This is an optimization exercise on Yosys and OpenROAD, whose aim is small area, not a production implementation. At most, simulation tests tie the RTL to the original design; equivalence was not proved. Some runs may be left out. An edit can pass the tests and still lose a function that they never use. The RTL of runs 10 to 13 was laid out without a check of its function. No activity file was given, so power comes from the tool's default toggle rates.

Fig. 1: run 1, cell placement
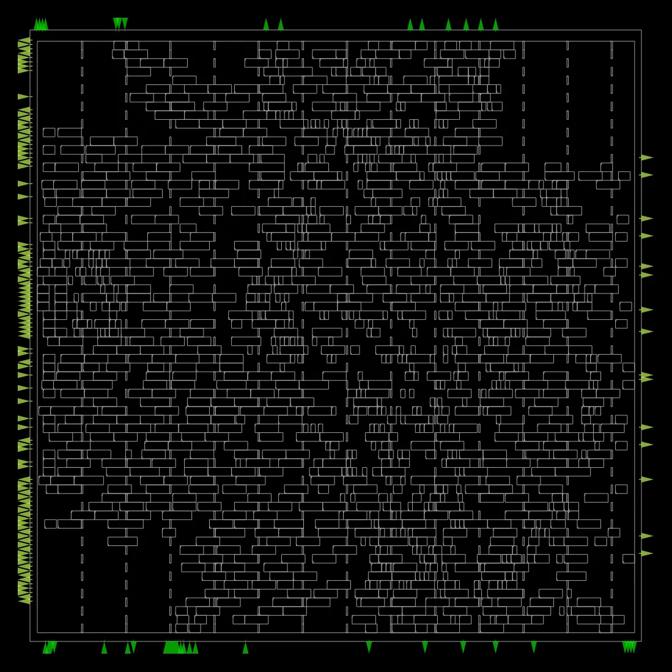
Fig. 2: run 1, the metal 2 layer
Bar = 50 um.
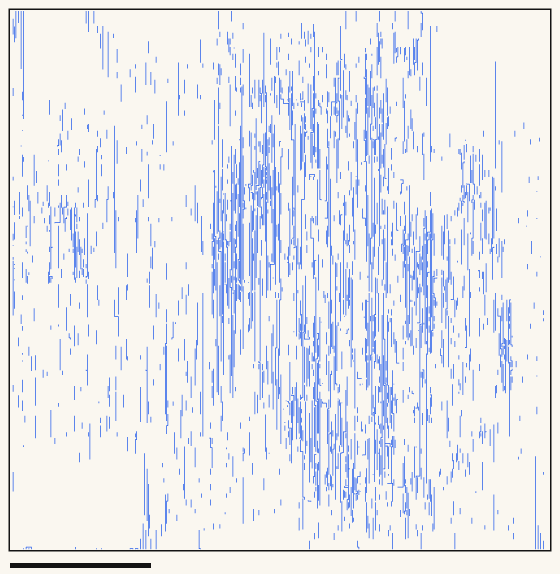
Fig. 3: run 1, register map, names as in the netlist
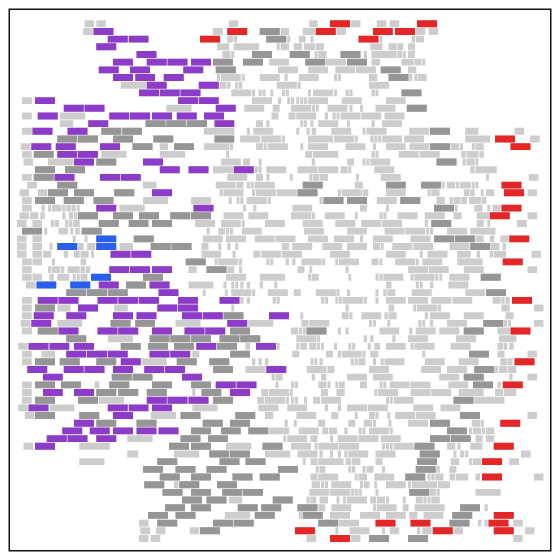
### flow/config.mk
export PLATFORM = sky130hd
export DESIGN_NAME = multiplier
export DESIGN_NICKNAME = multiplier
export VERILOG_FILES = /design/flow/design.v
export SDC_FILE = /design/flow/constraint.sdc
export NUM_CORES = 4
export LEC_CHECK = 0
export CAP_MARGIN = 20
export CORE_MARGIN = 2
export CORE_UTILIZATION = 40
export SLEW_MARGIN = 20
export SYNTH_HIERARCHICAL = 1
export SYNTH_MINIMUM_KEEP_SIZE = 0
### flow/constraint.sdc
create_clock -name core_clock -period 4.0 [get_ports {clk}]
set_input_delay 0.8000 -clock core_clock [delete_from_list [all_inputs] [get_ports {clk}]]
set_output_delay 0.8000 -clock core_clock [all_outputs]
set_load 0.01 [all_outputs]
### flow/design.v
module multiplier #(
    parameter LOGDEPTH = 6,
    parameter WIDTH = 32
) (
    input  logic                    clk,
    input  logic                    rst,
    input  logic                    EN_mult,
    output logic                    EN_writeMem,
    output logic [LOGDEPTH-1:0]     writeMem_addr,
    input  logic [16-1:0]           mult_input0,
    input  logic [16-1:0]           mult_input1,
    output logic [WIDTH-1:0]        writeMem_val,
    output logic                    RDY_mult,
    input  logic                    EN_blockRead,
    output logic                    VALID_memVal,
    output logic [WIDTH-1:0]        memVal_data,
    output logic                    EN_readMem,
    output logic [LOGDEPTH-1:0]     readMem_addr,
    input  logic [WIDTH-1:0]        readMem_val
);
    localparam int NSTG = 8;
    logic [15:0] a_q [NSTG];
    logic [15:0] b_q [NSTG];
    logic [15:0] ma, mb;
    assign ma = a_q[NSTG-1];
    assign mb = b_q[NSTG-1];
    logic [31:0] mp;
    logic mpp1;
    logic mpp2;
    logic mpp3;
    logic mpp4;
    logic mpp5;
    logic mpp6;
    logic mpp7;
    logic mpp8;
    logic mpp9;
    logic mpp10;
    logic mpp11;
    logic mpp12;
    logic mpp13;
    logic mpp14;
    logic mpp15;
    logic mpp16;
    logic mpp17;
    logic mpp18;
    logic mpp19;
    logic mpp20;
    logic mpp21;
    logic mpp22;
    logic mpp23;
    logic mpp24;
    logic mpp25;
    logic mpp26;
    logic mpp27;
    logic mpp28;
    logic mpp29;
    logic mpp30;
    logic mpp31;
    logic mpp32;
    logic mpp33;
    logic mpp34;
    logic mpp35;
    logic mpp36;
    logic mpp37;
    logic mpp38;
    logic mpp39;
    logic mpp40;
    logic mpp41;
    logic mpp42;
    logic mpp43;
    logic mpp44;
    logic mpp45;
    logic mpp46;
    logic mpp47;
    logic mpp48;
    logic mpp49;
    logic mpp50;
    logic mpp51;
    logic mpp52;
    logic mpp53;
    logic mpp54;
    logic mpp55;
    logic mpp56;
    logic mpp57;
    logic mpp58;
    logic mpp59;
    logic mpp60;
    logic mpp61;
    logic mpp62;
    logic mpp63;
    logic mpp64;
    logic mpp65;
    logic mpp66;
    logic mpp67;
    logic mpp68;
    logic mpp69;
    logic mpp70;
    logic mpp71;
    logic mpp72;
    logic mpp73;
    logic mpp74;
    logic mpp75;
    logic mpp76;
    logic mpp77;
    logic mpp78;
    logic mpp79;
    logic mpp80;
    logic mpp81;
    logic mpp82;
    logic mpp83;
    logic mpp84;
    logic mpp85;
    logic mpp86;
    logic mpp87;
    logic mpp88;
    logic mpp89;
    logic mpp90;
    logic mpp91;
    logic mpp92;
    logic mpp93;
    logic mpp94;
    logic mpp95;
    logic mpp96;
    logic mpp97;
    logic mpp98;
    logic mpp99;
    logic mpp100;
    logic mpp101;
    logic mpp102;
    logic mpp103;
    logic mpp104;
    logic mpp105;
    logic mpp106;
    logic mpp107;
    logic mpp108;
    logic mpp109;
    logic mpp110;
    logic mpp111;
    logic mpp112;
    logic mpp113;
    logic mpp114;
    logic mpp115;
    logic mpp116;
    logic mpp117;
    logic mpp118;
    logic mpp119;
    logic mpp120;
    logic mpp121;
    logic mpp122;
    logic mpp123;
    logic mpp124;
    logic mpp125;
    logic mpp126;
    logic mpp127;
    logic mpp128;
    logic mpp129;
    logic mpp130;
    logic mpp131;
    logic mpp132;
    logic mpp133;
    logic mpp134;
    logic mpp135;
    logic mpp136;
    logic mpp137;
    logic mpp138;
    logic mpp139;
    logic mpp140;
    logic mpp141;
    logic mpp142;
    logic mpp143;
    logic mpp144;
    logic mpp145;
    logic mpp146;
    logic mpp147;
    logic mpp148;
    logic mpp149;
    logic mpp150;
    logic mpp151;
    logic mpp152;
    logic mpp153;
    logic mpp154;
    logic mpp155;
    logic mpp156;
    logic mpp157;
    logic mpp158;
    logic mpp159;
    logic mpp160;
    logic mpp161;
    logic mpp162;
    logic mpp163;
    logic mpp164;
    logic mpp165;
    logic mpp166;
    logic mpp167;
    logic mpp168;
    logic mpp169;
    logic mpp170;
    logic mpp171;
    logic mpp172;
    logic mpp173;
    logic mpp174;
    logic mpp175;
    logic mpp176;
    logic mpp177;
    logic mpp178;
    logic mpp179;
    logic mpp180;
    logic mpp181;
    logic mpp182;
    logic mpp183;
    logic mpp184;
    logic mpp185;
    logic mpp186;
    logic mpp187;
    logic mpp188;
    logic mpp189;
    logic mpp190;
    logic mpp191;
    logic mpp192;
    logic mpp193;
    logic mpp194;
    logic mpp195;
    logic mpp196;
    logic mpp197;
    logic mpp198;
    logic mpp199;
    logic mpp200;
    logic mpp201;
    logic mpp202;
    logic mpp203;
    logic mpp204;
    logic mpp205;
    logic mpp206;
    logic mpp207;
    logic mpp208;
    logic mpp209;
    logic mpp210;
    logic mpp211;
    logic mpp212;
    logic mpp213;
    logic mpp214;
    logic mpp215;
    logic mpp216;
    logic mpp217;
    logic mpp218;
    logic mpp219;
    logic mpp220;
    logic mpp221;
    logic mpp222;
    logic mpp223;
    logic mpp224;
    logic mpp225;
    logic mpp226;
    logic mpp227;
    logic mpp228;
    logic mpp229;
    logic mpp230;
    logic mpp231;
    logic mpp232;
    logic mpp233;
    logic mpp234;
    logic mpp235;
    logic mpp236;
    logic mpp237;
    logic mpp238;
    logic mpp239;
    logic mpp240;
    logic mpp241;
    logic mpp242;
    logic mpp243;
    logic mpp244;
    logic mpp245;
    logic mpp246;
    logic mpp247;
    logic mpp248;
    logic mpp249;
    logic mpp250;
    logic mpp251;
    logic mpp252;
    logic mpp253;
    logic mpp254;
    logic mpp255;
    logic mpp256;
    logic ms257;
    logic mc258;
    logic ms259;
    logic mc260;
    logic ms261;
    logic mc262;
    logic ms263;
    logic mc264;
    logic ms265;
    logic mc266;
    logic ms267;
    logic mc268;
    logic ms269;
    logic mc270;
    logic ms271;
    logic mc272;
    logic ms273;
    logic mc274;
    logic ms275;
    logic mc276;
    logic ms277;
    logic mc278;
    logic ms279;
    logic mc280;
    logic ms281;
    logic mc282;
    logic ms283;
    logic mc284;
    logic ms285;
    logic mc286;
    logic ms287;
    logic mc288;
    logic ms289;
    logic mc290;
    logic ms291;
    logic mc292;
    logic ms293;
    logic mc294;
    logic ms295;
    logic mc296;
    logic ms297;
    logic mc298;
    logic ms299;
    logic mc300;
    logic ms301;
    logic mc302;
    logic ms303;
    logic mc304;
    logic ms305;
    logic mc306;
    logic ms307;
    logic mc308;
    logic ms309;
    logic mc310;
    logic ms311;
    logic mc312;
    logic ms313;
    logic mc314;
    logic ms315;
    logic mc316;
    logic ms317;
    logic mc318;
    logic ms319;
    logic mc320;
    logic ms321;
    logic mc322;
    logic ms323;
    logic mc324;
    logic ms325;
    logic mc326;
    logic ms327;
    logic mc328;
    logic ms329;
    logic mc330;
    logic ms331;
    logic mc332;
    logic ms333;
    logic mc334;
    logic ms335;
    logic mc336;
    logic ms337;
    logic mc338;
    logic ms339;
    logic mc340;
    logic ms341;
    logic mc342;
    logic ms343;
    logic mc344;
    logic ms345;
    logic mc346;
    logic ms347;
    logic mc348;
    logic ms349;
    logic mc350;
    logic ms351;
    logic mc352;
    logic ms353;
    logic mc354;
    logic ms355;
    logic mc356;
    logic ms357;
    logic mc358;
    logic ms359;
    logic mc360;
    logic ms361;
    logic mc362;
    logic ms363;
    logic mc364;
    logic ms365;
    logic mc366;
    logic ms367;
    logic mc368;
    logic ms369;
    logic mc370;
    logic ms371;
    logic mc372;
    logic ms373;
    logic mc374;
    logic ms375;
    logic mc376;
    logic ms377;
    logic mc378;
    logic ms379;
    logic mc380;
    logic ms381;
    logic mc382;
    logic ms383;
    logic mc384;
    logic ms385;
    logic mc386;
    logic ms387;
    logic mc388;
    logic ms389;
    logic mc390;
    logic ms391;
    logic mc392;
    logic ms393;
    logic mc394;
    logic ms395;
    logic mc396;
    logic ms397;
    logic mc398;
    logic ms399;
    logic mc400;
    logic ms401;
    logic mc402;
    logic ms403;
    logic mc404;
    logic ms405;
    logic mc406;
    logic ms407;
    logic mc408;
    logic ms409;
    logic mc410;
    logic ms411;
    logic mc412;
    logic ms413;
    logic mc414;
    logic ms415;
    logic mc416;
    logic ms417;
    logic mc418;
    logic ms419;
    logic mc420;
    logic ms421;
    logic mc422;
    logic ms423;
    logic mc424;
    logic ms425;
    logic mc426;
    logic ms427;
    logic mc428;
    logic ms429;
    logic mc430;
    logic ms431;
    logic mc432;
    logic ms433;
    logic mc434;
    logic ms435;
    logic mc436;
    logic ms437;
    logic mc438;
    logic ms439;
    logic mc440;
    logic ms441;
    logic mc442;
    logic ms443;
    logic mc444;
    logic ms445;
    logic mc446;
    logic ms447;
    logic mc448;
    logic ms449;
    logic mc450;
    logic ms451;
    logic mc452;
    logic ms453;
    logic mc454;
    logic ms455;
    logic mc456;
    logic ms457;
    logic mc458;
    logic ms459;
    logic mc460;
    logic ms461;
    logic mc462;
    logic ms463;
    logic mc464;
    logic ms465;
    logic mc466;
    logic ms467;
    logic mc468;
    logic ms469;
    logic mc470;
    logic ms471;
    logic mc472;
    logic ms473;
    logic mc474;
    logic ms475;
    logic mc476;
    logic ms477;
    logic mc478;
    logic ms479;
    logic mc480;
    logic ms481;
    logic mc482;
    logic ms483;
    logic mc484;
    logic ms485;
    logic mc486;
    logic ms487;
    logic mc488;
    logic ms489;
    logic mc490;
    logic ms491;
    logic mc492;
    logic ms493;
    logic mc494;
    logic ms495;
    logic mc496;
    logic ms497;
    logic mc498;
    logic ms499;
    logic mc500;
    logic ms501;
    logic mc502;
    logic ms503;
    logic mc504;
    logic ms505;
    logic mc506;
    logic ms507;
    logic mc508;
    logic ms509;
    logic mc510;
    logic ms511;
    logic mc512;
    logic ms513;
    logic mc514;
    logic ms515;
    logic mc516;
    logic ms517;
    logic mc518;
    logic ms519;
    logic mc520;
    logic ms521;
    logic mc522;
    logic ms523;
    logic mc524;
    logic ms525;
    logic mc526;
    logic ms527;
    logic mc528;
    logic ms529;
    logic mc530;
    logic ms531;
    logic mc532;
    logic ms533;
    logic mc534;
    logic ms535;
    logic mc536;
    logic ms537;
    logic mc538;
    logic ms539;
    logic mc540;
    logic ms541;
    logic mc542;
    logic ms543;
    logic mc544;
    logic ms545;
    logic mc546;
    logic ms547;
    logic mc548;
    logic ms549;
    logic mc550;
    logic ms551;
    logic mc552;
    logic ms553;
    logic mc554;
    logic ms555;
    logic mc556;
    logic ms557;
    logic mc558;
    logic ms559;
    logic mc560;
    logic ms561;
    logic mc562;
    logic ms563;
    logic mc564;
    logic ms565;
    logic mc566;
    logic ms567;
    logic mc568;
    logic ms569;
    logic mc570;
    logic ms571;
    logic mc572;
    logic ms573;
    logic mc574;
    logic ms575;
    logic mc576;
    logic ms577;
    logic mc578;
    logic ms579;
    logic mc580;
    logic ms581;
    logic mc582;
    logic ms583;
    logic mc584;
    logic ms585;
    logic mc586;
    logic ms587;
    logic mc588;
    logic ms589;
    logic mc590;
    logic ms591;
    logic mc592;
    logic ms593;
    logic mc594;
    logic ms595;
    logic mc596;
    logic ms597;
    logic mc598;
    logic ms599;
    logic mc600;
    logic ms601;
    logic mc602;
    logic ms603;
    logic mc604;
    logic ms605;
    logic mc606;
    logic ms607;
    logic mc608;
    logic ms609;
    logic mc610;
    logic ms611;
    logic mc612;
    logic ms613;
    logic mc614;
    logic ms615;
    logic mc616;
    logic ms617;
    logic mc618;
    logic ms619;
    logic mc620;
    logic ms621;
    logic mc622;
    logic ms623;
    logic mc624;
    logic ms625;
    logic mc626;
    logic ms627;
    logic mc628;
    logic ms629;
    logic mc630;
    logic ms631;
    logic mc632;
    logic ms633;
    logic mc634;
    logic ms635;
    logic mc636;
    logic ms637;
    logic mc638;
    logic ms639;
    logic mc640;
    logic ms641;
    logic mc642;
    logic ms643;
    logic mc644;
    logic ms645;
    logic mc646;
    logic ms647;
    logic mc648;
    logic ms649;
    logic mc650;
    logic ms651;
    logic mc652;
    logic ms653;
    logic mc654;
    logic ms655;
    logic mc656;
    logic ms657;
    logic mc658;
    logic ms659;
    logic mc660;
    logic ms661;
    logic mc662;
    logic ms663;
    logic mc664;
    logic ms665;
    logic mc666;
    logic ms667;
    logic mc668;
    logic ms669;
    logic mc670;
    logic ms671;
    logic mc672;
    logic ms673;
    logic mc674;
    logic ms675;
    logic mc676;
    logic ms677;
    logic mc678;
    logic ms679;
    logic mc680;
    logic ms681;
    logic mc682;
    logic ms683;
    logic mc684;
    logic ms685;
    logic mc686;
    logic ms687;
    logic mc688;
    logic mP0;
    logic mG0;
    logic mP1;
    logic mG1;
    logic mP2;
    logic mG2;
    logic mP3;
    logic mG3;
    logic mP4;
    logic mG4;
    logic mP5;
    logic mG5;
    logic mP6;
    logic mG6;
    logic mP7;
    logic mG7;
    logic mP8;
    logic mG8;
    logic mP9;
    logic mG9;
    logic mP10;
    logic mG10;
    logic mP11;
    logic mG11;
    logic mP12;
    logic mG12;
    logic mP13;
    logic mG13;
    logic mP14;
    logic mG14;
    logic mP15;
    logic mG15;
    logic mP16;
    logic mG16;
    logic mP17;
    logic mG17;
    logic mP18;
    logic mG18;
    logic mP19;
    logic mG19;
    logic mP20;
    logic mG20;
    logic mP21;
    logic mG21;
    logic mP22;
    logic mG22;
    logic mP23;
    logic mG23;
    logic mP24;
    logic mG24;
    logic mg1;
    logic mg2;
    logic mgp2;
    logic mg3;
    logic mgp3;
    logic mg4;
    logic mgp4;
    logic mg5;
    logic mgp5;
    logic mg6;
    logic mgp6;
    logic mg7;
    logic mgp7;
    logic mg8;
    logic mgp8;
    logic mg9;
    logic mgp9;
    logic mg10;
    logic mgp10;
    logic mg11;
    logic mgp11;
    logic mg12;
    logic mgp12;
    logic mg13;
    logic mgp13;
    logic mg14;
    logic mg15;
    logic mgp15;
    logic mg16;
    logic mgp16;
    logic mg17;
    logic mgp17;
    logic mg18;
    logic mgp18;
    logic mg19;
    logic mgp19;
    logic mg20;
    logic mg21;
    logic mgp21;
    logic mg22;
    logic mgp22;
    logic mg23;
    logic mg24;
    logic mg25;
    logic mg26;
    logic mg27;
    logic mg28;
    logic mg29;
    logic mg30;
    logic mg31;
    logic mg32;
    logic mg33;
    logic mg34;
    logic mg35;
    logic mg36;
    logic mg37;
    logic mg38;
    logic mg39;
    logic mg40;
    logic mg41;
    logic mg42;
    logic mg43;
    logic mg44;
    logic mq_0;
    logic mq_1;
    logic mq_2;
    logic mq_3;
    logic mq_4;
    logic mq_5;
    logic mq_6;
    logic mq_7;
    logic mq_8;
    logic mq_9;
    logic mq_10;
    logic mq_11;
    logic mq_12;
    logic mq_13;
    logic mq_14;
    logic mq_15;
    logic mq_16;
    logic mq_17;
    logic mq_18;
    logic mq_19;
    logic mq_20;
    logic mq_21;
    logic mq_22;
    logic mq_23;
    logic mq_24;
    logic mq_25;
    logic mq_26;
    logic mq_27;
    logic mq_28;
    logic mq_29;
    logic mq_30;
    logic mq_31;
    logic mq_32;
    logic mq_33;
    logic mq_34;
    logic mq_35;
    logic mq_36;
    logic mq_37;
    logic mq_38;
    logic mq_39;
    logic mq_40;
    logic mq_41;
    logic mq_42;
    logic mq_43;
    logic mq_44;
    logic mq_45;
    logic mq_46;
    logic mq_47;
    logic mq_48;
    logic mq_49;
    logic mq_50;
    logic mq_51;
    logic mq_52;
    logic mq_53;
    logic mq_54;
    logic mq_55;
    assign mpp1 = ~(ma[0] & mb[0]);
    assign mpp2 = ~(ma[0] & mb[1]);
    assign mpp3 = ~(ma[0] & mb[2]);
    assign mpp4 = ~(ma[0] & mb[3]);
    assign mpp5 = ~(ma[0] & mb[4]);
    assign mpp6 = ~(ma[0] & mb[5]);
    assign mpp7 = ~(ma[0] & mb[6]);
    assign mpp8 = ~(ma[0] & mb[7]);
    assign mpp9 = ~(ma[0] & mb[8]);
    assign mpp10 = ~(ma[0] & mb[9]);
    assign mpp11 = ~(ma[0] & mb[10]);
    assign mpp12 = ~(ma[0] & mb[11]);
    assign mpp13 = ~(ma[0] & mb[12]);
    assign mpp14 = ~(ma[0] & mb[13]);
    assign mpp15 = ~(ma[0] & mb[14]);
    assign mpp16 = ~(ma[0] & mb[15]);
    assign mpp17 = ~(ma[1] & mb[0]);
    assign mpp18 = ~(ma[1] & mb[1]);
    assign mpp19 = ~(ma[1] & mb[2]);
    assign mpp20 = ~(ma[1] & mb[3]);
    assign mpp21 = ~(ma[1] & mb[4]);
    assign mpp22 = ~(ma[1] & mb[5]);
    assign mpp23 = ~(ma[1] & mb[6]);
    assign mpp24 = ~(ma[1] & mb[7]);
    assign mpp25 = ~(ma[1] & mb[8]);
    assign mpp26 = ~(ma[1] & mb[9]);
    assign mpp27 = ~(ma[1] & mb[10]);
    assign mpp28 = ~(ma[1] & mb[11]);
    assign mpp29 = ~(ma[1] & mb[12]);
    assign mpp30 = ~(ma[1] & mb[13]);
    assign mpp31 = ~(ma[1] & mb[14]);
    assign mpp32 = ~(ma[1] & mb[15]);
    assign mpp33 = ~(ma[2] & mb[0]);
    assign mpp34 = ~(ma[2] & mb[1]);
    assign mpp35 = ~(ma[2] & mb[2]);
    assign mpp36 = ~(ma[2] & mb[3]);
    assign mpp37 = ~(ma[2] & mb[4]);
    assign mpp38 = ~(ma[2] & mb[5]);
    assign mpp39 = ~(ma[2] & mb[6]);
    assign mpp40 = ~(ma[2] & mb[7]);
    assign mpp41 = ~(ma[2] & mb[8]);
    assign mpp42 = ~(ma[2] & mb[9]);
    assign mpp43 = ~(ma[2] & mb[10]);
    assign mpp44 = ~(ma[2] & mb[11]);
    assign mpp45 = ~(ma[2] & mb[12]);
    assign mpp46 = ~(ma[2] & mb[13]);
    assign mpp47 = ~(ma[2] & mb[14]);
    assign mpp48 = ~(ma[2] & mb[15]);
    assign mpp49 = ~(ma[3] & mb[0]);
    assign mpp50 = ~(ma[3] & mb[1]);
    assign mpp51 = ~(ma[3] & mb[2]);
    assign mpp52 = ~(ma[3] & mb[3]);
    assign mpp53 = ~(ma[3] & mb[4]);
    assign mpp54 = ~(ma[3] & mb[5]);
    assign mpp55 = ~(ma[3] & mb[6]);
    assign mpp56 = ~(ma[3] & mb[7]);
    assign mpp57 = ~(ma[3] & mb[8]);
    assign mpp58 = ~(ma[3] & mb[9]);
    assign mpp59 = ~(ma[3] & mb[10]);
    assign mpp60 = ~(ma[3] & mb[11]);
    assign mpp61 = ~(ma[3] & mb[12]);
    assign mpp62 = ~(ma[3] & mb[13]);
    assign mpp63 = ~(ma[3] & mb[14]);
    assign mpp64 = ~(ma[3] & mb[15]);
    assign mpp65 = ~(ma[4] & mb[0]);
    assign mpp66 = ~(ma[4] & mb[1]);
    assign mpp67 = ~(ma[4] & mb[2]);
    assign mpp68 = ~(ma[4] & mb[3]);
    assign mpp69 = ~(ma[4] & mb[4]);
    assign mpp70 = ~(ma[4] & mb[5]);
    assign mpp71 = ~(ma[4] & mb[6]);
    assign mpp72 = ~(ma[4] & mb[7]);
    assign mpp73 = ~(ma[4] & mb[8]);
    assign mpp74 = ~(ma[4] & mb[9]);
    assign mpp75 = ~(ma[4] & mb[10]);
    assign mpp76 = ~(ma[4] & mb[11]);
    assign mpp77 = ~(ma[4] & mb[12]);
    assign mpp78 = ~(ma[4] & mb[13]);
    assign mpp79 = ~(ma[4] & mb[14]);
    assign mpp80 = ~(ma[4] & mb[15]);
    assign mpp81 = ~(ma[5] & mb[0]);
    assign mpp82 = ~(ma[5] & mb[1]);
    assign mpp83 = ~(ma[5] & mb[2]);
    assign mpp84 = ~(ma[5] & mb[3]);
    assign mpp85 = ~(ma[5] & mb[4]);
    assign mpp86 = ~(ma[5] & mb[5]);
    assign mpp87 = ~(ma[5] & mb[6]);
    assign mpp88 = ~(ma[5] & mb[7]);
    assign mpp89 = ~(ma[5] & mb[8]);
    assign mpp90 = ~(ma[5] & mb[9]);
    assign mpp91 = ~(ma[5] & mb[10]);
    assign mpp92 = ~(ma[5] & mb[11]);
    assign mpp93 = ~(ma[5] & mb[12]);
    assign mpp94 = ~(ma[5] & mb[13]);
    assign mpp95 = ~(ma[5] & mb[14]);
    assign mpp96 = ~(ma[5] & mb[15]);
    assign mpp97 = ~(ma[6] & mb[0]);
    assign mpp98 = ~(ma[6] & mb[1]);
    assign mpp99 = ~(ma[6] & mb[2]);
    assign mpp100 = ~(ma[6] & mb[3]);
    assign mpp101 = ~(ma[6] & mb[4]);
    assign mpp102 = ~(ma[6] & mb[5]);
    assign mpp103 = ~(ma[6] & mb[6]);
    assign mpp104 = ~(ma[6] & mb[7]);
    assign mpp105 = ~(ma[6] & mb[8]);
    assign mpp106 = ~(ma[6] & mb[9]);
    assign mpp107 = ~(ma[6] & mb[10]);
    assign mpp108 = ~(ma[6] & mb[11]);
    assign mpp109 = ~(ma[6] & mb[12]);
    assign mpp110 = ~(ma[6] & mb[13]);
    assign mpp111 = ~(ma[6] & mb[14]);
    assign mpp112 = ~(ma[6] & mb[15]);
    assign mpp113 = ~(ma[7] & mb[0]);
    assign mpp114 = ~(ma[7] & mb[1]);
    assign mpp115 = ~(ma[7] & mb[2]);
    assign mpp116 = ~(ma[7] & mb[3]);
    assign mpp117 = ~(ma[7] & mb[4]);
    assign mpp118 = ~(ma[7] & mb[5]);
    assign mpp119 = ~(ma[7] & mb[6]);
    assign mpp120 = ~(ma[7] & mb[7]);
    assign mpp121 = ~(ma[7] & mb[8]);
    assign mpp122 = ~(ma[7] & mb[9]);
    assign mpp123 = ~(ma[7] & mb[10]);
    assign mpp124 = ~(ma[7] & mb[11]);
    assign mpp125 = ~(ma[7] & mb[12]);
    assign mpp126 = ~(ma[7] & mb[13]);
    assign mpp127 = ~(ma[7] & mb[14]);
    assign mpp128 = ~(ma[7] & mb[15]);
    assign mpp129 = ~(ma[8] & mb[0]);
    assign mpp130 = ~(ma[8] & mb[1]);
    assign mpp131 = ~(ma[8] & mb[2]);
    assign mpp132 = ~(ma[8] & mb[3]);
    assign mpp133 = ~(ma[8] & mb[4]);
    assign mpp134 = ~(ma[8] & mb[5]);
    assign mpp135 = ~(ma[8] & mb[6]);
    assign mpp136 = ~(ma[8] & mb[7]);
    assign mpp137 = ~(ma[8] & mb[8]);
    assign mpp138 = ~(ma[8] & mb[9]);
    assign mpp139 = ~(ma[8] & mb[10]);
    assign mpp140 = ~(ma[8] & mb[11]);
    assign mpp141 = ~(ma[8] & mb[12]);
    assign mpp142 = ~(ma[8] & mb[13]);
    assign mpp143 = ~(ma[8] & mb[14]);
    assign mpp144 = ~(ma[8] & mb[15]);
    assign mpp145 = ~(ma[9] & mb[0]);
    assign mpp146 = ~(ma[9] & mb[1]);
    assign mpp147 = ~(ma[9] & mb[2]);
    assign mpp148 = ~(ma[9] & mb[3]);
    assign mpp149 = ~(ma[9] & mb[4]);
    assign mpp150 = ~(ma[9] & mb[5]);
    assign mpp151 = ~(ma[9] & mb[6]);
    assign mpp152 = ~(ma[9] & mb[7]);
    assign mpp153 = ~(ma[9] & mb[8]);
    assign mpp154 = ~(ma[9] & mb[9]);
    assign mpp155 = ~(ma[9] & mb[10]);
    assign mpp156 = ~(ma[9] & mb[11]);
    assign mpp157 = ~(ma[9] & mb[12]);
    assign mpp158 = ~(ma[9] & mb[13]);
    assign mpp159 = ~(ma[9] & mb[14]);
    assign mpp160 = ~(ma[9] & mb[15]);
    assign mpp161 = ~(ma[10] & mb[0]);
    assign mpp162 = ~(ma[10] & mb[1]);
    assign mpp163 = ~(ma[10] & mb[2]);
    assign mpp164 = ~(ma[10] & mb[3]);
    assign mpp165 = ~(ma[10] & mb[4]);
    assign mpp166 = ~(ma[10] & mb[5]);
    assign mpp167 = ~(ma[10] & mb[6]);
    assign mpp168 = ~(ma[10] & mb[7]);
    assign mpp169 = ~(ma[10] & mb[8]);
    assign mpp170 = ~(ma[10] & mb[9]);
    assign mpp171 = ~(ma[10] & mb[10]);
    assign mpp172 = ~(ma[10] & mb[11]);
    assign mpp173 = ~(ma[10] & mb[12]);
    assign mpp174 = ~(ma[10] & mb[13]);
    assign mpp175 = ~(ma[10] & mb[14]);
    assign mpp176 = ~(ma[10] & mb[15]);
    assign mpp177 = ~(ma[11] & mb[0]);
    assign mpp178 = ~(ma[11] & mb[1]);
    assign mpp179 = ~(ma[11] & mb[2]);
    assign mpp180 = ~(ma[11] & mb[3]);
    assign mpp181 = ~(ma[11] & mb[4]);
    assign mpp182 = ~(ma[11] & mb[5]);
    assign mpp183 = ~(ma[11] & mb[6]);
    assign mpp184 = ~(ma[11] & mb[7]);
    assign mpp185 = ~(ma[11] & mb[8]);
    assign mpp186 = ~(ma[11] & mb[9]);
    assign mpp187 = ~(ma[11] & mb[10]);
    assign mpp188 = ~(ma[11] & mb[11]);
    assign mpp189 = ~(ma[11] & mb[12]);
    assign mpp190 = ~(ma[11] & mb[13]);
    assign mpp191 = ~(ma[11] & mb[14]);
    assign mpp192 = ~(ma[11] & mb[15]);
    assign mpp193 = ~(ma[12] & mb[0]);
    assign mpp194 = ~(ma[12] & mb[1]);
    assign mpp195 = ~(ma[12] & mb[2]);
    assign mpp196 = ~(ma[12] & mb[3]);
    assign mpp197 = ~(ma[12] & mb[4]);
    assign mpp198 = ~(ma[12] & mb[5]);
    assign mpp199 = ~(ma[12] & mb[6]);
    assign mpp200 = ~(ma[12] & mb[7]);
    assign mpp201 = ~(ma[12] & mb[8]);
    assign mpp202 = ~(ma[12] & mb[9]);
    assign mpp203 = ~(ma[12] & mb[10]);
    assign mpp204 = ~(ma[12] & mb[11]);
    assign mpp205 = ~(ma[12] & mb[12]);
    assign mpp206 = ~(ma[12] & mb[13]);
    assign mpp207 = ~(ma[12] & mb[14]);
    assign mpp208 = ~(ma[12] & mb[15]);
    assign mpp209 = ~(ma[13] & mb[0]);
    assign mpp210 = ~(ma[13] & mb[1]);
    assign mpp211 = ~(ma[13] & mb[2]);
    assign mpp212 = ~(ma[13] & mb[3]);
    assign mpp213 = ~(ma[13] & mb[4]);
    assign mpp214 = ~(ma[13] & mb[5]);
    assign mpp215 = ~(ma[13] & mb[6]);
    assign mpp216 = ~(ma[13] & mb[7]);
    assign mpp217 = ~(ma[13] & mb[8]);
    assign mpp218 = ~(ma[13] & mb[9]);
    assign mpp219 = ~(ma[13] & mb[10]);
    assign mpp220 = ~(ma[13] & mb[11]);
    assign mpp221 = ~(ma[13] & mb[12]);
    assign mpp222 = ~(ma[13] & mb[13]);
    assign mpp223 = ~(ma[13] & mb[14]);
    assign mpp224 = ~(ma[13] & mb[15]);
    assign mpp225 = ~(ma[14] & mb[0]);
    assign mpp226 = ~(ma[14] & mb[1]);
    assign mpp227 = ~(ma[14] & mb[2]);
    assign mpp228 = ~(ma[14] & mb[3]);
    assign mpp229 = ~(ma[14] & mb[4]);
    assign mpp230 = ~(ma[14] & mb[5]);
    assign mpp231 = ~(ma[14] & mb[6]);
    assign mpp232 = ~(ma[14] & mb[7]);
    assign mpp233 = ~(ma[14] & mb[8]);
    assign mpp234 = ~(ma[14] & mb[9]);
    assign mpp235 = ~(ma[14] & mb[10]);
    assign mpp236 = ~(ma[14] & mb[11]);
    assign mpp237 = ~(ma[14] & mb[12]);
    assign mpp238 = ~(ma[14] & mb[13]);
    assign mpp239 = ~(ma[14] & mb[14]);
    assign mpp240 = ~(ma[14] & mb[15]);
    assign mpp241 = ~(ma[15] & mb[0]);
    assign mpp242 = ~(ma[15] & mb[1]);
    assign mpp243 = ~(ma[15] & mb[2]);
    assign mpp244 = ~(ma[15] & mb[3]);
    assign mpp245 = ~(ma[15] & mb[4]);
    assign mpp246 = ~(ma[15] & mb[5]);
    assign mpp247 = ~(ma[15] & mb[6]);
    assign mpp248 = ~(ma[15] & mb[7]);
    assign mpp249 = ~(ma[15] & mb[8]);
    assign mpp250 = ~(ma[15] & mb[9]);
    assign mpp251 = ~(ma[15] & mb[10]);
    assign mpp252 = ~(ma[15] & mb[11]);
    assign mpp253 = ~(ma[15] & mb[12]);
    assign mpp254 = ~(ma[15] & mb[13]);
    assign mpp255 = ~(ma[15] & mb[14]);
    assign mpp256 = ~(ma[15] & mb[15]);
    mul_xnor u_ms257 (.a(mpp104), .b(mpp119), .y(ms257));
    mul_or u_mc258 (.a(mpp104), .b(mpp119), .y(mc258));
    mul_fa u_ms259 (.a(mpp105), .b(mpp120), .c(mpp135), .s(ms259), .co(mc260));
    mul_xnor u_ms261 (.a(mpp15), .b(mpp150), .y(ms261));
    mul_or u_mc262 (.a(mpp15), .b(mpp150), .y(mc262));
    mul_fa u_ms263 (.a(mpp106), .b(mpp121), .c(mpp136), .s(ms263), .co(mc264));
    mul_fa u_ms265 (.a(mpp151), .b(mpp16), .c(mpp166), .s(ms265), .co(mc266));
    mul_xnor u_ms267 (.a(mpp181), .b(mpp196), .y(ms267));
    mul_or u_mc268 (.a(mpp181), .b(mpp196), .y(mc268));
    mul_fa u_ms269 (.a(mpp107), .b(mpp122), .c(mpp137), .s(ms269), .co(mc270));
    mul_fa u_ms271 (.a(mpp152), .b(mpp167), .c(mpp182), .s(ms271), .co(mc272));
    mul_xnor u_ms273 (.a(mpp197), .b(mpp212), .y(ms273));
    mul_or u_mc274 (.a(mpp197), .b(mpp212), .y(mc274));
    mul_fa u_ms275 (.a(mpp108), .b(mpp123), .c(mpp138), .s(ms275), .co(mc276));
    mul_fa u_ms277 (.a(mpp153), .b(mpp168), .c(mpp183), .s(ms277), .co(mc278));
    mul_fa u_ms279 (.a(mpp109), .b(mpp124), .c(mpp139), .s(ms279), .co(mc280));
    mul_xnor u_ms281 (.a(mpp10), .b(mpp100), .y(ms281));
    mul_or u_mc282 (.a(mpp10), .b(mpp100), .y(mc282));
    mul_fa u_ms283 (.a(mpp101), .b(mpp11), .c(mpp116), .s(ms283), .co(mc284));
    mul_xnor u_ms285 (.a(mpp131), .b(mpp146), .y(ms285));
    mul_or u_mc286 (.a(mpp131), .b(mpp146), .y(mc286));
    mul_fa u_ms287 (.a(mpp102), .b(mpp117), .c(mpp12), .s(ms287), .co(mc288));
    mul_fa u_ms289 (.a(mpp132), .b(mpp147), .c(mpp162), .s(ms289), .co(mc290));
    mul_xnor u_ms291 (.a(mpp177), .b(mpp27), .y(ms291));
    mul_or u_mc292 (.a(mpp177), .b(mpp27), .y(mc292));
    mul_fa u_ms293 (.a(mpp103), .b(mpp118), .c(mpp13), .s(ms293), .co(mc294));
    mul_fa u_ms295 (.a(mpp133), .b(mpp148), .c(mpp163), .s(ms295), .co(mc296));
    mul_fa u_ms297 (.a(mpp178), .b(mpp193), .c(mpp28), .s(ms297), .co(mc298));
    mul_xnor u_ms299 (.a(mpp43), .b(mpp58), .y(ms299));
    mul_or u_mc300 (.a(mpp43), .b(mpp58), .y(mc300));
    mul_fa u_ms301 (.a(mpp134), .b(mpp14), .c(mpp149), .s(ms301), .co(mc302));
    mul_fa u_ms303 (.a(mpp164), .b(mpp179), .c(mpp194), .s(ms303), .co(mc304));
    mul_fa u_ms305 (.a(mpp209), .b(mpp29), .c(mpp44), .s(ms305), .co(mc306));
    mul_fa u_ms307 (.a(mpp59), .b(mpp74), .c(mpp89), .s(ms307), .co(mc308));
    mul_fa u_ms309 (.a(mpp165), .b(mpp180), .c(mpp195), .s(ms309), .co(mc310));
    mul_fa u_ms311 (.a(mpp210), .b(mpp225), .c(mpp30), .s(ms311), .co(mc312));
    mul_fa u_ms313 (.a(mpp45), .b(mpp60), .c(mpp75), .s(ms313), .co(mc314));
    mul_fa u_ms315 (.a(mpp90), .b(mc258), .c(ms261), .s(ms315), .co(mc316));
    mul_fa u_ms317 (.a(mpp211), .b(mpp226), .c(mpp241), .s(ms317), .co(mc318));
    mul_fa u_ms319 (.a(mpp31), .b(mpp46), .c(mpp61), .s(ms319), .co(mc320));
    mul_fa u_ms321 (.a(mpp76), .b(mpp91), .c(mc262), .s(ms321), .co(mc322));
    mul_fa u_ms323 (.a(ms267), .b(mc260), .c(ms263), .s(ms323), .co(mc324));
    mul_fa u_ms325 (.a(mpp227), .b(mpp242), .c(mpp32), .s(ms325), .co(mc326));
    mul_fa u_ms327 (.a(mpp47), .b(mpp62), .c(mpp77), .s(ms327), .co(mc328));
    mul_fa u_ms329 (.a(mpp92), .b(mc268), .c(ms273), .s(ms329), .co(mc330));
    mul_fa u_ms331 (.a(mc264), .b(mc266), .c(ms269), .s(ms331), .co(mc332));
    mul_fa u_ms333 (.a(mpp198), .b(mpp213), .c(mpp228), .s(ms333), .co(mc334));
    mul_fa u_ms335 (.a(mpp243), .b(mpp48), .c(mpp63), .s(ms335), .co(mc336));
    mul_fa u_ms337 (.a(mpp78), .b(mpp93), .c(mc274), .s(ms337), .co(mc338));
    mul_fa u_ms339 (.a(mc270), .b(mc272), .c(ms275), .s(ms339), .co(mc340));
    mul_fa u_ms341 (.a(mpp154), .b(mpp169), .c(mpp184), .s(ms341), .co(mc342));
    mul_fa u_ms343 (.a(mpp199), .b(mpp214), .c(mpp229), .s(ms343), .co(mc344));
    mul_fa u_ms345 (.a(mpp244), .b(mpp64), .c(mpp79), .s(ms345), .co(mc346));
    mul_fa u_ms347 (.a(mpp94), .b(mc276), .c(mc278), .s(ms347), .co(mc348));
    mul_fa u_ms349 (.a(mpp110), .b(mpp125), .c(mpp140), .s(ms349), .co(mc350));
    mul_fa u_ms351 (.a(mpp155), .b(mpp170), .c(mpp185), .s(ms351), .co(mc352));
    mul_fa u_ms353 (.a(mpp200), .b(mpp215), .c(mpp230), .s(ms353), .co(mc354));
    mul_fa u_ms355 (.a(mpp245), .b(mpp80), .c(mpp95), .s(ms355), .co(mc356));
    mul_fa u_ms357 (.a(mpp111), .b(mpp126), .c(mpp141), .s(ms357), .co(mc358));
    mul_fa u_ms359 (.a(mpp156), .b(mpp171), .c(mpp186), .s(ms359), .co(mc360));
    mul_fa u_ms361 (.a(mpp201), .b(mpp216), .c(mpp231), .s(ms361), .co(mc362));
    mul_fa u_ms363 (.a(mpp112), .b(mpp127), .c(mpp142), .s(ms363), .co(mc364));
    mul_fa u_ms365 (.a(mpp157), .b(mpp172), .c(mpp187), .s(ms365), .co(mc366));
    mul_fa u_ms367 (.a(mpp128), .b(mpp143), .c(mpp158), .s(ms367), .co(mc368));
    mul_xnor u_ms369 (.a(mpp22), .b(mpp37), .y(ms369));
    mul_or u_mc370 (.a(mpp22), .b(mpp37), .y(mc370));
    mul_fa u_ms371 (.a(mpp113), .b(mpp23), .c(mpp38), .s(ms371), .co(mc372));
    mul_xnor u_ms373 (.a(mpp53), .b(mpp68), .y(ms373));
    mul_or u_mc374 (.a(mpp53), .b(mpp68), .y(mc374));
    mul_fa u_ms375 (.a(mpp114), .b(mpp129), .c(mpp24), .s(ms375), .co(mc376));
    mul_fa u_ms377 (.a(mpp39), .b(mpp54), .c(mpp69), .s(ms377), .co(mc378));
    mul_xnor u_ms379 (.a(mpp84), .b(mpp9), .y(ms379));
    mul_or u_mc380 (.a(mpp84), .b(mpp9), .y(mc380));
    mul_fa u_ms381 (.a(mpp115), .b(mpp130), .c(mpp145), .s(ms381), .co(mc382));
    mul_fa u_ms383 (.a(mpp25), .b(mpp40), .c(mpp55), .s(ms383), .co(mc384));
    mul_fa u_ms385 (.a(mpp70), .b(mpp85), .c(ms281), .s(ms385), .co(mc386));
    mul_fa u_ms387 (.a(mpp161), .b(mpp26), .c(mpp41), .s(ms387), .co(mc388));
    mul_fa u_ms389 (.a(mpp56), .b(mpp71), .c(mpp86), .s(ms389), .co(mc390));
    mul_fa u_ms391 (.a(mc282), .b(ms285), .c(ms283), .s(ms391), .co(mc392));
    mul_fa u_ms393 (.a(mpp42), .b(mpp57), .c(mpp72), .s(ms393), .co(mc394));
    mul_fa u_ms395 (.a(mpp87), .b(mc286), .c(ms291), .s(ms395), .co(mc396));
    mul_fa u_ms397 (.a(mc284), .b(ms287), .c(ms289), .s(ms397), .co(mc398));
    mul_fa u_ms399 (.a(mpp73), .b(mpp88), .c(mc292), .s(ms399), .co(mc400));
    mul_fa u_ms401 (.a(ms299), .b(mc288), .c(mc290), .s(ms401), .co(mc402));
    mul_fa u_ms403 (.a(ms293), .b(ms295), .c(ms297), .s(ms403), .co(mc404));
    mul_fa u_ms405 (.a(mc300), .b(ms257), .c(mc294), .s(ms405), .co(mc406));
    mul_fa u_ms407 (.a(mc296), .b(mc298), .c(ms301), .s(ms407), .co(mc408));
    mul_fa u_ms409 (.a(ms303), .b(ms305), .c(ms307), .s(ms409), .co(mc410));
    mul_fa u_ms411 (.a(mc302), .b(mc304), .c(mc306), .s(ms411), .co(mc412));
    mul_fa u_ms413 (.a(mc308), .b(ms259), .c(ms309), .s(ms413), .co(mc414));
    mul_fa u_ms415 (.a(ms311), .b(ms313), .c(ms315), .s(ms415), .co(mc416));
    mul_fa u_ms417 (.a(mc310), .b(mc312), .c(mc314), .s(ms417), .co(mc418));
    mul_fa u_ms419 (.a(ms265), .b(ms317), .c(ms319), .s(ms419), .co(mc420));
    mul_fa u_ms421 (.a(mc316), .b(ms321), .c(ms323), .s(ms421), .co(mc422));
    mul_fa u_ms423 (.a(mc318), .b(mc320), .c(ms271), .s(ms423), .co(mc424));
    mul_fa u_ms425 (.a(ms325), .b(ms327), .c(mc322), .s(ms425), .co(mc426));
    mul_fa u_ms427 (.a(ms329), .b(mc324), .c(ms331), .s(ms427), .co(mc428));
    mul_fa u_ms429 (.a(mc326), .b(mc328), .c(ms277), .s(ms429), .co(mc430));
    mul_fa u_ms431 (.a(ms333), .b(ms335), .c(mc330), .s(ms431), .co(mc432));
    mul_fa u_ms433 (.a(ms337), .b(mc332), .c(ms339), .s(ms433), .co(mc434));
    mul_fa u_ms435 (.a(mc334), .b(mc336), .c(ms279), .s(ms435), .co(mc436));
    mul_fa u_ms437 (.a(ms341), .b(ms343), .c(ms345), .s(ms437), .co(mc438));
    mul_fa u_ms439 (.a(mc338), .b(mc340), .c(ms347), .s(ms439), .co(mc440));
    mul_fa u_ms441 (.a(mc280), .b(mc342), .c(mc344), .s(ms441), .co(mc442));
    mul_fa u_ms443 (.a(mc346), .b(ms349), .c(ms351), .s(ms443), .co(mc444));
    mul_fa u_ms445 (.a(ms353), .b(ms355), .c(mc348), .s(ms445), .co(mc446));
    mul_fa u_ms447 (.a(mpp246), .b(mpp96), .c(mc350), .s(ms447), .co(mc448));
    mul_fa u_ms449 (.a(mc352), .b(mc354), .c(mc356), .s(ms449), .co(mc450));
    mul_fa u_ms451 (.a(ms357), .b(ms359), .c(ms361), .s(ms451), .co(mc452));
    mul_fa u_ms453 (.a(mpp202), .b(mpp217), .c(mpp232), .s(ms453), .co(mc454));
    mul_fa u_ms455 (.a(mpp247), .b(mc358), .c(mc360), .s(ms455), .co(mc456));
    mul_fa u_ms457 (.a(mc362), .b(ms363), .c(ms365), .s(ms457), .co(mc458));
    mul_fa u_ms459 (.a(mpp173), .b(mpp188), .c(mpp203), .s(ms459), .co(mc460));
    mul_fa u_ms461 (.a(mpp218), .b(mpp233), .c(mpp248), .s(ms461), .co(mc462));
    mul_fa u_ms463 (.a(mc364), .b(mc366), .c(ms367), .s(ms463), .co(mc464));
    mul_fa u_ms465 (.a(mpp144), .b(mpp159), .c(mpp174), .s(ms465), .co(mc466));
    mul_fa u_ms467 (.a(mpp189), .b(mpp204), .c(mpp219), .s(ms467), .co(mc468));
    mul_fa u_ms469 (.a(mpp234), .b(mpp249), .c(mc368), .s(ms469), .co(mc470));
    mul_fa u_ms471 (.a(mpp160), .b(mpp175), .c(mpp190), .s(ms471), .co(mc472));
    mul_fa u_ms473 (.a(mpp205), .b(mpp220), .c(mpp235), .s(ms473), .co(mc474));
    mul_fa u_ms475 (.a(mpp176), .b(mpp191), .c(mpp206), .s(ms475), .co(mc476));
    mul_xnor u_ms477 (.a(mpp20), .b(mpp35), .y(ms477));
    mul_or u_mc478 (.a(mpp20), .b(mpp35), .y(mc478));
    mul_fa u_ms479 (.a(mpp21), .b(mpp36), .c(mpp51), .s(ms479), .co(mc480));
    mul_xnor u_ms481 (.a(mpp6), .b(mpp66), .y(ms481));
    mul_or u_mc482 (.a(mpp6), .b(mpp66), .y(mc482));
    mul_fa u_ms483 (.a(mpp52), .b(mpp67), .c(mpp7), .s(ms483), .co(mc484));
    mul_fa u_ms485 (.a(mpp82), .b(mpp97), .c(ms369), .s(ms485), .co(mc486));
    mul_fa u_ms487 (.a(mpp8), .b(mpp83), .c(mpp98), .s(ms487), .co(mc488));
    mul_fa u_ms489 (.a(mc370), .b(ms373), .c(ms371), .s(ms489), .co(mc490));
    mul_fa u_ms491 (.a(mpp99), .b(mc374), .c(ms379), .s(ms491), .co(mc492));
    mul_fa u_ms493 (.a(mc372), .b(ms375), .c(ms377), .s(ms493), .co(mc494));
    mul_fa u_ms495 (.a(mc380), .b(mc376), .c(mc378), .s(ms495), .co(mc496));
    mul_fa u_ms497 (.a(ms381), .b(ms383), .c(ms385), .s(ms497), .co(mc498));
    mul_fa u_ms499 (.a(mc382), .b(mc384), .c(ms387), .s(ms499), .co(mc500));
    mul_fa u_ms501 (.a(ms389), .b(mc386), .c(ms391), .s(ms501), .co(mc502));
    mul_fa u_ms503 (.a(mc388), .b(mc390), .c(ms393), .s(ms503), .co(mc504));
    mul_fa u_ms505 (.a(ms395), .b(mc392), .c(ms397), .s(ms505), .co(mc506));
    mul_fa u_ms507 (.a(mc394), .b(mc396), .c(ms399), .s(ms507), .co(mc508));
    mul_fa u_ms509 (.a(mc398), .b(ms401), .c(ms403), .s(ms509), .co(mc510));
    mul_fa u_ms511 (.a(mc400), .b(mc402), .c(mc404), .s(ms511), .co(mc512));
    mul_fa u_ms513 (.a(ms405), .b(ms407), .c(ms409), .s(ms513), .co(mc514));
    mul_fa u_ms515 (.a(mc406), .b(mc408), .c(mc410), .s(ms515), .co(mc516));
    mul_fa u_ms517 (.a(ms411), .b(ms413), .c(ms415), .s(ms517), .co(mc518));
    mul_fa u_ms519 (.a(mc412), .b(mc414), .c(ms417), .s(ms519), .co(mc520));
    mul_fa u_ms521 (.a(ms419), .b(mc416), .c(ms421), .s(ms521), .co(mc522));
    mul_fa u_ms523 (.a(mc418), .b(mc420), .c(ms423), .s(ms523), .co(mc524));
    mul_fa u_ms525 (.a(ms425), .b(mc422), .c(ms427), .s(ms525), .co(mc526));
    mul_fa u_ms527 (.a(mc424), .b(ms429), .c(mc426), .s(ms527), .co(mc528));
    mul_fa u_ms529 (.a(ms431), .b(mc428), .c(ms433), .s(ms529), .co(mc530));
    mul_fa u_ms531 (.a(mc430), .b(ms435), .c(ms437), .s(ms531), .co(mc532));
    mul_fa u_ms533 (.a(mc432), .b(mc434), .c(ms439), .s(ms533), .co(mc534));
    mul_fa u_ms535 (.a(mc436), .b(mc438), .c(ms441), .s(ms535), .co(mc536));
    mul_fa u_ms537 (.a(ms443), .b(mc440), .c(ms445), .s(ms537), .co(mc538));
    mul_fa u_ms539 (.a(mc442), .b(mc444), .c(ms447), .s(ms539), .co(mc540));
    mul_fa u_ms541 (.a(ms449), .b(ms451), .c(mc446), .s(ms541), .co(mc542));
    mul_fa u_ms543 (.a(ms453), .b(mc448), .c(mc450), .s(ms543), .co(mc544));
    mul_fa u_ms545 (.a(mc452), .b(ms455), .c(ms457), .s(ms545), .co(mc546));
    mul_fa u_ms547 (.a(mc454), .b(ms459), .c(ms461), .s(ms547), .co(mc548));
    mul_fa u_ms549 (.a(mc456), .b(mc458), .c(ms463), .s(ms549), .co(mc550));
    mul_fa u_ms551 (.a(mc460), .b(mc462), .c(ms465), .s(ms551), .co(mc552));
    mul_fa u_ms553 (.a(ms467), .b(mc464), .c(ms469), .s(ms553), .co(mc554));
    mul_fa u_ms555 (.a(mpp250), .b(mc466), .c(mc468), .s(ms555), .co(mc556));
    mul_fa u_ms557 (.a(ms471), .b(ms473), .c(mc470), .s(ms557), .co(mc558));
    mul_fa u_ms559 (.a(mpp221), .b(mpp236), .c(mpp251), .s(ms559), .co(mc560));
    mul_fa u_ms561 (.a(mc472), .b(mc474), .c(ms475), .s(ms561), .co(mc562));
    mul_fa u_ms563 (.a(mpp192), .b(mpp207), .c(mpp222), .s(ms563), .co(mc564));
    mul_fa u_ms565 (.a(mpp237), .b(mpp252), .c(mc476), .s(ms565), .co(mc566));
    mul_fa u_ms567 (.a(mpp208), .b(mpp223), .c(mpp238), .s(ms567), .co(mc568));
    mul_xnor u_ms569 (.a(mpp19), .b(mpp34), .y(ms569));
    mul_or u_mc570 (.a(mpp19), .b(mpp34), .y(mc570));
    mul_fa u_ms571 (.a(mpp5), .b(mpp50), .c(mpp65), .s(ms571), .co(mc572));
    mul_fa u_ms573 (.a(mpp81), .b(mc478), .c(ms481), .s(ms573), .co(mc574));
    mul_fa u_ms575 (.a(mc482), .b(mc480), .c(ms483), .s(ms575), .co(mc576));
    mul_fa u_ms577 (.a(mc484), .b(ms487), .c(mc486), .s(ms577), .co(mc578));
    mul_fa u_ms579 (.a(mc488), .b(ms491), .c(mc490), .s(ms579), .co(mc580));
    mul_fa u_ms581 (.a(mc492), .b(mc494), .c(ms495), .s(ms581), .co(mc582));
    mul_fa u_ms583 (.a(mc496), .b(ms499), .c(mc498), .s(ms583), .co(mc584));
    mul_fa u_ms585 (.a(mc500), .b(ms503), .c(mc502), .s(ms585), .co(mc586));
    mul_fa u_ms587 (.a(mc504), .b(ms507), .c(mc506), .s(ms587), .co(mc588));
    mul_fa u_ms589 (.a(mc508), .b(mc510), .c(ms511), .s(ms589), .co(mc590));
    mul_fa u_ms591 (.a(mc512), .b(mc514), .c(ms515), .s(ms591), .co(mc592));
    mul_fa u_ms593 (.a(mc516), .b(ms519), .c(mc518), .s(ms593), .co(mc594));
    mul_fa u_ms595 (.a(mc520), .b(ms523), .c(mc522), .s(ms595), .co(mc596));
    mul_fa u_ms597 (.a(mc524), .b(ms527), .c(mc526), .s(ms597), .co(mc598));
    mul_fa u_ms599 (.a(mc528), .b(ms531), .c(mc530), .s(ms599), .co(mc600));
    mul_fa u_ms601 (.a(mc532), .b(ms535), .c(mc534), .s(ms601), .co(mc602));
    mul_fa u_ms603 (.a(mc536), .b(ms539), .c(mc538), .s(ms603), .co(mc604));
    mul_fa u_ms605 (.a(mc540), .b(ms543), .c(ms545), .s(ms605), .co(mc606));
    mul_fa u_ms607 (.a(ms547), .b(mc544), .c(mc546), .s(ms607), .co(mc608));
    mul_fa u_ms609 (.a(mc548), .b(ms551), .c(mc550), .s(ms609), .co(mc610));
    mul_fa u_ms611 (.a(mc552), .b(ms555), .c(mc554), .s(ms611), .co(mc612));
    mul_fa u_ms613 (.a(ms559), .b(mc556), .c(ms561), .s(ms613), .co(mc614));
    mul_fa u_ms615 (.a(mc560), .b(ms563), .c(mc562), .s(ms615), .co(mc616));
    mul_fa u_ms617 (.a(mpp253), .b(mc564), .c(ms567), .s(ms617), .co(mc618));
    mul_fa u_ms619 (.a(mpp224), .b(mpp239), .c(mpp254), .s(ms619), .co(mc620));
    mul_xnor u_ms621 (.a(mpp18), .b(mpp3), .y(ms621));
    mul_or u_mc622 (.a(mpp18), .b(mpp3), .y(mc622));
    mul_fa u_ms623 (.a(mpp4), .b(mpp49), .c(ms569), .s(ms623), .co(mc624));
    mul_fa u_ms625 (.a(mc570), .b(ms477), .c(ms571), .s(ms625), .co(mc626));
    mul_fa u_ms627 (.a(mc572), .b(ms479), .c(ms573), .s(ms627), .co(mc628));
    mul_fa u_ms629 (.a(mc574), .b(ms485), .c(ms575), .s(ms629), .co(mc630));
    mul_fa u_ms631 (.a(mc576), .b(ms489), .c(ms577), .s(ms631), .co(mc632));
    mul_fa u_ms633 (.a(ms493), .b(mc578), .c(ms579), .s(ms633), .co(mc634));
    mul_fa u_ms635 (.a(ms497), .b(mc580), .c(ms581), .s(ms635), .co(mc636));
    mul_fa u_ms637 (.a(mc582), .b(ms501), .c(ms583), .s(ms637), .co(mc638));
    mul_fa u_ms639 (.a(ms505), .b(mc584), .c(ms585), .s(ms639), .co(mc640));
    mul_fa u_ms641 (.a(ms509), .b(mc586), .c(ms587), .s(ms641), .co(mc642));
    mul_fa u_ms643 (.a(ms513), .b(mc588), .c(ms589), .s(ms643), .co(mc644));
    mul_fa u_ms645 (.a(ms517), .b(mc590), .c(ms591), .s(ms645), .co(mc646));
    mul_fa u_ms647 (.a(mc592), .b(ms521), .c(ms593), .s(ms647), .co(mc648));
    mul_fa u_ms649 (.a(ms525), .b(mc594), .c(ms595), .s(ms649), .co(mc650));
    mul_fa u_ms651 (.a(ms529), .b(mc596), .c(ms597), .s(ms651), .co(mc652));
    mul_fa u_ms653 (.a(ms533), .b(mc598), .c(ms599), .s(ms653), .co(mc654));
    mul_fa u_ms655 (.a(ms537), .b(mc600), .c(ms601), .s(ms655), .co(mc656));
    mul_fa u_ms657 (.a(ms541), .b(mc602), .c(ms603), .s(ms657), .co(mc658));
    mul_fa u_ms659 (.a(mc542), .b(ms605), .c(mc604), .s(ms659), .co(mc660));
    mul_fa u_ms661 (.a(ms549), .b(mc606), .c(ms607), .s(ms661), .co(mc662));
    mul_fa u_ms663 (.a(ms553), .b(mc608), .c(ms609), .s(ms663), .co(mc664));
    mul_fa u_ms665 (.a(ms557), .b(mc610), .c(ms611), .s(ms665), .co(mc666));
    mul_fa u_ms667 (.a(mc558), .b(ms613), .c(mc612), .s(ms667), .co(mc668));
    mul_fa u_ms669 (.a(ms565), .b(mc614), .c(ms615), .s(ms669), .co(mc670));
    mul_fa u_ms671 (.a(mc566), .b(ms617), .c(mc616), .s(ms671), .co(mc672));
    mul_fa u_ms673 (.a(mc568), .b(ms619), .c(mc618), .s(ms673), .co(mc674));
    mul_fa u_ms675 (.a(mpp240), .b(mpp255), .c(mc620), .s(ms675), .co(mc676));
    mul_xnor u_ms677 (.a(mpp17), .b(mpp2), .y(ms677));
    mul_or u_mc678 (.a(mpp17), .b(mpp2), .y(mc678));
    mul_fa u_ms679 (.a(mpp33), .b(mc678), .c(ms621), .s(ms679), .co(mc680));
    mul_fa u_ms681 (.a(mc622), .b(mc680), .c(ms623), .s(ms681), .co(mc682));
    mul_fa u_ms683 (.a(mc624), .b(ms625), .c(mc682), .s(ms683), .co(mc684));
    mul_fa u_ms685 (.a(mc626), .b(ms627), .c(mc684), .s(ms685), .co(mc686));
    mul_fa u_ms687 (.a(mc628), .b(ms629), .c(mc686), .s(ms687), .co(mc688));
    always_ff @(posedge clk) begin
        mq_0 <= mpp1;
        mq_1 <= ms677;
        mq_2 <= ms679;
        mq_3 <= ms681;
        mq_4 <= ms683;
        mq_5 <= ms685;
        mq_6 <= ms687;
        mq_7 <= mc688;
        mq_8 <= ms631;
        mq_9 <= mc630;
        mq_10 <= ms633;
        mq_11 <= mc632;
        mq_12 <= ms635;
        mq_13 <= mc634;
        mq_14 <= ms637;
        mq_15 <= mc636;
        mq_16 <= ms639;
        mq_17 <= mc638;
        mq_18 <= ms641;
        mq_19 <= mc640;
        mq_20 <= ms643;
        mq_21 <= mc642;
        mq_22 <= ms645;
        mq_23 <= mc644;
        mq_24 <= ms647;
        mq_25 <= mc646;
        mq_26 <= ms649;
        mq_27 <= mc648;
        mq_28 <= ms651;
        mq_29 <= mc650;
        mq_30 <= ms653;
        mq_31 <= mc652;
        mq_32 <= ms655;
        mq_33 <= mc654;
        mq_34 <= ms657;
        mq_35 <= mc656;
        mq_36 <= ms659;
        mq_37 <= mc658;
        mq_38 <= ms661;
        mq_39 <= mc660;
        mq_40 <= ms663;
        mq_41 <= mc662;
        mq_42 <= ms665;
        mq_43 <= mc664;
        mq_44 <= ms667;
        mq_45 <= mc666;
        mq_46 <= ms669;
        mq_47 <= mc668;
        mq_48 <= ms671;
        mq_49 <= mc670;
        mq_50 <= ms673;
        mq_51 <= mc672;
        mq_52 <= ms675;
        mq_53 <= mc674;
        mq_54 <= mpp256;
        mq_55 <= mc676;
    end
    assign mp[0] = ~mq_0;
    assign mp[1] = ~mq_1;
    assign mp[2] = ~mq_2;
    assign mp[3] = ~mq_3;
    assign mp[4] = ~mq_4;
    assign mp[5] = ~mq_5;
    assign mp[6] = ~mq_6;
    mul_xor u_mP0 (.a(mq_8), .b(mq_9), .y(mP0));
    mul_nor u_mG0 (.a(mq_8), .b(mq_9), .y(mG0));
    mul_xor u_mP1 (.a(mq_10), .b(mq_11), .y(mP1));
    mul_nor u_mG1 (.a(mq_10), .b(mq_11), .y(mG1));
    mul_xor u_mP2 (.a(mq_12), .b(mq_13), .y(mP2));
    mul_nor u_mG2 (.a(mq_12), .b(mq_13), .y(mG2));
    mul_xor u_mP3 (.a(mq_14), .b(mq_15), .y(mP3));
    mul_nor u_mG3 (.a(mq_14), .b(mq_15), .y(mG3));
    mul_xor u_mP4 (.a(mq_16), .b(mq_17), .y(mP4));
    mul_nor u_mG4 (.a(mq_16), .b(mq_17), .y(mG4));
    mul_xor u_mP5 (.a(mq_18), .b(mq_19), .y(mP5));
    mul_nor u_mG5 (.a(mq_18), .b(mq_19), .y(mG5));
    mul_xor u_mP6 (.a(mq_20), .b(mq_21), .y(mP6));
    mul_nor u_mG6 (.a(mq_20), .b(mq_21), .y(mG6));
    mul_xor u_mP7 (.a(mq_22), .b(mq_23), .y(mP7));
    mul_nor u_mG7 (.a(mq_22), .b(mq_23), .y(mG7));
    mul_xor u_mP8 (.a(mq_24), .b(mq_25), .y(mP8));
    mul_nor u_mG8 (.a(mq_24), .b(mq_25), .y(mG8));
    mul_xor u_mP9 (.a(mq_26), .b(mq_27), .y(mP9));
    mul_nor u_mG9 (.a(mq_26), .b(mq_27), .y(mG9));
    mul_xor u_mP10 (.a(mq_28), .b(mq_29), .y(mP10));
    mul_nor u_mG10 (.a(mq_28), .b(mq_29), .y(mG10));
    mul_xor u_mP11 (.a(mq_30), .b(mq_31), .y(mP11));
    mul_nor u_mG11 (.a(mq_30), .b(mq_31), .y(mG11));
    mul_xor u_mP12 (.a(mq_32), .b(mq_33), .y(mP12));
    mul_nor u_mG12 (.a(mq_32), .b(mq_33), .y(mG12));
    mul_xor u_mP13 (.a(mq_34), .b(mq_35), .y(mP13));
    mul_nor u_mG13 (.a(mq_34), .b(mq_35), .y(mG13));
    mul_xor u_mP14 (.a(mq_36), .b(mq_37), .y(mP14));
    mul_nor u_mG14 (.a(mq_36), .b(mq_37), .y(mG14));
    mul_xor u_mP15 (.a(mq_38), .b(mq_39), .y(mP15));
    mul_nor u_mG15 (.a(mq_38), .b(mq_39), .y(mG15));
    mul_xor u_mP16 (.a(mq_40), .b(mq_41), .y(mP16));
    mul_nor u_mG16 (.a(mq_40), .b(mq_41), .y(mG16));
    mul_xor u_mP17 (.a(mq_42), .b(mq_43), .y(mP17));
    mul_nor u_mG17 (.a(mq_42), .b(mq_43), .y(mG17));
    mul_xor u_mP18 (.a(mq_44), .b(mq_45), .y(mP18));
    mul_nor u_mG18 (.a(mq_44), .b(mq_45), .y(mG18));
    mul_xor u_mP19 (.a(mq_46), .b(mq_47), .y(mP19));
    mul_nor u_mG19 (.a(mq_46), .b(mq_47), .y(mG19));
    mul_xor u_mP20 (.a(mq_48), .b(mq_49), .y(mP20));
    mul_nor u_mG20 (.a(mq_48), .b(mq_49), .y(mG20));
    mul_xor u_mP21 (.a(mq_50), .b(mq_51), .y(mP21));
    mul_nor u_mG21 (.a(mq_50), .b(mq_51), .y(mG21));
    mul_xor u_mP22 (.a(mq_52), .b(mq_53), .y(mP22));
    mul_nor u_mG22 (.a(mq_52), .b(mq_53), .y(mG22));
    mul_xor u_mP23 (.a(mq_54), .b(mq_55), .y(mP23));
    mul_nor u_mG23 (.a(mq_54), .b(mq_55), .y(mG23));
    assign mP24 = 1'b0;
    assign mG24 = 1'b0;
    assign mg1 = mG0 | (mP0 & ~mq_7);
    assign mg2 = mG2 | (mP2 & mG1);
    assign mgp2 = mP2 & mP1;
    assign mg3 = mG4 | (mP4 & mG3);
    assign mgp3 = mP4 & mP3;
    assign mg4 = mG6 | (mP6 & mG5);
    assign mgp4 = mP6 & mP5;
    assign mg5 = mG8 | (mP8 & mG7);
    assign mgp5 = mP8 & mP7;
    assign mg6 = mG10 | (mP10 & mG9);
    assign mgp6 = mP10 & mP9;
    assign mg7 = mG12 | (mP12 & mG11);
    assign mgp7 = mP12 & mP11;
    assign mg8 = mG14 | (mP14 & mG13);
    assign mgp8 = mP14 & mP13;
    assign mg9 = mG16 | (mP16 & mG15);
    assign mgp9 = mP16 & mP15;
    assign mg10 = mG18 | (mP18 & mG17);
    assign mgp10 = mP18 & mP17;
    assign mg11 = mG20 | (mP20 & mG19);
    assign mgp11 = mP20 & mP19;
    assign mg12 = mG22 | (mP22 & mG21);
    assign mgp12 = mP22 & mP21;
    assign mg13 = mG24 | (mP24 & mG23);
    assign mgp13 = mP24 & mP23;
    assign mg14 = mg2 | (mgp2 & mg1);
    assign mg15 = mg4 | (mgp4 & mg3);
    assign mgp15 = mgp4 & mgp3;
    assign mg16 = mg6 | (mgp6 & mg5);
    assign mgp16 = mgp6 & mgp5;
    assign mg17 = mg8 | (mgp8 & mg7);
    assign mgp17 = mgp8 & mgp7;
    assign mg18 = mg10 | (mgp10 & mg9);
    assign mgp18 = mgp10 & mgp9;
    assign mg19 = mg12 | (mgp12 & mg11);
    assign mgp19 = mgp12 & mgp11;
    assign mg20 = mg15 | (mgp15 & mg14);
    assign mg21 = mg17 | (mgp17 & mg16);
    assign mgp21 = mgp17 & mgp16;
    assign mg22 = mg19 | (mgp19 & mg18);
    assign mgp22 = mgp19 & mgp18;
    assign mg23 = mg21 | (mgp21 & mg20);
    assign mg24 = mg22 | (mgp22 & mg23);
    assign mg25 = mg16 | (mgp16 & mg20);
    assign mg26 = mg18 | (mgp18 & mg23);
    assign mg27 = mg3 | (mgp3 & mg14);
    assign mg28 = mg5 | (mgp5 & mg20);
    assign mg29 = mg7 | (mgp7 & mg25);
    assign mg30 = mg9 | (mgp9 & mg23);
    assign mg31 = mg11 | (mgp11 & mg26);
    assign mg32 = mg13 | (mgp13 & mg24);
    assign mg33 = mG1 | (mP1 & mg1);
    assign mg34 = mG3 | (mP3 & mg14);
    assign mg35 = mG5 | (mP5 & mg27);
    assign mg36 = mG7 | (mP7 & mg20);
    assign mg37 = mG9 | (mP9 & mg28);
    assign mg38 = mG11 | (mP11 & mg25);
    assign mg39 = mG13 | (mP13 & mg29);
    assign mg40 = mG15 | (mP15 & mg23);
    assign mg41 = mG17 | (mP17 & mg30);
    assign mg42 = mG19 | (mP19 & mg26);
    assign mg43 = mG21 | (mP21 & mg31);
    assign mg44 = mG23 | (mP23 & mg24);
    assign mp[7] = mP0 ^ ~mq_7;
    assign mp[8] = mP1 ^ mg1;
    assign mp[9] = mP2 ^ mg33;
    assign mp[10] = mP3 ^ mg14;
    assign mp[11] = mP4 ^ mg34;
    assign mp[12] = mP5 ^ mg27;
    assign mp[13] = mP6 ^ mg35;
    assign mp[14] = mP7 ^ mg20;
    assign mp[15] = mP8 ^ mg36;
    assign mp[16] = mP9 ^ mg28;
    assign mp[17] = mP10 ^ mg37;
    assign mp[18] = mP11 ^ mg25;
    assign mp[19] = mP12 ^ mg38;
    assign mp[20] = mP13 ^ mg29;
    assign mp[21] = mP14 ^ mg39;
    assign mp[22] = mP15 ^ mg23;
    assign mp[23] = mP16 ^ mg40;
    assign mp[24] = mP17 ^ mg30;
    assign mp[25] = mP18 ^ mg41;
    assign mp[26] = mP19 ^ mg26;
    assign mp[27] = mP20 ^ mg42;
    assign mp[28] = mP21 ^ mg31;
    assign mp[29] = mP22 ^ mg43;
    assign mp[30] = mP23 ^ mg24;
    assign mp[31] = mP24 ^ mg44;
    always_ff @(posedge clk) begin
        a_q[0] <= mult_input0;
        b_q[0] <= mult_input1;
        for (int i = 1; i < NSTG; i++) begin
            a_q[i] <= a_q[i-1];
            b_q[i] <= b_q[i-1];
        end
        writeMem_val <= mp;
    end
    assign memVal_data = readMem_val;
    logic       dly;
    logic [5:0] cnt;
    logic       idle_edge, cnt_last, full;
    assign idle_edge = rst | (RDY_mult & ~EN_writeMem & ~dly);
    assign cnt_last  = &cnt;
    assign full      = ~RDY_mult & ~EN_writeMem & ~EN_readMem;
    always_ff @(posedge clk) begin
        if (idle_edge) begin
            RDY_mult     <= 1'b1;
            EN_writeMem  <= 1'b0;
            EN_readMem   <= 1'b0;
            VALID_memVal <= 1'b0;
            dly          <= EN_mult;
            cnt          <= 6'd54;
        end else begin
            RDY_mult     <= dly | (EN_writeMem & (cnt < 6'd61)) |
                            (EN_readMem & cnt_last);
            EN_writeMem  <= (dly & cnt_last) | (EN_writeMem & ~cnt_last);
            EN_readMem   <= (full & EN_blockRead) | (EN_readMem & ~cnt_last);
            VALID_memVal <= EN_readMem;
            dly          <= dly & ~cnt_last;
            if (dly | EN_writeMem | EN_readMem)
                cnt <= cnt + 6'd1;
        end
    end
    assign writeMem_addr = cnt;
    assign readMem_addr  = cnt;
endmodule
module mul_fa (input logic a, input logic b, input logic c, output logic s, output logic co);
    assign s  = a ^ b ^ c;
    assign co = (a & b) | (a & c) | (b & c);
endmodule
module mul_xor (input logic a, input logic b, output logic y);
    assign y = a ^ b;
endmodule
module mul_xnor (input logic a, input logic b, output logic y);
    assign y = ~(a ^ b);
endmodule
module mul_or (input logic a, input logic b, output logic y);
    assign y = a | b;
endmodule
module mul_nor (input logic a, input logic b, output logic y);
    assign y = ~(a | b);
endmodule
### flow/run.sh
#!/bin/bash
# synth_recipe.tcl (not shown) runs the flow's synth.tcl, then flattens the netlist and writes it again
# the make line also repeats each setting of config.mk as NAME=value (left out here)
make -C /OpenROAD-flow-scripts/flow DESIGN_CONFIG=/design/flow/config.mk WORK_HOME=/design/flow/orfs CLKGATE_MAP_FILE= SYNTH_SCRIPT=/design/flow/synth_recipe.tcl finish
==> metrics.md, run 1 <==
| Metric | Value |
|---|---|
| M1 WL | ~12000 um |
| Minimum clock period | 3.71 ns |
| Clkbuf count | 48 |
| Largest delay contributor family on the critical path | adder cells |
| H-tree Lvls | 2 |
| Routed wire length | roughly 26000 um |
| Met2 wire length | 11500 um |
| CP max-delay cell | dfxtp_1 |
| Worst-path clk slew | 0.06 ns |
| Switching power total | approximately 3.1 mW |
| Mapped Area | 14000 um^2 |
| Fraction of area in multi-input gates | a little under two fifths |
| Drt wl/cell | 15.6 um |
| Worst hold endpoint | b_q[6][15] |
| Cell variety after synth | 33 |
| Sequential share of power | 40.5% |
| Worst-path cell chain | nand2_1 -> fa_1 -> fa_1 -> fa_1 -> fa_1 -> fa_1 -> fa_1 |
| Drt pass-1 iters | 5 |
| Die area | about 37000 um^2 |
| Largest family of logic cells by synthesized area | adder cells |
| Hold crit path type | flop to flop |
| Crit start category | flop |
| Status | complete, no violations |
| Remaining Overflow, GRT | 0 |
| Synth top area share | 50.7% |
| Layout buffer count excluding clock buffers | 131 |
| GR Util met3 | 2.96% |
| Clk power | 3.47 mW |
| Nets | 1476 |
| GRT busiest layer | met2 |
| Power Dens Cells | 662 nW/um^2 |
| Flops & latches, synth | 355 |
| Min-Delay Path Depth | 0 |
| Maximum capacitance violations | 0 |
| Period utilisation layout | 92.9% |
| Initial antenna violation count | 0 |
| CTS tree | done |
| CP Capture Type | flop |
| Vias in the first global route | 7987 |
| Worst R2R End | mq_30 |
| Critical path class | flop to flop |
| Sequential logic power | ~4.4 mW |
| TNS Setup | 0 ns |
| Switching Fraction | 28.8% |
| Top cells by count, synth | 355 x dfxtp_1, 268 x nand2_1, 200 x fa_1 |
| Crit path max fanout | 10 |
| Clock-cell share of area | 7.67% |
| Gate Count Post-Synth | 1125 |
| Reg2reg start | b_q[7][7] |
-- Fig. 1 (at the start) --
fin util: 47.8%
non-filler cells, final: 1672
row count: 68
Tap Cells: 455
fraction of area in registers: 43.0%

-- Fig. 2 (at the start) --
The layer carries 11500 um of wire. 1201 nets have wire on it. The wires run mostly vertical. The longest straight run is 72.4 um. The layer holds 44% of the routed length.

-- Fig. 3 (at the start) --
`writeMem_val`: marked red, placed flops 32. `a_q`: marked purple, placed flops 128. `cnt`: marked blue, placed flops 6, where west.
Another 189 sequential cells are not coloured.

## run 1: layout by cell type, fill, tap and decap left out, drive strengths merged, types with 2 or more instances in the layout
| master | count |
|---|---|
| o21bai | 2 |
| clkbuf | 48 |
| nor2 | 43 |
| ha | 15 |
| a31o | 3 |
| buf | 48 |
| o211ai | 3 |
| o21ai | 6 |
| bufinv | 4 |
| inv | 22 |
| a21oi | 11 |
| nand2 | 268 |
| xor2 | 26 |
| clkdlybuf4s50 | 83 |
| dfxtp | 355 |
| nand4 | 4 |
| nand3 | 4 |
| and3 | 2 |
| a21o | 6 |
| fa | 200 |
| clkinv | 6 |
| or2 | 19 |
| xnor2 | 29 |
## run 1: modules after synthesis (local to each module, per instance)
module | flops+latches | copies in the design | cells inside | cell area, um^2
mul_xnor | 0 | 16 | 1 | 8.76
mul_nor | 0 | 24 | 1 | 3.75
mul_or | 0 | 16 | 1 | 6.26
mul_fa | 0 | 200 | 1 | 20.0
multiplier | 355 | 1 | 845 | 9470
mul_xor | 0 | 24 | 1 | 8.76
## run 1: sequential cells by signal, summed over array words and instances, names as in the netlist, 6 cells and up, named ones only
register      count
a_q             128
cnt               6
b_q             128
writeMem_val     32
## Run 2: what changed since run 1
==> flow/flow/run.sh (new file) <==
#!/bin/bash
# The standard layout (standard.sh), with two changes:
#  - the port buffers are buf_1 cells (buffer_ports picks a larger delay cell by default);
#  - clock tree synthesis inserts no dummy loads.
set -euo pipefail
bash standard.sh \
  BUFFER_PORTS_ARGS="-buffer_cell sky130_fd_sc_hd__buf_1" \
  CTS_ARGS="-sink_clustering_enable -repair_clock_nets -dont_use_dummy_load" \
  finish > standard.log 2>&1
==> flow/standard.sh (new file) <==
#!/bin/bash
# synth_recipe.tcl (not shown) runs the flow's synth.tcl, then flattens the netlist and writes it again
# the make line also repeats each setting of config.mk as NAME=value (left out here)
make -C /OpenROAD-flow-scripts/flow DESIGN_CONFIG=/design/flow/config.mk WORK_HOME=/design/flow/orfs CLKGATE_MAP_FILE= SYNTH_SCRIPT=/design/flow/synth_recipe.tcl "${@:-finish}"
--- a/flow/config.mk
+++ b/flow/config.mk
@@ -7,7 +7,7 @@
 export LEC_CHECK = 0
 export CAP_MARGIN = 20
 export CORE_MARGIN = 2
-export CORE_UTILIZATION = 40
+export CORE_UTILIZATION = 65
 export SLEW_MARGIN = 20
 export SYNTH_HIERARCHICAL = 1
 export SYNTH_MINIMUM_KEEP_SIZE = 0
removed: flow/run.sh
==> run 2 against run 1 <==
  * Design area is 7.1% lower
  * Die area is 38% lower
  * Global-route usage is 8.7 points higher
  * Non-clock buffer count is 5 lower
  * Area after synthesis stayed put
  * Critical path depth stayed put
  * Sequential power hardly changed
  * Total power is 9.2% lower
  * Sequential cell count stayed put
  * Via count is 1.7% higher
  * Worst setup slack better by 0.066 ns
  * Highest routed layer unchanged
==> metrics.md, run 2 <==
| Metric | Value |
|---|---|
| RSZ-0062 raised after global routing | false (unchanged) |
| Flops & latches, synth | 355 (unchanged) |
| Period utilisation layout | 91.2% (was 92.9%) |
| Largest delay contributor family on the critical path | adder cells (unchanged) |
| GRT busiest layer | met2 (unchanged) |
| CTS tree | done (unchanged) |
| CP max-delay cell | fa_1 (was dfxtp_1) |
| Drt pass-1 iters | 5 (unchanged) |
| Maximum capacitance violations | 0 (unchanged) |
| Clk pwr share | 27.1% (was 31.8%) |
| Initial antenna violation count | 0 (unchanged) |
| Power Dens Cells | 647 nW/um^2 (was 662 nW/um^2) |
| Worst hold endpoint | b_q[3][14] (was b_q[6][15]) |
| Gate Count Post-Synth | 1125 (unchanged) |
| R2R setup slack | 0.35 ns (was 0.29 ns) |
| Status | complete, no violations (unchanged) |
| Met3 WL | 2040 um (was 1630 um) |
| TNS Setup | 0 ns (unchanged) |
| GR Util met3 | 6.02% (was 2.96%) |
| Die area | 22800 um^2 (was 36600 um^2) |
| Gr usage total | 23.8% (was 15.2%) |
| Remaining Overflow, GRT | 0 (unchanged) |
| Switching Fraction | 29.8% (was 28.8%) |
| Mapped Area | 14000 um^2 (unchanged) |
| Routed wire length | 25500 um (was 26200 um) |
| Top cells by count, synth | 355 x dfxtp_1, 268 x nand2_1, 200 x fa_1 (unchanged) |
| Drt wl/cell | 17.5 um (was 15.6 um) |
| Vias in the first global route | 7850 (was 7987) |
| CP Capture Type | flop (unchanged) |
| Synth top area share | 50.7% (unchanged) |
| First-pass GRT wire length | 40500 um (was 42400 um) |
| Fin util | 72.8% (was 47.8%) |
| Met2 wire length | 12000 um (was 11500 um) |
| Minimum clock period | 3.65 ns (was 3.71 ns) |
| Worst R2R End | mq_30 (unchanged) |
| Nets | 1469 (was 1476) |
| Via count | 7562 (was 7436) |
| Cell variety after synth | 33 (unchanged) |
| Hold crit path type | flop to flop (unchanged) |
| Final setup margin | 0.351 ns (was 0.285 ns) |
| Top sig layer | met4 (unchanged) |
| Biggest regs | a_q x128, b_q x128, writeMem_val x32 (unchanged) |
| Worst-path clk slew | 0.06 ns (about the same) |
| Commonest non-fill, non-tap cell in the layout | dfxtp_1 (unchanged) |
| Worst setup path startpoint | b_q[7][10] (was b_q[7][7]) |
| Sequential share of power | 44.6% (was 40.5%) |
| M1 WL | 10900 um (was 12300 um) |
| Min-Delay Path Depth | 0 (unchanged) |
| Switching power total | 2.96 mW (was 3.14 mW) |
| Reg2reg start | b_q[7][10] (was b_q[7][7]) |
| Worst-path cell chain | nand2_1 -> fa_1 -> fa_1 -> fa_1 -> fa_1 -> fa_1 -> fa_1 (unchanged) |
| Most frequent cells in the layout | 355 x dfxtp_1, 268 x nand2_1, 200 x fa_1 (unchanged) |
| Crit start category | flop (unchanged) |
| Crit path max fanout | 9 (was 10) |
| Critical path class | flop to flop (unchanged) |
| Max_slew headroom | 59.0% (was 58.1%) |
| Worst Path Required | 4.35 ns (was 4.40 ns) |
| H-tree Lvls | 2 (unchanged) |
## run 2: cell count changes in the layout (fill, tap and decap cells not counted), moves of 2 or more
cell	change
bufinv_16	-4
clkbuf_8	-9
buf_4	-5
clkinv_2	-5
buf_1	+83
inv_6	-2
clkbuf_1	-2
clkbuf_16	-2
clkdlybuf4s50_1	-83
## run 2: kinds of logic after synthesis
group | synth area share (%)
simple gates | 9.69
compound gates | 2.04
xor+xnor | 3.44
buf+inv | 4.23
flops | 50.7
fa+ha+maj | 29.9
## run 2: layout make-up
class	count	area [um^2]	share of cell area, %
clock buffers	35	876	5.71
inverters	18	67.6	0.440
multi-input cells	650	6320	41.2
flip-flops and latches	355	7110	46.3
well taps	275	344	2.24
repair buffers	126	634	4.13
## run 2: metrics by stage
stage / std cells / power, mW
floorplan: 1125 / 6.57
global placement: 1424 / 7.23
detailed placement: 1424 / 7.35
CTS: 1459 / 10.1
global route: 1459 / 10.7
finish: 1459 / 9.93
## run 2: power by group through the flow
stage	Sequential, mW	Combinational [mW]	Clock (mW)
floorplan	4.50	2.07	0
global placement	4.48	2.74	0
detailed placement	4.50	2.85	0
CTS	4.43	2.86	2.77
global route	4.49	3.26	2.90
finish	4.43	2.81	2.69
Fig. 4: run 2, cell placement
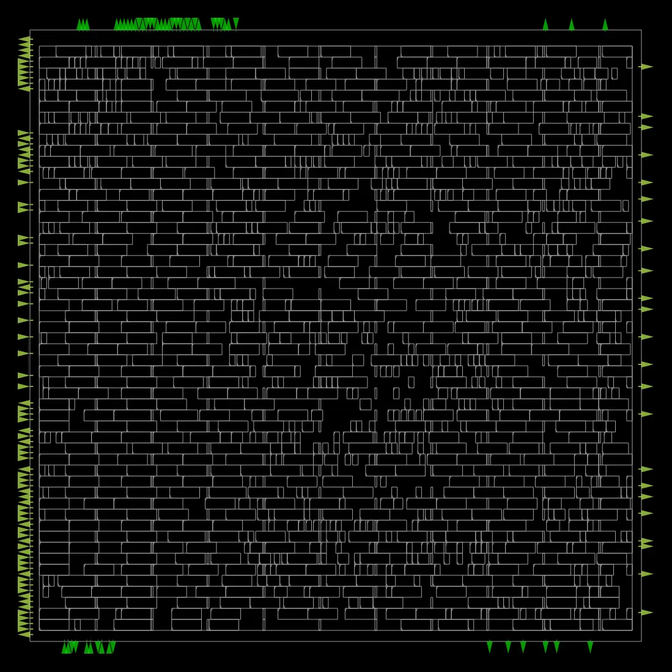
non-filler cells, final: 1459
seq_cells: 355
Tap Cells: 275
row count: 53
fraction of area in registers: 46.3%

Fig. 5: run 2, cell classes on the final placement
Bar = 50 um. Fill, decap, tap and diode cells in grey.
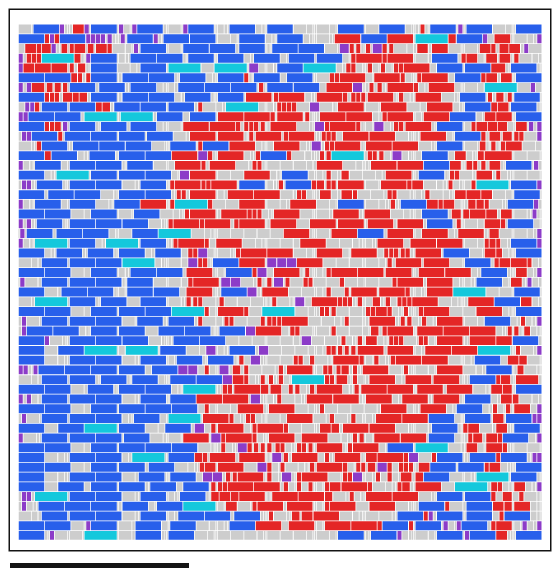
combinational and other logic: marked red, cells 668. clock drivers: marked cyan, cells 35. flops: marked blue, cells 355. other buffers and delay cells: marked purple, cells 126.

Fig. 6: run 2, the metal 2 layer
Bar = 50 um.
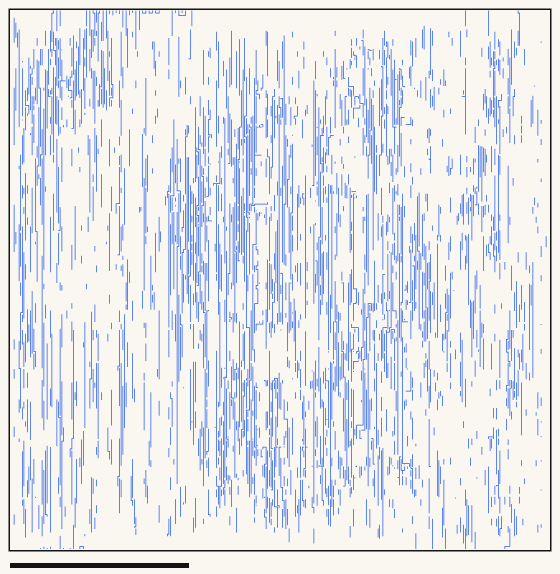
The layer carries 12000 um of wire. The wires run mostly vertical. The longest straight run is 66.3 um. 1253 nets have wire on it.

## Run 3: what changed since run 2
==> flow/flow/run.sh (replaced) <==
#!/bin/bash
# The standard layout (standard.sh) with these changes:
#  - the port buffers are buf_1 cells (buffer_ports picks a larger delay cell by default);
#  - clock tree synthesis inserts no dummy loads and uses the buffers and sink
#    clusters given below;
#  - other ORFS settings as given below.
set -euo pipefail
bash standard.sh \
  BUFFER_PORTS_ARGS="-buffer_cell sky130_fd_sc_hd__buf_1" \
  CTS_ARGS="-sink_clustering_enable -repair_clock_nets -dont_use_dummy_load -buf_list {sky130_fd_sc_hd__clkbuf_8} -sink_clustering_size 20 -sink_clustering_max_diameter 80" \
  REMOVE_ABC_BUFFERS=1 RECOVER_POWER=100 \
  finish > standard.log 2>&1
==> run 3 against run 2 <==
  * Worst setup slack worse by 0.14 ns
  * First-iteration DRC count is 3.0% lower
  * Combinational power hardly changed
  * Clock skew is 0.018 ns lower
  * Non-clock buffer count is 4 higher
  * Worst hold slack better by 0.0037 ns
  * Count of clock-buffer cells in the layout is 13 lower
  * Total power is 12% lower
  * Die area stayed put
  * Via count is 0.58% lower
==> metrics.md, run 3 <==
| Metric | Value |
|---|---|
| Switching power total | 2.78 mW (was 2.96 mW) |
| Row count | 53 (unchanged) |
| Synth top area share | 50.7% (unchanged) |
| Worst hold endpoint | a_q[7][14] (was b_q[3][14]) |
| Via count | 7518 (was 7562) |
| Flops & latches, synth | 355 (unchanged) |
| Remaining Overflow, GRT | 0 (unchanged) |
| GRT busiest layer | met2 (unchanged) |
| CP Capture Type | flop (unchanged) |
| M1 WL | 11600 um (was 10900 um) |
| Max_slew headroom | 58.4% (was 59.0%) |
| First-pass GRT wire length | 42100 um (was 40500 um) |
| Synth Area in Adders | 29.9% (unchanged) |
| Top power group | sequential cells (unchanged) |
| Drt wl/cell | 18.2 um (was 17.5 um) |
| P_comb | 2.80 mW (was 2.81 mW) |
| Worst R2R End | mq_26 (was mq_30) |
| Top cells by count, synth | 355 x dfxtp_1, 268 x nand2_1, 200 x fa_1 (unchanged) |
| Synth Area in Simple Gates | 9.69% (unchanged) |
| Reg2reg start | a_q[7][6] (was b_q[7][10]) |
| Vias in the first global route | 7989 (was 7850) |
| Status | complete, no violations (unchanged) |
| Sequential share of power | 50.9% (was 44.6%) |
| Met3 WL | 2230 um (was 2040 um) |
| Worst-path clk slew | 0.13 ns (was 0.06 ns) |
| Clk power | 1.46 mW (was 2.69 mW) |
| Met2 wire length | 11900 um (was 12000 um) |
==> run 3: through the flow <==
stage | util (%) | hold WS [ns] | instances
floorplan | - | 0.310 | 1023
global placement | 68.8 | 0.310 | 1428
detailed placement | 68.8 | 0.312 | 1428
CTS | 70.2 | 0.304 | 1450
global route | 70.0 | 0.302 | 1450
finish | 70.0 | 0.318 | 1450
==> run 3: worst reg2reg max path, stage by stage, from the launching register on <==
cell	delay (ns)
dfxtp_1	0.51
clkbuf_1	0.46
nand2_1	0.16
or2_0	0.26
fa_1	0.44
fa_1	0.52
fa_1	0.41
fa_1	0.51
fa_1	0.41
==> run 3: modules after synthesis (local to each module, per instance) <==
| module | copies in the design | cells inside | flops+latches | cell area (um^2) |
|---|---|---|---|---|
| mul_fa | 200 | 1 | 0 | 20.0 |
| mul_or | 16 | 1 | 0 | 6.26 |
| mul_nor | 24 | 1 | 0 | 3.75 |
| mul_xnor | 16 | 1 | 0 | 8.76 |
| mul_xor | 24 | 1 | 0 | 8.76 |
| multiplier | 1 | 845 | 355 | 9470 |
==> run 3: cell type report <==
type	instances	area, um^2
multi-input cells	650	6290
flip-flops and latches	355	7110
fillers	1514	6340
repair buffers	130	642
clock buffers	22	303
inverters	18	67.6
well taps	275	344
Fig. 7: run 3, register map, names as in the netlist
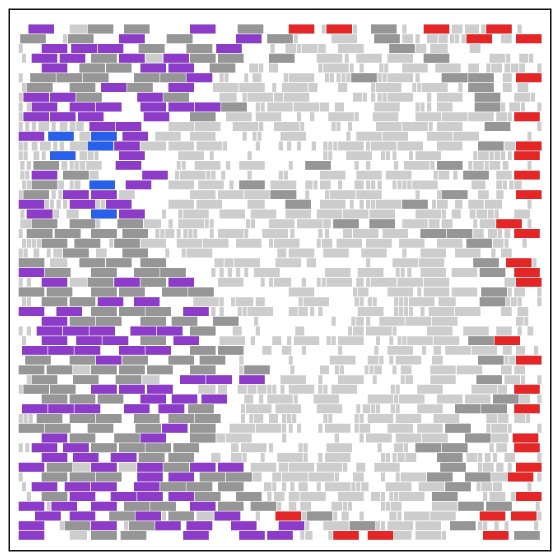
`cnt`: marked blue, placed flops 6, where north-west. `a_q`: marked purple, placed flops 128. `writeMem_val`: marked red, placed flops 32.

Fig. 8: run 3, the metal 2 layer
Bar = 50 um.
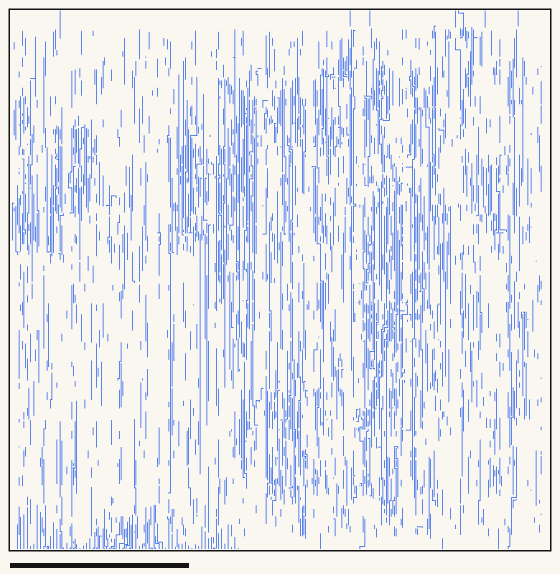
The layer carries 11900 um of wire. The wires run mostly vertical.

Fig. 9: run 3, cell area per tile
The die is cut into 15 by 15 equal tiles; white is low, dark blue is high, 0 to 100% covered.
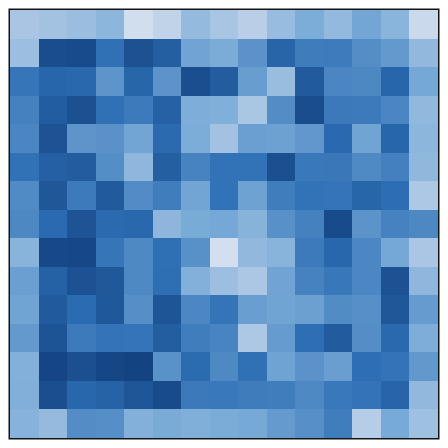
27% of the tiles are over 75% full. The mean over all tiles is 63%. The fullest tile reaches 93%.

## Run 4: what changed since run 3
--- a/flow/flow/run.sh
+++ b/flow/flow/run.sh
@@ -7,6 +7,6 @@
 set -euo pipefail
 bash standard.sh \
   BUFFER_PORTS_ARGS="-buffer_cell sky130_fd_sc_hd__buf_1" \
-  CTS_ARGS="-sink_clustering_enable -repair_clock_nets -dont_use_dummy_load -buf_list {sky130_fd_sc_hd__clkbuf_8} -sink_clustering_size 20 -sink_clustering_max_diameter 80" \
+  CTS_ARGS="-sink_clustering_enable -repair_clock_nets -dont_use_dummy_load -buf_list {sky130_fd_sc_hd__clkbuf_16} -sink_clustering_size 30 -sink_clustering_max_diameter 100" \
   REMOVE_ABC_BUFFERS=1 RECOVER_POWER=100 \
   finish > standard.log 2>&1
==> run 4 against run 3 <==
  * Still clean on timing, DRC and antenna
  * Sequential cell count unchanged
  * Register-to-register slack worse by 0.02 ns
  * First-iteration DRC count up 14%
  * Routed wire length grew 3.7%
  * Non-clock buffer count did not move
  * Global-route usage up 0.83 points
  * Fmax shrank 0.42%
  * Worst hold slack worse by 0.039 ns
  * Highest routed layer unchanged
==> metrics.md, run 4 <==
| Metric | Value |
|---|---|
| Dpl cells | 1428 (unchanged) |
| H-tree Lvls | 1 (unchanged) |
| Mapped Area | 14000 um^2 (unchanged) |
| Cell variety after synth | 33 (unchanged) |
| Worst-path clk slew | 0.10 ns (was 0.13 ns) |
| Row count | 53 (unchanged) |
| Worst hold slack | 0.280 ns (was 0.318 ns) |
| Period utilisation layout | 95.2% (was 94.8%) |
| Most frequent cells in the layout | 355 x dfxtp_1, 268 x nand2_1, 200 x fa_1 (unchanged) |
| Largest delay contributor family on the critical path | adder cells (unchanged) |
| CP max-delay cell | fa_1 (unchanged) |
| Nets | 1454 (was 1460) |
| Minimum clock period | 3.81 ns (was 3.79 ns) |
| Status | complete, no violations (unchanged) |
| Remaining Overflow, GRT | 0 (unchanged) |
| GR Util met3 | 5.60% (was 6.36%) |
| TNS Setup | 0 ns (unchanged) |
| Flops & latches, synth | 355 (unchanged) |
| Critical path class | flop to flop (unchanged) |
| Top cells by count, synth | 355 x dfxtp_1, 268 x nand2_1, 200 x fa_1 (unchanged) |
| Min-Delay Path Depth | 0 (unchanged) |
| Final setup margin | 0.191 ns (was 0.207 ns) |
| Worst-path cell chain | clkbuf_1 -> nand2_1 -> or2_0 -> fa_1 -> fa_1 -> fa_1 -> fa_1 -> fa_1 (unchanged) |
| CTS tree | done (unchanged) |
| Max_slew headroom | 58.6% (was 58.4%) |
| Worst Path Required | 4.36 ns (was 4.44 ns) |
| Vias in the first global route | 8180 (was 7989) |
| Commonest non-fill, non-tap cell in the layout | dfxtp_1 (unchanged) |
| GRT busiest layer | met2 (unchanged) |
| Power Dens Cells | 601 nW/um^2 (was 590 nW/um^2) |
| Maximum capacitance violations | 0 (unchanged) |
| Drt wl/cell | 18.9 um (was 18.2 um) |
| CP Capture Type | flop (unchanged) |
| Top sig layer | met4 (unchanged) |
| Crit start category | flop (unchanged) |
| Initial antenna violation count | 0 (unchanged) |
| First-pass GRT wire length | 43500 um (was 42100 um) |
| Gr usage total | 25.4% (was 24.6%) |
run 4: worst paths after layout:
kind                                 from         to  slack, ns
worst max-delay path            a_q[7][6]      mq_26       0.19
worst min-delay path            b_q[4][4]  b_q[5][4]       0.28
worst max register to register  a_q[7][6]      mq_26       0.19
worst min register to register  b_q[4][4]  b_q[5][4]       0.28
run 4: layout make-up:
class,instances,area [um^2]
Timing Repair Buffer,130,642
Clock buffer,16,400
Multi-Input combinational cell,650,6290
Sequential cell,355,7110
Fill cell,1482,6240
Tap cell,275,344
Inverter,18,67.6
run 4: power breakdown:
group | switching, mW | total, mW | internal (mW)
Clock | 0.982 | 1.70 | 0.722
Sequential | 0.288 | 4.44 | 4.15
Combinational | 1.52 | 2.79 | 1.27
run 4: modules after synthesis (local to each module, per instance):
module      flip-flops and latches  cell area (um^2)
mul_nor                          0              3.75
multiplier                     355              9470
mul_fa                           0              20.0
mul_xnor                         0              8.76
mul_or                           0              6.26
mul_xor                          0              8.76
run 4: cells by family after synthesis:
family          Yosys count  synth area share (%)
flops                   355                  50.7
buf+inv                 120                  4.23
simple gates            342                  9.69
fa+ha+maj               215                  29.9
xor+xnor                 55                  3.44
compound gates           38                  2.04
Fig. 10: run 4, cell classes on the final placement
Bar = 50 um. Fill, decap, tap and diode cells in grey.
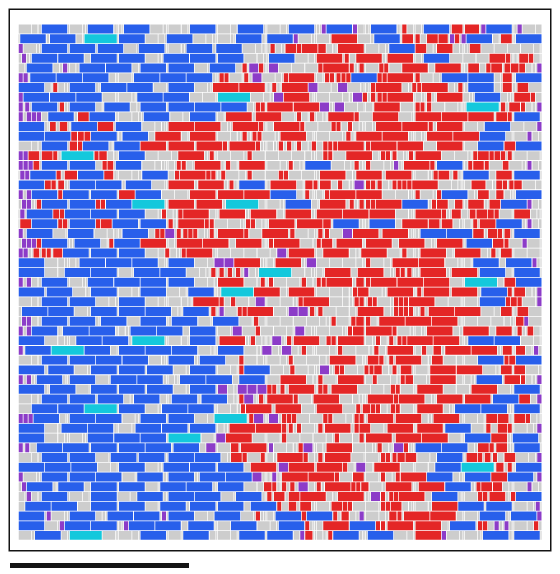
other buffers and delay cells: marked purple, cells 130. clock drivers: marked cyan, cells 16. combinational and other logic: marked red, cells 668. flops: marked blue, cells 355.

Fig. 11: run 4, the metal 2 layer
Bar = 50 um.
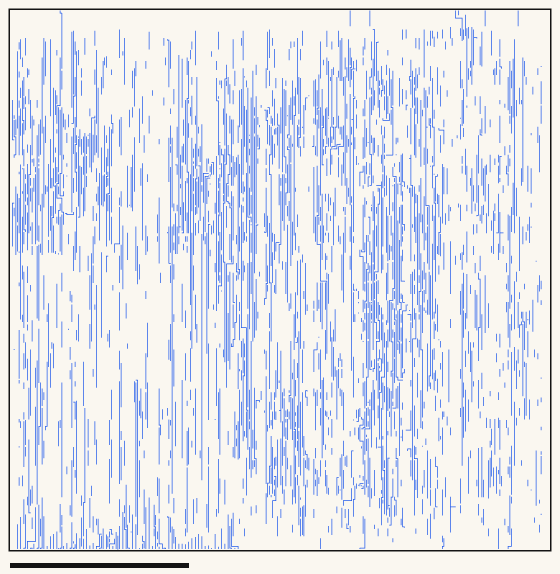
met2 Track Usage GR: 42.1%
routed wire length: 27300 um
via count: 7582

Fig. 12: run 4, register map, names as in the netlist
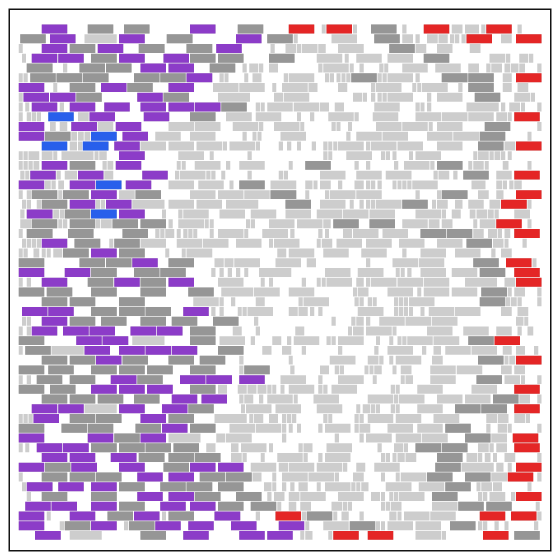
fin util: 70.4%
sequential logic power: 4.44 mW
fraction of area in registers: 47.9%

## Run 5: what changed since run 4
==> flow/flow/run.sh (replaced) <==
#!/bin/bash
# The standard layout (standard.sh, which runs ORFS) with these changes:
#  - the port buffers are buf_1 cells (buffer_ports picks a larger delay cell by default);
#  - clock tree synthesis inserts no dummy loads and uses the clock buffers and
#    sink clusters given in CTS_ARGS;
#  - the other ORFS settings given below.
# Each make run writes its full output to its own log in this folder.
set -euo pipefail
ARGS=(
  BUFFER_PORTS_ARGS="-buffer_cell sky130_fd_sc_hd__buf_1"
  CTS_ARGS="-sink_clustering_enable -repair_clock_nets -dont_use_dummy_load -buf_list {sky130_fd_sc_hd__clkbuf_16} -sink_clustering_size 30 -sink_clustering_max_diameter 100"
  REMOVE_ABC_BUFFERS=1 RECOVER_POWER=100
)
bash standard.sh "${ARGS[@]}" finish > standard.log 2>&1
--- a/flow/config.mk
+++ b/flow/config.mk
@@ -5,9 +5,11 @@
 export SDC_FILE = /design/flow/constraint.sdc
 export NUM_CORES = 4
 export LEC_CHECK = 0
+export ABC_AREA = 1
 export CAP_MARGIN = 20
 export CORE_MARGIN = 2
-export CORE_UTILIZATION = 65
+export CORE_UTILIZATION = 80
+export GPL_TIMING_DRIVEN = 0
 export SLEW_MARGIN = 20
 export SYNTH_HIERARCHICAL = 1
 export SYNTH_MINIMUM_KEEP_SIZE = 0
==> run 5 against run 4 <==
  * Combinational power hardly changed
  * Routed wire length is 14% higher
  * Register-to-register slack worse by 0.07 ns
  * Total power is 0.18% lower
  * Clock power hardly changed
  * Highest routed layer is now met5
  * Synthesized cell count is 20% higher
  * Largest power group unchanged
  * Via count is 19% higher
  * Utilization is 13 points higher
  * Still clean
  * Final cell count is 8.9% higher
  * Fmax is 1.8% lower
  * Sequential cell count stayed put
==> metrics.md, run 5 <==
| Metric | Value |
|---|---|
| Final setup margin | 0.123 ns (was 0.191 ns) |
| Clk pwr share | 18.8% (was 19.1%) |
| Drt pass-1 iters | 7 (was 5) |
| Vias in the first global route | 9693 (was 8180) |
| Crit path capture | mq_32 (was mq_26) |
| Combinational share of power | 30.9% (was 31.2%) |
| Minimum clock period | 3.88 ns (was 3.81 ns) |
| Nets | 1629 (was 1454) |
| Row count | 49 (was 53) |
| Met3 WL | 3550 um (was 2260 um) |
| Worst R2R End | mq_32 (was mq_26) |
| M1 WL | 10700 um (was 11700 um) |
| Flops & latches, synth | 355 (unchanged) |
| P_comb | 2.76 mW (was 2.79 mW) |
| HP Start | b_q[6][10] (was b_q[4][4]) |
| Biggest regs | a_q x128, b_q x128, writeMem_val x32 (unchanged) |
| Dpl cells | 1558 (was 1428) |
| R2R setup slack | 0.12 ns (was 0.19 ns) |
| GRT busiest layer | met2 (unchanged) |
| Internal | 6.00 mW (was 6.14 mW) |
| Top cell category | flip-flops and latches (unchanged) |
| Mapped Area | 14600 um^2 (was 14000 um^2) |
| Top cells by count, synth | 424 x nand2_1, 355 x dfxtp_1, 200 x fa_1 (was 355 x dfxtp_1, 268 x nand2_1, 200 x fa_1) |
| Max_slew headroom | 42.8% (was 58.6%) |
| Synth top area share | 48.8% (was 50.7%) |
| Commonest non-fill, non-tap cell in the layout | nand2_1 (was dfxtp_1) |
| Fraction of area in multi-input gates | 42.5% (was 42.3%) |
| Most frequent cells in the layout | 430 x nand2_1, 342 x dfxtp_1, 200 x fa_1 (was 355 x dfxtp_1, 268 x nand2_1, 200 x fa_1) |
| CP Capture Type | flop (unchanged) |
| Power Dens Cells | 594 nW/um^2 (was 601 nW/um^2) |
| Met2 wire length | 15300 um (was 12900 um) |
| Seq_cells | 355 (unchanged) |
| Drt wl/cell | 19.8 um (was 18.9 um) |
| Maximum capacitance violations | 0 (unchanged) |
| Switching power total | 2.91 mW (was 2.79 mW) |
| RSZ-0062 raised after global routing | false (unchanged) |
| Gr usage total | 33.4% (was 25.4%) |
| Worst Path Required | 4.37 ns (was 4.36 ns) |
| Non-clk invs | 141 (was 18) |
| Reg2reg start | a_q[7][11] (was a_q[7][6]) |
| Comb_multi_in | 750 (was 650) |
| Clk power | 1.67 mW (was 1.70 mW) |
| Remaining Overflow, GRT | 0 (unchanged) |
| Fin util | 83.8% (was 70.4%) |
| Status | complete, no violations (unchanged) |
| Total Power | 8.91 mW (was 8.93 mW) |
| Seq. cell area | 7120 um^2 (was 7110 um^2) |
| Hold crit path type | flop to flop (unchanged) |
| Layout buffer count excluding clock buffers | 83 (was 130) |
| CTS tree | done (unchanged) |
| TNS Setup | 0 ns (unchanged) |
| Switching Fraction | 32.7% (was 31.3%) |
| Signal buf overhead | 2.08% (was 4.32%) |
| Min-Delay Path Depth | 0 (unchanged) |
## run 5: cell families (layout without fill, tap and decap cells)
group | after synthesis | count (layout) | share of synthesized area (%)
adder cells (fa/ha/maj) | 215 | 215 | 28.8
flip-flops | 355 | 355 | 48.8
buffers and inverters | 243 | 239 | 7.24
XOR/XNOR | 11 | 11 | 0.661
AND/OR/NAND/NOR | 493 | 493 | 13.3
AO/OA/AOI/OAI | 31 | 31 | 1.31
## run 5: repair_timing
item / 4_1_cts / 5_1_grt
resized for setup: 6 / 7
endpoints found under the setup margin: 6 / 10
pin swaps: 0 / 0
hold buffers: 0 / 0
endpoints found under the hold margin: 0 / 0
## run 5: Yosys stat by module, one instance, submodules excluded
| module | times used | cells | flops+latches |
|---|---|---|---|
| mul_xor | 24 | 5 | 0 |
| mul_nor | 24 | 1 | 0 |
| multiplier | 1 | 876 | 355 |
| mul_fa | 200 | 1 | 0 |
| mul_or | 16 | 3 | 0 |
| mul_xnor | 16 | 5 | 0 |
## run 5: worst max-delay path: stages (launching register included)
cell and delay [ns]:
dfxtp_1 0.81, nand2_1 0.15, fa_1 0.43, fa_1 0.52
fa_1 0.49, fa_1 0.42, fa_1 0.51, fa_1 0.41
Fig. 13: run 5, cell area per tile
The die is cut into 14 by 14 equal tiles; white is low, dark blue is high, 0 to 100% covered.
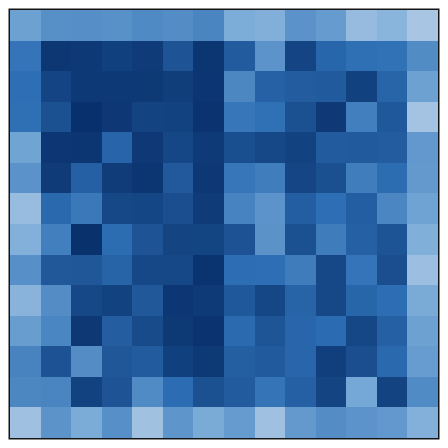
The mean over all tiles is 76%. 60% of the tiles are over 75% full. The fullest tile reaches 100%.

Fig. 14: run 5, the metal 2 layer
Bar = 50 um.
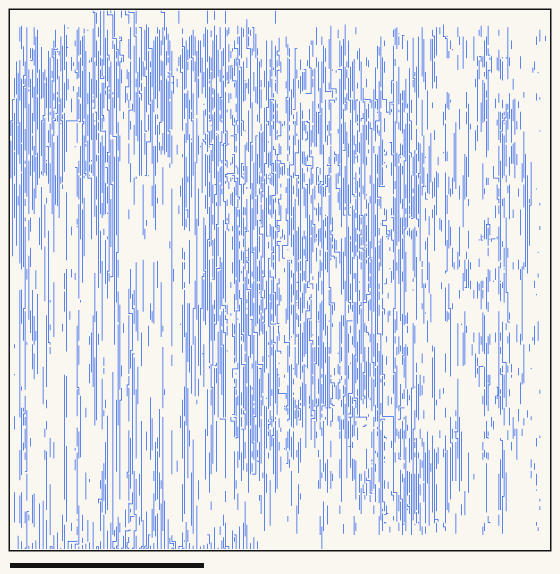
routed wire length: 31100 um
met2 Track Usage GR: 56.8%
via count: 8987

Fig. 15: run 5, register map, names as in the netlist
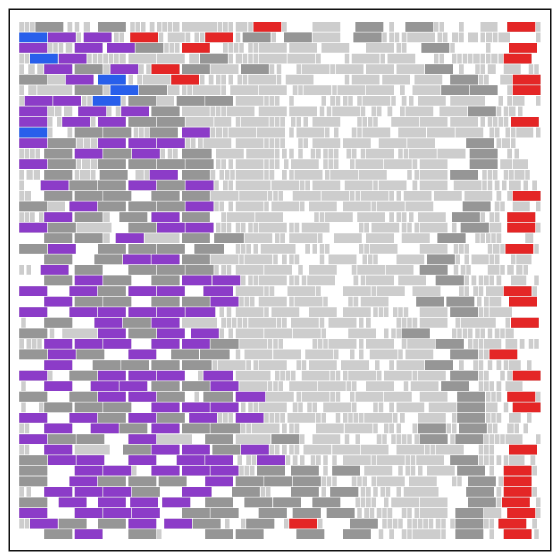
fraction of area in registers: 47.5%
sequential logic power: 4.48 mW

## Run 6: what changed since run 5
--- a/flow/config.mk
+++ b/flow/config.mk
@@ -5,11 +5,11 @@
 export SDC_FILE = /design/flow/constraint.sdc
 export NUM_CORES = 4
 export LEC_CHECK = 0
-export ABC_AREA = 1
 export CAP_MARGIN = 20
 export CORE_MARGIN = 2
 export CORE_UTILIZATION = 80
 export GPL_TIMING_DRIVEN = 0
+export SETUP_SLACK_MARGIN = 0.1
 export SLEW_MARGIN = 20
 export SYNTH_HIERARCHICAL = 1
 export SYNTH_MINIMUM_KEEP_SIZE = 0
==> run 6 against run 5 <==
  * Now fails the layout checks on setup timing
  * Sequential power hardly changed
  * Clock skew is 0.0083 ns lower
  * Fmax fell by 3.2%
  * Worst hold slack better by 0.0028 ns
  * Non-clock buffer count unchanged
  * Global-route usage increased by 1.9 points
  * Routed wire length is 1.6% higher
  * Synthesized cell count is 17% lower
  * Sequential share of layout area rose by 1.9 points
  * Largest cell class unchanged
==> metrics.md, run 6 <==
| Metric | Value |
|---|---|
| Internal | 6.12 mW (was 6.00 mW) |
| R2R setup slack | -0.006 ns (was 0.12 ns) |
| Nets | 1406 (was 1629) |
| Critical path buffer and inverter count | 0 (unchanged) |
| Combinational share of power | 32.0% (was 30.9%) |
| Power Dens Cells | 624 nW/um^2 (was 594 nW/um^2) |
| Synth top area share | 50.7% (was 48.8%) |
| Tap Cells | 225 (was 229) |
| Comb_multi_in | 650 (was 750) |
| Mapped Area | 14000 um^2 (was 14600 um^2) |
| Final setup viols | 1 (was 0) |
| Worst-path clk slew | 0.11 ns (was 0.10 ns) |
| Final setup margin | -0.00559 ns (was 0.123 ns) |
| Post-CTS Resized | 12 (was 6) |
| SO Faults | setup timing |
| Status | finished with violations (was complete, no violations) |
| Drt wl/cell | 23.5 um (was 19.8 um) |
| Critical path depth | 7 (unchanged) |
| Top power group | sequential cells (unchanged) |
| Critical path class | flop to flop (unchanged) |
| Vias in the first global route | 8946 (was 9693) |
| Largest family of logic cells by synthesized area | adder cells (unchanged) |
| Drt pass-1 iters | 5 (was 7) |
| Biggest regs | a_q x128, b_q x128, writeMem_val x32 (unchanged) |
| Signal buf overhead | 2.15% (was 2.08%) |
| Clk power | 1.66 mW (was 1.67 mW) |
| Sequential logic power | 4.48 mW (about the same) |
| Worst-path cell chain | nand2_1 -> or2_1 -> fa_1 -> fa_1 -> fa_1 -> fa_1 -> fa_1 (was nand2_1 -> fa_1 -> fa_1 -> fa_1 -> fa_1 -> fa_1 -> fa_1) |
| RSZ-0062 raised after global routing | true (was false) |
| Post-CTS Hold Fix Bufs | 0 (unchanged) |
| Via count | 8229 (was 8987) |
| Most frequent cells in the layout | 337 x dfxtp_1, 268 x nand2_1, 200 x fa_1 (was 430 x nand2_1, 342 x dfxtp_1, 200 x fa_1) |
| Compound-Gate Fraction of Synth Area | 2.04% (was 1.31%) |
| Cell variety after synth | 33 (was 30) |
| Layout fillers | 814 (was 896) |
| Fraction of area in multi-input gates | 43.4% (was 42.5%) |
| TNS Setup | -0.00559 ns (was 0 ns) |
| Hold crit path type | flop to flop (unchanged) |
| Switching power total | 2.92 mW (was 2.91 mW) |
run 6: changes by cell type after synthesis, sizes merged, moves of 4 or more:
cell and delta:
nor2 -4, xnor2 +20, a21o +6, xor2 +24, or2 +17, inv -122
a21oi -7, nand2 -166
run 6: worst max-delay path by stage:
| stage | end | slack [ns] |
|---|---|---|
| 6_report | mq_32 | -0.006 |
| 5_1_grt | mq_32 | 0.03 |
| 4_1_cts | mq_28 | 0.14 |
| 3_5_place_dp | mq_30 | -0.02 |
| 3_3_place_gp | mq_30 | 0.06 |
| 2_1_floorplan | mq_28 | 0.51 |
run 6: routing by layer:
layer  track usage (%)  up-vias  share of wire (%)
met5              2.50        -                  0
met4              18.6        0                6.2
met3              13.9      191                 13
met2              57.9      762                 48
met1              40.0     3924                 33
li1                  -     3352                  -
run 6: stage by stage:
step,cell area [um^2],power [mW],hold slack (ns),setup slack (ns),util (%)
global placement,14100,7.18,0.309,0.0555,81.7
CTS,14500,9.06,0.318,0.145,84.0
floorplan,13500,6.51,0.310,0.512,-
finish,14500,9.04,0.326,-0.00559,84.0
global route,14500,9.57,0.327,0.0333,84.0
detailed placement,14100,7.39,0.312,-0.0210,81.7
Fig. 16: run 6, cell placement
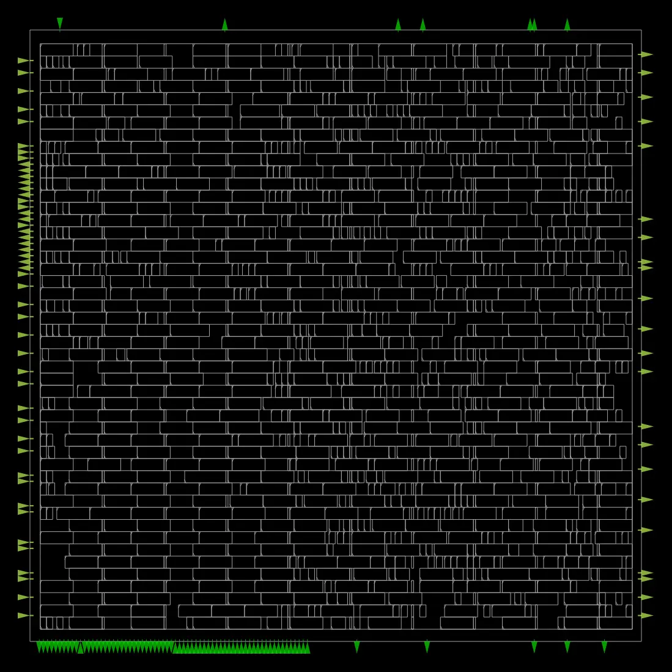
CORE AREA: 17200 um^2
fin util: 84.0%

Fig. 17: run 6, cell area per tile
The die is cut into 14 by 14 equal tiles; white is low, dark blue is high, 0 to 100% covered.
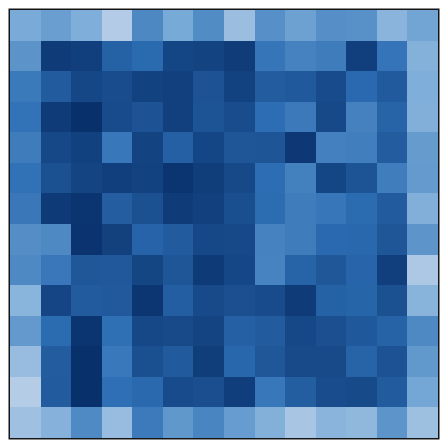
The fullest tile reaches 100%. The mean over all tiles is 76%. 62% of the tiles are over 75% full.

Fig. 18: run 6, register map, names as in the netlist
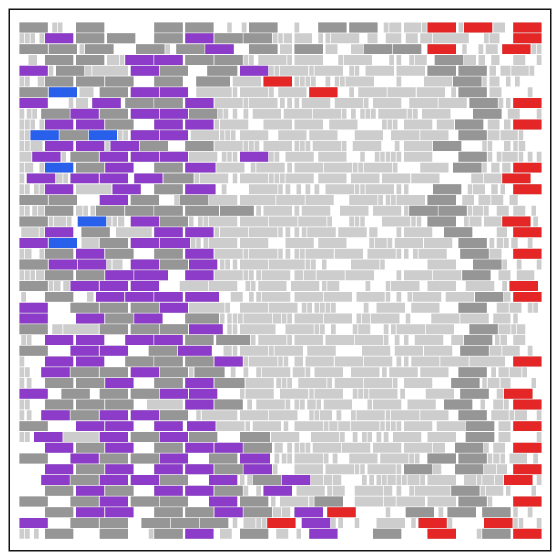
fraction of area in registers: 49.4%
Seq. cell area: 7150 um^2

## Run 7: what changed since run 6
--- a/flow/flow/run.sh
+++ b/flow/flow/run.sh
@@ -8,7 +8,7 @@
 set -euo pipefail
 ARGS=(
   BUFFER_PORTS_ARGS="-buffer_cell sky130_fd_sc_hd__buf_1"
-  CTS_ARGS="-sink_clustering_enable -repair_clock_nets -dont_use_dummy_load -buf_list {sky130_fd_sc_hd__clkbuf_16} -sink_clustering_size 30 -sink_clustering_max_diameter 100"
-  REMOVE_ABC_BUFFERS=1 RECOVER_POWER=100
+  CTS_ARGS="-sink_clustering_enable -repair_clock_nets -dont_use_dummy_load -root_buf sky130_fd_sc_hd__clkbuf_8 -buf_list {sky130_fd_sc_hd__clkbuf_8} -sink_clustering_size 20 -sink_clustering_max_diameter 60"
+  REMOVE_ABC_BUFFERS=1
 )
 bash standard.sh "${ARGS[@]}" finish > standard.log 2>&1
--- a/flow/config.mk
+++ b/flow/config.mk
@@ -7,7 +7,7 @@
 export LEC_CHECK = 0
 export CAP_MARGIN = 20
 export CORE_MARGIN = 2
-export CORE_UTILIZATION = 80
+export CORE_UTILIZATION = 70
 export GPL_TIMING_DRIVEN = 0
 export SETUP_SLACK_MARGIN = 0.1
 export SLEW_MARGIN = 20
==> run 7 against run 6 <==
  * The run now finishes clean
  * Global-route usage down 11 points
  * Synthesized cell count unchanged
  * Final cell count up 3.6%
  * Largest power group unchanged
  * Highest routed layer unchanged
==> metrics.md, run 7 <==
| Metric | Value |
|---|---|
| Top power group | sequential cells (unchanged) |
| M1 WL | 9930 um (was 10500 um) |
| Most frequent cells in the layout | 340 x dfxtp_1, 268 x nand2_1, 200 x fa_1 (was 337 x dfxtp_1, 268 x nand2_1, 200 x fa_1) |
| Post-CTS Hold Fix Bufs | 0 (unchanged) |
| Crit path max fanout | 16 (unchanged) |
| Vias in the first global route | 7795 (was 8946) |
| Remaining Overflow, GRT | 0 (unchanged) |
| Hold crit path type | flop to flop (unchanged) |
| First-pass GRT wire length | 39500 um (was 47800 um) |
| Mapped Area | 14000 um^2 (unchanged) |
| Cell variety after synth | 33 (unchanged) |
| Post-route cell area | 14500 um^2 (about the same) |
| Critical path class | flop to flop (unchanged) |
| Crit start category | flop (unchanged) |
| Sequential share of power | 51.3% (was 49.6%) |
| Gr usage total | 23.9% (was 35.3%) |
| Top cells by count, synth | 355 x dfxtp_1, 268 x nand2_1, 200 x fa_1 (unchanged) |
| Met2 wire length | 11200 um (was 15100 um) |
| Clk power | 1.49 mW (was 1.66 mW) |
| Row count | 51 (was 48) |
| TNS Setup | 0 ns (was -0.00559 ns) |
| H-tree Lvls | 1 (unchanged) |
| Initial antenna violation count | 0 (unchanged) |
| Biggest regs | a_q x128, b_q x128, writeMem_val x32 (unchanged) |
| Via count | 7425 (was 8229) |
| Most used cell along the critical path | fa_1 (unchanged) |
| Switching Fraction | 31.5% (was 32.3%) |
| Status | complete, no violations (was finished with violations) |
| Multi-input logic area | 6320 um^2 (was 6290 um^2) |
| RSZ-0062 raised after global routing | true (unchanged) |
| Worst hold slack | 0.251 ns (was 0.326 ns) |
| Minimum clock period | 3.78 ns (was 4.01 ns) |
| Sequential logic power | 4.46 mW (was 4.48 mW) |
| Area after DPL | 14100 um^2 (about the same) |
| CTS tree | done (unchanged) |
| Clk pwr share | 17.1% (was 18.4%) |
| Seq. cell area | 7130 um^2 (was 7150 um^2) |
| CP Capture Type | flop (unchanged) |
| Period utilisation layout | 94.4% (was 100%) |
| R2R setup slack | 0.22 ns (was -0.006 ns) |
| Combinational share of power | 31.6% (was 32.0%) |
| Final setup margin | 0.223 ns (was -0.00559 ns) |
| Largest delay contributor family on the critical path | adder cells (unchanged) |
| Gate Count Post-Synth | 1125 (unchanged) |
run 7: cell type report:
type,count,area share (%)
tap,265,2.29
clock buffer,24,2.28
inverter,18,0.467
timing repair buffer,83,2.15
sequential,355,49.2
multi-input combinational,650,43.6
run 7: modules after synthesis (local to each module, per instance):
module      cells inside  times used
mul_xor                1          24
mul_xnor               1          16
mul_fa                 1         200
mul_nor                1          24
multiplier           845           1
mul_or                 1          16
run 7: worst paths after layout:
kind / startpoint / endpoint / cells after the start
hold / removal: b_q[6][10] / b_q[7][10] / 0
hold reg to reg: b_q[6][10] / b_q[7][10] / 0
setup reg to reg: a_q[7][12] / mq_28 / 7
setup / recovery: a_q[7][12] / mq_28 / 7
run 7: routing by layer:
layer,vias up,global-route usage (%)
li1,3359,-
met1,3623,31.1
met2,395,38.2
met3,48,8.46
met4,0,7.21
met5,-,2.50
run 7: kinds of logic after synthesis:
family / share of synthesized area, %
DFF: 50.7
xor gates and xnor gates: 3.44
AOI/OAI and AO/OA: 2.04
buffers and inverters: 4.23
and+or+nand+nor: 9.69
adders and majority gates: 29.9
run 7: what timing repair did:
item	4_1_cts	5_1_grt
pin swaps	0	0
resized for setup	7	8
setup buffers	0	0
endpoints found under the setup margin	6	10
Fig. 19: run 7, cell placement
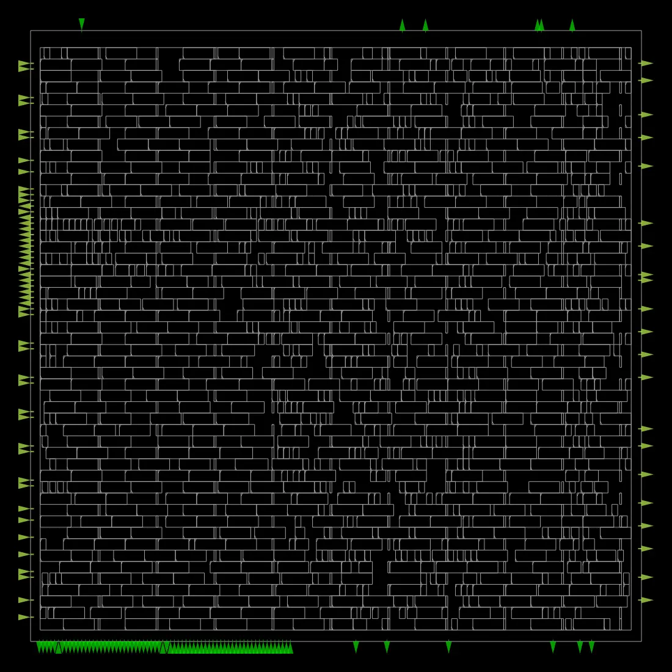
Layout fillers: 1297
fin util: 74.2%

Fig. 20: run 7, register map, names as in the netlist
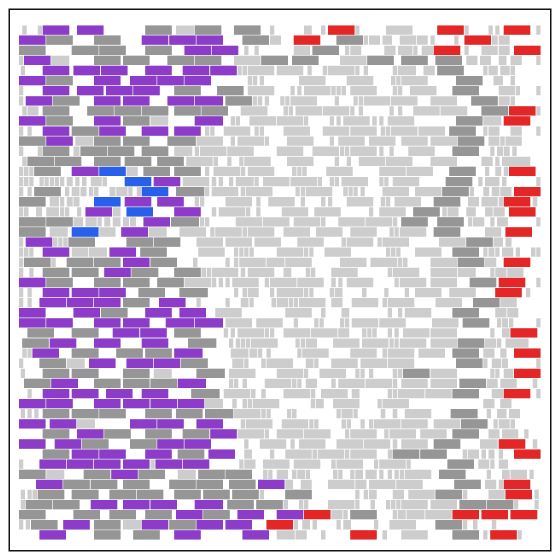
`cnt`: marked blue, placed flops 6. `a_q`: marked purple, placed flops 128. `writeMem_val`: marked red, placed flops 32.

Fig. 21: run 7, cell classes on the final placement
Bar = 50 um. Fill, decap, tap and diode cells in grey.
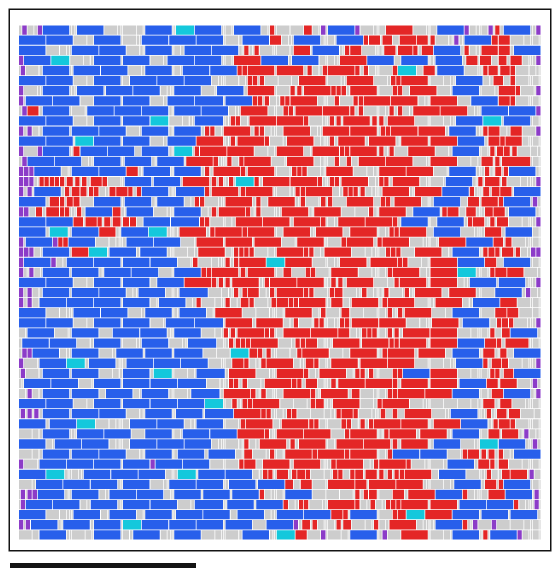
flops: marked blue, cells 355. other buffers and delay cells: marked purple, cells 83. clock drivers: marked cyan, cells 24. combinational and other logic: marked red, cells 668.

## Run 8: what changed since run 7
--- a/flow/flow/run.sh
+++ b/flow/flow/run.sh
@@ -8,7 +8,7 @@
 set -euo pipefail
 ARGS=(
   BUFFER_PORTS_ARGS="-buffer_cell sky130_fd_sc_hd__buf_1"
-  CTS_ARGS="-sink_clustering_enable -repair_clock_nets -dont_use_dummy_load -root_buf sky130_fd_sc_hd__clkbuf_8 -buf_list {sky130_fd_sc_hd__clkbuf_8} -sink_clustering_size 20 -sink_clustering_max_diameter 60"
+  CTS_ARGS="-sink_clustering_enable -repair_clock_nets -dont_use_dummy_load -root_buf sky130_fd_sc_hd__clkbuf_8 -buf_list {sky130_fd_sc_hd__clkbuf_4} -sink_clustering_size 11 -sink_clustering_max_diameter 45"
   REMOVE_ABC_BUFFERS=1
 )
 bash standard.sh "${ARGS[@]}" finish > standard.log 2>&1
==> run 8 against run 7 <==
  * Still clean
  * Worst setup slack worse by 0.029 ns
  * Global-route usage is 0.30 points higher
  * Sequential share of layout area hardly changed
  * Synthesized cell count stayed put
  * Final cell count is 1.2% higher
  * Via count is 2.3% higher
  * Combinational power hardly changed
  * Non-clock buffer count stayed put
  * Critical path type unchanged
  * Critical endpoint is now mq_30
  * Largest cell class unchanged
==> metrics.md, run 8 <==
| Metric | Value |
|---|---|
| Status | complete, no violations (unchanged) |
| R2R setup slack | 0.19 ns (was 0.22 ns) |
| Largest family of logic cells by synthesized area | adder cells (unchanged) |
| Crit path max fanout | 16 (unchanged) |
| Synth top area share | 50.7% (unchanged) |
| Crit-path max cell delay | 0.63 ns (was 0.83 ns) |
| Post-CTS Setup Inserts | 0 (unchanged) |
| GR Util met1 | 30.9% (was 31.1%) |
| Internal | 5.95 mW (was 5.96 mW) |
| Top cells by count, synth | 355 x dfxtp_1, 268 x nand2_1, 200 x fa_1 (unchanged) |
| HP Start | b_q[6][10] (unchanged) |
| Met2 Track Usage GR | 38.1% (was 38.2%) |
| Power Dens Cells | 601 nW/um^2 (was 600 nW/um^2) |
| GR Util met3 | 10.0% (was 8.46%) |
| Min-Delay Path Depth | 0 (unchanged) |
| Met3 WL | 3050 um (was 2700 um) |
| Worst Path Required | 4.32 ns (was 4.45 ns) |
| Drt pass-1 iters | 5 (unchanged) |
| Reg2reg start | b_q[7][9] (was a_q[7][12]) |
| Gate Count Post-Synth | 1125 (unchanged) |
| Hold crit path type | flop to flop (unchanged) |
| RSZ-0062 raised after global routing | false (was true) |
| Critical path class | flop to flop (unchanged) |
| Drt wl/cell | 17.4 um (was 17.5 um) |
| Synth Area in Adders | 29.9% (unchanged) |
| Routed wire length | 24600 um (was 24400 um) |
| Commonest non-fill, non-tap cell in the layout | dfxtp_1 (unchanged) |
| Worst hold endpoint | b_q[7][10] (unchanged) |
==> run 8: cell counts after synthesis <==
No cell type changed its count.
==> run 8: stage by stage <==
| stage | area, um^2 | setup WS (ns) | std cells |
|---|---|---|---|
| after floorplan | 13500 | 0.512 | 1023 |
| after detailed placement | 14100 | 0.0135 | 1371 |
| after CTS | 14500 | 0.135 | 1412 |
| after global routing | 14500 | 0.103 | 1412 |
| after global placement | 14100 | 0.0182 | 1371 |
| final | 14500 | 0.194 | 1412 |
==> run 8: per-module statistics from Yosys (local to each module, per instance) <==
module | times used | cell area (um^2) | flip-flops and latches | cells inside
mul_xor | 24 | 8.76 | 0 | 1
mul_nor | 24 | 3.75 | 0 | 1
multiplier | 1 | 9470 | 355 | 845
mul_fa | 200 | 20.0 | 0 | 1
mul_or | 16 | 6.26 | 0 | 1
mul_xnor | 16 | 8.76 | 0 | 1
==> run 8: area by class of cell <==
| cell class | count | area share [%] |
|---|---|---|
| Multi-Input combinational cell | 650 | 43.6 |
| Tap cell | 265 | 2.29 |
| Timing Repair Buffer | 83 | 2.15 |
| Sequential cell | 355 | 49.2 |
| Clock buffer | 41 | 2.34 |
| Inverter | 18 | 0.466 |
Fig. 22: run 8, cell area per tile
The die is cut into 15 by 15 equal tiles; white is low, dark blue is high, 0 to 100% covered.
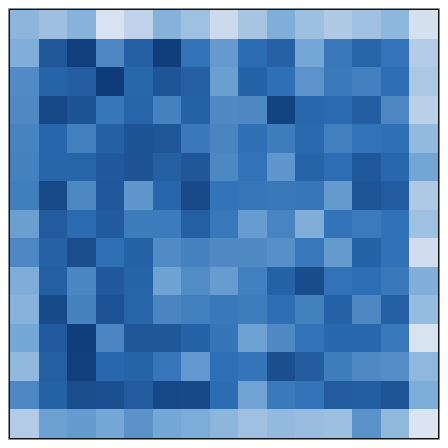
37% of the tiles are over 75% full. The mean over all tiles is 67%. The fullest tile reaches 95%.

Fig. 23: run 8, cell placement
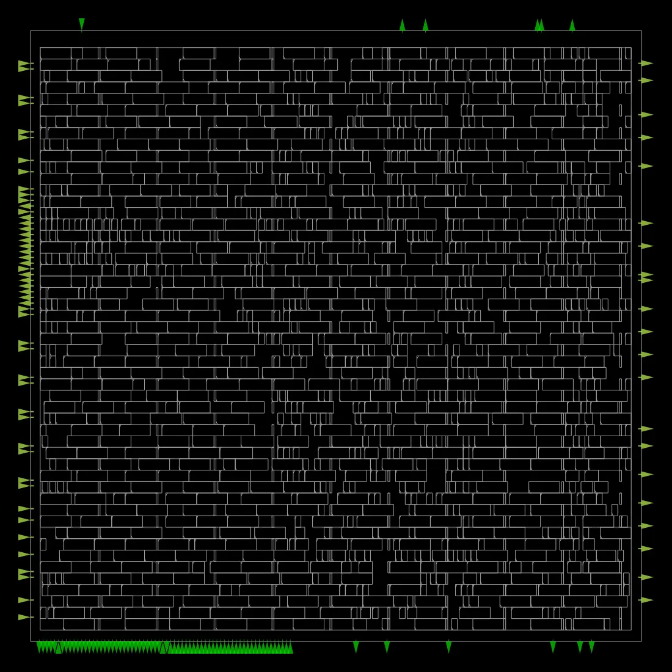
Tap Cells: 265
non-filler cells, final: 1412
CORE AREA: 19500 um^2
Layout fillers: 1319

Fig. 24: run 8, register map, names as in the netlist
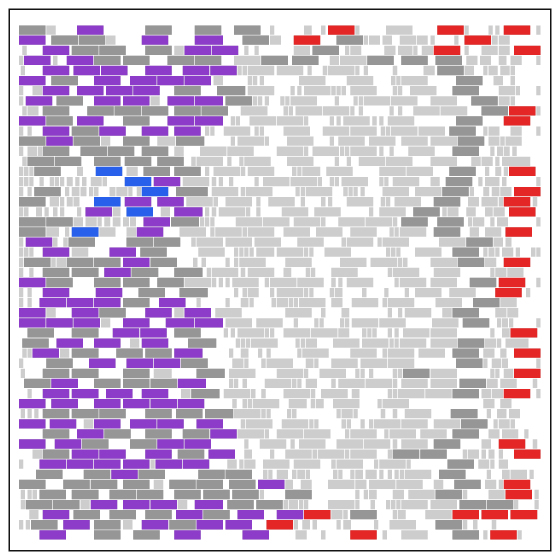
fin util: 74.3%
sequential logic power: 4.46 mW
Seq. cell area: 7130 um^2
fraction of area in registers: 49.2%

## Run 9: what changed since run 8
--- a/flow/flow/run.sh
+++ b/flow/flow/run.sh
@@ -8,7 +8,7 @@
 set -euo pipefail
 ARGS=(
   BUFFER_PORTS_ARGS="-buffer_cell sky130_fd_sc_hd__buf_1"
-  CTS_ARGS="-sink_clustering_enable -repair_clock_nets -dont_use_dummy_load -root_buf sky130_fd_sc_hd__clkbuf_8 -buf_list {sky130_fd_sc_hd__clkbuf_4} -sink_clustering_size 11 -sink_clustering_max_diameter 45"
+  CTS_ARGS="-sink_clustering_enable -repair_clock_nets -dont_use_dummy_load -root_buf sky130_fd_sc_hd__clkbuf_8 -buf_list {sky130_fd_sc_hd__clkbuf_8} -sink_clustering_size 18 -sink_clustering_max_diameter 70"
   REMOVE_ABC_BUFFERS=1
 )
 bash standard.sh "${ARGS[@]}" finish > standard.log 2>&1
==> run 9 against run 8 <==
  * Worst setup slack improved by 0.037 ns
  * Register-to-register slack improved by 0.04 ns
  * Count of clock-buffer cells in the layout shrank 18
  * Die area unchanged
  * Via count is 1.6% lower
  * Total power down 0.49%
  * Utilization shrank 0.16 points
  * Synthesized cell count is the same
  * Clock power is 3% lower
  * Worst hold slack improved by 0.063 ns
  * Critical path depth unchanged
  * Fmax is 0.99% higher
  * Critical path type unchanged
==> metrics.md, run 9 <==
| Metric | Value |
|---|---|
| Crit path capture | mq_30 (unchanged) |
| Biggest regs | a_q x128, b_q x128, writeMem_val x32 (unchanged) |
| Crit path max fanout | 16 (unchanged) |
| R2R depth | 7 (unchanged) |
| Commonest non-fill, non-tap cell in the layout | dfxtp_1 (unchanged) |
| Final setup viols | 0 (unchanged) |
| Hold crit path type | flop to flop (unchanged) |
| Worst setup path startpoint | a_q[7][12] (was b_q[7][9]) |
| Synth top area share | 50.7% (unchanged) |
| GR Util met1 | 31.8% (was 30.9%) |
| Drt pass-1 iters | 8 (was 5) |
| Via count | 7470 (was 7595) |
| Worst hold endpoint | b_q[6][8] (was b_q[7][10]) |
| Vias in the first global route | 7772 (was 7946) |
| Nets | 1414 (was 1432) |
| Top cells by count, synth | 355 x dfxtp_1, 268 x nand2_1, 200 x fa_1 (unchanged) |
| Total Power | 8.67 mW (was 8.71 mW) |
| GRT busiest layer | met2 (unchanged) |
| Critical path class | flop to flop (unchanged) |
| First-pass GRT wire length | 39500 um (was 39800 um) |
| Mapped Area | 14000 um^2 (unchanged) |
| CORE AREA | 19500 um^2 (unchanged) |
| GR Util met3 | 8.34% (was 10.0%) |
| Met2 wire length | 11200 um (about the same) |
| Remaining Overflow, GRT | 0 (unchanged) |
| Status | complete, no violations (unchanged) |
| Synth Area in Adders | 29.9% (unchanged) |
| Compound-Gate Fraction of Synth Area | 2.04% (unchanged) |
| Worst R2R End | mq_30 (unchanged) |
| HP Start | b_q[5][8] (was b_q[6][10]) |
| Worst-path cell chain | nand2_1 -> or2_1 -> fa_1 -> fa_1 -> fa_1 -> fa_1 -> fa_1 (was nand2_1 -> fa_1 -> fa_1 -> fa_1 -> fa_1 -> fa_1 -> fa_1) |
| Most used cell along the critical path | fa_1 (unchanged) |
| H-tree Lvls | 1 (was 2) |
| Initial antenna violation count | 0 (unchanged) |
| Maximum capacitance violations | 0 (unchanged) |
| Mux share of post-synthesis cell area | 0% (unchanged) |
| R2R setup slack | 0.23 ns (was 0.19 ns) |
| Most frequent cells in the layout | 341 x dfxtp_1, 268 x nand2_1, 200 x fa_1 (was 336 x dfxtp_1, 268 x nand2_1, 200 x fa_1) |
| Drt wl/cell | 17.4 um (about the same) |
| Gate Count Post-Synth | 1125 (unchanged) |
| Routed wire length | 24300 um (was 24600 um) |
| Max_slew headroom | 44.3% (was 44.9%) |
| Worst-path clk slew | 0.09 ns (was 0.10 ns) |
| Die area | 21200 um^2 (unchanged) |
| Synth Area in Simple Gates | 9.69% (unchanged) |
| CP Capture Type | flop (unchanged) |
| Power Dens Cells | 599 nW/um^2 (was 601 nW/um^2) |
| Met3 WL | 2940 um (was 3050 um) |
| Crit start category | flop (unchanged) |
| Post-synthesis xor/xnor area fraction | 3.44% (unchanged) |
| Minimum clock period | 3.77 ns (was 3.81 ns) |
-- run 9: cell counts after synthesis --
No cell type changed its count.
-- run 9: worst max-delay path: cells and delay by family (launching register included) --
family	cells	cell delay, ns
simple gates	2	0.47
fa+ha+maj	5	2.34
flops	1	0.83
-- run 9: repair_timing --
| item | CTS | global route |
|---|---|---|
| buffers inserted | 0 | 0 |
| gates resized for setup | 8 | 6 |
| hold buffers | 0 | 0 |
| pin swaps | 0 | 0 |
| setup endpoints to repair | 7 | 11 |
-- run 9: stage by stage --
stage / worst slack (ns) / instance area (um^2) / std cells
2_1_floorplan: 0.512 / 13500 / 1023
3_3_place_gp: 0.0182 / 14100 / 1371
3_5_place_dp: 0.0135 / 14100 / 1371
4_1_cts: 0.104 / 14500 / 1394
5_1_grt: 0.0635 / 14500 / 1394
6_report: 0.231 / 14500 / 1394
-- run 9: layout make-up --
cell class	instances	area [um^2]
Fill cell	1313	5060
Clock buffer	23	317
Multi-Input combinational cell	650	6320
Sequential cell	355	7120
Tap cell	265	332
Timing Repair Buffer	83	312
Inverter	18	67.6
-- run 9: where the power goes --
part	internal (mW)	total, mW	switching [mW]
clock	0.518	1.46	0.941
sequential	4.15	4.46	0.308
combinational	1.27	2.75	1.48
Fig. 25: run 9, register map, names as in the netlist
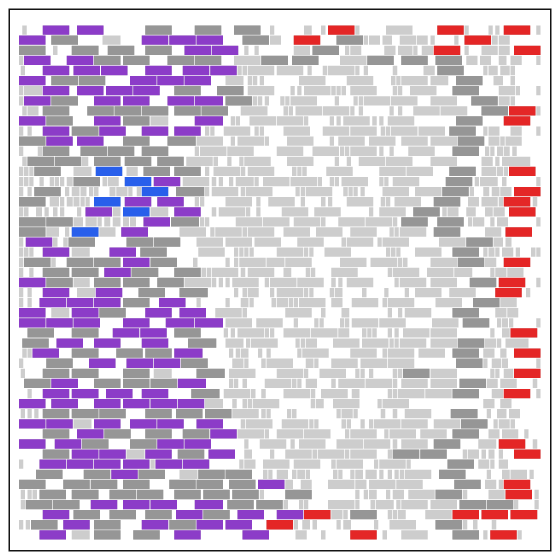
`cnt`: marked blue, placed flops 6. `a_q`: marked purple, placed flops 128. `writeMem_val`: marked red, placed flops 32.

Fig. 26: run 9, cell area per tile
The die is cut into 15 by 15 equal tiles; white is low, dark blue is high, 0 to 100% covered.
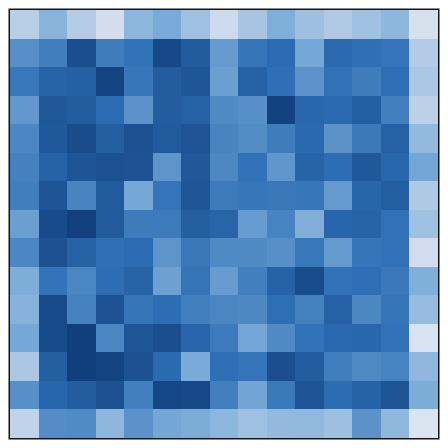
Starting Density: 71.8%
fin util: 74.1%

Fig. 27: run 9, cell classes on the final placement
Bar = 50 um. Fill, decap, tap and diode cells in grey.
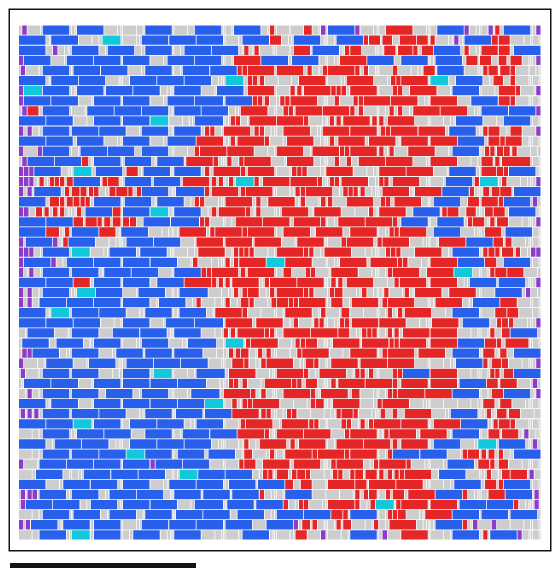
combinational and other logic: marked red, cells 668. flops: marked blue, cells 355. clock drivers: marked cyan, cells 23. other buffers and delay cells: marked purple, cells 83.

## Run 10: what changed since run 9
--- a/flow/design.v
+++ b/flow/design.v
@@ -713,6 +713,20 @@
     logic mc686;
     logic ms687;
     logic mc688;
+    logic mrs0;
+    logic mrc0;
+    logic mrs1;
+    logic mrc1;
+    logic mrs2;
+    logic mrc2;
+    logic mrs3;
+    logic mrc3;
+    logic mrs4;
+    logic mrc4;
+    logic mrs5;
+    logic mrc5;
+    logic mrs6;
+    logic mrc6;
     logic mP0;
     logic mG0;
     logic mP1;
@@ -749,20 +763,6 @@
     logic mG16;
     logic mP17;
     logic mG17;
-    logic mP18;
-    logic mG18;
-    logic mP19;
-    logic mG19;
-    logic mP20;
-    logic mG20;
-    logic mP21;
-    logic mG21;
-    logic mP22;
-    logic mG22;
-    logic mP23;
-    logic mG23;
-    logic mP24;
-    logic mG24;
     logic mg1;
     logic mg2;
     logic mgp2;
@@ -781,7 +781,6 @@
     logic mg9;
     logic mgp9;
     logic mg10;
-    logic mgp10;
     logic mg11;
     logic mgp11;
     logic mg12;
@@ -792,18 +791,12 @@
     logic mg15;
     logic mgp15;
     logic mg16;
-    logic mgp16;
     logic mg17;
-    logic mgp17;
     logic mg18;
-    logic mgp18;
     logic mg19;
-    logic mgp19;
     logic mg20;
     logic mg21;
-    logic mgp21;
     logic mg22;
-    logic mgp22;
     logic mg23;
     logic mg24;
     logic mg25;
@@ -812,20 +805,6 @@
     logic mg28;
     logic mg29;
     logic mg30;
-    logic mg31;
-    logic mg32;
-    logic mg33;
-    logic mg34;
-    logic mg35;
-    logic mg36;
-    logic mg37;
-    logic mg38;
-    logic mg39;
-    logic mg40;
-    logic mg41;
-    logic mg42;
-    logic mg43;
-    logic mg44;
     logic mq_0;
     logic mq_1;
     logic mq_2;
@@ -1435,57 +1414,57 @@
     assign mp[4] = ~mq_4;
     assign mp[5] = ~mq_5;
     assign mp[6] = ~mq_6;
-    mul_xor u_mP0 (.a(mq_8), .b(mq_9), .y(mP0));
-    mul_nor u_mG0 (.a(mq_8), .b(mq_9), .y(mG0));
-    mul_xor u_mP1 (.a(mq_10), .b(mq_11), .y(mP1));
-    mul_nor u_mG1 (.a(mq_10), .b(mq_11), .y(mG1));
-    mul_xor u_mP2 (.a(mq_12), .b(mq_13), .y(mP2));
-    mul_nor u_mG2 (.a(mq_12), .b(mq_13), .y(mG2));
-    mul_xor u_mP3 (.a(mq_14), .b(mq_15), .y(mP3));
-    mul_nor u_mG3 (.a(mq_14), .b(mq_15), .y(mG3));
-    mul_xor u_mP4 (.a(mq_16), .b(mq_17), .y(mP4));
-    mul_nor u_mG4 (.a(mq_16), .b(mq_17), .y(mG4));
-    mul_xor u_mP5 (.a(mq_18), .b(mq_19), .y(mP5));
-    mul_nor u_mG5 (.a(mq_18), .b(mq_19), .y(mG5));
-    mul_xor u_mP6 (.a(mq_20), .b(mq_21), .y(mP6));
-    mul_nor u_mG6 (.a(mq_20), .b(mq_21), .y(mG6));
-    mul_xor u_mP7 (.a(mq_22), .b(mq_23), .y(mP7));
-    mul_nor u_mG7 (.a(mq_22), .b(mq_23), .y(mG7));
-    mul_xor u_mP8 (.a(mq_24), .b(mq_25), .y(mP8));
-    mul_nor u_mG8 (.a(mq_24), .b(mq_25), .y(mG8));
-    mul_xor u_mP9 (.a(mq_26), .b(mq_27), .y(mP9));
-    mul_nor u_mG9 (.a(mq_26), .b(mq_27), .y(mG9));
-    mul_xor u_mP10 (.a(mq_28), .b(mq_29), .y(mP10));
-    mul_nor u_mG10 (.a(mq_28), .b(mq_29), .y(mG10));
-    mul_xor u_mP11 (.a(mq_30), .b(mq_31), .y(mP11));
-    mul_nor u_mG11 (.a(mq_30), .b(mq_31), .y(mG11));
-    mul_xor u_mP12 (.a(mq_32), .b(mq_33), .y(mP12));
-    mul_nor u_mG12 (.a(mq_32), .b(mq_33), .y(mG12));
-    mul_xor u_mP13 (.a(mq_34), .b(mq_35), .y(mP13));
-    mul_nor u_mG13 (.a(mq_34), .b(mq_35), .y(mG13));
-    mul_xor u_mP14 (.a(mq_36), .b(mq_37), .y(mP14));
-    mul_nor u_mG14 (.a(mq_36), .b(mq_37), .y(mG14));
-    mul_xor u_mP15 (.a(mq_38), .b(mq_39), .y(mP15));
-    mul_nor u_mG15 (.a(mq_38), .b(mq_39), .y(mG15));
-    mul_xor u_mP16 (.a(mq_40), .b(mq_41), .y(mP16));
-    mul_nor u_mG16 (.a(mq_40), .b(mq_41), .y(mG16));
-    mul_xor u_mP17 (.a(mq_42), .b(mq_43), .y(mP17));
-    mul_nor u_mG17 (.a(mq_42), .b(mq_43), .y(mG17));
-    mul_xor u_mP18 (.a(mq_44), .b(mq_45), .y(mP18));
-    mul_nor u_mG18 (.a(mq_44), .b(mq_45), .y(mG18));
-    mul_xor u_mP19 (.a(mq_46), .b(mq_47), .y(mP19));
-    mul_nor u_mG19 (.a(mq_46), .b(mq_47), .y(mG19));
-    mul_xor u_mP20 (.a(mq_48), .b(mq_49), .y(mP20));
-    mul_nor u_mG20 (.a(mq_48), .b(mq_49), .y(mG20));
-    mul_xor u_mP21 (.a(mq_50), .b(mq_51), .y(mP21));
-    mul_nor u_mG21 (.a(mq_50), .b(mq_51), .y(mG21));
-    mul_xor u_mP22 (.a(mq_52), .b(mq_53), .y(mP22));
-    mul_nor u_mG22 (.a(mq_52), .b(mq_53), .y(mG22));
-    mul_xor u_mP23 (.a(mq_54), .b(mq_55), .y(mP23));
-    mul_nor u_mG23 (.a(mq_54), .b(mq_55), .y(mG23));
-    assign mP24 = 1'b0;
-    assign mG24 = 1'b0;
-    assign mg1 = mG0 | (mP0 & ~mq_7);
+    mul_fa u_mrs0 (.a(mq_8), .b(mq_9), .c(mq_7), .s(mrs0), .co(mrc0));
+    assign mp[7] = ~mrs0;
+    mul_fa u_mrs1 (.a(mq_10), .b(mq_11), .c(mrc0), .s(mrs1), .co(mrc1));
+    assign mp[8] = ~mrs1;
+    mul_fa u_mrs2 (.a(mq_12), .b(mq_13), .c(mrc1), .s(mrs2), .co(mrc2));
+    assign mp[9] = ~mrs2;
+    mul_fa u_mrs3 (.a(mq_14), .b(mq_15), .c(mrc2), .s(mrs3), .co(mrc3));
+    assign mp[10] = ~mrs3;
+    mul_fa u_mrs4 (.a(mq_16), .b(mq_17), .c(mrc3), .s(mrs4), .co(mrc4));
+    assign mp[11] = ~mrs4;
+    mul_fa u_mrs5 (.a(mq_18), .b(mq_19), .c(mrc4), .s(mrs5), .co(mrc5));
+    assign mp[12] = ~mrs5;
+    mul_fa u_mrs6 (.a(mq_20), .b(mq_21), .c(mrc5), .s(mrs6), .co(mrc6));
+    assign mp[13] = ~mrs6;
+    mul_xor u_mP0 (.a(mq_22), .b(mq_23), .y(mP0));
+    mul_nor u_mG0 (.a(mq_22), .b(mq_23), .y(mG0));
+    mul_xor u_mP1 (.a(mq_24), .b(mq_25), .y(mP1));
+    mul_nor u_mG1 (.a(mq_24), .b(mq_25), .y(mG1));
+    mul_xor u_mP2 (.a(mq_26), .b(mq_27), .y(mP2));
+    mul_nor u_mG2 (.a(mq_26), .b(mq_27), .y(mG2));
+    mul_xor u_mP3 (.a(mq_28), .b(mq_29), .y(mP3));
+    mul_nor u_mG3 (.a(mq_28), .b(mq_29), .y(mG3));
+    mul_xor u_mP4 (.a(mq_30), .b(mq_31), .y(mP4));
+    mul_nor u_mG4 (.a(mq_30), .b(mq_31), .y(mG4));
+    mul_xor u_mP5 (.a(mq_32), .b(mq_33), .y(mP5));
+    mul_nor u_mG5 (.a(mq_32), .b(mq_33), .y(mG5));
+    mul_xor u_mP6 (.a(mq_34), .b(mq_35), .y(mP6));
+    mul_nor u_mG6 (.a(mq_34), .b(mq_35), .y(mG6));
+    mul_xor u_mP7 (.a(mq_36), .b(mq_37), .y(mP7));
+    mul_nor u_mG7 (.a(mq_36), .b(mq_37), .y(mG7));
+    mul_xor u_mP8 (.a(mq_38), .b(mq_39), .y(mP8));
+    mul_nor u_mG8 (.a(mq_38), .b(mq_39), .y(mG8));
+    mul_xor u_mP9 (.a(mq_40), .b(mq_41), .y(mP9));
+    mul_nor u_mG9 (.a(mq_40), .b(mq_41), .y(mG9));
+    mul_xor u_mP10 (.a(mq_42), .b(mq_43), .y(mP10));
+    mul_nor u_mG10 (.a(mq_42), .b(mq_43), .y(mG10));
+    mul_xor u_mP11 (.a(mq_44), .b(mq_45), .y(mP11));
+    mul_nor u_mG11 (.a(mq_44), .b(mq_45), .y(mG11));
+    mul_xor u_mP12 (.a(mq_46), .b(mq_47), .y(mP12));
+    mul_nor u_mG12 (.a(mq_46), .b(mq_47), .y(mG12));
+    mul_xor u_mP13 (.a(mq_48), .b(mq_49), .y(mP13));
+    mul_nor u_mG13 (.a(mq_48), .b(mq_49), .y(mG13));
+    mul_xor u_mP14 (.a(mq_50), .b(mq_51), .y(mP14));
+    mul_nor u_mG14 (.a(mq_50), .b(mq_51), .y(mG14));
+    mul_xor u_mP15 (.a(mq_52), .b(mq_53), .y(mP15));
+    mul_nor u_mG15 (.a(mq_52), .b(mq_53), .y(mG15));
+    mul_xor u_mP16 (.a(mq_54), .b(mq_55), .y(mP16));
+    mul_nor u_mG16 (.a(mq_54), .b(mq_55), .y(mG16));
+    assign mP17 = 1'b0;
+    assign mG17 = 1'b0;
+    assign mg1 = mG0 | (mP0 & ~mrc6);
     assign mg2 = mG2 | (mP2 & mG1);
     assign mgp2 = mP2 & mP1;
     assign mg3 = mG4 | (mP4 & mG3);
@@ -1502,77 +1481,49 @@
     assign mgp8 = mP14 & mP13;
     assign mg9 = mG16 | (mP16 & mG15);
     assign mgp9 = mP16 & mP15;
-    assign mg10 = mG18 | (mP18 & mG17);
-    assign mgp10 = mP18 & mP17;
-    assign mg11 = mG20 | (mP20 & mG19);
-    assign mgp11 = mP20 & mP19;
-    assign mg12 = mG22 | (mP22 & mG21);
-    assign mgp12 = mP22 & mP21;
-    assign mg13 = mG24 | (mP24 & mG23);
-    assign mgp13 = mP24 & mP23;
-    assign mg14 = mg2 | (mgp2 & mg1);
-    assign mg15 = mg4 | (mgp4 & mg3);
-    assign mgp15 = mgp4 & mgp3;
-    assign mg16 = mg6 | (mgp6 & mg5);
-    assign mgp16 = mgp6 & mgp5;
-    assign mg17 = mg8 | (mgp8 & mg7);
-    assign mgp17 = mgp8 & mgp7;
-    assign mg18 = mg10 | (mgp10 & mg9);
-    assign mgp18 = mgp10 & mgp9;
-    assign mg19 = mg12 | (mgp12 & mg11);
-    assign mgp19 = mgp12 & mgp11;
-    assign mg20 = mg15 | (mgp15 & mg14);
-    assign mg21 = mg17 | (mgp17 & mg16);
-    assign mgp21 = mgp17 & mgp16;
-    assign mg22 = mg19 | (mgp19 & mg18);
-    assign mgp22 = mgp19 & mgp18;
-    assign mg23 = mg21 | (mgp21 & mg20);
-    assign mg24 = mg22 | (mgp22 & mg23);
-    assign mg25 = mg16 | (mgp16 & mg20);
-    assign mg26 = mg18 | (mgp18 & mg23);
-    assign mg27 = mg3 | (mgp3 & mg14);
-    assign mg28 = mg5 | (mgp5 & mg20);
-    assign mg29 = mg7 | (mgp7 & mg25);
-    assign mg30 = mg9 | (mgp9 & mg23);
-    assign mg31 = mg11 | (mgp11 & mg26);
-    assign mg32 = mg13 | (mgp13 & mg24);
-    assign mg33 = mG1 | (mP1 & mg1);
-    assign mg34 = mG3 | (mP3 & mg14);
-    assign mg35 = mG5 | (mP5 & mg27);
-    assign mg36 = mG7 | (mP7 & mg20);
-    assign mg37 = mG9 | (mP9 & mg28);
-    assign mg38 = mG11 | (mP11 & mg25);
-    assign mg39 = mG13 | (mP13 & mg29);
-    assign mg40 = mG15 | (mP15 & mg23);
-    assign mg41 = mG17 | (mP17 & mg30);
-    assign mg42 = mG19 | (mP19 & mg26);
-    assign mg43 = mG21 | (mP21 & mg31);
-    assign mg44 = mG23 | (mP23 & mg24);
-    assign mp[7] = mP0 ^ ~mq_7;
-    assign mp[8] = mP1 ^ mg1;
-    assign mp[9] = mP2 ^ mg33;
-    assign mp[10] = mP3 ^ mg14;
-    assign mp[11] = mP4 ^ mg34;
-    assign mp[12] = mP5 ^ mg27;
-    assign mp[13] = mP6 ^ mg35;
-    assign mp[14] = mP7 ^ mg20;
-    assign mp[15] = mP8 ^ mg36;
-    assign mp[16] = mP9 ^ mg28;
-    assign mp[17] = mP10 ^ mg37;
-    assign mp[18] = mP11 ^ mg25;
-    assign mp[19] = mP12 ^ mg38;
-    assign mp[20] = mP13 ^ mg29;
-    assign mp[21] = mP14 ^ mg39;
-    assign mp[22] = mP15 ^ mg23;
-    assign mp[23] = mP16 ^ mg40;
-    assign mp[24] = mP17 ^ mg30;
-    assign mp[25] = mP18 ^ mg41;
-    assign mp[26] = mP19 ^ mg26;
-    assign mp[27] = mP20 ^ mg42;
-    assign mp[28] = mP21 ^ mg31;
-    assign mp[29] = mP22 ^ mg43;
-    assign mp[30] = mP23 ^ mg24;
-    assign mp[31] = mP24 ^ mg44;
+    assign mg10 = mg2 | (mgp2 & mg1);
+    assign mg11 = mg4 | (mgp4 & mg3);
+    assign mgp11 = mgp4 & mgp3;
+    assign mg12 = mg6 | (mgp6 & mg5);
+    assign mgp12 = mgp6 & mgp5;
+    assign mg13 = mg8 | (mgp8 & mg7);
+    assign mgp13 = mgp8 & mgp7;
+    assign mg14 = mg11 | (mgp11 & mg10);
+    assign mg15 = mg13 | (mgp13 & mg12);
+    assign mgp15 = mgp13 & mgp12;
+    assign mg16 = mg15 | (mgp15 & mg14);
+    assign mg17 = mg12 | (mgp12 & mg14);
+    assign mg18 = mg3 | (mgp3 & mg10);
+    assign mg19 = mg5 | (mgp5 & mg14);
+    assign mg20 = mg7 | (mgp7 & mg17);
+    assign mg21 = mg9 | (mgp9 & mg16);
+    assign mg22 = mG1 | (mP1 & mg1);
+    assign mg23 = mG3 | (mP3 & mg10);
+    assign mg24 = mG5 | (mP5 & mg18);
+    assign mg25 = mG7 | (mP7 & mg14);
+    assign mg26 = mG9 | (mP9 & mg19);
+    assign mg27 = mG11 | (mP11 & mg17);
+    assign mg28 = mG13 | (mP13 & mg20);
+    assign mg29 = mG15 | (mP15 & mg16);
+    assign mg30 = mG17 | (mP17 & mg21);
+    assign mp[14] = mP0 ^ ~mrc6;
+    assign mp[15] = mP1 ^ mg1;
+    assign mp[16] = mP2 ^ mg22;
+    assign mp[17] = mP3 ^ mg10;
+    assign mp[18] = mP4 ^ mg23;
+    assign mp[19] = mP5 ^ mg18;
+    assign mp[20] = mP6 ^ mg24;
+    assign mp[21] = mP7 ^ mg14;
+    assign mp[22] = mP8 ^ mg25;
+    assign mp[23] = mP9 ^ mg19;
+    assign mp[24] = mP10 ^ mg26;
+    assign mp[25] = mP11 ^ mg17;
+    assign mp[26] = mP12 ^ mg27;
+    assign mp[27] = mP13 ^ mg20;
+    assign mp[28] = mP14 ^ mg28;
+    assign mp[29] = mP15 ^ mg16;
+    assign mp[30] = mP16 ^ mg29;
+    assign mp[31] = mP17 ^ mg21;
     always_ff @(posedge clk) begin
         a_q[0] <= mult_input0;
         b_q[0] <= mult_input1;
--- a/flow/flow/run.sh
+++ b/flow/flow/run.sh
@@ -8,7 +8,7 @@
 set -euo pipefail
 ARGS=(
   BUFFER_PORTS_ARGS="-buffer_cell sky130_fd_sc_hd__buf_1"
-  CTS_ARGS="-sink_clustering_enable -repair_clock_nets -dont_use_dummy_load -root_buf sky130_fd_sc_hd__clkbuf_8 -buf_list {sky130_fd_sc_hd__clkbuf_8} -sink_clustering_size 18 -sink_clustering_max_diameter 70"
-  REMOVE_ABC_BUFFERS=1
+  CTS_ARGS="-sink_clustering_enable -repair_clock_nets -dont_use_dummy_load -buf_list {sky130_fd_sc_hd__clkbuf_16} -sink_clustering_size 30 -sink_clustering_max_diameter 100"
+  REMOVE_ABC_BUFFERS=1 RECOVER_POWER=100
 )
 bash standard.sh "${ARGS[@]}" finish > standard.log 2>&1
--- a/flow/config.mk
+++ b/flow/config.mk
@@ -7,7 +7,7 @@
 export LEC_CHECK = 0
 export CAP_MARGIN = 20
 export CORE_MARGIN = 2
-export CORE_UTILIZATION = 70
+export CORE_UTILIZATION = 80
 export GPL_TIMING_DRIVEN = 0
 export SETUP_SLACK_MARGIN = 0.1
 export SLEW_MARGIN = 20
==> run 10 against run 9 <==
  * Critical path depth is 9 higher
  * The layout now fails its checks (setup timing)
  * Highest routed layer unchanged
  * Die area is 13% lower
  * Fmax is 13% lower
  * Synthesized cell count is 1.5% lower
  * Largest power group unchanged
  * Area after synthesis is 0.54% lower
  * Critical endpoint is now writeMem_val[30]
  * Worst setup slack worse by 0.57 ns
  * First-iteration DRC count is 96% higher
==> metrics.md, run 10 <==
| Metric | Value |
|---|---|
| Worst setup path startpoint | mq_8 (was a_q[7][12]) |
| Sequential share of power | 48.6% (was 51.4%) |
| Crit path max fanout | 4 (was 16) |
| Hold crit path type | flop to flop (unchanged) |
| Top cells by count, synth | 355 x dfxtp_1, 271 x nand2_1, 207 x fa_1 (was 355 x dfxtp_1, 268 x nand2_1, 200 x fa_1) |
| GR Util met3 | 14.3% (was 8.34%) |
| Gate Count Post-Synth | 1108 (was 1125) |
| Maximum capacitance violations | 0 (unchanged) |
| Dpl cells | 1313 (was 1371) |
| Commonest non-fill, non-tap cell in the layout | dfxtp_1 (unchanged) |
| Max_slew headroom | 42.2% (was 44.3%) |
| Total Power | 9.29 mW (was 8.67 mW) |
| Status | finished with violations (was complete, no violations) |
| Top power group | sequential cells (unchanged) |
| Drt wl/cell | 25.5 um (was 17.4 um) |
| Area after DPL | 14000 um^2 (was 14100 um^2) |
| Min-Delay Path Depth | 0 (unchanged) |
| Final setup viols | 13 (was 0) |
| Drt pass-1 iters | 8 (unchanged) |
| Clk pwr share | 18.5% (was 16.8%) |
| CORE AREA | 17200 um^2 (was 19500 um^2) |
| Internal | 6.19 mW (was 5.94 mW) |
| Worst hold slack | 0.315 ns (was 0.311 ns) |
| Flops & latches, synth | 355 (unchanged) |
| Met2 Track Usage GR | 65.3% (was 37.9%) |
| Initial antenna violation count | 1 (was 0) |
| R2R depth | 16 (was 7) |
| M1 WL | 11000 um (was 9650 um) |
| Row count | 48 (was 51) |
| Starting Density | 81.2% (was 71.8%) |
| Worst hold endpoint | a_q[7][12] (was b_q[6][8]) |
| Nets | 1393 (was 1414) |
| Via count | 8222 (was 7470) |
| SO Faults | setup timing |
| Post-synthesis xor/xnor area fraction | 2.83% (was 3.44%) |
| CP Capture Type | flop (unchanged) |
| Post-route cell area | 14500 um^2 (about the same) |
| Die area | 18500 um^2 (was 21200 um^2) |
| Power Dens Cells | 640 nW/um^2 (was 599 nW/um^2) |
| Crit start category | flop (unchanged) |
| Vias in the first global route | 9050 (was 7772) |
| Worst-path clk slew | 0.11 ns (was 0.09 ns) |
| P_comb | 3.06 mW (was 2.75 mW) |
| Synth Area in Adders | 30.7% (was 29.9%) |
| Compound-Gate Fraction of Synth Area | 1.46% (was 2.04%) |
| Period utilisation layout | 108% (was 94.2%) |
| Crit path capture | writeMem_val[30] (was mq_30) |
| R2R setup slack | -0.34 ns (was 0.23 ns) |
| Reg2reg start | mq_8 (was a_q[7][12]) |
| Switching Fraction | 33.4% (was 31.5%) |
| Synth top area share | 51.0% (was 50.7%) |
| Post-place setup slack | -0.796 ns (was 0.0135 ns) |
| TNS Setup | -2.65 ns (was 0 ns) |
| Fin util | 84.6% (was 74.1%) |
| CTS tree | done (unchanged) |
| Cell variety after synth | 34 (was 33) |
| Final setup margin | -0.335 ns (was 0.231 ns) |
| Layout fillers | 769 (was 1313) |
## run 10: cell count changes after synthesis, moves of 4 or more
cell	previous run	this run
nor2_1	43	32
fa_1	200	207
xor2_1	26	20
a21o_1	6	2
ha_1	15	11
inv_1	18	22
xnor2_1	29	25
## run 10: critical path: stages, from the launching register on
cell	delay, ns
dfxtp_2	0.34
fa_2	0.38
fa_2	0.36
fa_2	0.36
fa_2	0.36
fa_2	0.35
fa_2	0.38
fa_2	0.39
inv_2	0.09
ha_4	0.13
o211ai_1	0.13
a21oi_2	0.26
a211oi_2	0.14
o21ai_1	0.18
ha_1	0.16
nor2_1	0.05
xnor2_1	0.14
## run 10: cell type report
| class | count | area, um^2 | share of cell area (%) |
|---|---|---|---|
| multi-input combinational | 628 | 6300 | 43.4 |
| antenna | 1 | 2.50 | 0.0172 |
| timing repair buffer | 85 | 330 | 2.27 |
| inverter | 22 | 85.1 | 0.586 |
| clock buffer | 15 | 375 | 2.58 |
| sequential | 355 | 7150 | 49.2 |
| tap | 225 | 282 | 1.94 |
## run 10: what timing repair did
action	4_1_cts	5_1_grt
endpoints found under the setup margin	28	23
setup buffers	2	1
resized for setup	36	18
endpoints found under the hold margin	0	0
pin swaps	12	10
Fig. 28: run 10, cell area per tile
The die is cut into 14 by 14 equal tiles; white is low, dark blue is high, 0 to 100% covered.
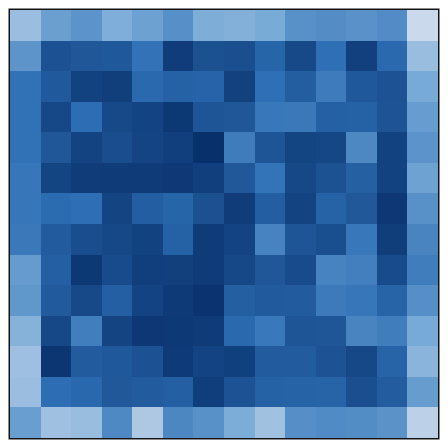
The fullest tile reaches 100%. The mean over all tiles is 77%. 63% of the tiles are over 75% full.

Fig. 29: run 10, cell placement
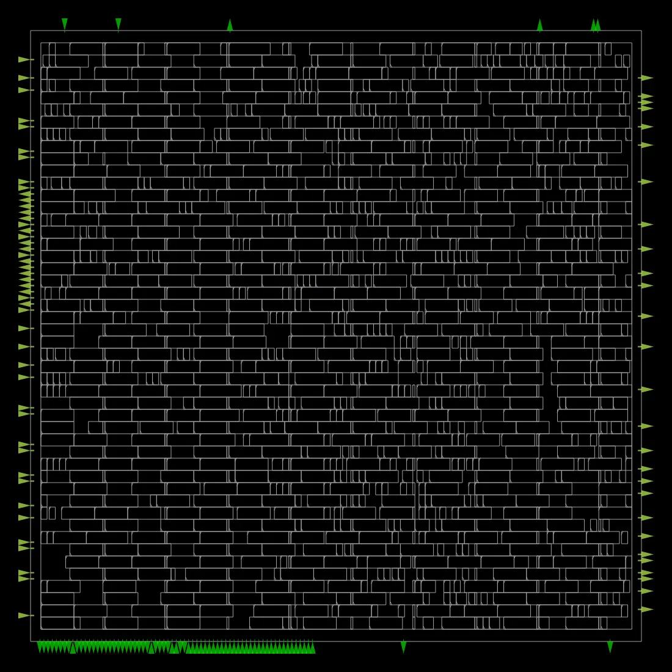
fraction of area in registers: 49.2%
Tap Cells: 225

Fig. 30: run 10, the metal 2 layer
Bar = 50 um.
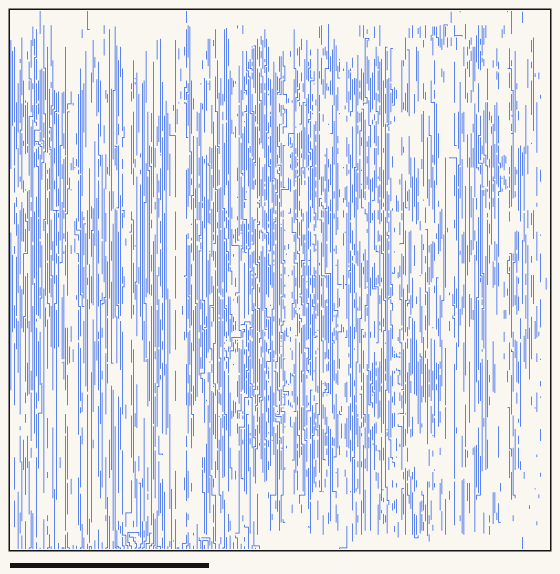
The layer carries 16800 um of wire. The layer holds 50% of the routed length. The wires run mostly vertical. 1312 nets have wire on it.

## Run 11: what changed since run 10
--- a/flow/design.v
+++ b/flow/design.v
@@ -713,20 +713,18 @@
     logic mc686;
     logic ms687;
     logic mc688;
-    logic mrs0;
-    logic mrc0;
-    logic mrs1;
-    logic mrc1;
-    logic mrs2;
-    logic mrc2;
-    logic mrs3;
-    logic mrc3;
-    logic mrs4;
-    logic mrc4;
-    logic mrs5;
-    logic mrc5;
-    logic mrs6;
-    logic mrc6;
+    logic ms689;
+    logic mc690;
+    logic ms691;
+    logic mc692;
+    logic ms693;
+    logic mc694;
+    logic ms695;
+    logic mc696;
+    logic ms697;
+    logic mc698;
+    logic ms699;
+    logic mc700;
     logic mP0;
     logic mG0;
     logic mP1;
@@ -805,6 +803,11 @@
     logic mg28;
     logic mg29;
     logic mg30;
+    logic mta0;
+    logic mta1;
+    logic mta2;
+    logic mta3;
+    logic mta4;
     logic mq_0;
     logic mq_1;
     logic mq_2;
@@ -856,11 +859,6 @@
     logic mq_48;
     logic mq_49;
     logic mq_50;
-    logic mq_51;
-    logic mq_52;
-    logic mq_53;
-    logic mq_54;
-    logic mq_55;
     assign mpp1 = ~(ma[0] & mb[0]);
     assign mpp2 = ~(ma[0] & mb[1]);
     assign mpp3 = ~(ma[0] & mb[2]);
@@ -1349,6 +1347,13 @@
     mul_fa u_ms683 (.a(mc624), .b(ms625), .c(mc682), .s(ms683), .co(mc684));
     mul_fa u_ms685 (.a(mc626), .b(ms627), .c(mc684), .s(ms685), .co(mc686));
     mul_fa u_ms687 (.a(mc628), .b(ms629), .c(mc686), .s(ms687), .co(mc688));
+    mul_fa u_ms689 (.a(mc630), .b(ms631), .c(mc688), .s(ms689), .co(mc690));
+    mul_fa u_ms691 (.a(mc632), .b(ms633), .c(mc690), .s(ms691), .co(mc692));
+    mul_xnor u_ms693 (.a(mc670), .b(ms671), .y(ms693));
+    mul_or u_mc694 (.a(mc670), .b(ms671), .y(mc694));
+    mul_fa u_ms695 (.a(ms673), .b(mc672), .c(mc694), .s(ms695), .co(mc696));
+    mul_fa u_ms697 (.a(ms675), .b(mc674), .c(mc696), .s(ms697), .co(mc698));
+    mul_fa u_ms699 (.a(mpp256), .b(mc676), .c(mc698), .s(ms699), .co(mc700));
     always_ff @(posedge clk) begin
         mq_0 <= mpp1;
         mq_1 <= ms677;
@@ -1357,55 +1362,50 @@
         mq_4 <= ms683;
         mq_5 <= ms685;
         mq_6 <= ms687;
-        mq_7 <= mc688;
-        mq_8 <= ms631;
-        mq_9 <= mc630;
-        mq_10 <= ms633;
-        mq_11 <= mc632;
-        mq_12 <= ms635;
-        mq_13 <= mc634;
-        mq_14 <= ms637;
-        mq_15 <= mc636;
-        mq_16 <= ms639;
-        mq_17 <= mc638;
-        mq_18 <= ms641;
-        mq_19 <= mc640;
-        mq_20 <= ms643;
-        mq_21 <= mc642;
-        mq_22 <= ms645;
-        mq_23 <= mc644;
-        mq_24 <= ms647;
-        mq_25 <= mc646;
-        mq_26 <= ms649;
-        mq_27 <= mc648;
-        mq_28 <= ms651;
-        mq_29 <= mc650;
-        mq_30 <= ms653;
-        mq_31 <= mc652;
-        mq_32 <= ms655;
-        mq_33 <= mc654;
-        mq_34 <= ms657;
-        mq_35 <= mc656;
-        mq_36 <= ms659;
-        mq_37 <= mc658;
-        mq_38 <= ms661;
-        mq_39 <= mc660;
-        mq_40 <= ms663;
-        mq_41 <= mc662;
-        mq_42 <= ms665;
-        mq_43 <= mc664;
-        mq_44 <= ms667;
-        mq_45 <= mc666;
-        mq_46 <= ms669;
-        mq_47 <= mc668;
-        mq_48 <= ms671;
-        mq_49 <= mc670;
-        mq_50 <= ms673;
-        mq_51 <= mc672;
-        mq_52 <= ms675;
-        mq_53 <= mc674;
-        mq_54 <= mpp256;
-        mq_55 <= mc676;
+        mq_7 <= ms689;
+        mq_8 <= ms691;
+        mq_9 <= mc692;
+        mq_10 <= ms635;
+        mq_11 <= mc634;
+        mq_12 <= ms637;
+        mq_13 <= mc636;
+        mq_14 <= ms639;
+        mq_15 <= mc638;
+        mq_16 <= ms641;
+        mq_17 <= mc640;
+        mq_18 <= ms643;
+        mq_19 <= mc642;
+        mq_20 <= ms645;
+        mq_21 <= mc644;
+        mq_22 <= ms647;
+        mq_23 <= mc646;
+        mq_24 <= ms649;
+        mq_25 <= mc648;
+        mq_26 <= ms651;
+        mq_27 <= mc650;
+        mq_28 <= ms653;
+        mq_29 <= mc652;
+        mq_30 <= ms655;
+        mq_31 <= mc654;
+        mq_32 <= ms657;
+        mq_33 <= mc656;
+        mq_34 <= ms659;
+        mq_35 <= mc658;
+        mq_36 <= ms661;
+        mq_37 <= mc660;
+        mq_38 <= ms663;
+        mq_39 <= mc662;
+        mq_40 <= ms665;
+        mq_41 <= mc664;
+        mq_42 <= ms667;
+        mq_43 <= mc666;
+        mq_44 <= ms669;
+        mq_45 <= mc668;
+        mq_46 <= ms693;
+        mq_47 <= ms695;
+        mq_48 <= ms697;
+        mq_49 <= ms699;
+        mq_50 <= mc700;
     end
     assign mp[0] = ~mq_0;
     assign mp[1] = ~mq_1;
@@ -1414,57 +1414,45 @@
     assign mp[4] = ~mq_4;
     assign mp[5] = ~mq_5;
     assign mp[6] = ~mq_6;
-    mul_fa u_mrs0 (.a(mq_8), .b(mq_9), .c(mq_7), .s(mrs0), .co(mrc0));
-    assign mp[7] = ~mrs0;
-    mul_fa u_mrs1 (.a(mq_10), .b(mq_11), .c(mrc0), .s(mrs1), .co(mrc1));
-    assign mp[8] = ~mrs1;
-    mul_fa u_mrs2 (.a(mq_12), .b(mq_13), .c(mrc1), .s(mrs2), .co(mrc2));
-    assign mp[9] = ~mrs2;
-    mul_fa u_mrs3 (.a(mq_14), .b(mq_15), .c(mrc2), .s(mrs3), .co(mrc3));
-    assign mp[10] = ~mrs3;
-    mul_fa u_mrs4 (.a(mq_16), .b(mq_17), .c(mrc3), .s(mrs4), .co(mrc4));
-    assign mp[11] = ~mrs4;
-    mul_fa u_mrs5 (.a(mq_18), .b(mq_19), .c(mrc4), .s(mrs5), .co(mrc5));
-    assign mp[12] = ~mrs5;
-    mul_fa u_mrs6 (.a(mq_20), .b(mq_21), .c(mrc5), .s(mrs6), .co(mrc6));
-    assign mp[13] = ~mrs6;
-    mul_xor u_mP0 (.a(mq_22), .b(mq_23), .y(mP0));
-    mul_nor u_mG0 (.a(mq_22), .b(mq_23), .y(mG0));
-    mul_xor u_mP1 (.a(mq_24), .b(mq_25), .y(mP1));
-    mul_nor u_mG1 (.a(mq_24), .b(mq_25), .y(mG1));
-    mul_xor u_mP2 (.a(mq_26), .b(mq_27), .y(mP2));
-    mul_nor u_mG2 (.a(mq_26), .b(mq_27), .y(mG2));
-    mul_xor u_mP3 (.a(mq_28), .b(mq_29), .y(mP3));
-    mul_nor u_mG3 (.a(mq_28), .b(mq_29), .y(mG3));
-    mul_xor u_mP4 (.a(mq_30), .b(mq_31), .y(mP4));
-    mul_nor u_mG4 (.a(mq_30), .b(mq_31), .y(mG4));
-    mul_xor u_mP5 (.a(mq_32), .b(mq_33), .y(mP5));
-    mul_nor u_mG5 (.a(mq_32), .b(mq_33), .y(mG5));
-    mul_xor u_mP6 (.a(mq_34), .b(mq_35), .y(mP6));
-    mul_nor u_mG6 (.a(mq_34), .b(mq_35), .y(mG6));
-    mul_xor u_mP7 (.a(mq_36), .b(mq_37), .y(mP7));
-    mul_nor u_mG7 (.a(mq_36), .b(mq_37), .y(mG7));
-    mul_xor u_mP8 (.a(mq_38), .b(mq_39), .y(mP8));
-    mul_nor u_mG8 (.a(mq_38), .b(mq_39), .y(mG8));
-    mul_xor u_mP9 (.a(mq_40), .b(mq_41), .y(mP9));
-    mul_nor u_mG9 (.a(mq_40), .b(mq_41), .y(mG9));
-    mul_xor u_mP10 (.a(mq_42), .b(mq_43), .y(mP10));
-    mul_nor u_mG10 (.a(mq_42), .b(mq_43), .y(mG10));
-    mul_xor u_mP11 (.a(mq_44), .b(mq_45), .y(mP11));
-    mul_nor u_mG11 (.a(mq_44), .b(mq_45), .y(mG11));
-    mul_xor u_mP12 (.a(mq_46), .b(mq_47), .y(mP12));
-    mul_nor u_mG12 (.a(mq_46), .b(mq_47), .y(mG12));
-    mul_xor u_mP13 (.a(mq_48), .b(mq_49), .y(mP13));
-    mul_nor u_mG13 (.a(mq_48), .b(mq_49), .y(mG13));
-    mul_xor u_mP14 (.a(mq_50), .b(mq_51), .y(mP14));
-    mul_nor u_mG14 (.a(mq_50), .b(mq_51), .y(mG14));
-    mul_xor u_mP15 (.a(mq_52), .b(mq_53), .y(mP15));
-    mul_nor u_mG15 (.a(mq_52), .b(mq_53), .y(mG15));
-    mul_xor u_mP16 (.a(mq_54), .b(mq_55), .y(mP16));
-    mul_nor u_mG16 (.a(mq_54), .b(mq_55), .y(mG16));
-    assign mP17 = 1'b0;
-    assign mG17 = 1'b0;
-    assign mg1 = mG0 | (mP0 & ~mrc6);
+    assign mp[7] = ~mq_7;
+    assign mp[8] = ~mq_8;
+    mul_xor u_mP0 (.a(mq_10), .b(mq_11), .y(mP0));
+    mul_nor u_mG0 (.a(mq_10), .b(mq_11), .y(mG0));
+    mul_xor u_mP1 (.a(mq_12), .b(mq_13), .y(mP1));
+    mul_nor u_mG1 (.a(mq_12), .b(mq_13), .y(mG1));
+    mul_xor u_mP2 (.a(mq_14), .b(mq_15), .y(mP2));
+    mul_nor u_mG2 (.a(mq_14), .b(mq_15), .y(mG2));
+    mul_xor u_mP3 (.a(mq_16), .b(mq_17), .y(mP3));
+    mul_nor u_mG3 (.a(mq_16), .b(mq_17), .y(mG3));
+    mul_xor u_mP4 (.a(mq_18), .b(mq_19), .y(mP4));
+    mul_nor u_mG4 (.a(mq_18), .b(mq_19), .y(mG4));
+    mul_xor u_mP5 (.a(mq_20), .b(mq_21), .y(mP5));
+    mul_nor u_mG5 (.a(mq_20), .b(mq_21), .y(mG5));
+    mul_xor u_mP6 (.a(mq_22), .b(mq_23), .y(mP6));
+    mul_nor u_mG6 (.a(mq_22), .b(mq_23), .y(mG6));
+    mul_xor u_mP7 (.a(mq_24), .b(mq_25), .y(mP7));
+    mul_nor u_mG7 (.a(mq_24), .b(mq_25), .y(mG7));
+    mul_xor u_mP8 (.a(mq_26), .b(mq_27), .y(mP8));
+    mul_nor u_mG8 (.a(mq_26), .b(mq_27), .y(mG8));
+    mul_xor u_mP9 (.a(mq_28), .b(mq_29), .y(mP9));
+    mul_nor u_mG9 (.a(mq_28), .b(mq_29), .y(mG9));
+    mul_xor u_mP10 (.a(mq_30), .b(mq_31), .y(mP10));
+    mul_nor u_mG10 (.a(mq_30), .b(mq_31), .y(mG10));
+    mul_xor u_mP11 (.a(mq_32), .b(mq_33), .y(mP11));
+    mul_nor u_mG11 (.a(mq_32), .b(mq_33), .y(mG11));
+    mul_xor u_mP12 (.a(mq_34), .b(mq_35), .y(mP12));
+    mul_nor u_mG12 (.a(mq_34), .b(mq_35), .y(mG12));
+    mul_xor u_mP13 (.a(mq_36), .b(mq_37), .y(mP13));
+    mul_nor u_mG13 (.a(mq_36), .b(mq_37), .y(mG13));
+    mul_xor u_mP14 (.a(mq_38), .b(mq_39), .y(mP14));
+    mul_nor u_mG14 (.a(mq_38), .b(mq_39), .y(mG14));
+    mul_xor u_mP15 (.a(mq_40), .b(mq_41), .y(mP15));
+    mul_nor u_mG15 (.a(mq_40), .b(mq_41), .y(mG15));
+    mul_xor u_mP16 (.a(mq_42), .b(mq_43), .y(mP16));
+    mul_nor u_mG16 (.a(mq_42), .b(mq_43), .y(mG16));
+    mul_xor u_mP17 (.a(mq_44), .b(mq_45), .y(mP17));
+    mul_nor u_mG17 (.a(mq_44), .b(mq_45), .y(mG17));
+    assign mg1 = mG0 | (mP0 & ~mq_9);
     assign mg2 = mG2 | (mP2 & mG1);
     assign mgp2 = mP2 & mP1;
     assign mg3 = mG4 | (mP4 & mG3);
@@ -1506,24 +1494,34 @@
     assign mg28 = mG13 | (mP13 & mg20);
     assign mg29 = mG15 | (mP15 & mg16);
     assign mg30 = mG17 | (mP17 & mg21);
-    assign mp[14] = mP0 ^ ~mrc6;
-    assign mp[15] = mP1 ^ mg1;
-    assign mp[16] = mP2 ^ mg22;
-    assign mp[17] = mP3 ^ mg10;
-    assign mp[18] = mP4 ^ mg23;
-    assign mp[19] = mP5 ^ mg18;
-    assign mp[20] = mP6 ^ mg24;
-    assign mp[21] = mP7 ^ mg14;
-    assign mp[22] = mP8 ^ mg25;
-    assign mp[23] = mP9 ^ mg19;
-    assign mp[24] = mP10 ^ mg26;
-    assign mp[25] = mP11 ^ mg17;
-    assign mp[26] = mP12 ^ mg27;
-    assign mp[27] = mP13 ^ mg20;
-    assign mp[28] = mP14 ^ mg28;
-    assign mp[29] = mP15 ^ mg16;
-    assign mp[30] = mP16 ^ mg29;
-    assign mp[31] = mP17 ^ mg21;
+    assign mp[9] = mP0 ^ ~mq_9;
+    assign mp[10] = mP1 ^ mg1;
+    assign mp[11] = mP2 ^ mg22;
+    assign mp[12] = mP3 ^ mg10;
+    assign mp[13] = mP4 ^ mg23;
+    assign mp[14] = mP5 ^ mg18;
+    assign mp[15] = mP6 ^ mg24;
+    assign mp[16] = mP7 ^ mg14;
+    assign mp[17] = mP8 ^ mg25;
+    assign mp[18] = mP9 ^ mg19;
+    assign mp[19] = mP10 ^ mg26;
+    assign mp[20] = mP11 ^ mg17;
+    assign mp[21] = mP12 ^ mg27;
+    assign mp[22] = mP13 ^ mg20;
+    assign mp[23] = mP14 ^ mg28;
+    assign mp[24] = mP15 ^ mg16;
+    assign mp[25] = mP16 ^ mg29;
+    assign mp[26] = mP17 ^ mg21;
+    assign mta0 = mg30;
+    assign mp[27] = ~mq_46 ^ mta0;
+    assign mta1 = mta0 & ~mq_46;
+    assign mp[28] = ~mq_47 ^ mta1;
+    assign mta2 = mta1 & ~mq_47;
+    assign mp[29] = ~mq_48 ^ mta2;
+    assign mta3 = mta2 & ~mq_48;
+    assign mp[30] = ~mq_49 ^ mta3;
+    assign mta4 = mta3 & ~mq_49;
+    assign mp[31] = ~mq_50 ^ mta4;
     always_ff @(posedge clk) begin
         a_q[0] <= mult_input0;
         b_q[0] <= mult_input1;
--- a/flow/flow/run.sh
+++ b/flow/flow/run.sh
@@ -8,7 +8,7 @@
 set -euo pipefail
 ARGS=(
   BUFFER_PORTS_ARGS="-buffer_cell sky130_fd_sc_hd__buf_1"
-  CTS_ARGS="-sink_clustering_enable -repair_clock_nets -dont_use_dummy_load -buf_list {sky130_fd_sc_hd__clkbuf_16} -sink_clustering_size 30 -sink_clustering_max_diameter 100"
-  REMOVE_ABC_BUFFERS=1 RECOVER_POWER=100
+  CTS_ARGS="-sink_clustering_enable -repair_clock_nets -dont_use_dummy_load -root_buf sky130_fd_sc_hd__clkbuf_8 -buf_list {sky130_fd_sc_hd__clkbuf_8} -sink_clustering_size 18 -sink_clustering_max_diameter 70"
+  REMOVE_ABC_BUFFERS=1
 )
 bash standard.sh "${ARGS[@]}" finish > standard.log 2>&1
--- a/flow/config.mk
+++ b/flow/config.mk
@@ -7,7 +7,7 @@
 export LEC_CHECK = 0
 export CAP_MARGIN = 20
 export CORE_MARGIN = 2
-export CORE_UTILIZATION = 80
+export CORE_UTILIZATION = 70
 export GPL_TIMING_DRIVEN = 0
 export SETUP_SLACK_MARGIN = 0.1
 export SLEW_MARGIN = 20
==> run 11 against run 10 <==
  * The run now finishes clean
  * Clock skew is 0.012 ns lower
  * Count of clock-buffer cells in the layout is 8 higher
  * Sequential share of layout area is 1.3 points lower
  * Utilization is 8.5 points lower
  * Largest power group unchanged
  * Highest routed layer is now met5
==> metrics.md, run 11 <==
| Metric | Value |
|---|---|
| Routed wire length | 23600 um (was 33900 um) |
| Starting Density | 71.3% (was 81.2%) |
| Drt wl/cell | 16.5 um (was 25.5 um) |
| Gr usage total | 23.7% (was 38.3%) |
| R2R depth | 9 (was 16) |
| CP max-delay cell | fa_1 (was fa_2) |
| Reg2reg start | a_q[7][12] (was mq_8) |
| Synth Area in Adders | 31.0% (was 30.7%) |
| Crit-path max cell delay | 0.47 ns (was 0.39 ns) |
| Most used cell along the critical path | fa_1 (was fa_2) |
| Drt pass-1 iters | 5 (was 8) |
| Post-place setup slack | -0.388 ns (was -0.796 ns) |
| CP Capture Type | flop (unchanged) |
| Crit path max fanout | 10 (was 4) |
| Top cells by count, synth | 350 x dfxtp_1, 272 x nand2_1, 205 x fa_1 (was 355 x dfxtp_1, 271 x nand2_1, 207 x fa_1) |
| Multi-input logic area | 6270 um^2 (was 6300 um^2) |
| Total Power | 8.47 mW (was 9.29 mW) |
| Worst-path cell chain | nand2_1 -> fa_1 -> fa_1 -> fa_1 -> fa_1 -> or2_1 -> fa_1 -> fa_1 -> fa_1 (was fa_2 -> fa_2 -> fa_2 -> fa_2 -> fa_2 -> fa_2 -> fa_2 -> inv_2 -> ha_4 -> o211ai_1 -> a21oi_2 -> a211oi_2 -> o21ai_1 -> ha_1 -> nor2_1 -> xnor2_1) |
| Period utilisation layout | 94.8% (was 108%) |
| Max_slew headroom | 68.4% (was 42.2%) |
| Remaining Overflow, GRT | 0 (unchanged) |
| Maximum capacitance violations | 0 (unchanged) |
| Critical path class | flop to flop (unchanged) |
| Status | complete, no violations (was finished with violations) |
| Minimum clock period | 3.79 ns (was 4.34 ns) |
| Post-synthesis xor/xnor area fraction | 3.03% (was 2.83%) |
| H-tree Lvls | 1 (unchanged) |
| Via count | 7562 (was 8222) |
| Most frequent cells in the layout | 318 x dfxtp_1, 272 x nand2_1, 204 x fa_1 (was 335 x dfxtp_1, 271 x nand2_1, 200 x fa_1) |
| Worst R2R End | mq_49 (was writeMem_val[30]) |
## run 11: cell count changes in the layout (fill, tap and decap cells not counted), moves of 10 or more
cell,change
buf_4,+53
clkbuf_8,+23
dfxtp_1,-17
dfxtp_4,+16
clkbuf_16,-15
ha_1,+10
## run 11: layout make-up
| cell class | instances | area share, % |
|---|---|---|
| sequential | 350 | 48.0 |
| multi-input combinational | 638 | 42.3 |
| timing repair buffer | 137 | 4.84 |
| tap | 265 | 2.24 |
| clock buffer | 23 | 2.14 |
| inverter | 20 | 0.507 |
## run 11: worst register-to-register path: cells and delay by family (launching register included)
family        cells  cell delay, ns
fa+ha+maj         7            2.90
flops             1            0.43
simple gates      2            0.35
## run 11: what timing repair did
action | 4_1_cts | 5_1_grt
resized for setup | 48 | 8
setup buffers | 8 | 46
setup endpoints to repair | 12 | 14
cloned | 0 | 0
## run 11: metal layers
metal | global-route usage, % | wire length (um) | vias to the layer above
met5 | 3.01 | 30 | -
met4 | 7.51 | 593 | 2
met3 | 8.19 | 2750 | 60
met2 | 37.3 | 10600 | 368
met1 | 31.1 | 9650 | 3719
li1 | - | - | 3413
## run 11: power breakdown
part	internal [mW]	switching, mW
combinational	1.24	1.44
sequential	4.09	0.259
clock	0.518	0.929
Fig. 31: run 11, cell placement
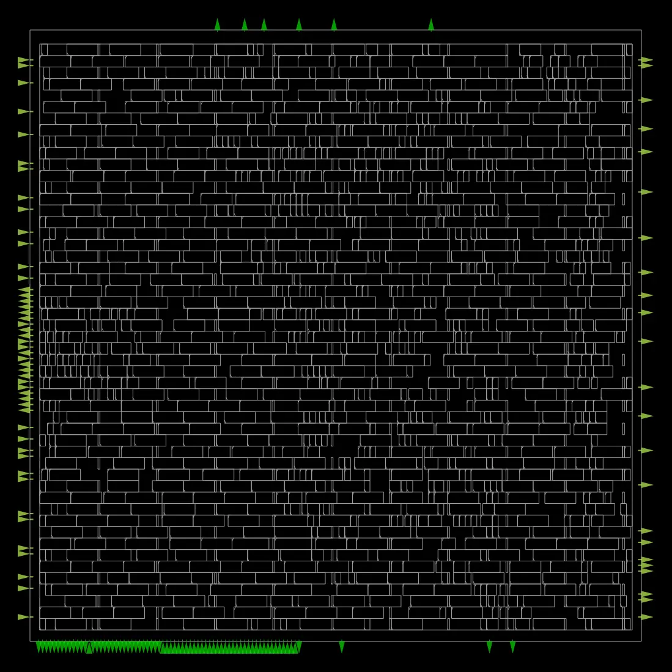
non-filler cells, final: 1433
CORE AREA: 19500 um^2
row count: 51

Fig. 32: run 11, cell area per tile
The die is cut into 14 by 14 equal tiles; white is low, dark blue is high, 0 to 100% covered.
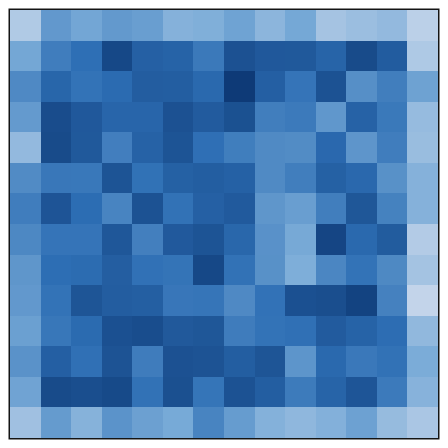
The fullest tile reaches 96%. The mean over all tiles is 69%. 41% of the tiles are over 75% full.

Fig. 33: run 11, cell classes on the final placement
Bar = 50 um. Fill, decap, tap and diode cells in grey.
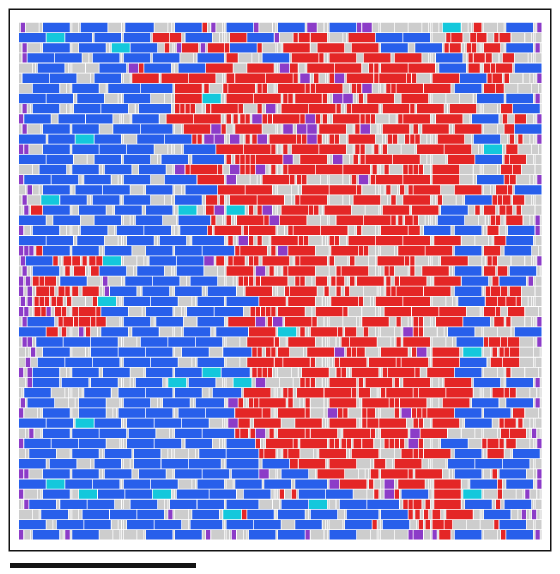
fraction of area in registers: 48.0%
fin util: 76.1%
post-route cell area: 14800 um^2

## Run 12: what changed since run 11
--- a/flow/design.v
+++ b/flow/design.v
@@ -717,14 +717,6 @@
     logic mc690;
     logic ms691;
     logic mc692;
-    logic ms693;
-    logic mc694;
-    logic ms695;
-    logic mc696;
-    logic ms697;
-    logic mc698;
-    logic ms699;
-    logic mc700;
     logic mP0;
     logic mG0;
     logic mP1;
@@ -761,6 +753,16 @@
     logic mG16;
     logic mP17;
     logic mG17;
+    logic mP18;
+    logic mG18;
+    logic mP19;
+    logic mG19;
+    logic mP20;
+    logic mG20;
+    logic mP21;
+    logic mG21;
+    logic mP22;
+    logic mG22;
     logic mg1;
     logic mg2;
     logic mgp2;
@@ -779,21 +781,27 @@
     logic mg9;
     logic mgp9;
     logic mg10;
+    logic mgp10;
     logic mg11;
     logic mgp11;
     logic mg12;
     logic mgp12;
     logic mg13;
-    logic mgp13;
     logic mg14;
+    logic mgp14;
     logic mg15;
     logic mgp15;
     logic mg16;
+    logic mgp16;
     logic mg17;
+    logic mgp17;
     logic mg18;
+    logic mgp18;
     logic mg19;
     logic mg20;
+    logic mgp20;
     logic mg21;
+    logic mgp21;
     logic mg22;
     logic mg23;
     logic mg24;
@@ -803,11 +811,17 @@
     logic mg28;
     logic mg29;
     logic mg30;
-    logic mta0;
-    logic mta1;
-    logic mta2;
-    logic mta3;
-    logic mta4;
+    logic mg31;
+    logic mg32;
+    logic mg33;
+    logic mg34;
+    logic mg35;
+    logic mg36;
+    logic mg37;
+    logic mg38;
+    logic mg39;
+    logic mg40;
+    logic mg41;
     logic mq_0;
     logic mq_1;
     logic mq_2;
@@ -859,6 +873,9 @@
     logic mq_48;
     logic mq_49;
     logic mq_50;
+    logic mq_51;
+    logic mq_52;
+    logic mq_53;
     assign mpp1 = ~(ma[0] & mb[0]);
     assign mpp2 = ~(ma[0] & mb[1]);
     assign mpp3 = ~(ma[0] & mb[2]);
@@ -1349,11 +1366,6 @@
     mul_fa u_ms687 (.a(mc628), .b(ms629), .c(mc686), .s(ms687), .co(mc688));
     mul_fa u_ms689 (.a(mc630), .b(ms631), .c(mc688), .s(ms689), .co(mc690));
     mul_fa u_ms691 (.a(mc632), .b(ms633), .c(mc690), .s(ms691), .co(mc692));
-    mul_xnor u_ms693 (.a(mc670), .b(ms671), .y(ms693));
-    mul_or u_mc694 (.a(mc670), .b(ms671), .y(mc694));
-    mul_fa u_ms695 (.a(ms673), .b(mc672), .c(mc694), .s(ms695), .co(mc696));
-    mul_fa u_ms697 (.a(ms675), .b(mc674), .c(mc696), .s(ms697), .co(mc698));
-    mul_fa u_ms699 (.a(mpp256), .b(mc676), .c(mc698), .s(ms699), .co(mc700));
     always_ff @(posedge clk) begin
         mq_0 <= mpp1;
         mq_1 <= ms677;
@@ -1401,11 +1413,14 @@
         mq_43 <= mc666;
         mq_44 <= ms669;
         mq_45 <= mc668;
-        mq_46 <= ms693;
-        mq_47 <= ms695;
-        mq_48 <= ms697;
-        mq_49 <= ms699;
-        mq_50 <= mc700;
+        mq_46 <= ms671;
+        mq_47 <= mc670;
+        mq_48 <= ms673;
+        mq_49 <= mc672;
+        mq_50 <= ms675;
+        mq_51 <= mc674;
+        mq_52 <= mpp256;
+        mq_53 <= mc676;
     end
     assign mp[0] = ~mq_0;
     assign mp[1] = ~mq_1;
@@ -1452,6 +1467,16 @@
     mul_nor u_mG16 (.a(mq_42), .b(mq_43), .y(mG16));
     mul_xor u_mP17 (.a(mq_44), .b(mq_45), .y(mP17));
     mul_nor u_mG17 (.a(mq_44), .b(mq_45), .y(mG17));
+    mul_xor u_mP18 (.a(mq_46), .b(mq_47), .y(mP18));
+    mul_nor u_mG18 (.a(mq_46), .b(mq_47), .y(mG18));
+    mul_xor u_mP19 (.a(mq_48), .b(mq_49), .y(mP19));
+    mul_nor u_mG19 (.a(mq_48), .b(mq_49), .y(mG19));
+    mul_xor u_mP20 (.a(mq_50), .b(mq_51), .y(mP20));
+    mul_nor u_mG20 (.a(mq_50), .b(mq_51), .y(mG20));
+    mul_xor u_mP21 (.a(mq_52), .b(mq_53), .y(mP21));
+    mul_nor u_mG21 (.a(mq_52), .b(mq_53), .y(mG21));
+    assign mP22 = 1'b0;
+    assign mG22 = 1'b0;
     assign mg1 = mG0 | (mP0 & ~mq_9);
     assign mg2 = mG2 | (mP2 & mG1);
     assign mgp2 = mP2 & mP1;
@@ -1469,59 +1494,71 @@
     assign mgp8 = mP14 & mP13;
     assign mg9 = mG16 | (mP16 & mG15);
     assign mgp9 = mP16 & mP15;
-    assign mg10 = mg2 | (mgp2 & mg1);
-    assign mg11 = mg4 | (mgp4 & mg3);
-    assign mgp11 = mgp4 & mgp3;
-    assign mg12 = mg6 | (mgp6 & mg5);
-    assign mgp12 = mgp6 & mgp5;
-    assign mg13 = mg8 | (mgp8 & mg7);
-    assign mgp13 = mgp8 & mgp7;
-    assign mg14 = mg11 | (mgp11 & mg10);
-    assign mg15 = mg13 | (mgp13 & mg12);
-    assign mgp15 = mgp13 & mgp12;
-    assign mg16 = mg15 | (mgp15 & mg14);
-    assign mg17 = mg12 | (mgp12 & mg14);
-    assign mg18 = mg3 | (mgp3 & mg10);
-    assign mg19 = mg5 | (mgp5 & mg14);
-    assign mg20 = mg7 | (mgp7 & mg17);
-    assign mg21 = mg9 | (mgp9 & mg16);
-    assign mg22 = mG1 | (mP1 & mg1);
-    assign mg23 = mG3 | (mP3 & mg10);
-    assign mg24 = mG5 | (mP5 & mg18);
-    assign mg25 = mG7 | (mP7 & mg14);
-    assign mg26 = mG9 | (mP9 & mg19);
-    assign mg27 = mG11 | (mP11 & mg17);
-    assign mg28 = mG13 | (mP13 & mg20);
-    assign mg29 = mG15 | (mP15 & mg16);
-    assign mg30 = mG17 | (mP17 & mg21);
+    assign mg10 = mG18 | (mP18 & mG17);
+    assign mgp10 = mP18 & mP17;
+    assign mg11 = mG20 | (mP20 & mG19);
+    assign mgp11 = mP20 & mP19;
+    assign mg12 = mG22 | (mP22 & mG21);
+    assign mgp12 = mP22 & mP21;
+    assign mg13 = mg2 | (mgp2 & mg1);
+    assign mg14 = mg4 | (mgp4 & mg3);
+    assign mgp14 = mgp4 & mgp3;
+    assign mg15 = mg6 | (mgp6 & mg5);
+    assign mgp15 = mgp6 & mgp5;
+    assign mg16 = mg8 | (mgp8 & mg7);
+    assign mgp16 = mgp8 & mgp7;
+    assign mg17 = mg10 | (mgp10 & mg9);
+    assign mgp17 = mgp10 & mgp9;
+    assign mg18 = mg12 | (mgp12 & mg11);
+    assign mgp18 = mgp12 & mgp11;
+    assign mg19 = mg14 | (mgp14 & mg13);
+    assign mg20 = mg16 | (mgp16 & mg15);
+    assign mgp20 = mgp16 & mgp15;
+    assign mg21 = mg18 | (mgp18 & mg17);
+    assign mgp21 = mgp18 & mgp17;
+    assign mg22 = mg20 | (mgp20 & mg19);
+    assign mg23 = mg21 | (mgp21 & mg22);
+    assign mg24 = mg15 | (mgp15 & mg19);
+    assign mg25 = mg17 | (mgp17 & mg22);
+    assign mg26 = mg3 | (mgp3 & mg13);
+    assign mg27 = mg5 | (mgp5 & mg19);
+    assign mg28 = mg7 | (mgp7 & mg24);
+    assign mg29 = mg9 | (mgp9 & mg22);
+    assign mg30 = mg11 | (mgp11 & mg25);
+    assign mg31 = mG1 | (mP1 & mg1);
+    assign mg32 = mG3 | (mP3 & mg13);
+    assign mg33 = mG5 | (mP5 & mg26);
+    assign mg34 = mG7 | (mP7 & mg19);
+    assign mg35 = mG9 | (mP9 & mg27);
+    assign mg36 = mG11 | (mP11 & mg24);
+    assign mg37 = mG13 | (mP13 & mg28);
+    assign mg38 = mG15 | (mP15 & mg22);
+    assign mg39 = mG17 | (mP17 & mg29);
+    assign mg40 = mG19 | (mP19 & mg25);
+    assign mg41 = mG21 | (mP21 & mg30);
     assign mp[9] = mP0 ^ ~mq_9;
     assign mp[10] = mP1 ^ mg1;
-    assign mp[11] = mP2 ^ mg22;
-    assign mp[12] = mP3 ^ mg10;
-    assign mp[13] = mP4 ^ mg23;
-    assign mp[14] = mP5 ^ mg18;
-    assign mp[15] = mP6 ^ mg24;
-    assign mp[16] = mP7 ^ mg14;
-    assign mp[17] = mP8 ^ mg25;
-    assign mp[18] = mP9 ^ mg19;
-    assign mp[19] = mP10 ^ mg26;
-    assign mp[20] = mP11 ^ mg17;
-    assign mp[21] = mP12 ^ mg27;
-    assign mp[22] = mP13 ^ mg20;
-    assign mp[23] = mP14 ^ mg28;
-    assign mp[24] = mP15 ^ mg16;
-    assign mp[25] = mP16 ^ mg29;
-    assign mp[26] = mP17 ^ mg21;
-    assign mta0 = mg30;
-    assign mp[27] = ~mq_46 ^ mta0;
-    assign mta1 = mta0 & ~mq_46;
-    assign mp[28] = ~mq_47 ^ mta1;
-    assign mta2 = mta1 & ~mq_47;
-    assign mp[29] = ~mq_48 ^ mta2;
-    assign mta3 = mta2 & ~mq_48;
-    assign mp[30] = ~mq_49 ^ mta3;
-    assign mta4 = mta3 & ~mq_49;
-    assign mp[31] = ~mq_50 ^ mta4;
+    assign mp[11] = mP2 ^ mg31;
+    assign mp[12] = mP3 ^ mg13;
+    assign mp[13] = mP4 ^ mg32;
+    assign mp[14] = mP5 ^ mg26;
+    assign mp[15] = mP6 ^ mg33;
+    assign mp[16] = mP7 ^ mg19;
+    assign mp[17] = mP8 ^ mg34;
+    assign mp[18] = mP9 ^ mg27;
+    assign mp[19] = mP10 ^ mg35;
+    assign mp[20] = mP11 ^ mg24;
+    assign mp[21] = mP12 ^ mg36;
+    assign mp[22] = mP13 ^ mg28;
+    assign mp[23] = mP14 ^ mg37;
+    assign mp[24] = mP15 ^ mg22;
+    assign mp[25] = mP16 ^ mg38;
+    assign mp[26] = mP17 ^ mg29;
+    assign mp[27] = mP18 ^ mg39;
+    assign mp[28] = mP19 ^ mg25;
+    assign mp[29] = mP20 ^ mg40;
+    assign mp[30] = mP21 ^ mg30;
+    assign mp[31] = mP22 ^ mg41;
     always_ff @(posedge clk) begin
         a_q[0] <= mult_input0;
         b_q[0] <= mult_input1;
==> run 12 against run 11 <==
  * Still clean
  * Synthesized cell count up 1.3%
  * Sequential share of layout area increased by 0.97 points
  * Clock skew decreased by 0.014 ns
  * Non-clock buffer count down 43
  * Count of clock-buffer cells in the layout is the same
  * Register-to-register slack got worse by 0.02 ns
  * Fmax is 0.44% lower
  * Sequential power rose by 1%
  * Combinational power increased by 3%
  * Area after synthesis up 0.77%
  * Global-route usage increased by 0.12 points
  * Critical path type unchanged
  * Critical endpoint is now mq_9
  * Largest cell class unchanged
  * Highest routed layer is now met4
==> metrics.md, run 12 <==
| Metric | Value |
|---|---|
| Via count | 7628 (was 7562) |
| Power Dens Cells | 592 nW/um^2 (was 572 nW/um^2) |
| Worst hold endpoint | b_q[1][4] (was a_q[7][1]) |
| CORE AREA | 19500 um^2 (about the same) |
| Worst-path clk slew | 0.10 ns (about the same) |
| Ant. Diodes | 0 (unchanged) |
| Post-route cell area | 14500 um^2 (was 14800 um^2) |
| Comb_multi_in | 652 (was 638) |
| Synth Area in Adders | 30.2% (was 31.0%) |
| Non-filler cells, final | 1404 (was 1433) |
| Switching Fraction | 31.5% (was 31.0%) |
| Gate Count Post-Synth | 1124 (was 1110) |
| Status | complete, no violations (unchanged) |
| Crit path max fanout | 16 (was 10) |
| Critical path depth | 8 (was 9) |
| Clkbuf count | 23 (unchanged) |
| Total Power | 8.61 mW (was 8.47 mW) |
| Crit start category | flop (unchanged) |
| Sequential logic power | 4.41 mW (was 4.35 mW) |
| HP Start | b_q[0][4] (was a_q[6][1]) |
| Critical path buffer and inverter count | 0 (unchanged) |
| Synth Area in Simple Gates | 10.1% (was 9.76%) |
| Compound-Gate Fraction of Synth Area | 1.66% (was 1.34%) |
| TNS Setup | 0 ns (unchanged) |
| Clk power | 1.44 mW (was 1.45 mW) |
| Nets | 1425 (was 1459) |
| Worst-path cell chain | nand2_1 -> fa_1 -> fa_1 -> fa_1 -> fa_1 -> fa_1 -> fa_1 -> fa_1 (was nand2_1 -> fa_1 -> fa_1 -> fa_1 -> fa_1 -> or2_1 -> fa_1 -> fa_1 -> fa_1) |
| Hold crit path type | flop to flop (unchanged) |
| Die area | 21100 um^2 (was 21000 um^2) |
| CP max-delay cell | dfxtp_2 (was fa_1) |
| Tap Cells | 265 (unchanged) |
run 12: changes by cell type in the layout (fill, tap and decap cells not counted), moves of 4 or more:
cell,delta
dfxtp_2,+9
nor2_1,+6
dfxtp_4,-15
xor2_1,+4
buf_4,-43
dfxtp_1,+9
run 12: Yosys stat by module (local to each module, per instance):
| module | area [um^2] | cells inside | copies in the design | flip-flops and latches |
|---|---|---|---|---|
| mul_fa | 20.0 | 1 | 202 | 0 |
| mul_nor | 3.75 | 1 | 22 | 0 |
| mul_or | 6.26 | 1 | 16 | 0 |
| mul_xnor | 8.76 | 1 | 16 | 0 |
| mul_xor | 8.76 | 1 | 22 | 0 |
| multiplier | 9420 | 846 | 1 | 353 |
run 12: per-layer routing:
metal / wire length, um / vias up / global-route usage, %
li1: - / 3393 / -
met1: 9950 / 3767 / 32.4
met2: 11000 / 411 / 37.5
met3: 2620 / 57 / 6.89
met4: 616 / 0 / 7.35
met5: 0 / - / 2.27
Fig. 34: run 12, the metal 2 layer
Bar = 50 um.
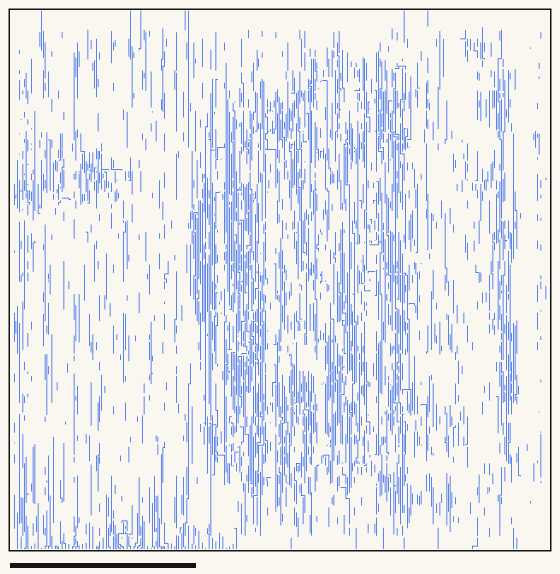
The layer carries 11000 um of wire. 1224 nets have wire on it. The longest straight run is 56.8 um. The layer holds 46% of the routed length. The wires run mostly vertical.

Fig. 35: run 12, cell area per tile
The die is cut into 15 by 15 equal tiles; white is low, dark blue is high, 0 to 100% covered.
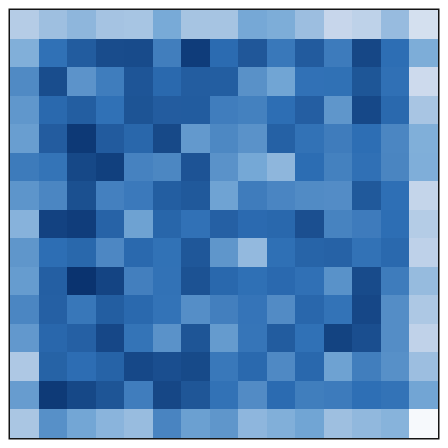
The mean over all tiles is 67%. The fullest tile reaches 99%. 37% of the tiles are over 75% full.

Fig. 36: run 12, register map, names as in the netlist
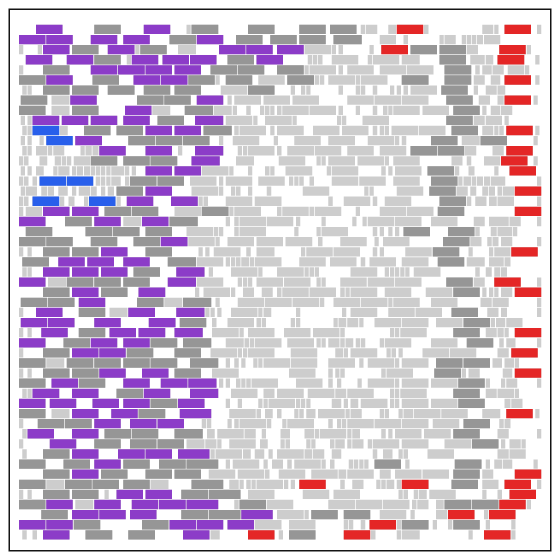
`cnt`: marked blue, placed flops 6. `a_q`: marked purple, placed flops 128. `writeMem_val`: marked red, placed flops 32.
Another 187 sequential cells are not coloured.

## Run 13: what changed since run 12
==> flow/flow/run.sh (replaced) <==
#!/bin/bash
# The standard layout (standard.sh, which runs ORFS) with these changes:
#  - the port buffers are buf_1 cells (buffer_ports picks a larger delay cell by default);
#  - clock tree synthesis inserts no dummy loads and uses the clock buffers and
#    sink clusters given in CTS_ARGS;
#  - the other ORFS settings given below.
# Each tool run writes its full output to its own log in this folder.
set -euo pipefail
ARGS=(
  BUFFER_PORTS_ARGS="-buffer_cell sky130_fd_sc_hd__buf_1"
  CTS_ARGS="-sink_clustering_enable -repair_clock_nets -dont_use_dummy_load -buf_list {sky130_fd_sc_hd__clkbuf_16} -sink_clustering_size 30 -sink_clustering_max_diameter 100"
  REMOVE_ABC_BUFFERS=1
)
bash standard.sh "${ARGS[@]}" floorplan > standard_floorplan.log 2>&1
ODB_FILE=orfs/results/sky130hd/multiplier/base/2_floorplan.odb REG_MASTER=sky130_fd_sc_hd__dfxtp_2 \
  openroad -no_init -exit flow/upsize_regs.tcl > upsize_regs.log 2>&1
bash standard.sh "${ARGS[@]}" finish > standard.log 2>&1
==> flow/flow/upsize_regs.tcl (new file) <==
set odb_file $::env(ODB_FILE)
read_db $odb_file
set db [ord::get_db]
set block [ord::get_db_block]
set big [$db findMaster $::env(REG_MASTER)]
set n 0
foreach inst [$block getInsts] {
  set name [string map {\\ {}} [$inst getName]]
  if {[[$inst getMaster] getName] ne "sky130_fd_sc_hd__dfxtp_1"} { continue }
  if {[regexp {^[ab]_q\[7\]\[[0-9]+\]} $name]} {
    $inst swapMaster $big
    incr n
  }
}
puts "upsized $n registers to $::env(REG_MASTER)"
write_db $odb_file
--- a/flow/config.mk
+++ b/flow/config.mk
@@ -7,7 +7,7 @@
 export LEC_CHECK = 0
 export CAP_MARGIN = 20
 export CORE_MARGIN = 2
-export CORE_UTILIZATION = 70
+export CORE_UTILIZATION = 80
 export GPL_TIMING_DRIVEN = 0
 export SETUP_SLACK_MARGIN = 0.1
 export SLEW_MARGIN = 20
==> run 13 against run 12 <==
  * Register-to-register slack worse by 0.06 ns
  * Worst hold slack better by 0.0042 ns
  * Sequential power is 0.9% higher
  * Routed wire length is 26% higher
  * Die area is 12% lower
  * Synthesized cell count stayed put
  * Total power is 4.4% higher
  * Largest cell class unchanged
  * Critical path type unchanged
==> metrics.md, run 13 <==
| Metric | Value |
|---|---|
| Status | complete, no violations (unchanged) |
| Remaining Overflow, GRT | 0 (unchanged) |
| Drt pass-1 iters | 5 (unchanged) |
| Most used cell along the critical path | fa_1 (unchanged) |
| Clk pwr share | 18.4% (was 16.8%) |
| Post-place setup slack | 0.0812 ns (was -0.219 ns) |
| Crit path max fanout | 16 (unchanged) |
| Worst R2R End | mq_30 (was mq_9) |
| Non-filler cells, final | 1347 (was 1404) |
| TNS Setup | 0 ns (unchanged) |
| Drt wl/cell | 22.6 um (was 17.2 um) |
| Top power group | sequential cells (unchanged) |
| Gr usage total | 34.4% (was 23.8%) |
| Internal | 6.09 mW (was 5.90 mW) |
| Worst Path Required | 4.38 ns (was 4.41 ns) |
| Sequential share of power | 49.5% (was 51.3%) |
| RSZ-0062 raised after global routing | true (was false) |
| Die area | 18500 um^2 (was 21100 um^2) |
| HP Start | b_q[6][5] (was b_q[0][4]) |
| Vias in the first global route | 9032 (was 7905) |
| M1 WL | 10200 um (was 9950 um) |
| Clk power | 1.66 mW (was 1.44 mW) |
| Final setup viols | 0 (unchanged) |
| Commonest non-fill, non-tap cell in the layout | dfxtp_1 (unchanged) |
| Initial antenna violation count | 0 (unchanged) |
| Maximum capacitance violations | 0 (unchanged) |
| Met3 WL | 3640 um (was 2620 um) |
| Mapped Area | 14000 um^2 (unchanged) |
| Largest delay contributor family on the critical path | adder cells (unchanged) |
| Met2 wire length | 15000 um (was 11000 um) |
| Final setup margin | 0.131 ns (was 0.190 ns) |
| Total Power | 8.99 mW (was 8.61 mW) |
| H-tree Lvls | 1 (unchanged) |
| Routed wire length | 30400 um (was 24200 um) |
| Top sig layer | met4 (unchanged) |
| CP Capture Type | flop (unchanged) |
| Reg2reg start | b_q[7][10] (was a_q[7][4]) |
| Hold crit path type | flop to flop (unchanged) |
| Area after DPL | 14100 um^2 (about the same) |
| Top cells by count, synth | 353 x dfxtp_1, 269 x nand2_1, 202 x fa_1 (unchanged) |
-- run 13: cell families (layout without fill, tap and decap cells) --
| kind of cell | after synthesis | in the layout | synth area share, % |
|---|---|---|---|
| compound gates | 35 | 35 | 1.66 |
| xor+xnor | 52 | 52 | 3.26 |
| fa+ha+maj | 216 | 216 | 30.2 |
| buf+inv | 119 | 117 | 4.22 |
| flops | 353 | 353 | 50.6 |
| simple gates | 349 | 349 | 10.1 |
-- run 13: cell type report --
type	instances	area, um^2
inverter	17	63.8
sequential	353	7130
tap	225	282
multi-input combinational	652	6320
clock buffer	15	375
timing repair buffer	85	327
fill	805	2680
-- run 13: worst max-delay path by stage --
stage	start	endpoint	depth (start not counted)	slack (ns)
finish	b_q[7][10]	mq_30	7	0.13
global route	a_q[7][1]	mq_9	9	0.09
CTS	b_q[7][4]	mq_9	8	0.13
detailed placement	a_q[7][1]	mq_8	9	0.08
global placement	b_q[7][1]	mq_9	9	0.08
floorplan	a_q[7][0]	mq_8	9	0.21
-- run 13: what timing repair did --
item,4_1_cts,5_1_grt
endpoints found under the setup margin,2,3
pin swaps,0,0
gates cloned,0,0
gates resized for setup,6,4
setup buffers,0,2
hold buffers,0,0
Fig. 37: run 13, cell area per tile
The die is cut into 14 by 14 equal tiles; white is low, dark blue is high, 0 to 100% covered.
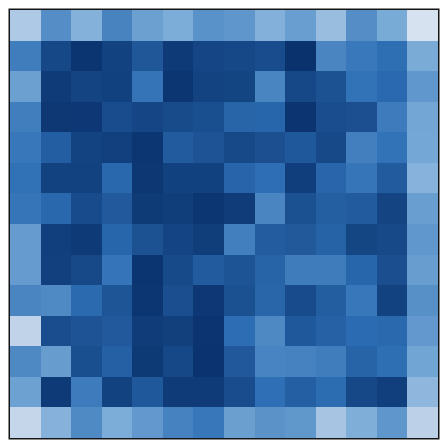
60% of the tiles are over 75% full. The mean over all tiles is 77%. The fullest tile reaches 99%.

Fig. 38: run 13, cell classes on the final placement
Bar = 50 um. Fill, decap, tap and diode cells in grey.
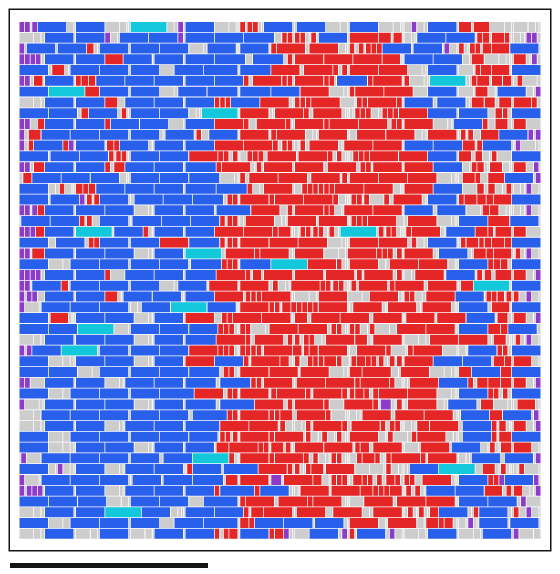
CORE AREA: 17200 um^2
row count: 48
post-route cell area: 14500 um^2
fin util: 84.4%

Fig. 39: run 13, register map, names as in the netlist
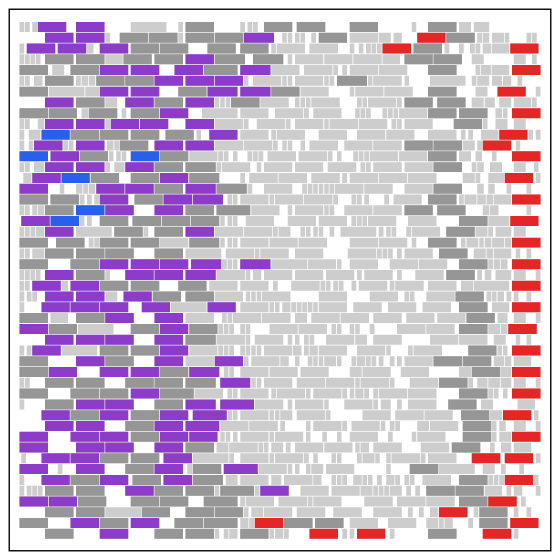
`a_q`: marked purple, placed flops 128. `writeMem_val`: marked red, placed flops 32, where a vertical strip on the right. `cnt`: marked blue, placed flops 6.
Another 187 sequential cells are not coloured.

## Run 14: what changed since run 13
--- a/flow/design.v
+++ b/flow/design.v
@@ -715,8 +715,6 @@
     logic mc688;
     logic ms689;
     logic mc690;
-    logic ms691;
-    logic mc692;
     logic mP0;
     logic mG0;
     logic mP1;
@@ -763,6 +761,8 @@
     logic mG21;
     logic mP22;
     logic mG22;
+    logic mP23;
+    logic mG23;
     logic mg1;
     logic mg2;
     logic mgp2;
@@ -822,6 +822,7 @@
     logic mg39;
     logic mg40;
     logic mg41;
+    logic mg42;
     logic mq_0;
     logic mq_1;
     logic mq_2;
@@ -876,6 +877,7 @@
     logic mq_51;
     logic mq_52;
     logic mq_53;
+    logic mq_54;
     assign mpp1 = ~(ma[0] & mb[0]);
     assign mpp2 = ~(ma[0] & mb[1]);
     assign mpp3 = ~(ma[0] & mb[2]);
@@ -1365,7 +1367,6 @@
     mul_fa u_ms685 (.a(mc626), .b(ms627), .c(mc684), .s(ms685), .co(mc686));
     mul_fa u_ms687 (.a(mc628), .b(ms629), .c(mc686), .s(ms687), .co(mc688));
     mul_fa u_ms689 (.a(mc630), .b(ms631), .c(mc688), .s(ms689), .co(mc690));
-    mul_fa u_ms691 (.a(mc632), .b(ms633), .c(mc690), .s(ms691), .co(mc692));
     always_ff @(posedge clk) begin
         mq_0 <= mpp1;
         mq_1 <= ms677;
@@ -1375,52 +1376,53 @@
         mq_5 <= ms685;
         mq_6 <= ms687;
         mq_7 <= ms689;
-        mq_8 <= ms691;
-        mq_9 <= mc692;
-        mq_10 <= ms635;
-        mq_11 <= mc634;
-        mq_12 <= ms637;
-        mq_13 <= mc636;
-        mq_14 <= ms639;
-        mq_15 <= mc638;
-        mq_16 <= ms641;
-        mq_17 <= mc640;
-        mq_18 <= ms643;
-        mq_19 <= mc642;
-        mq_20 <= ms645;
-        mq_21 <= mc644;
-        mq_22 <= ms647;
-        mq_23 <= mc646;
-        mq_24 <= ms649;
-        mq_25 <= mc648;
-        mq_26 <= ms651;
-        mq_27 <= mc650;
-        mq_28 <= ms653;
-        mq_29 <= mc652;
-        mq_30 <= ms655;
-        mq_31 <= mc654;
-        mq_32 <= ms657;
-        mq_33 <= mc656;
-        mq_34 <= ms659;
-        mq_35 <= mc658;
-        mq_36 <= ms661;
-        mq_37 <= mc660;
-        mq_38 <= ms663;
-        mq_39 <= mc662;
-        mq_40 <= ms665;
-        mq_41 <= mc664;
-        mq_42 <= ms667;
-        mq_43 <= mc666;
-        mq_44 <= ms669;
-        mq_45 <= mc668;
-        mq_46 <= ms671;
-        mq_47 <= mc670;
-        mq_48 <= ms673;
-        mq_49 <= mc672;
-        mq_50 <= ms675;
-        mq_51 <= mc674;
-        mq_52 <= mpp256;
-        mq_53 <= mc676;
+        mq_8 <= mc690;
+        mq_9 <= ms633;
+        mq_10 <= mc632;
+        mq_11 <= ms635;
+        mq_12 <= mc634;
+        mq_13 <= ms637;
+        mq_14 <= mc636;
+        mq_15 <= ms639;
+        mq_16 <= mc638;
+        mq_17 <= ms641;
+        mq_18 <= mc640;
+        mq_19 <= ms643;
+        mq_20 <= mc642;
+        mq_21 <= ms645;
+        mq_22 <= mc644;
+        mq_23 <= ms647;
+        mq_24 <= mc646;
+        mq_25 <= ms649;
+        mq_26 <= mc648;
+        mq_27 <= ms651;
+        mq_28 <= mc650;
+        mq_29 <= ms653;
+        mq_30 <= mc652;
+        mq_31 <= ms655;
+        mq_32 <= mc654;
+        mq_33 <= ms657;
+        mq_34 <= mc656;
+        mq_35 <= ms659;
+        mq_36 <= mc658;
+        mq_37 <= ms661;
+        mq_38 <= mc660;
+        mq_39 <= ms663;
+        mq_40 <= mc662;
+        mq_41 <= ms665;
+        mq_42 <= mc664;
+        mq_43 <= ms667;
+        mq_44 <= mc666;
+        mq_45 <= ms669;
+        mq_46 <= mc668;
+        mq_47 <= ms671;
+        mq_48 <= mc670;
+        mq_49 <= ms673;
+        mq_50 <= mc672;
+        mq_51 <= ms675;
+        mq_52 <= mc674;
+        mq_53 <= mpp256;
+        mq_54 <= mc676;
     end
     assign mp[0] = ~mq_0;
     assign mp[1] = ~mq_1;
@@ -1430,54 +1432,55 @@
     assign mp[5] = ~mq_5;
     assign mp[6] = ~mq_6;
     assign mp[7] = ~mq_7;
-    assign mp[8] = ~mq_8;
-    mul_xor u_mP0 (.a(mq_10), .b(mq_11), .y(mP0));
-    mul_nor u_mG0 (.a(mq_10), .b(mq_11), .y(mG0));
-    mul_xor u_mP1 (.a(mq_12), .b(mq_13), .y(mP1));
-    mul_nor u_mG1 (.a(mq_12), .b(mq_13), .y(mG1));
-    mul_xor u_mP2 (.a(mq_14), .b(mq_15), .y(mP2));
-    mul_nor u_mG2 (.a(mq_14), .b(mq_15), .y(mG2));
-    mul_xor u_mP3 (.a(mq_16), .b(mq_17), .y(mP3));
-    mul_nor u_mG3 (.a(mq_16), .b(mq_17), .y(mG3));
-    mul_xor u_mP4 (.a(mq_18), .b(mq_19), .y(mP4));
-    mul_nor u_mG4 (.a(mq_18), .b(mq_19), .y(mG4));
-    mul_xor u_mP5 (.a(mq_20), .b(mq_21), .y(mP5));
-    mul_nor u_mG5 (.a(mq_20), .b(mq_21), .y(mG5));
-    mul_xor u_mP6 (.a(mq_22), .b(mq_23), .y(mP6));
-    mul_nor u_mG6 (.a(mq_22), .b(mq_23), .y(mG6));
-    mul_xor u_mP7 (.a(mq_24), .b(mq_25), .y(mP7));
-    mul_nor u_mG7 (.a(mq_24), .b(mq_25), .y(mG7));
-    mul_xor u_mP8 (.a(mq_26), .b(mq_27), .y(mP8));
-    mul_nor u_mG8 (.a(mq_26), .b(mq_27), .y(mG8));
-    mul_xor u_mP9 (.a(mq_28), .b(mq_29), .y(mP9));
-    mul_nor u_mG9 (.a(mq_28), .b(mq_29), .y(mG9));
-    mul_xor u_mP10 (.a(mq_30), .b(mq_31), .y(mP10));
-    mul_nor u_mG10 (.a(mq_30), .b(mq_31), .y(mG10));
-    mul_xor u_mP11 (.a(mq_32), .b(mq_33), .y(mP11));
-    mul_nor u_mG11 (.a(mq_32), .b(mq_33), .y(mG11));
-    mul_xor u_mP12 (.a(mq_34), .b(mq_35), .y(mP12));
-    mul_nor u_mG12 (.a(mq_34), .b(mq_35), .y(mG12));
-    mul_xor u_mP13 (.a(mq_36), .b(mq_37), .y(mP13));
-    mul_nor u_mG13 (.a(mq_36), .b(mq_37), .y(mG13));
-    mul_xor u_mP14 (.a(mq_38), .b(mq_39), .y(mP14));
-    mul_nor u_mG14 (.a(mq_38), .b(mq_39), .y(mG14));
-    mul_xor u_mP15 (.a(mq_40), .b(mq_41), .y(mP15));
-    mul_nor u_mG15 (.a(mq_40), .b(mq_41), .y(mG15));
-    mul_xor u_mP16 (.a(mq_42), .b(mq_43), .y(mP16));
-    mul_nor u_mG16 (.a(mq_42), .b(mq_43), .y(mG16));
-    mul_xor u_mP17 (.a(mq_44), .b(mq_45), .y(mP17));
-    mul_nor u_mG17 (.a(mq_44), .b(mq_45), .y(mG17));
-    mul_xor u_mP18 (.a(mq_46), .b(mq_47), .y(mP18));
-    mul_nor u_mG18 (.a(mq_46), .b(mq_47), .y(mG18));
-    mul_xor u_mP19 (.a(mq_48), .b(mq_49), .y(mP19));
-    mul_nor u_mG19 (.a(mq_48), .b(mq_49), .y(mG19));
-    mul_xor u_mP20 (.a(mq_50), .b(mq_51), .y(mP20));
-    mul_nor u_mG20 (.a(mq_50), .b(mq_51), .y(mG20));
-    mul_xor u_mP21 (.a(mq_52), .b(mq_53), .y(mP21));
-    mul_nor u_mG21 (.a(mq_52), .b(mq_53), .y(mG21));
-    assign mP22 = 1'b0;
-    assign mG22 = 1'b0;
-    assign mg1 = mG0 | (mP0 & ~mq_9);
+    mul_xor u_mP0 (.a(mq_9), .b(mq_10), .y(mP0));
+    mul_nor u_mG0 (.a(mq_9), .b(mq_10), .y(mG0));
+    mul_xor u_mP1 (.a(mq_11), .b(mq_12), .y(mP1));
+    mul_nor u_mG1 (.a(mq_11), .b(mq_12), .y(mG1));
+    mul_xor u_mP2 (.a(mq_13), .b(mq_14), .y(mP2));
+    mul_nor u_mG2 (.a(mq_13), .b(mq_14), .y(mG2));
+    mul_xor u_mP3 (.a(mq_15), .b(mq_16), .y(mP3));
+    mul_nor u_mG3 (.a(mq_15), .b(mq_16), .y(mG3));
+    mul_xor u_mP4 (.a(mq_17), .b(mq_18), .y(mP4));
+    mul_nor u_mG4 (.a(mq_17), .b(mq_18), .y(mG4));
+    mul_xor u_mP5 (.a(mq_19), .b(mq_20), .y(mP5));
+    mul_nor u_mG5 (.a(mq_19), .b(mq_20), .y(mG5));
+    mul_xor u_mP6 (.a(mq_21), .b(mq_22), .y(mP6));
+    mul_nor u_mG6 (.a(mq_21), .b(mq_22), .y(mG6));
+    mul_xor u_mP7 (.a(mq_23), .b(mq_24), .y(mP7));
+    mul_nor u_mG7 (.a(mq_23), .b(mq_24), .y(mG7));
+    mul_xor u_mP8 (.a(mq_25), .b(mq_26), .y(mP8));
+    mul_nor u_mG8 (.a(mq_25), .b(mq_26), .y(mG8));
+    mul_xor u_mP9 (.a(mq_27), .b(mq_28), .y(mP9));
+    mul_nor u_mG9 (.a(mq_27), .b(mq_28), .y(mG9));
+    mul_xor u_mP10 (.a(mq_29), .b(mq_30), .y(mP10));
+    mul_nor u_mG10 (.a(mq_29), .b(mq_30), .y(mG10));
+    mul_xor u_mP11 (.a(mq_31), .b(mq_32), .y(mP11));
+    mul_nor u_mG11 (.a(mq_31), .b(mq_32), .y(mG11));
+    mul_xor u_mP12 (.a(mq_33), .b(mq_34), .y(mP12));
+    mul_nor u_mG12 (.a(mq_33), .b(mq_34), .y(mG12));
+    mul_xor u_mP13 (.a(mq_35), .b(mq_36), .y(mP13));
+    mul_nor u_mG13 (.a(mq_35), .b(mq_36), .y(mG13));
+    mul_xor u_mP14 (.a(mq_37), .b(mq_38), .y(mP14));
+    mul_nor u_mG14 (.a(mq_37), .b(mq_38), .y(mG14));
+    mul_xor u_mP15 (.a(mq_39), .b(mq_40), .y(mP15));
+    mul_nor u_mG15 (.a(mq_39), .b(mq_40), .y(mG15));
+    mul_xor u_mP16 (.a(mq_41), .b(mq_42), .y(mP16));
+    mul_nor u_mG16 (.a(mq_41), .b(mq_42), .y(mG16));
+    mul_xor u_mP17 (.a(mq_43), .b(mq_44), .y(mP17));
+    mul_nor u_mG17 (.a(mq_43), .b(mq_44), .y(mG17));
+    mul_xor u_mP18 (.a(mq_45), .b(mq_46), .y(mP18));
+    mul_nor u_mG18 (.a(mq_45), .b(mq_46), .y(mG18));
+    mul_xor u_mP19 (.a(mq_47), .b(mq_48), .y(mP19));
+    mul_nor u_mG19 (.a(mq_47), .b(mq_48), .y(mG19));
+    mul_xor u_mP20 (.a(mq_49), .b(mq_50), .y(mP20));
+    mul_nor u_mG20 (.a(mq_49), .b(mq_50), .y(mG20));
+    mul_xor u_mP21 (.a(mq_51), .b(mq_52), .y(mP21));
+    mul_nor u_mG21 (.a(mq_51), .b(mq_52), .y(mG21));
+    mul_xor u_mP22 (.a(mq_53), .b(mq_54), .y(mP22));
+    mul_nor u_mG22 (.a(mq_53), .b(mq_54), .y(mG22));
+    assign mP23 = 1'b0;
+    assign mG23 = 1'b0;
+    assign mg1 = mG0 | (mP0 & ~mq_8);
     assign mg2 = mG2 | (mP2 & mG1);
     assign mgp2 = mP2 & mP1;
     assign mg3 = mG4 | (mP4 & mG3);
@@ -1536,29 +1539,31 @@
     assign mg39 = mG17 | (mP17 & mg29);
     assign mg40 = mG19 | (mP19 & mg25);
     assign mg41 = mG21 | (mP21 & mg30);
-    assign mp[9] = mP0 ^ ~mq_9;
-    assign mp[10] = mP1 ^ mg1;
-    assign mp[11] = mP2 ^ mg31;
-    assign mp[12] = mP3 ^ mg13;
-    assign mp[13] = mP4 ^ mg32;
-    assign mp[14] = mP5 ^ mg26;
-    assign mp[15] = mP6 ^ mg33;
-    assign mp[16] = mP7 ^ mg19;
-    assign mp[17] = mP8 ^ mg34;
-    assign mp[18] = mP9 ^ mg27;
-    assign mp[19] = mP10 ^ mg35;
-    assign mp[20] = mP11 ^ mg24;
-    assign mp[21] = mP12 ^ mg36;
-    assign mp[22] = mP13 ^ mg28;
-    assign mp[23] = mP14 ^ mg37;
-    assign mp[24] = mP15 ^ mg22;
-    assign mp[25] = mP16 ^ mg38;
-    assign mp[26] = mP17 ^ mg29;
-    assign mp[27] = mP18 ^ mg39;
-    assign mp[28] = mP19 ^ mg25;
-    assign mp[29] = mP20 ^ mg40;
-    assign mp[30] = mP21 ^ mg30;
-    assign mp[31] = mP22 ^ mg41;
+    assign mg42 = mG23 | (mP23 & mg23);
+    assign mp[8] = mP0 ^ ~mq_8;
+    assign mp[9] = mP1 ^ mg1;
+    assign mp[10] = mP2 ^ mg31;
+    assign mp[11] = mP3 ^ mg13;
+    assign mp[12] = mP4 ^ mg32;
+    assign mp[13] = mP5 ^ mg26;
+    assign mp[14] = mP6 ^ mg33;
+    assign mp[15] = mP7 ^ mg19;
+    assign mp[16] = mP8 ^ mg34;
+    assign mp[17] = mP9 ^ mg27;
+    assign mp[18] = mP10 ^ mg35;
+    assign mp[19] = mP11 ^ mg24;
+    assign mp[20] = mP12 ^ mg36;
+    assign mp[21] = mP13 ^ mg28;
+    assign mp[22] = mP14 ^ mg37;
+    assign mp[23] = mP15 ^ mg22;
+    assign mp[24] = mP16 ^ mg38;
+    assign mp[25] = mP17 ^ mg29;
+    assign mp[26] = mP18 ^ mg39;
+    assign mp[27] = mP19 ^ mg25;
+    assign mp[28] = mP20 ^ mg40;
+    assign mp[29] = mP21 ^ mg30;
+    assign mp[30] = mP22 ^ mg41;
+    assign mp[31] = mP23 ^ mg23;
     always_ff @(posedge clk) begin
         a_q[0] <= mult_input0;
         b_q[0] <= mult_input1;
==> flow/flow/run.sh (replaced) <==
#!/bin/bash
# The standard layout (standard.sh, which runs ORFS) with these changes:
#  - the port buffers are buf_1 cells (buffer_ports picks a larger delay cell by default);
#  - clock tree synthesis inserts no dummy loads and uses the clock buffers and
#    sink clusters given in CTS_ARGS;
#  - the other ORFS settings given below.
# Each make run writes its full output to its own log in this folder.
set -euo pipefail
ARGS=(
  BUFFER_PORTS_ARGS="-buffer_cell sky130_fd_sc_hd__buf_1"
  CTS_ARGS="-sink_clustering_enable -repair_clock_nets -dont_use_dummy_load -root_buf sky130_fd_sc_hd__clkbuf_8 -buf_list {sky130_fd_sc_hd__clkbuf_8} -sink_clustering_size 18 -sink_clustering_max_diameter 70"
  REMOVE_ABC_BUFFERS=1
)
bash standard.sh "${ARGS[@]}" finish > standard.log 2>&1
--- a/flow/config.mk
+++ b/flow/config.mk
@@ -7,7 +7,7 @@
 export LEC_CHECK = 0
 export CAP_MARGIN = 20
 export CORE_MARGIN = 2
-export CORE_UTILIZATION = 80
+export CORE_UTILIZATION = 70
 export GPL_TIMING_DRIVEN = 0
 export SETUP_SLACK_MARGIN = 0.1
 export SLEW_MARGIN = 20
removed: flow/flow/upsize_regs.tcl
==> run 14 against run 13 <==
  * Combinational power shrank 4%
  * Die area grew 14%
  * Design area shrank 0.37%
  * Via count shrank 8.4%
  * Non-clock buffer count shrank 2
  * Sequential share of layout area is essentially flat
  * Critical path type unchanged
  * Largest cell class unchanged
  * Largest power group unchanged
  * Highest routed layer unchanged
==> metrics.md, run 14 <==
| Metric | Value |
|---|---|
| Status | complete, no violations (unchanged) |
| Mux share of post-synthesis cell area | 0% (unchanged) |
| Combinational share of power | 32.0% (was 32.1%) |
| Met3 WL | 2690 um (was 3640 um) |
| Synth Area in Simple Gates | 9.63% (was 10.1%) |
| Post-place setup slack | -0.00768 ns (was 0.0812 ns) |
| Row count | 51 (was 48) |
| Flops & latches, synth | 354 (was 353) |
| Gr usage total | 23.1% (was 34.4%) |
| Nets | 1411 (was 1408) |
| Maximum capacitance violations | 0 (unchanged) |
| Post-route cell area | 14400 um^2 (was 14500 um^2) |
| Worst-path clk slew | 0.10 ns (about the same) |
| Largest delay contributor family on the critical path | adder cells (unchanged) |
| Met2 wire length | 10500 um (was 15000 um) |
| Worst Path Required | 4.42 ns (was 4.38 ns) |
| Power Dens Cells | 599 nW/um^2 (was 620 nW/um^2) |
| Cell variety after synth | 34 (unchanged) |
| Met2 Track Usage GR | 35.6% (was 58.3%) |
| Synth Area in Adders | 30.0% (was 30.2%) |
| Routed wire length | 23500 um (was 30400 um) |
| Gate Count Post-Synth | 1122 (was 1124) |
| Period utilisation layout | 95.5% (was 96.7%) |
| Largest family of logic cells by synthesized area | adder cells (unchanged) |
| Drt pass-1 iters | 5 (unchanged) |
| Post-CTS Setup Inserts | 0 (unchanged) |
| P_comb | 2.77 mW (was 2.88 mW) |
| Hold crit path type | flop to flop (unchanged) |
| Via count | 7460 (was 8141) |
| Crit-path max cell delay | 0.74 ns (was 0.62 ns) |
| Area after DPL | 14100 um^2 (about the same) |
| Sequential share of power | 51.3% (was 49.5%) |
| Ant. Diodes | 0 (unchanged) |
| Post-CTS Hold Fix Bufs | 0 (unchanged) |
| CP max-delay cell | dfxtp_1 (was dfxtp_2) |
| Max_slew headroom | 44.7% (was 62.9%) |
| Vias in the first global route | 7746 (was 9032) |
| Clk power | 1.45 mW (was 1.66 mW) |
| Starting Density | 71.6% (was 81.4%) |
| Die area | 21100 um^2 (was 18500 um^2) |
| Worst hold slack | 0.316 ns (was 0.320 ns) |
==> run 14: changes by cell type after synthesis, moves of 2 or more <==
cell | previous run | this run
nor3_1 | 4 | 1
inv_1 | 17 | 19
o21ai_1 | 3 | 1
o21bai_1 | 0 | 2
==> run 14: layout make-up <==
class                           count  area [um^2]  area share (%)
Sequential cell                   354         7110            49.2
Multi-Input combinational cell    647         6300            43.6
Inverter                           19         71.3           0.494
Tap cell                          265          332            2.29
Clock buffer                       23          317            2.19
Timing Repair Buffer               83          312            2.16
==> run 14: worst paths after layout <==
check                           startpoint    endpoint  slack (ns)  cells past startpoint
worst max register to register  b_q[7][15]       mq_27        0.18                      7
worst max-delay path            b_q[7][15]       mq_27        0.18                      7
worst min-delay path            a_q[2][12]  a_q[3][12]        0.32                      0
worst min register to register  a_q[2][12]  a_q[3][12]        0.32                      0
==> run 14: per-module statistics from Yosys (local to each module, per instance) <==
| module | cell area [um^2] | flip-flops and latches |
|---|---|---|
| mul_or | 6.26 | 0 |
| mul_fa | 20.0 | 0 |
| multiplier | 9440 | 354 |
| mul_nor | 3.75 | 0 |
| mul_xor | 8.76 | 0 |
| mul_xnor | 8.76 | 0 |
Fig. 40: run 14, cell classes on the final placement
Bar = 50 um. Fill, decap, tap and diode cells in grey.
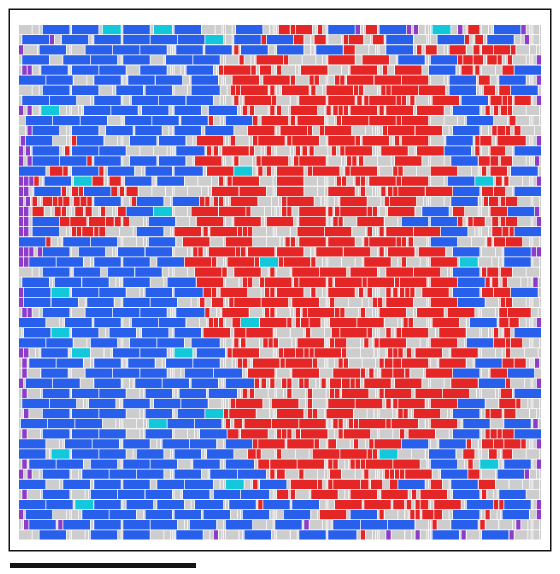
flops: marked blue, cells 354. combinational and other logic: marked red, cells 666. other buffers and delay cells: marked purple, cells 83. clock drivers: marked cyan, cells 23.

Fig. 41: run 14, cell area per tile
The die is cut into 15 by 15 equal tiles; white is low, dark blue is high, 0 to 100% covered.
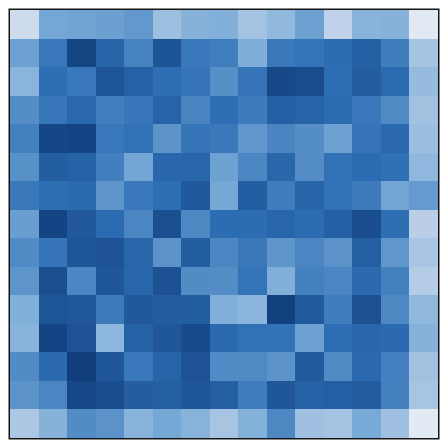
38% of the tiles are over 75% full. The fullest tile reaches 94%. The mean over all tiles is 67%.

Fig. 42: run 14, cell placement
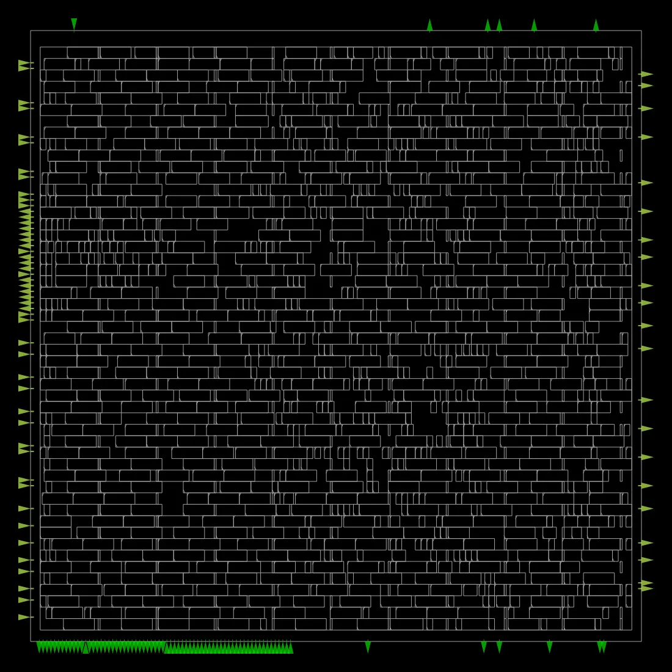
CORE AREA: 19500 um^2
seq_cells: 354
Layout fillers: 1332
Tap Cells: 265
fin util: 74.0%

## Run 15: what changed since run 14
--- a/flow/design.v
+++ b/flow/design.v
@@ -715,6 +715,12 @@
     logic mc688;
     logic ms689;
     logic mc690;
+    logic ms691;
+    logic mc692;
+    logic ms693;
+    logic mc694;
+    logic ms695;
+    logic mc696;
     logic mP0;
     logic mG0;
     logic mP1;
@@ -755,14 +761,6 @@
     logic mG18;
     logic mP19;
     logic mG19;
-    logic mP20;
-    logic mG20;
-    logic mP21;
-    logic mG21;
-    logic mP22;
-    logic mG22;
-    logic mP23;
-    logic mG23;
     logic mg1;
     logic mg2;
     logic mgp2;
@@ -783,25 +781,21 @@
     logic mg10;
     logic mgp10;
     logic mg11;
-    logic mgp11;
     logic mg12;
     logic mgp12;
     logic mg13;
+    logic mgp13;
     logic mg14;
     logic mgp14;
     logic mg15;
     logic mgp15;
     logic mg16;
-    logic mgp16;
     logic mg17;
     logic mgp17;
     logic mg18;
-    logic mgp18;
     logic mg19;
     logic mg20;
-    logic mgp20;
     logic mg21;
-    logic mgp21;
     logic mg22;
     logic mg23;
     logic mg24;
@@ -815,14 +809,10 @@
     logic mg32;
     logic mg33;
     logic mg34;
-    logic mg35;
-    logic mg36;
-    logic mg37;
-    logic mg38;
-    logic mg39;
-    logic mg40;
-    logic mg41;
-    logic mg42;
+    logic mta0;
+    logic mta1;
+    logic mta2;
+    logic mta3;
     logic mq_0;
     logic mq_1;
     logic mq_2;
@@ -876,8 +866,6 @@
     logic mq_50;
     logic mq_51;
     logic mq_52;
-    logic mq_53;
-    logic mq_54;
     assign mpp1 = ~(ma[0] & mb[0]);
     assign mpp2 = ~(ma[0] & mb[1]);
     assign mpp3 = ~(ma[0] & mb[2]);
@@ -1367,6 +1355,10 @@
     mul_fa u_ms685 (.a(mc626), .b(ms627), .c(mc684), .s(ms685), .co(mc686));
     mul_fa u_ms687 (.a(mc628), .b(ms629), .c(mc686), .s(ms687), .co(mc688));
     mul_fa u_ms689 (.a(mc630), .b(ms631), .c(mc688), .s(ms689), .co(mc690));
+    mul_xnor u_ms691 (.a(ms673), .b(mc672), .y(ms691));
+    mul_or u_mc692 (.a(ms673), .b(mc672), .y(mc692));
+    mul_fa u_ms693 (.a(ms675), .b(mc674), .c(mc692), .s(ms693), .co(mc694));
+    mul_fa u_ms695 (.a(mpp256), .b(mc676), .c(mc694), .s(ms695), .co(mc696));
     always_ff @(posedge clk) begin
         mq_0 <= mpp1;
         mq_1 <= ms677;
@@ -1417,12 +1409,10 @@
         mq_46 <= mc668;
         mq_47 <= ms671;
         mq_48 <= mc670;
-        mq_49 <= ms673;
-        mq_50 <= mc672;
-        mq_51 <= ms675;
-        mq_52 <= mc674;
-        mq_53 <= mpp256;
-        mq_54 <= mc676;
+        mq_49 <= ms691;
+        mq_50 <= ms693;
+        mq_51 <= ms695;
+        mq_52 <= mc696;
     end
     assign mp[0] = ~mq_0;
     assign mp[1] = ~mq_1;
@@ -1472,14 +1462,6 @@
     mul_nor u_mG18 (.a(mq_45), .b(mq_46), .y(mG18));
     mul_xor u_mP19 (.a(mq_47), .b(mq_48), .y(mP19));
     mul_nor u_mG19 (.a(mq_47), .b(mq_48), .y(mG19));
-    mul_xor u_mP20 (.a(mq_49), .b(mq_50), .y(mP20));
-    mul_nor u_mG20 (.a(mq_49), .b(mq_50), .y(mG20));
-    mul_xor u_mP21 (.a(mq_51), .b(mq_52), .y(mP21));
-    mul_nor u_mG21 (.a(mq_51), .b(mq_52), .y(mG21));
-    mul_xor u_mP22 (.a(mq_53), .b(mq_54), .y(mP22));
-    mul_nor u_mG22 (.a(mq_53), .b(mq_54), .y(mG22));
-    assign mP23 = 1'b0;
-    assign mG23 = 1'b0;
     assign mg1 = mG0 | (mP0 & ~mq_8);
     assign mg2 = mG2 | (mP2 & mG1);
     assign mgp2 = mP2 & mP1;
@@ -1499,71 +1481,63 @@
     assign mgp9 = mP16 & mP15;
     assign mg10 = mG18 | (mP18 & mG17);
     assign mgp10 = mP18 & mP17;
-    assign mg11 = mG20 | (mP20 & mG19);
-    assign mgp11 = mP20 & mP19;
-    assign mg12 = mG22 | (mP22 & mG21);
-    assign mgp12 = mP22 & mP21;
-    assign mg13 = mg2 | (mgp2 & mg1);
-    assign mg14 = mg4 | (mgp4 & mg3);
-    assign mgp14 = mgp4 & mgp3;
-    assign mg15 = mg6 | (mgp6 & mg5);
-    assign mgp15 = mgp6 & mgp5;
-    assign mg16 = mg8 | (mgp8 & mg7);
-    assign mgp16 = mgp8 & mgp7;
-    assign mg17 = mg10 | (mgp10 & mg9);
-    assign mgp17 = mgp10 & mgp9;
-    assign mg18 = mg12 | (mgp12 & mg11);
-    assign mgp18 = mgp12 & mgp11;
-    assign mg19 = mg14 | (mgp14 & mg13);
-    assign mg20 = mg16 | (mgp16 & mg15);
-    assign mgp20 = mgp16 & mgp15;
-    assign mg21 = mg18 | (mgp18 & mg17);
-    assign mgp21 = mgp18 & mgp17;
-    assign mg22 = mg20 | (mgp20 & mg19);
-    assign mg23 = mg21 | (mgp21 & mg22);
-    assign mg24 = mg15 | (mgp15 & mg19);
-    assign mg25 = mg17 | (mgp17 & mg22);
-    assign mg26 = mg3 | (mgp3 & mg13);
-    assign mg27 = mg5 | (mgp5 & mg19);
-    assign mg28 = mg7 | (mgp7 & mg24);
-    assign mg29 = mg9 | (mgp9 & mg22);
-    assign mg30 = mg11 | (mgp11 & mg25);
-    assign mg31 = mG1 | (mP1 & mg1);
-    assign mg32 = mG3 | (mP3 & mg13);
-    assign mg33 = mG5 | (mP5 & mg26);
-    assign mg34 = mG7 | (mP7 & mg19);
-    assign mg35 = mG9 | (mP9 & mg27);
-    assign mg36 = mG11 | (mP11 & mg24);
-    assign mg37 = mG13 | (mP13 & mg28);
-    assign mg38 = mG15 | (mP15 & mg22);
-    assign mg39 = mG17 | (mP17 & mg29);
-    assign mg40 = mG19 | (mP19 & mg25);
-    assign mg41 = mG21 | (mP21 & mg30);
-    assign mg42 = mG23 | (mP23 & mg23);
+    assign mg11 = mg2 | (mgp2 & mg1);
+    assign mg12 = mg4 | (mgp4 & mg3);
+    assign mgp12 = mgp4 & mgp3;
+    assign mg13 = mg6 | (mgp6 & mg5);
+    assign mgp13 = mgp6 & mgp5;
+    assign mg14 = mg8 | (mgp8 & mg7);
+    assign mgp14 = mgp8 & mgp7;
+    assign mg15 = mg10 | (mgp10 & mg9);
+    assign mgp15 = mgp10 & mgp9;
+    assign mg16 = mg12 | (mgp12 & mg11);
+    assign mg17 = mg14 | (mgp14 & mg13);
+    assign mgp17 = mgp14 & mgp13;
+    assign mg18 = mg17 | (mgp17 & mg16);
+    assign mg19 = mg13 | (mgp13 & mg16);
+    assign mg20 = mg15 | (mgp15 & mg18);
+    assign mg21 = mg3 | (mgp3 & mg11);
+    assign mg22 = mg5 | (mgp5 & mg16);
+    assign mg23 = mg7 | (mgp7 & mg19);
+    assign mg24 = mg9 | (mgp9 & mg18);
+    assign mg25 = mG1 | (mP1 & mg1);
+    assign mg26 = mG3 | (mP3 & mg11);
+    assign mg27 = mG5 | (mP5 & mg21);
+    assign mg28 = mG7 | (mP7 & mg16);
+    assign mg29 = mG9 | (mP9 & mg22);
+    assign mg30 = mG11 | (mP11 & mg19);
+    assign mg31 = mG13 | (mP13 & mg23);
+    assign mg32 = mG15 | (mP15 & mg18);
+    assign mg33 = mG17 | (mP17 & mg24);
+    assign mg34 = mG19 | (mP19 & mg20);
     assign mp[8] = mP0 ^ ~mq_8;
     assign mp[9] = mP1 ^ mg1;
-    assign mp[10] = mP2 ^ mg31;
-    assign mp[11] = mP3 ^ mg13;
-    assign mp[12] = mP4 ^ mg32;
-    assign mp[13] = mP5 ^ mg26;
-    assign mp[14] = mP6 ^ mg33;
-    assign mp[15] = mP7 ^ mg19;
-    assign mp[16] = mP8 ^ mg34;
-    assign mp[17] = mP9 ^ mg27;
-    assign mp[18] = mP10 ^ mg35;
-    assign mp[19] = mP11 ^ mg24;
-    assign mp[20] = mP12 ^ mg36;
-    assign mp[21] = mP13 ^ mg28;
-    assign mp[22] = mP14 ^ mg37;
-    assign mp[23] = mP15 ^ mg22;
-    assign mp[24] = mP16 ^ mg38;
-    assign mp[25] = mP17 ^ mg29;
-    assign mp[26] = mP18 ^ mg39;
-    assign mp[27] = mP19 ^ mg25;
-    assign mp[28] = mP20 ^ mg40;
-    assign mp[29] = mP21 ^ mg30;
-    assign mp[30] = mP22 ^ mg41;
-    assign mp[31] = mP23 ^ mg23;
+    assign mp[10] = mP2 ^ mg25;
+    assign mp[11] = mP3 ^ mg11;
+    assign mp[12] = mP4 ^ mg26;
+    assign mp[13] = mP5 ^ mg21;
+    assign mp[14] = mP6 ^ mg27;
+    assign mp[15] = mP7 ^ mg16;
+    assign mp[16] = mP8 ^ mg28;
+    assign mp[17] = mP9 ^ mg22;
+    assign mp[18] = mP10 ^ mg29;
+    assign mp[19] = mP11 ^ mg19;
+    assign mp[20] = mP12 ^ mg30;
+    assign mp[21] = mP13 ^ mg23;
+    assign mp[22] = mP14 ^ mg31;
+    assign mp[23] = mP15 ^ mg18;
+    assign mp[24] = mP16 ^ mg32;
+    assign mp[25] = mP17 ^ mg24;
+    assign mp[26] = mP18 ^ mg33;
+    assign mp[27] = mP19 ^ mg20;
+    assign mta0 = mg34;
+    assign mp[28] = ~mq_49 ^ mta0;
+    assign mta1 = mta0 & ~mq_49;
+    assign mp[29] = ~mq_50 ^ mta1;
+    assign mta2 = mta1 & ~mq_50;
+    assign mp[30] = ~mq_51 ^ mta2;
+    assign mta3 = mta2 & ~mq_51;
+    assign mp[31] = ~mq_52 ^ mta3;
     always_ff @(posedge clk) begin
         a_q[0] <= mult_input0;
         b_q[0] <= mult_input1;
==> run 15 against run 14 <==
  * Still clean on timing, DRC and antenna
  * Final cell count did not move
  * Global-route usage increased by 0.21 points
  * Utilization down 0.064 points
  * Worst hold slack worse by 0.010 ns
  * Sequential power about the same
  * Clock power hardly changed
  * Critical path type unchanged
==> metrics.md, run 15 <==
| Metric | Value |
|---|---|
| Top sig layer | met5 (was met4) |
| Non-clk invs | 18 (was 19) |
| Non-filler cells, final | 1391 (unchanged) |
| Post-place setup slack | 0.0411 ns (was -0.00768 ns) |
| Switching power total | 2.72 mW (was 2.73 mW) |
| Biggest regs | a_q x128, b_q x128, writeMem_val x32 (unchanged) |
| Compound-Gate Fraction of Synth Area | 1.59% (was 2.04%) |
| Crit start category | flop (unchanged) |
| Largest family of logic cells by synthesized area | adder cells (unchanged) |
| Vias in the first global route | 7636 (was 7746) |
| Met2 wire length | 10700 um (was 10500 um) |
| Die area | 21100 um^2 (about the same) |
| Crit path max fanout | 16 (unchanged) |
| Hold crit path type | flop to flop (unchanged) |
| Worst hold slack | 0.306 ns (was 0.316 ns) |
| Clkbuf count | 23 (unchanged) |
| P_comb | 2.73 mW (was 2.77 mW) |
| Signal buf overhead | 2.16% (about the same) |
| Synth Area in Adders | 30.5% (was 30.0%) |
| Worst-path clk slew | 0.10 ns (about the same) |
| Area after DPL | 14100 um^2 (about the same) |
| Cell variety after synth | 35 (was 34) |
| Final setup viols | 0 (unchanged) |
| Synth top area share | 50.4% (was 50.7%) |
| Status | complete, no violations (unchanged) |
| Sequential logic power | 4.42 mW (was 4.44 mW) |
| First-pass GRT wire length | 38900 um (was 38600 um) |
| Post-CTS Setup Inserts | 0 (unchanged) |
| Fraction of area in multi-input gates | 43.8% (was 43.6%) |
| Maximum capacitance violations | 0 (unchanged) |
| Multi-input logic area | 6330 um^2 (was 6300 um^2) |
| Clk pwr share | 16.9% (was 16.8%) |
| Synth Area in Simple Gates | 9.99% (was 9.63%) |
| Total Power | 8.60 mW (was 8.65 mW) |
-- run 15: cell count changes in the layout (fill, tap and decap cells not counted), moves of 3 or more --
| cell | before | now |
|---|---|---|
| dfxtp_2 | 20 | 26 |
| dfxtp_1 | 334 | 326 |
| xor2_1 | 25 | 22 |
| a21oi_1 | 11 | 8 |
| nand2_1 | 268 | 272 |
-- run 15: worst paths after layout --
kind / to / slack (ns) / from
worst max-delay path: mq_31 / 0.20 / b_q[7][3]
worst min-delay path: a_q[3][0] / 0.31 / a_q[2][0]
worst max register to register: mq_31 / 0.20 / b_q[7][3]
worst min register to register: a_q[3][0] / 0.31 / a_q[2][0]
-- run 15: worst max-delay path, stage by stage (launching register included) --
cell and delay (ns):
dfxtp_1 0.83, nand2_1 0.17, or2_1 0.29, fa_1 0.48, fa_1 0.47, fa_1 0.45, fa_1 0.56, fa_1 0.42
-- run 15: cell families after synthesis --
| logic type | after synthesis |
|---|---|
| buffers and inverters | 120 |
| AO/OA/AOI/OAI | 32 |
| flip-flops | 352 |
| adder cells (fa/ha/maj) | 219 |
| AND/OR/NAND/NOR | 348 |
| XOR/XNOR | 51 |
Fig. 43: run 15, cell classes on the final placement
Bar = 50 um. Fill, decap, tap and diode cells in grey.
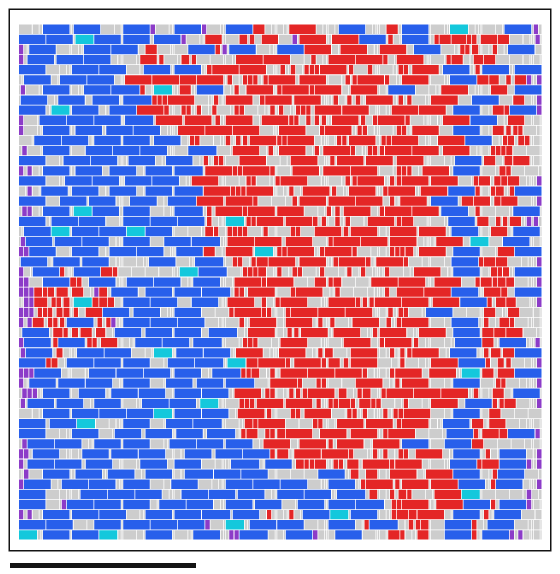
flops: marked blue, cells 352. other buffers and delay cells: marked purple, cells 83. clock drivers: marked cyan, cells 23. combinational and other logic: marked red, cells 668.

Fig. 44: run 15, register map, names as in the netlist
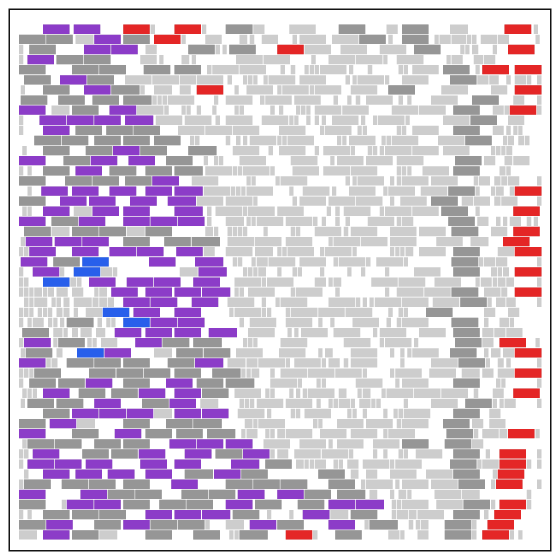
`a_q`: marked purple, placed flops 128. `cnt`: marked blue, placed flops 6, where west. `writeMem_val`: marked red, placed flops 32.

Fig. 45: run 15, the metal 2 layer
Bar = 50 um.
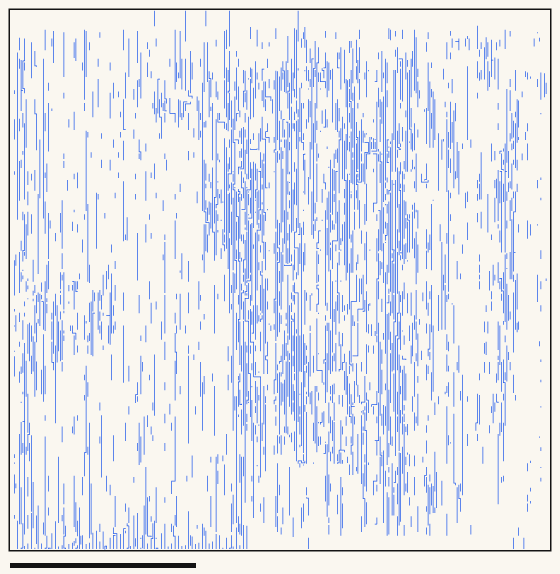
1235 nets have wire on it. The layer carries 10700 um of wire. The layer holds 45% of the routed length. The wires run mostly vertical. The longest straight run is 51.3 um.

static timing again, ports no longer ideal:
The flow's constraints put no driver on any port. The routed layouts listed below were extracted and timed again, unchanged, in two steps. Step 1: set_driving_cell puts a clkbuf_16 on clk and a buf_2 on each other input, an assumption about the parent block. Step 2 adds t to the input delays and takes it off the output delays; t is the mean of the earliest and latest rising clock arrival at the registers after step 1. Input paths then give back, and output paths get back, about the clock's delay inside the block. Three values: ideal ports, drivers, drivers and shift; two values: the first two.
| run | t (ns) | slack for setup (ns) | worst slew at a driven data input, ns |
|---|---|---|---|
| run 1 | 0.564 | 0.285 / 0.285 / 0.285 | 0.08 |
| run 2 | 0.538 | 0.351 / 0.351 / 0.351 | 0.08 |
| run 3 | 0.585 | 0.207 / 0.207 / 0.207 | 0.12 |
| run 4 | 0.536 | 0.191 / 0.191 / 0.191 | 0.11 |
| run 5 | 0.546 | 0.123 / 0.123 / 0.123 | 0.11 |
| run 6 | 0.539 | -0.006 / -0.006 / -0.006 | 0.11 |
| run 7 | 0.572 | 0.223 / 0.223 / 0.223 | 0.11 |
| run 8 | 0.539 | 0.194 / 0.194 / 0.194 | 0.11 |
| run 9 | 0.586 | 0.231 / 0.231 / 0.231 | 0.11 |
| run 10 | 0.546 | -0.335 / -0.335 / -0.335 | 0.11 |
| run 11 | 0.587 | 0.207 / 0.207 / 0.207 | 0.11 |
| run 12 | 0.577 | 0.190 / 0.190 / 0.190 | 0.11 |
| run 13 | 0.542 | 0.131 / 0.131 / 0.131 | 0.10 |
| run 14 | 0.579 | 0.181 / 0.181 / 0.181 | 0.11 |
| run 15 | 0.581 | 0.199 / 0.199 / 0.199 | 0.10 |
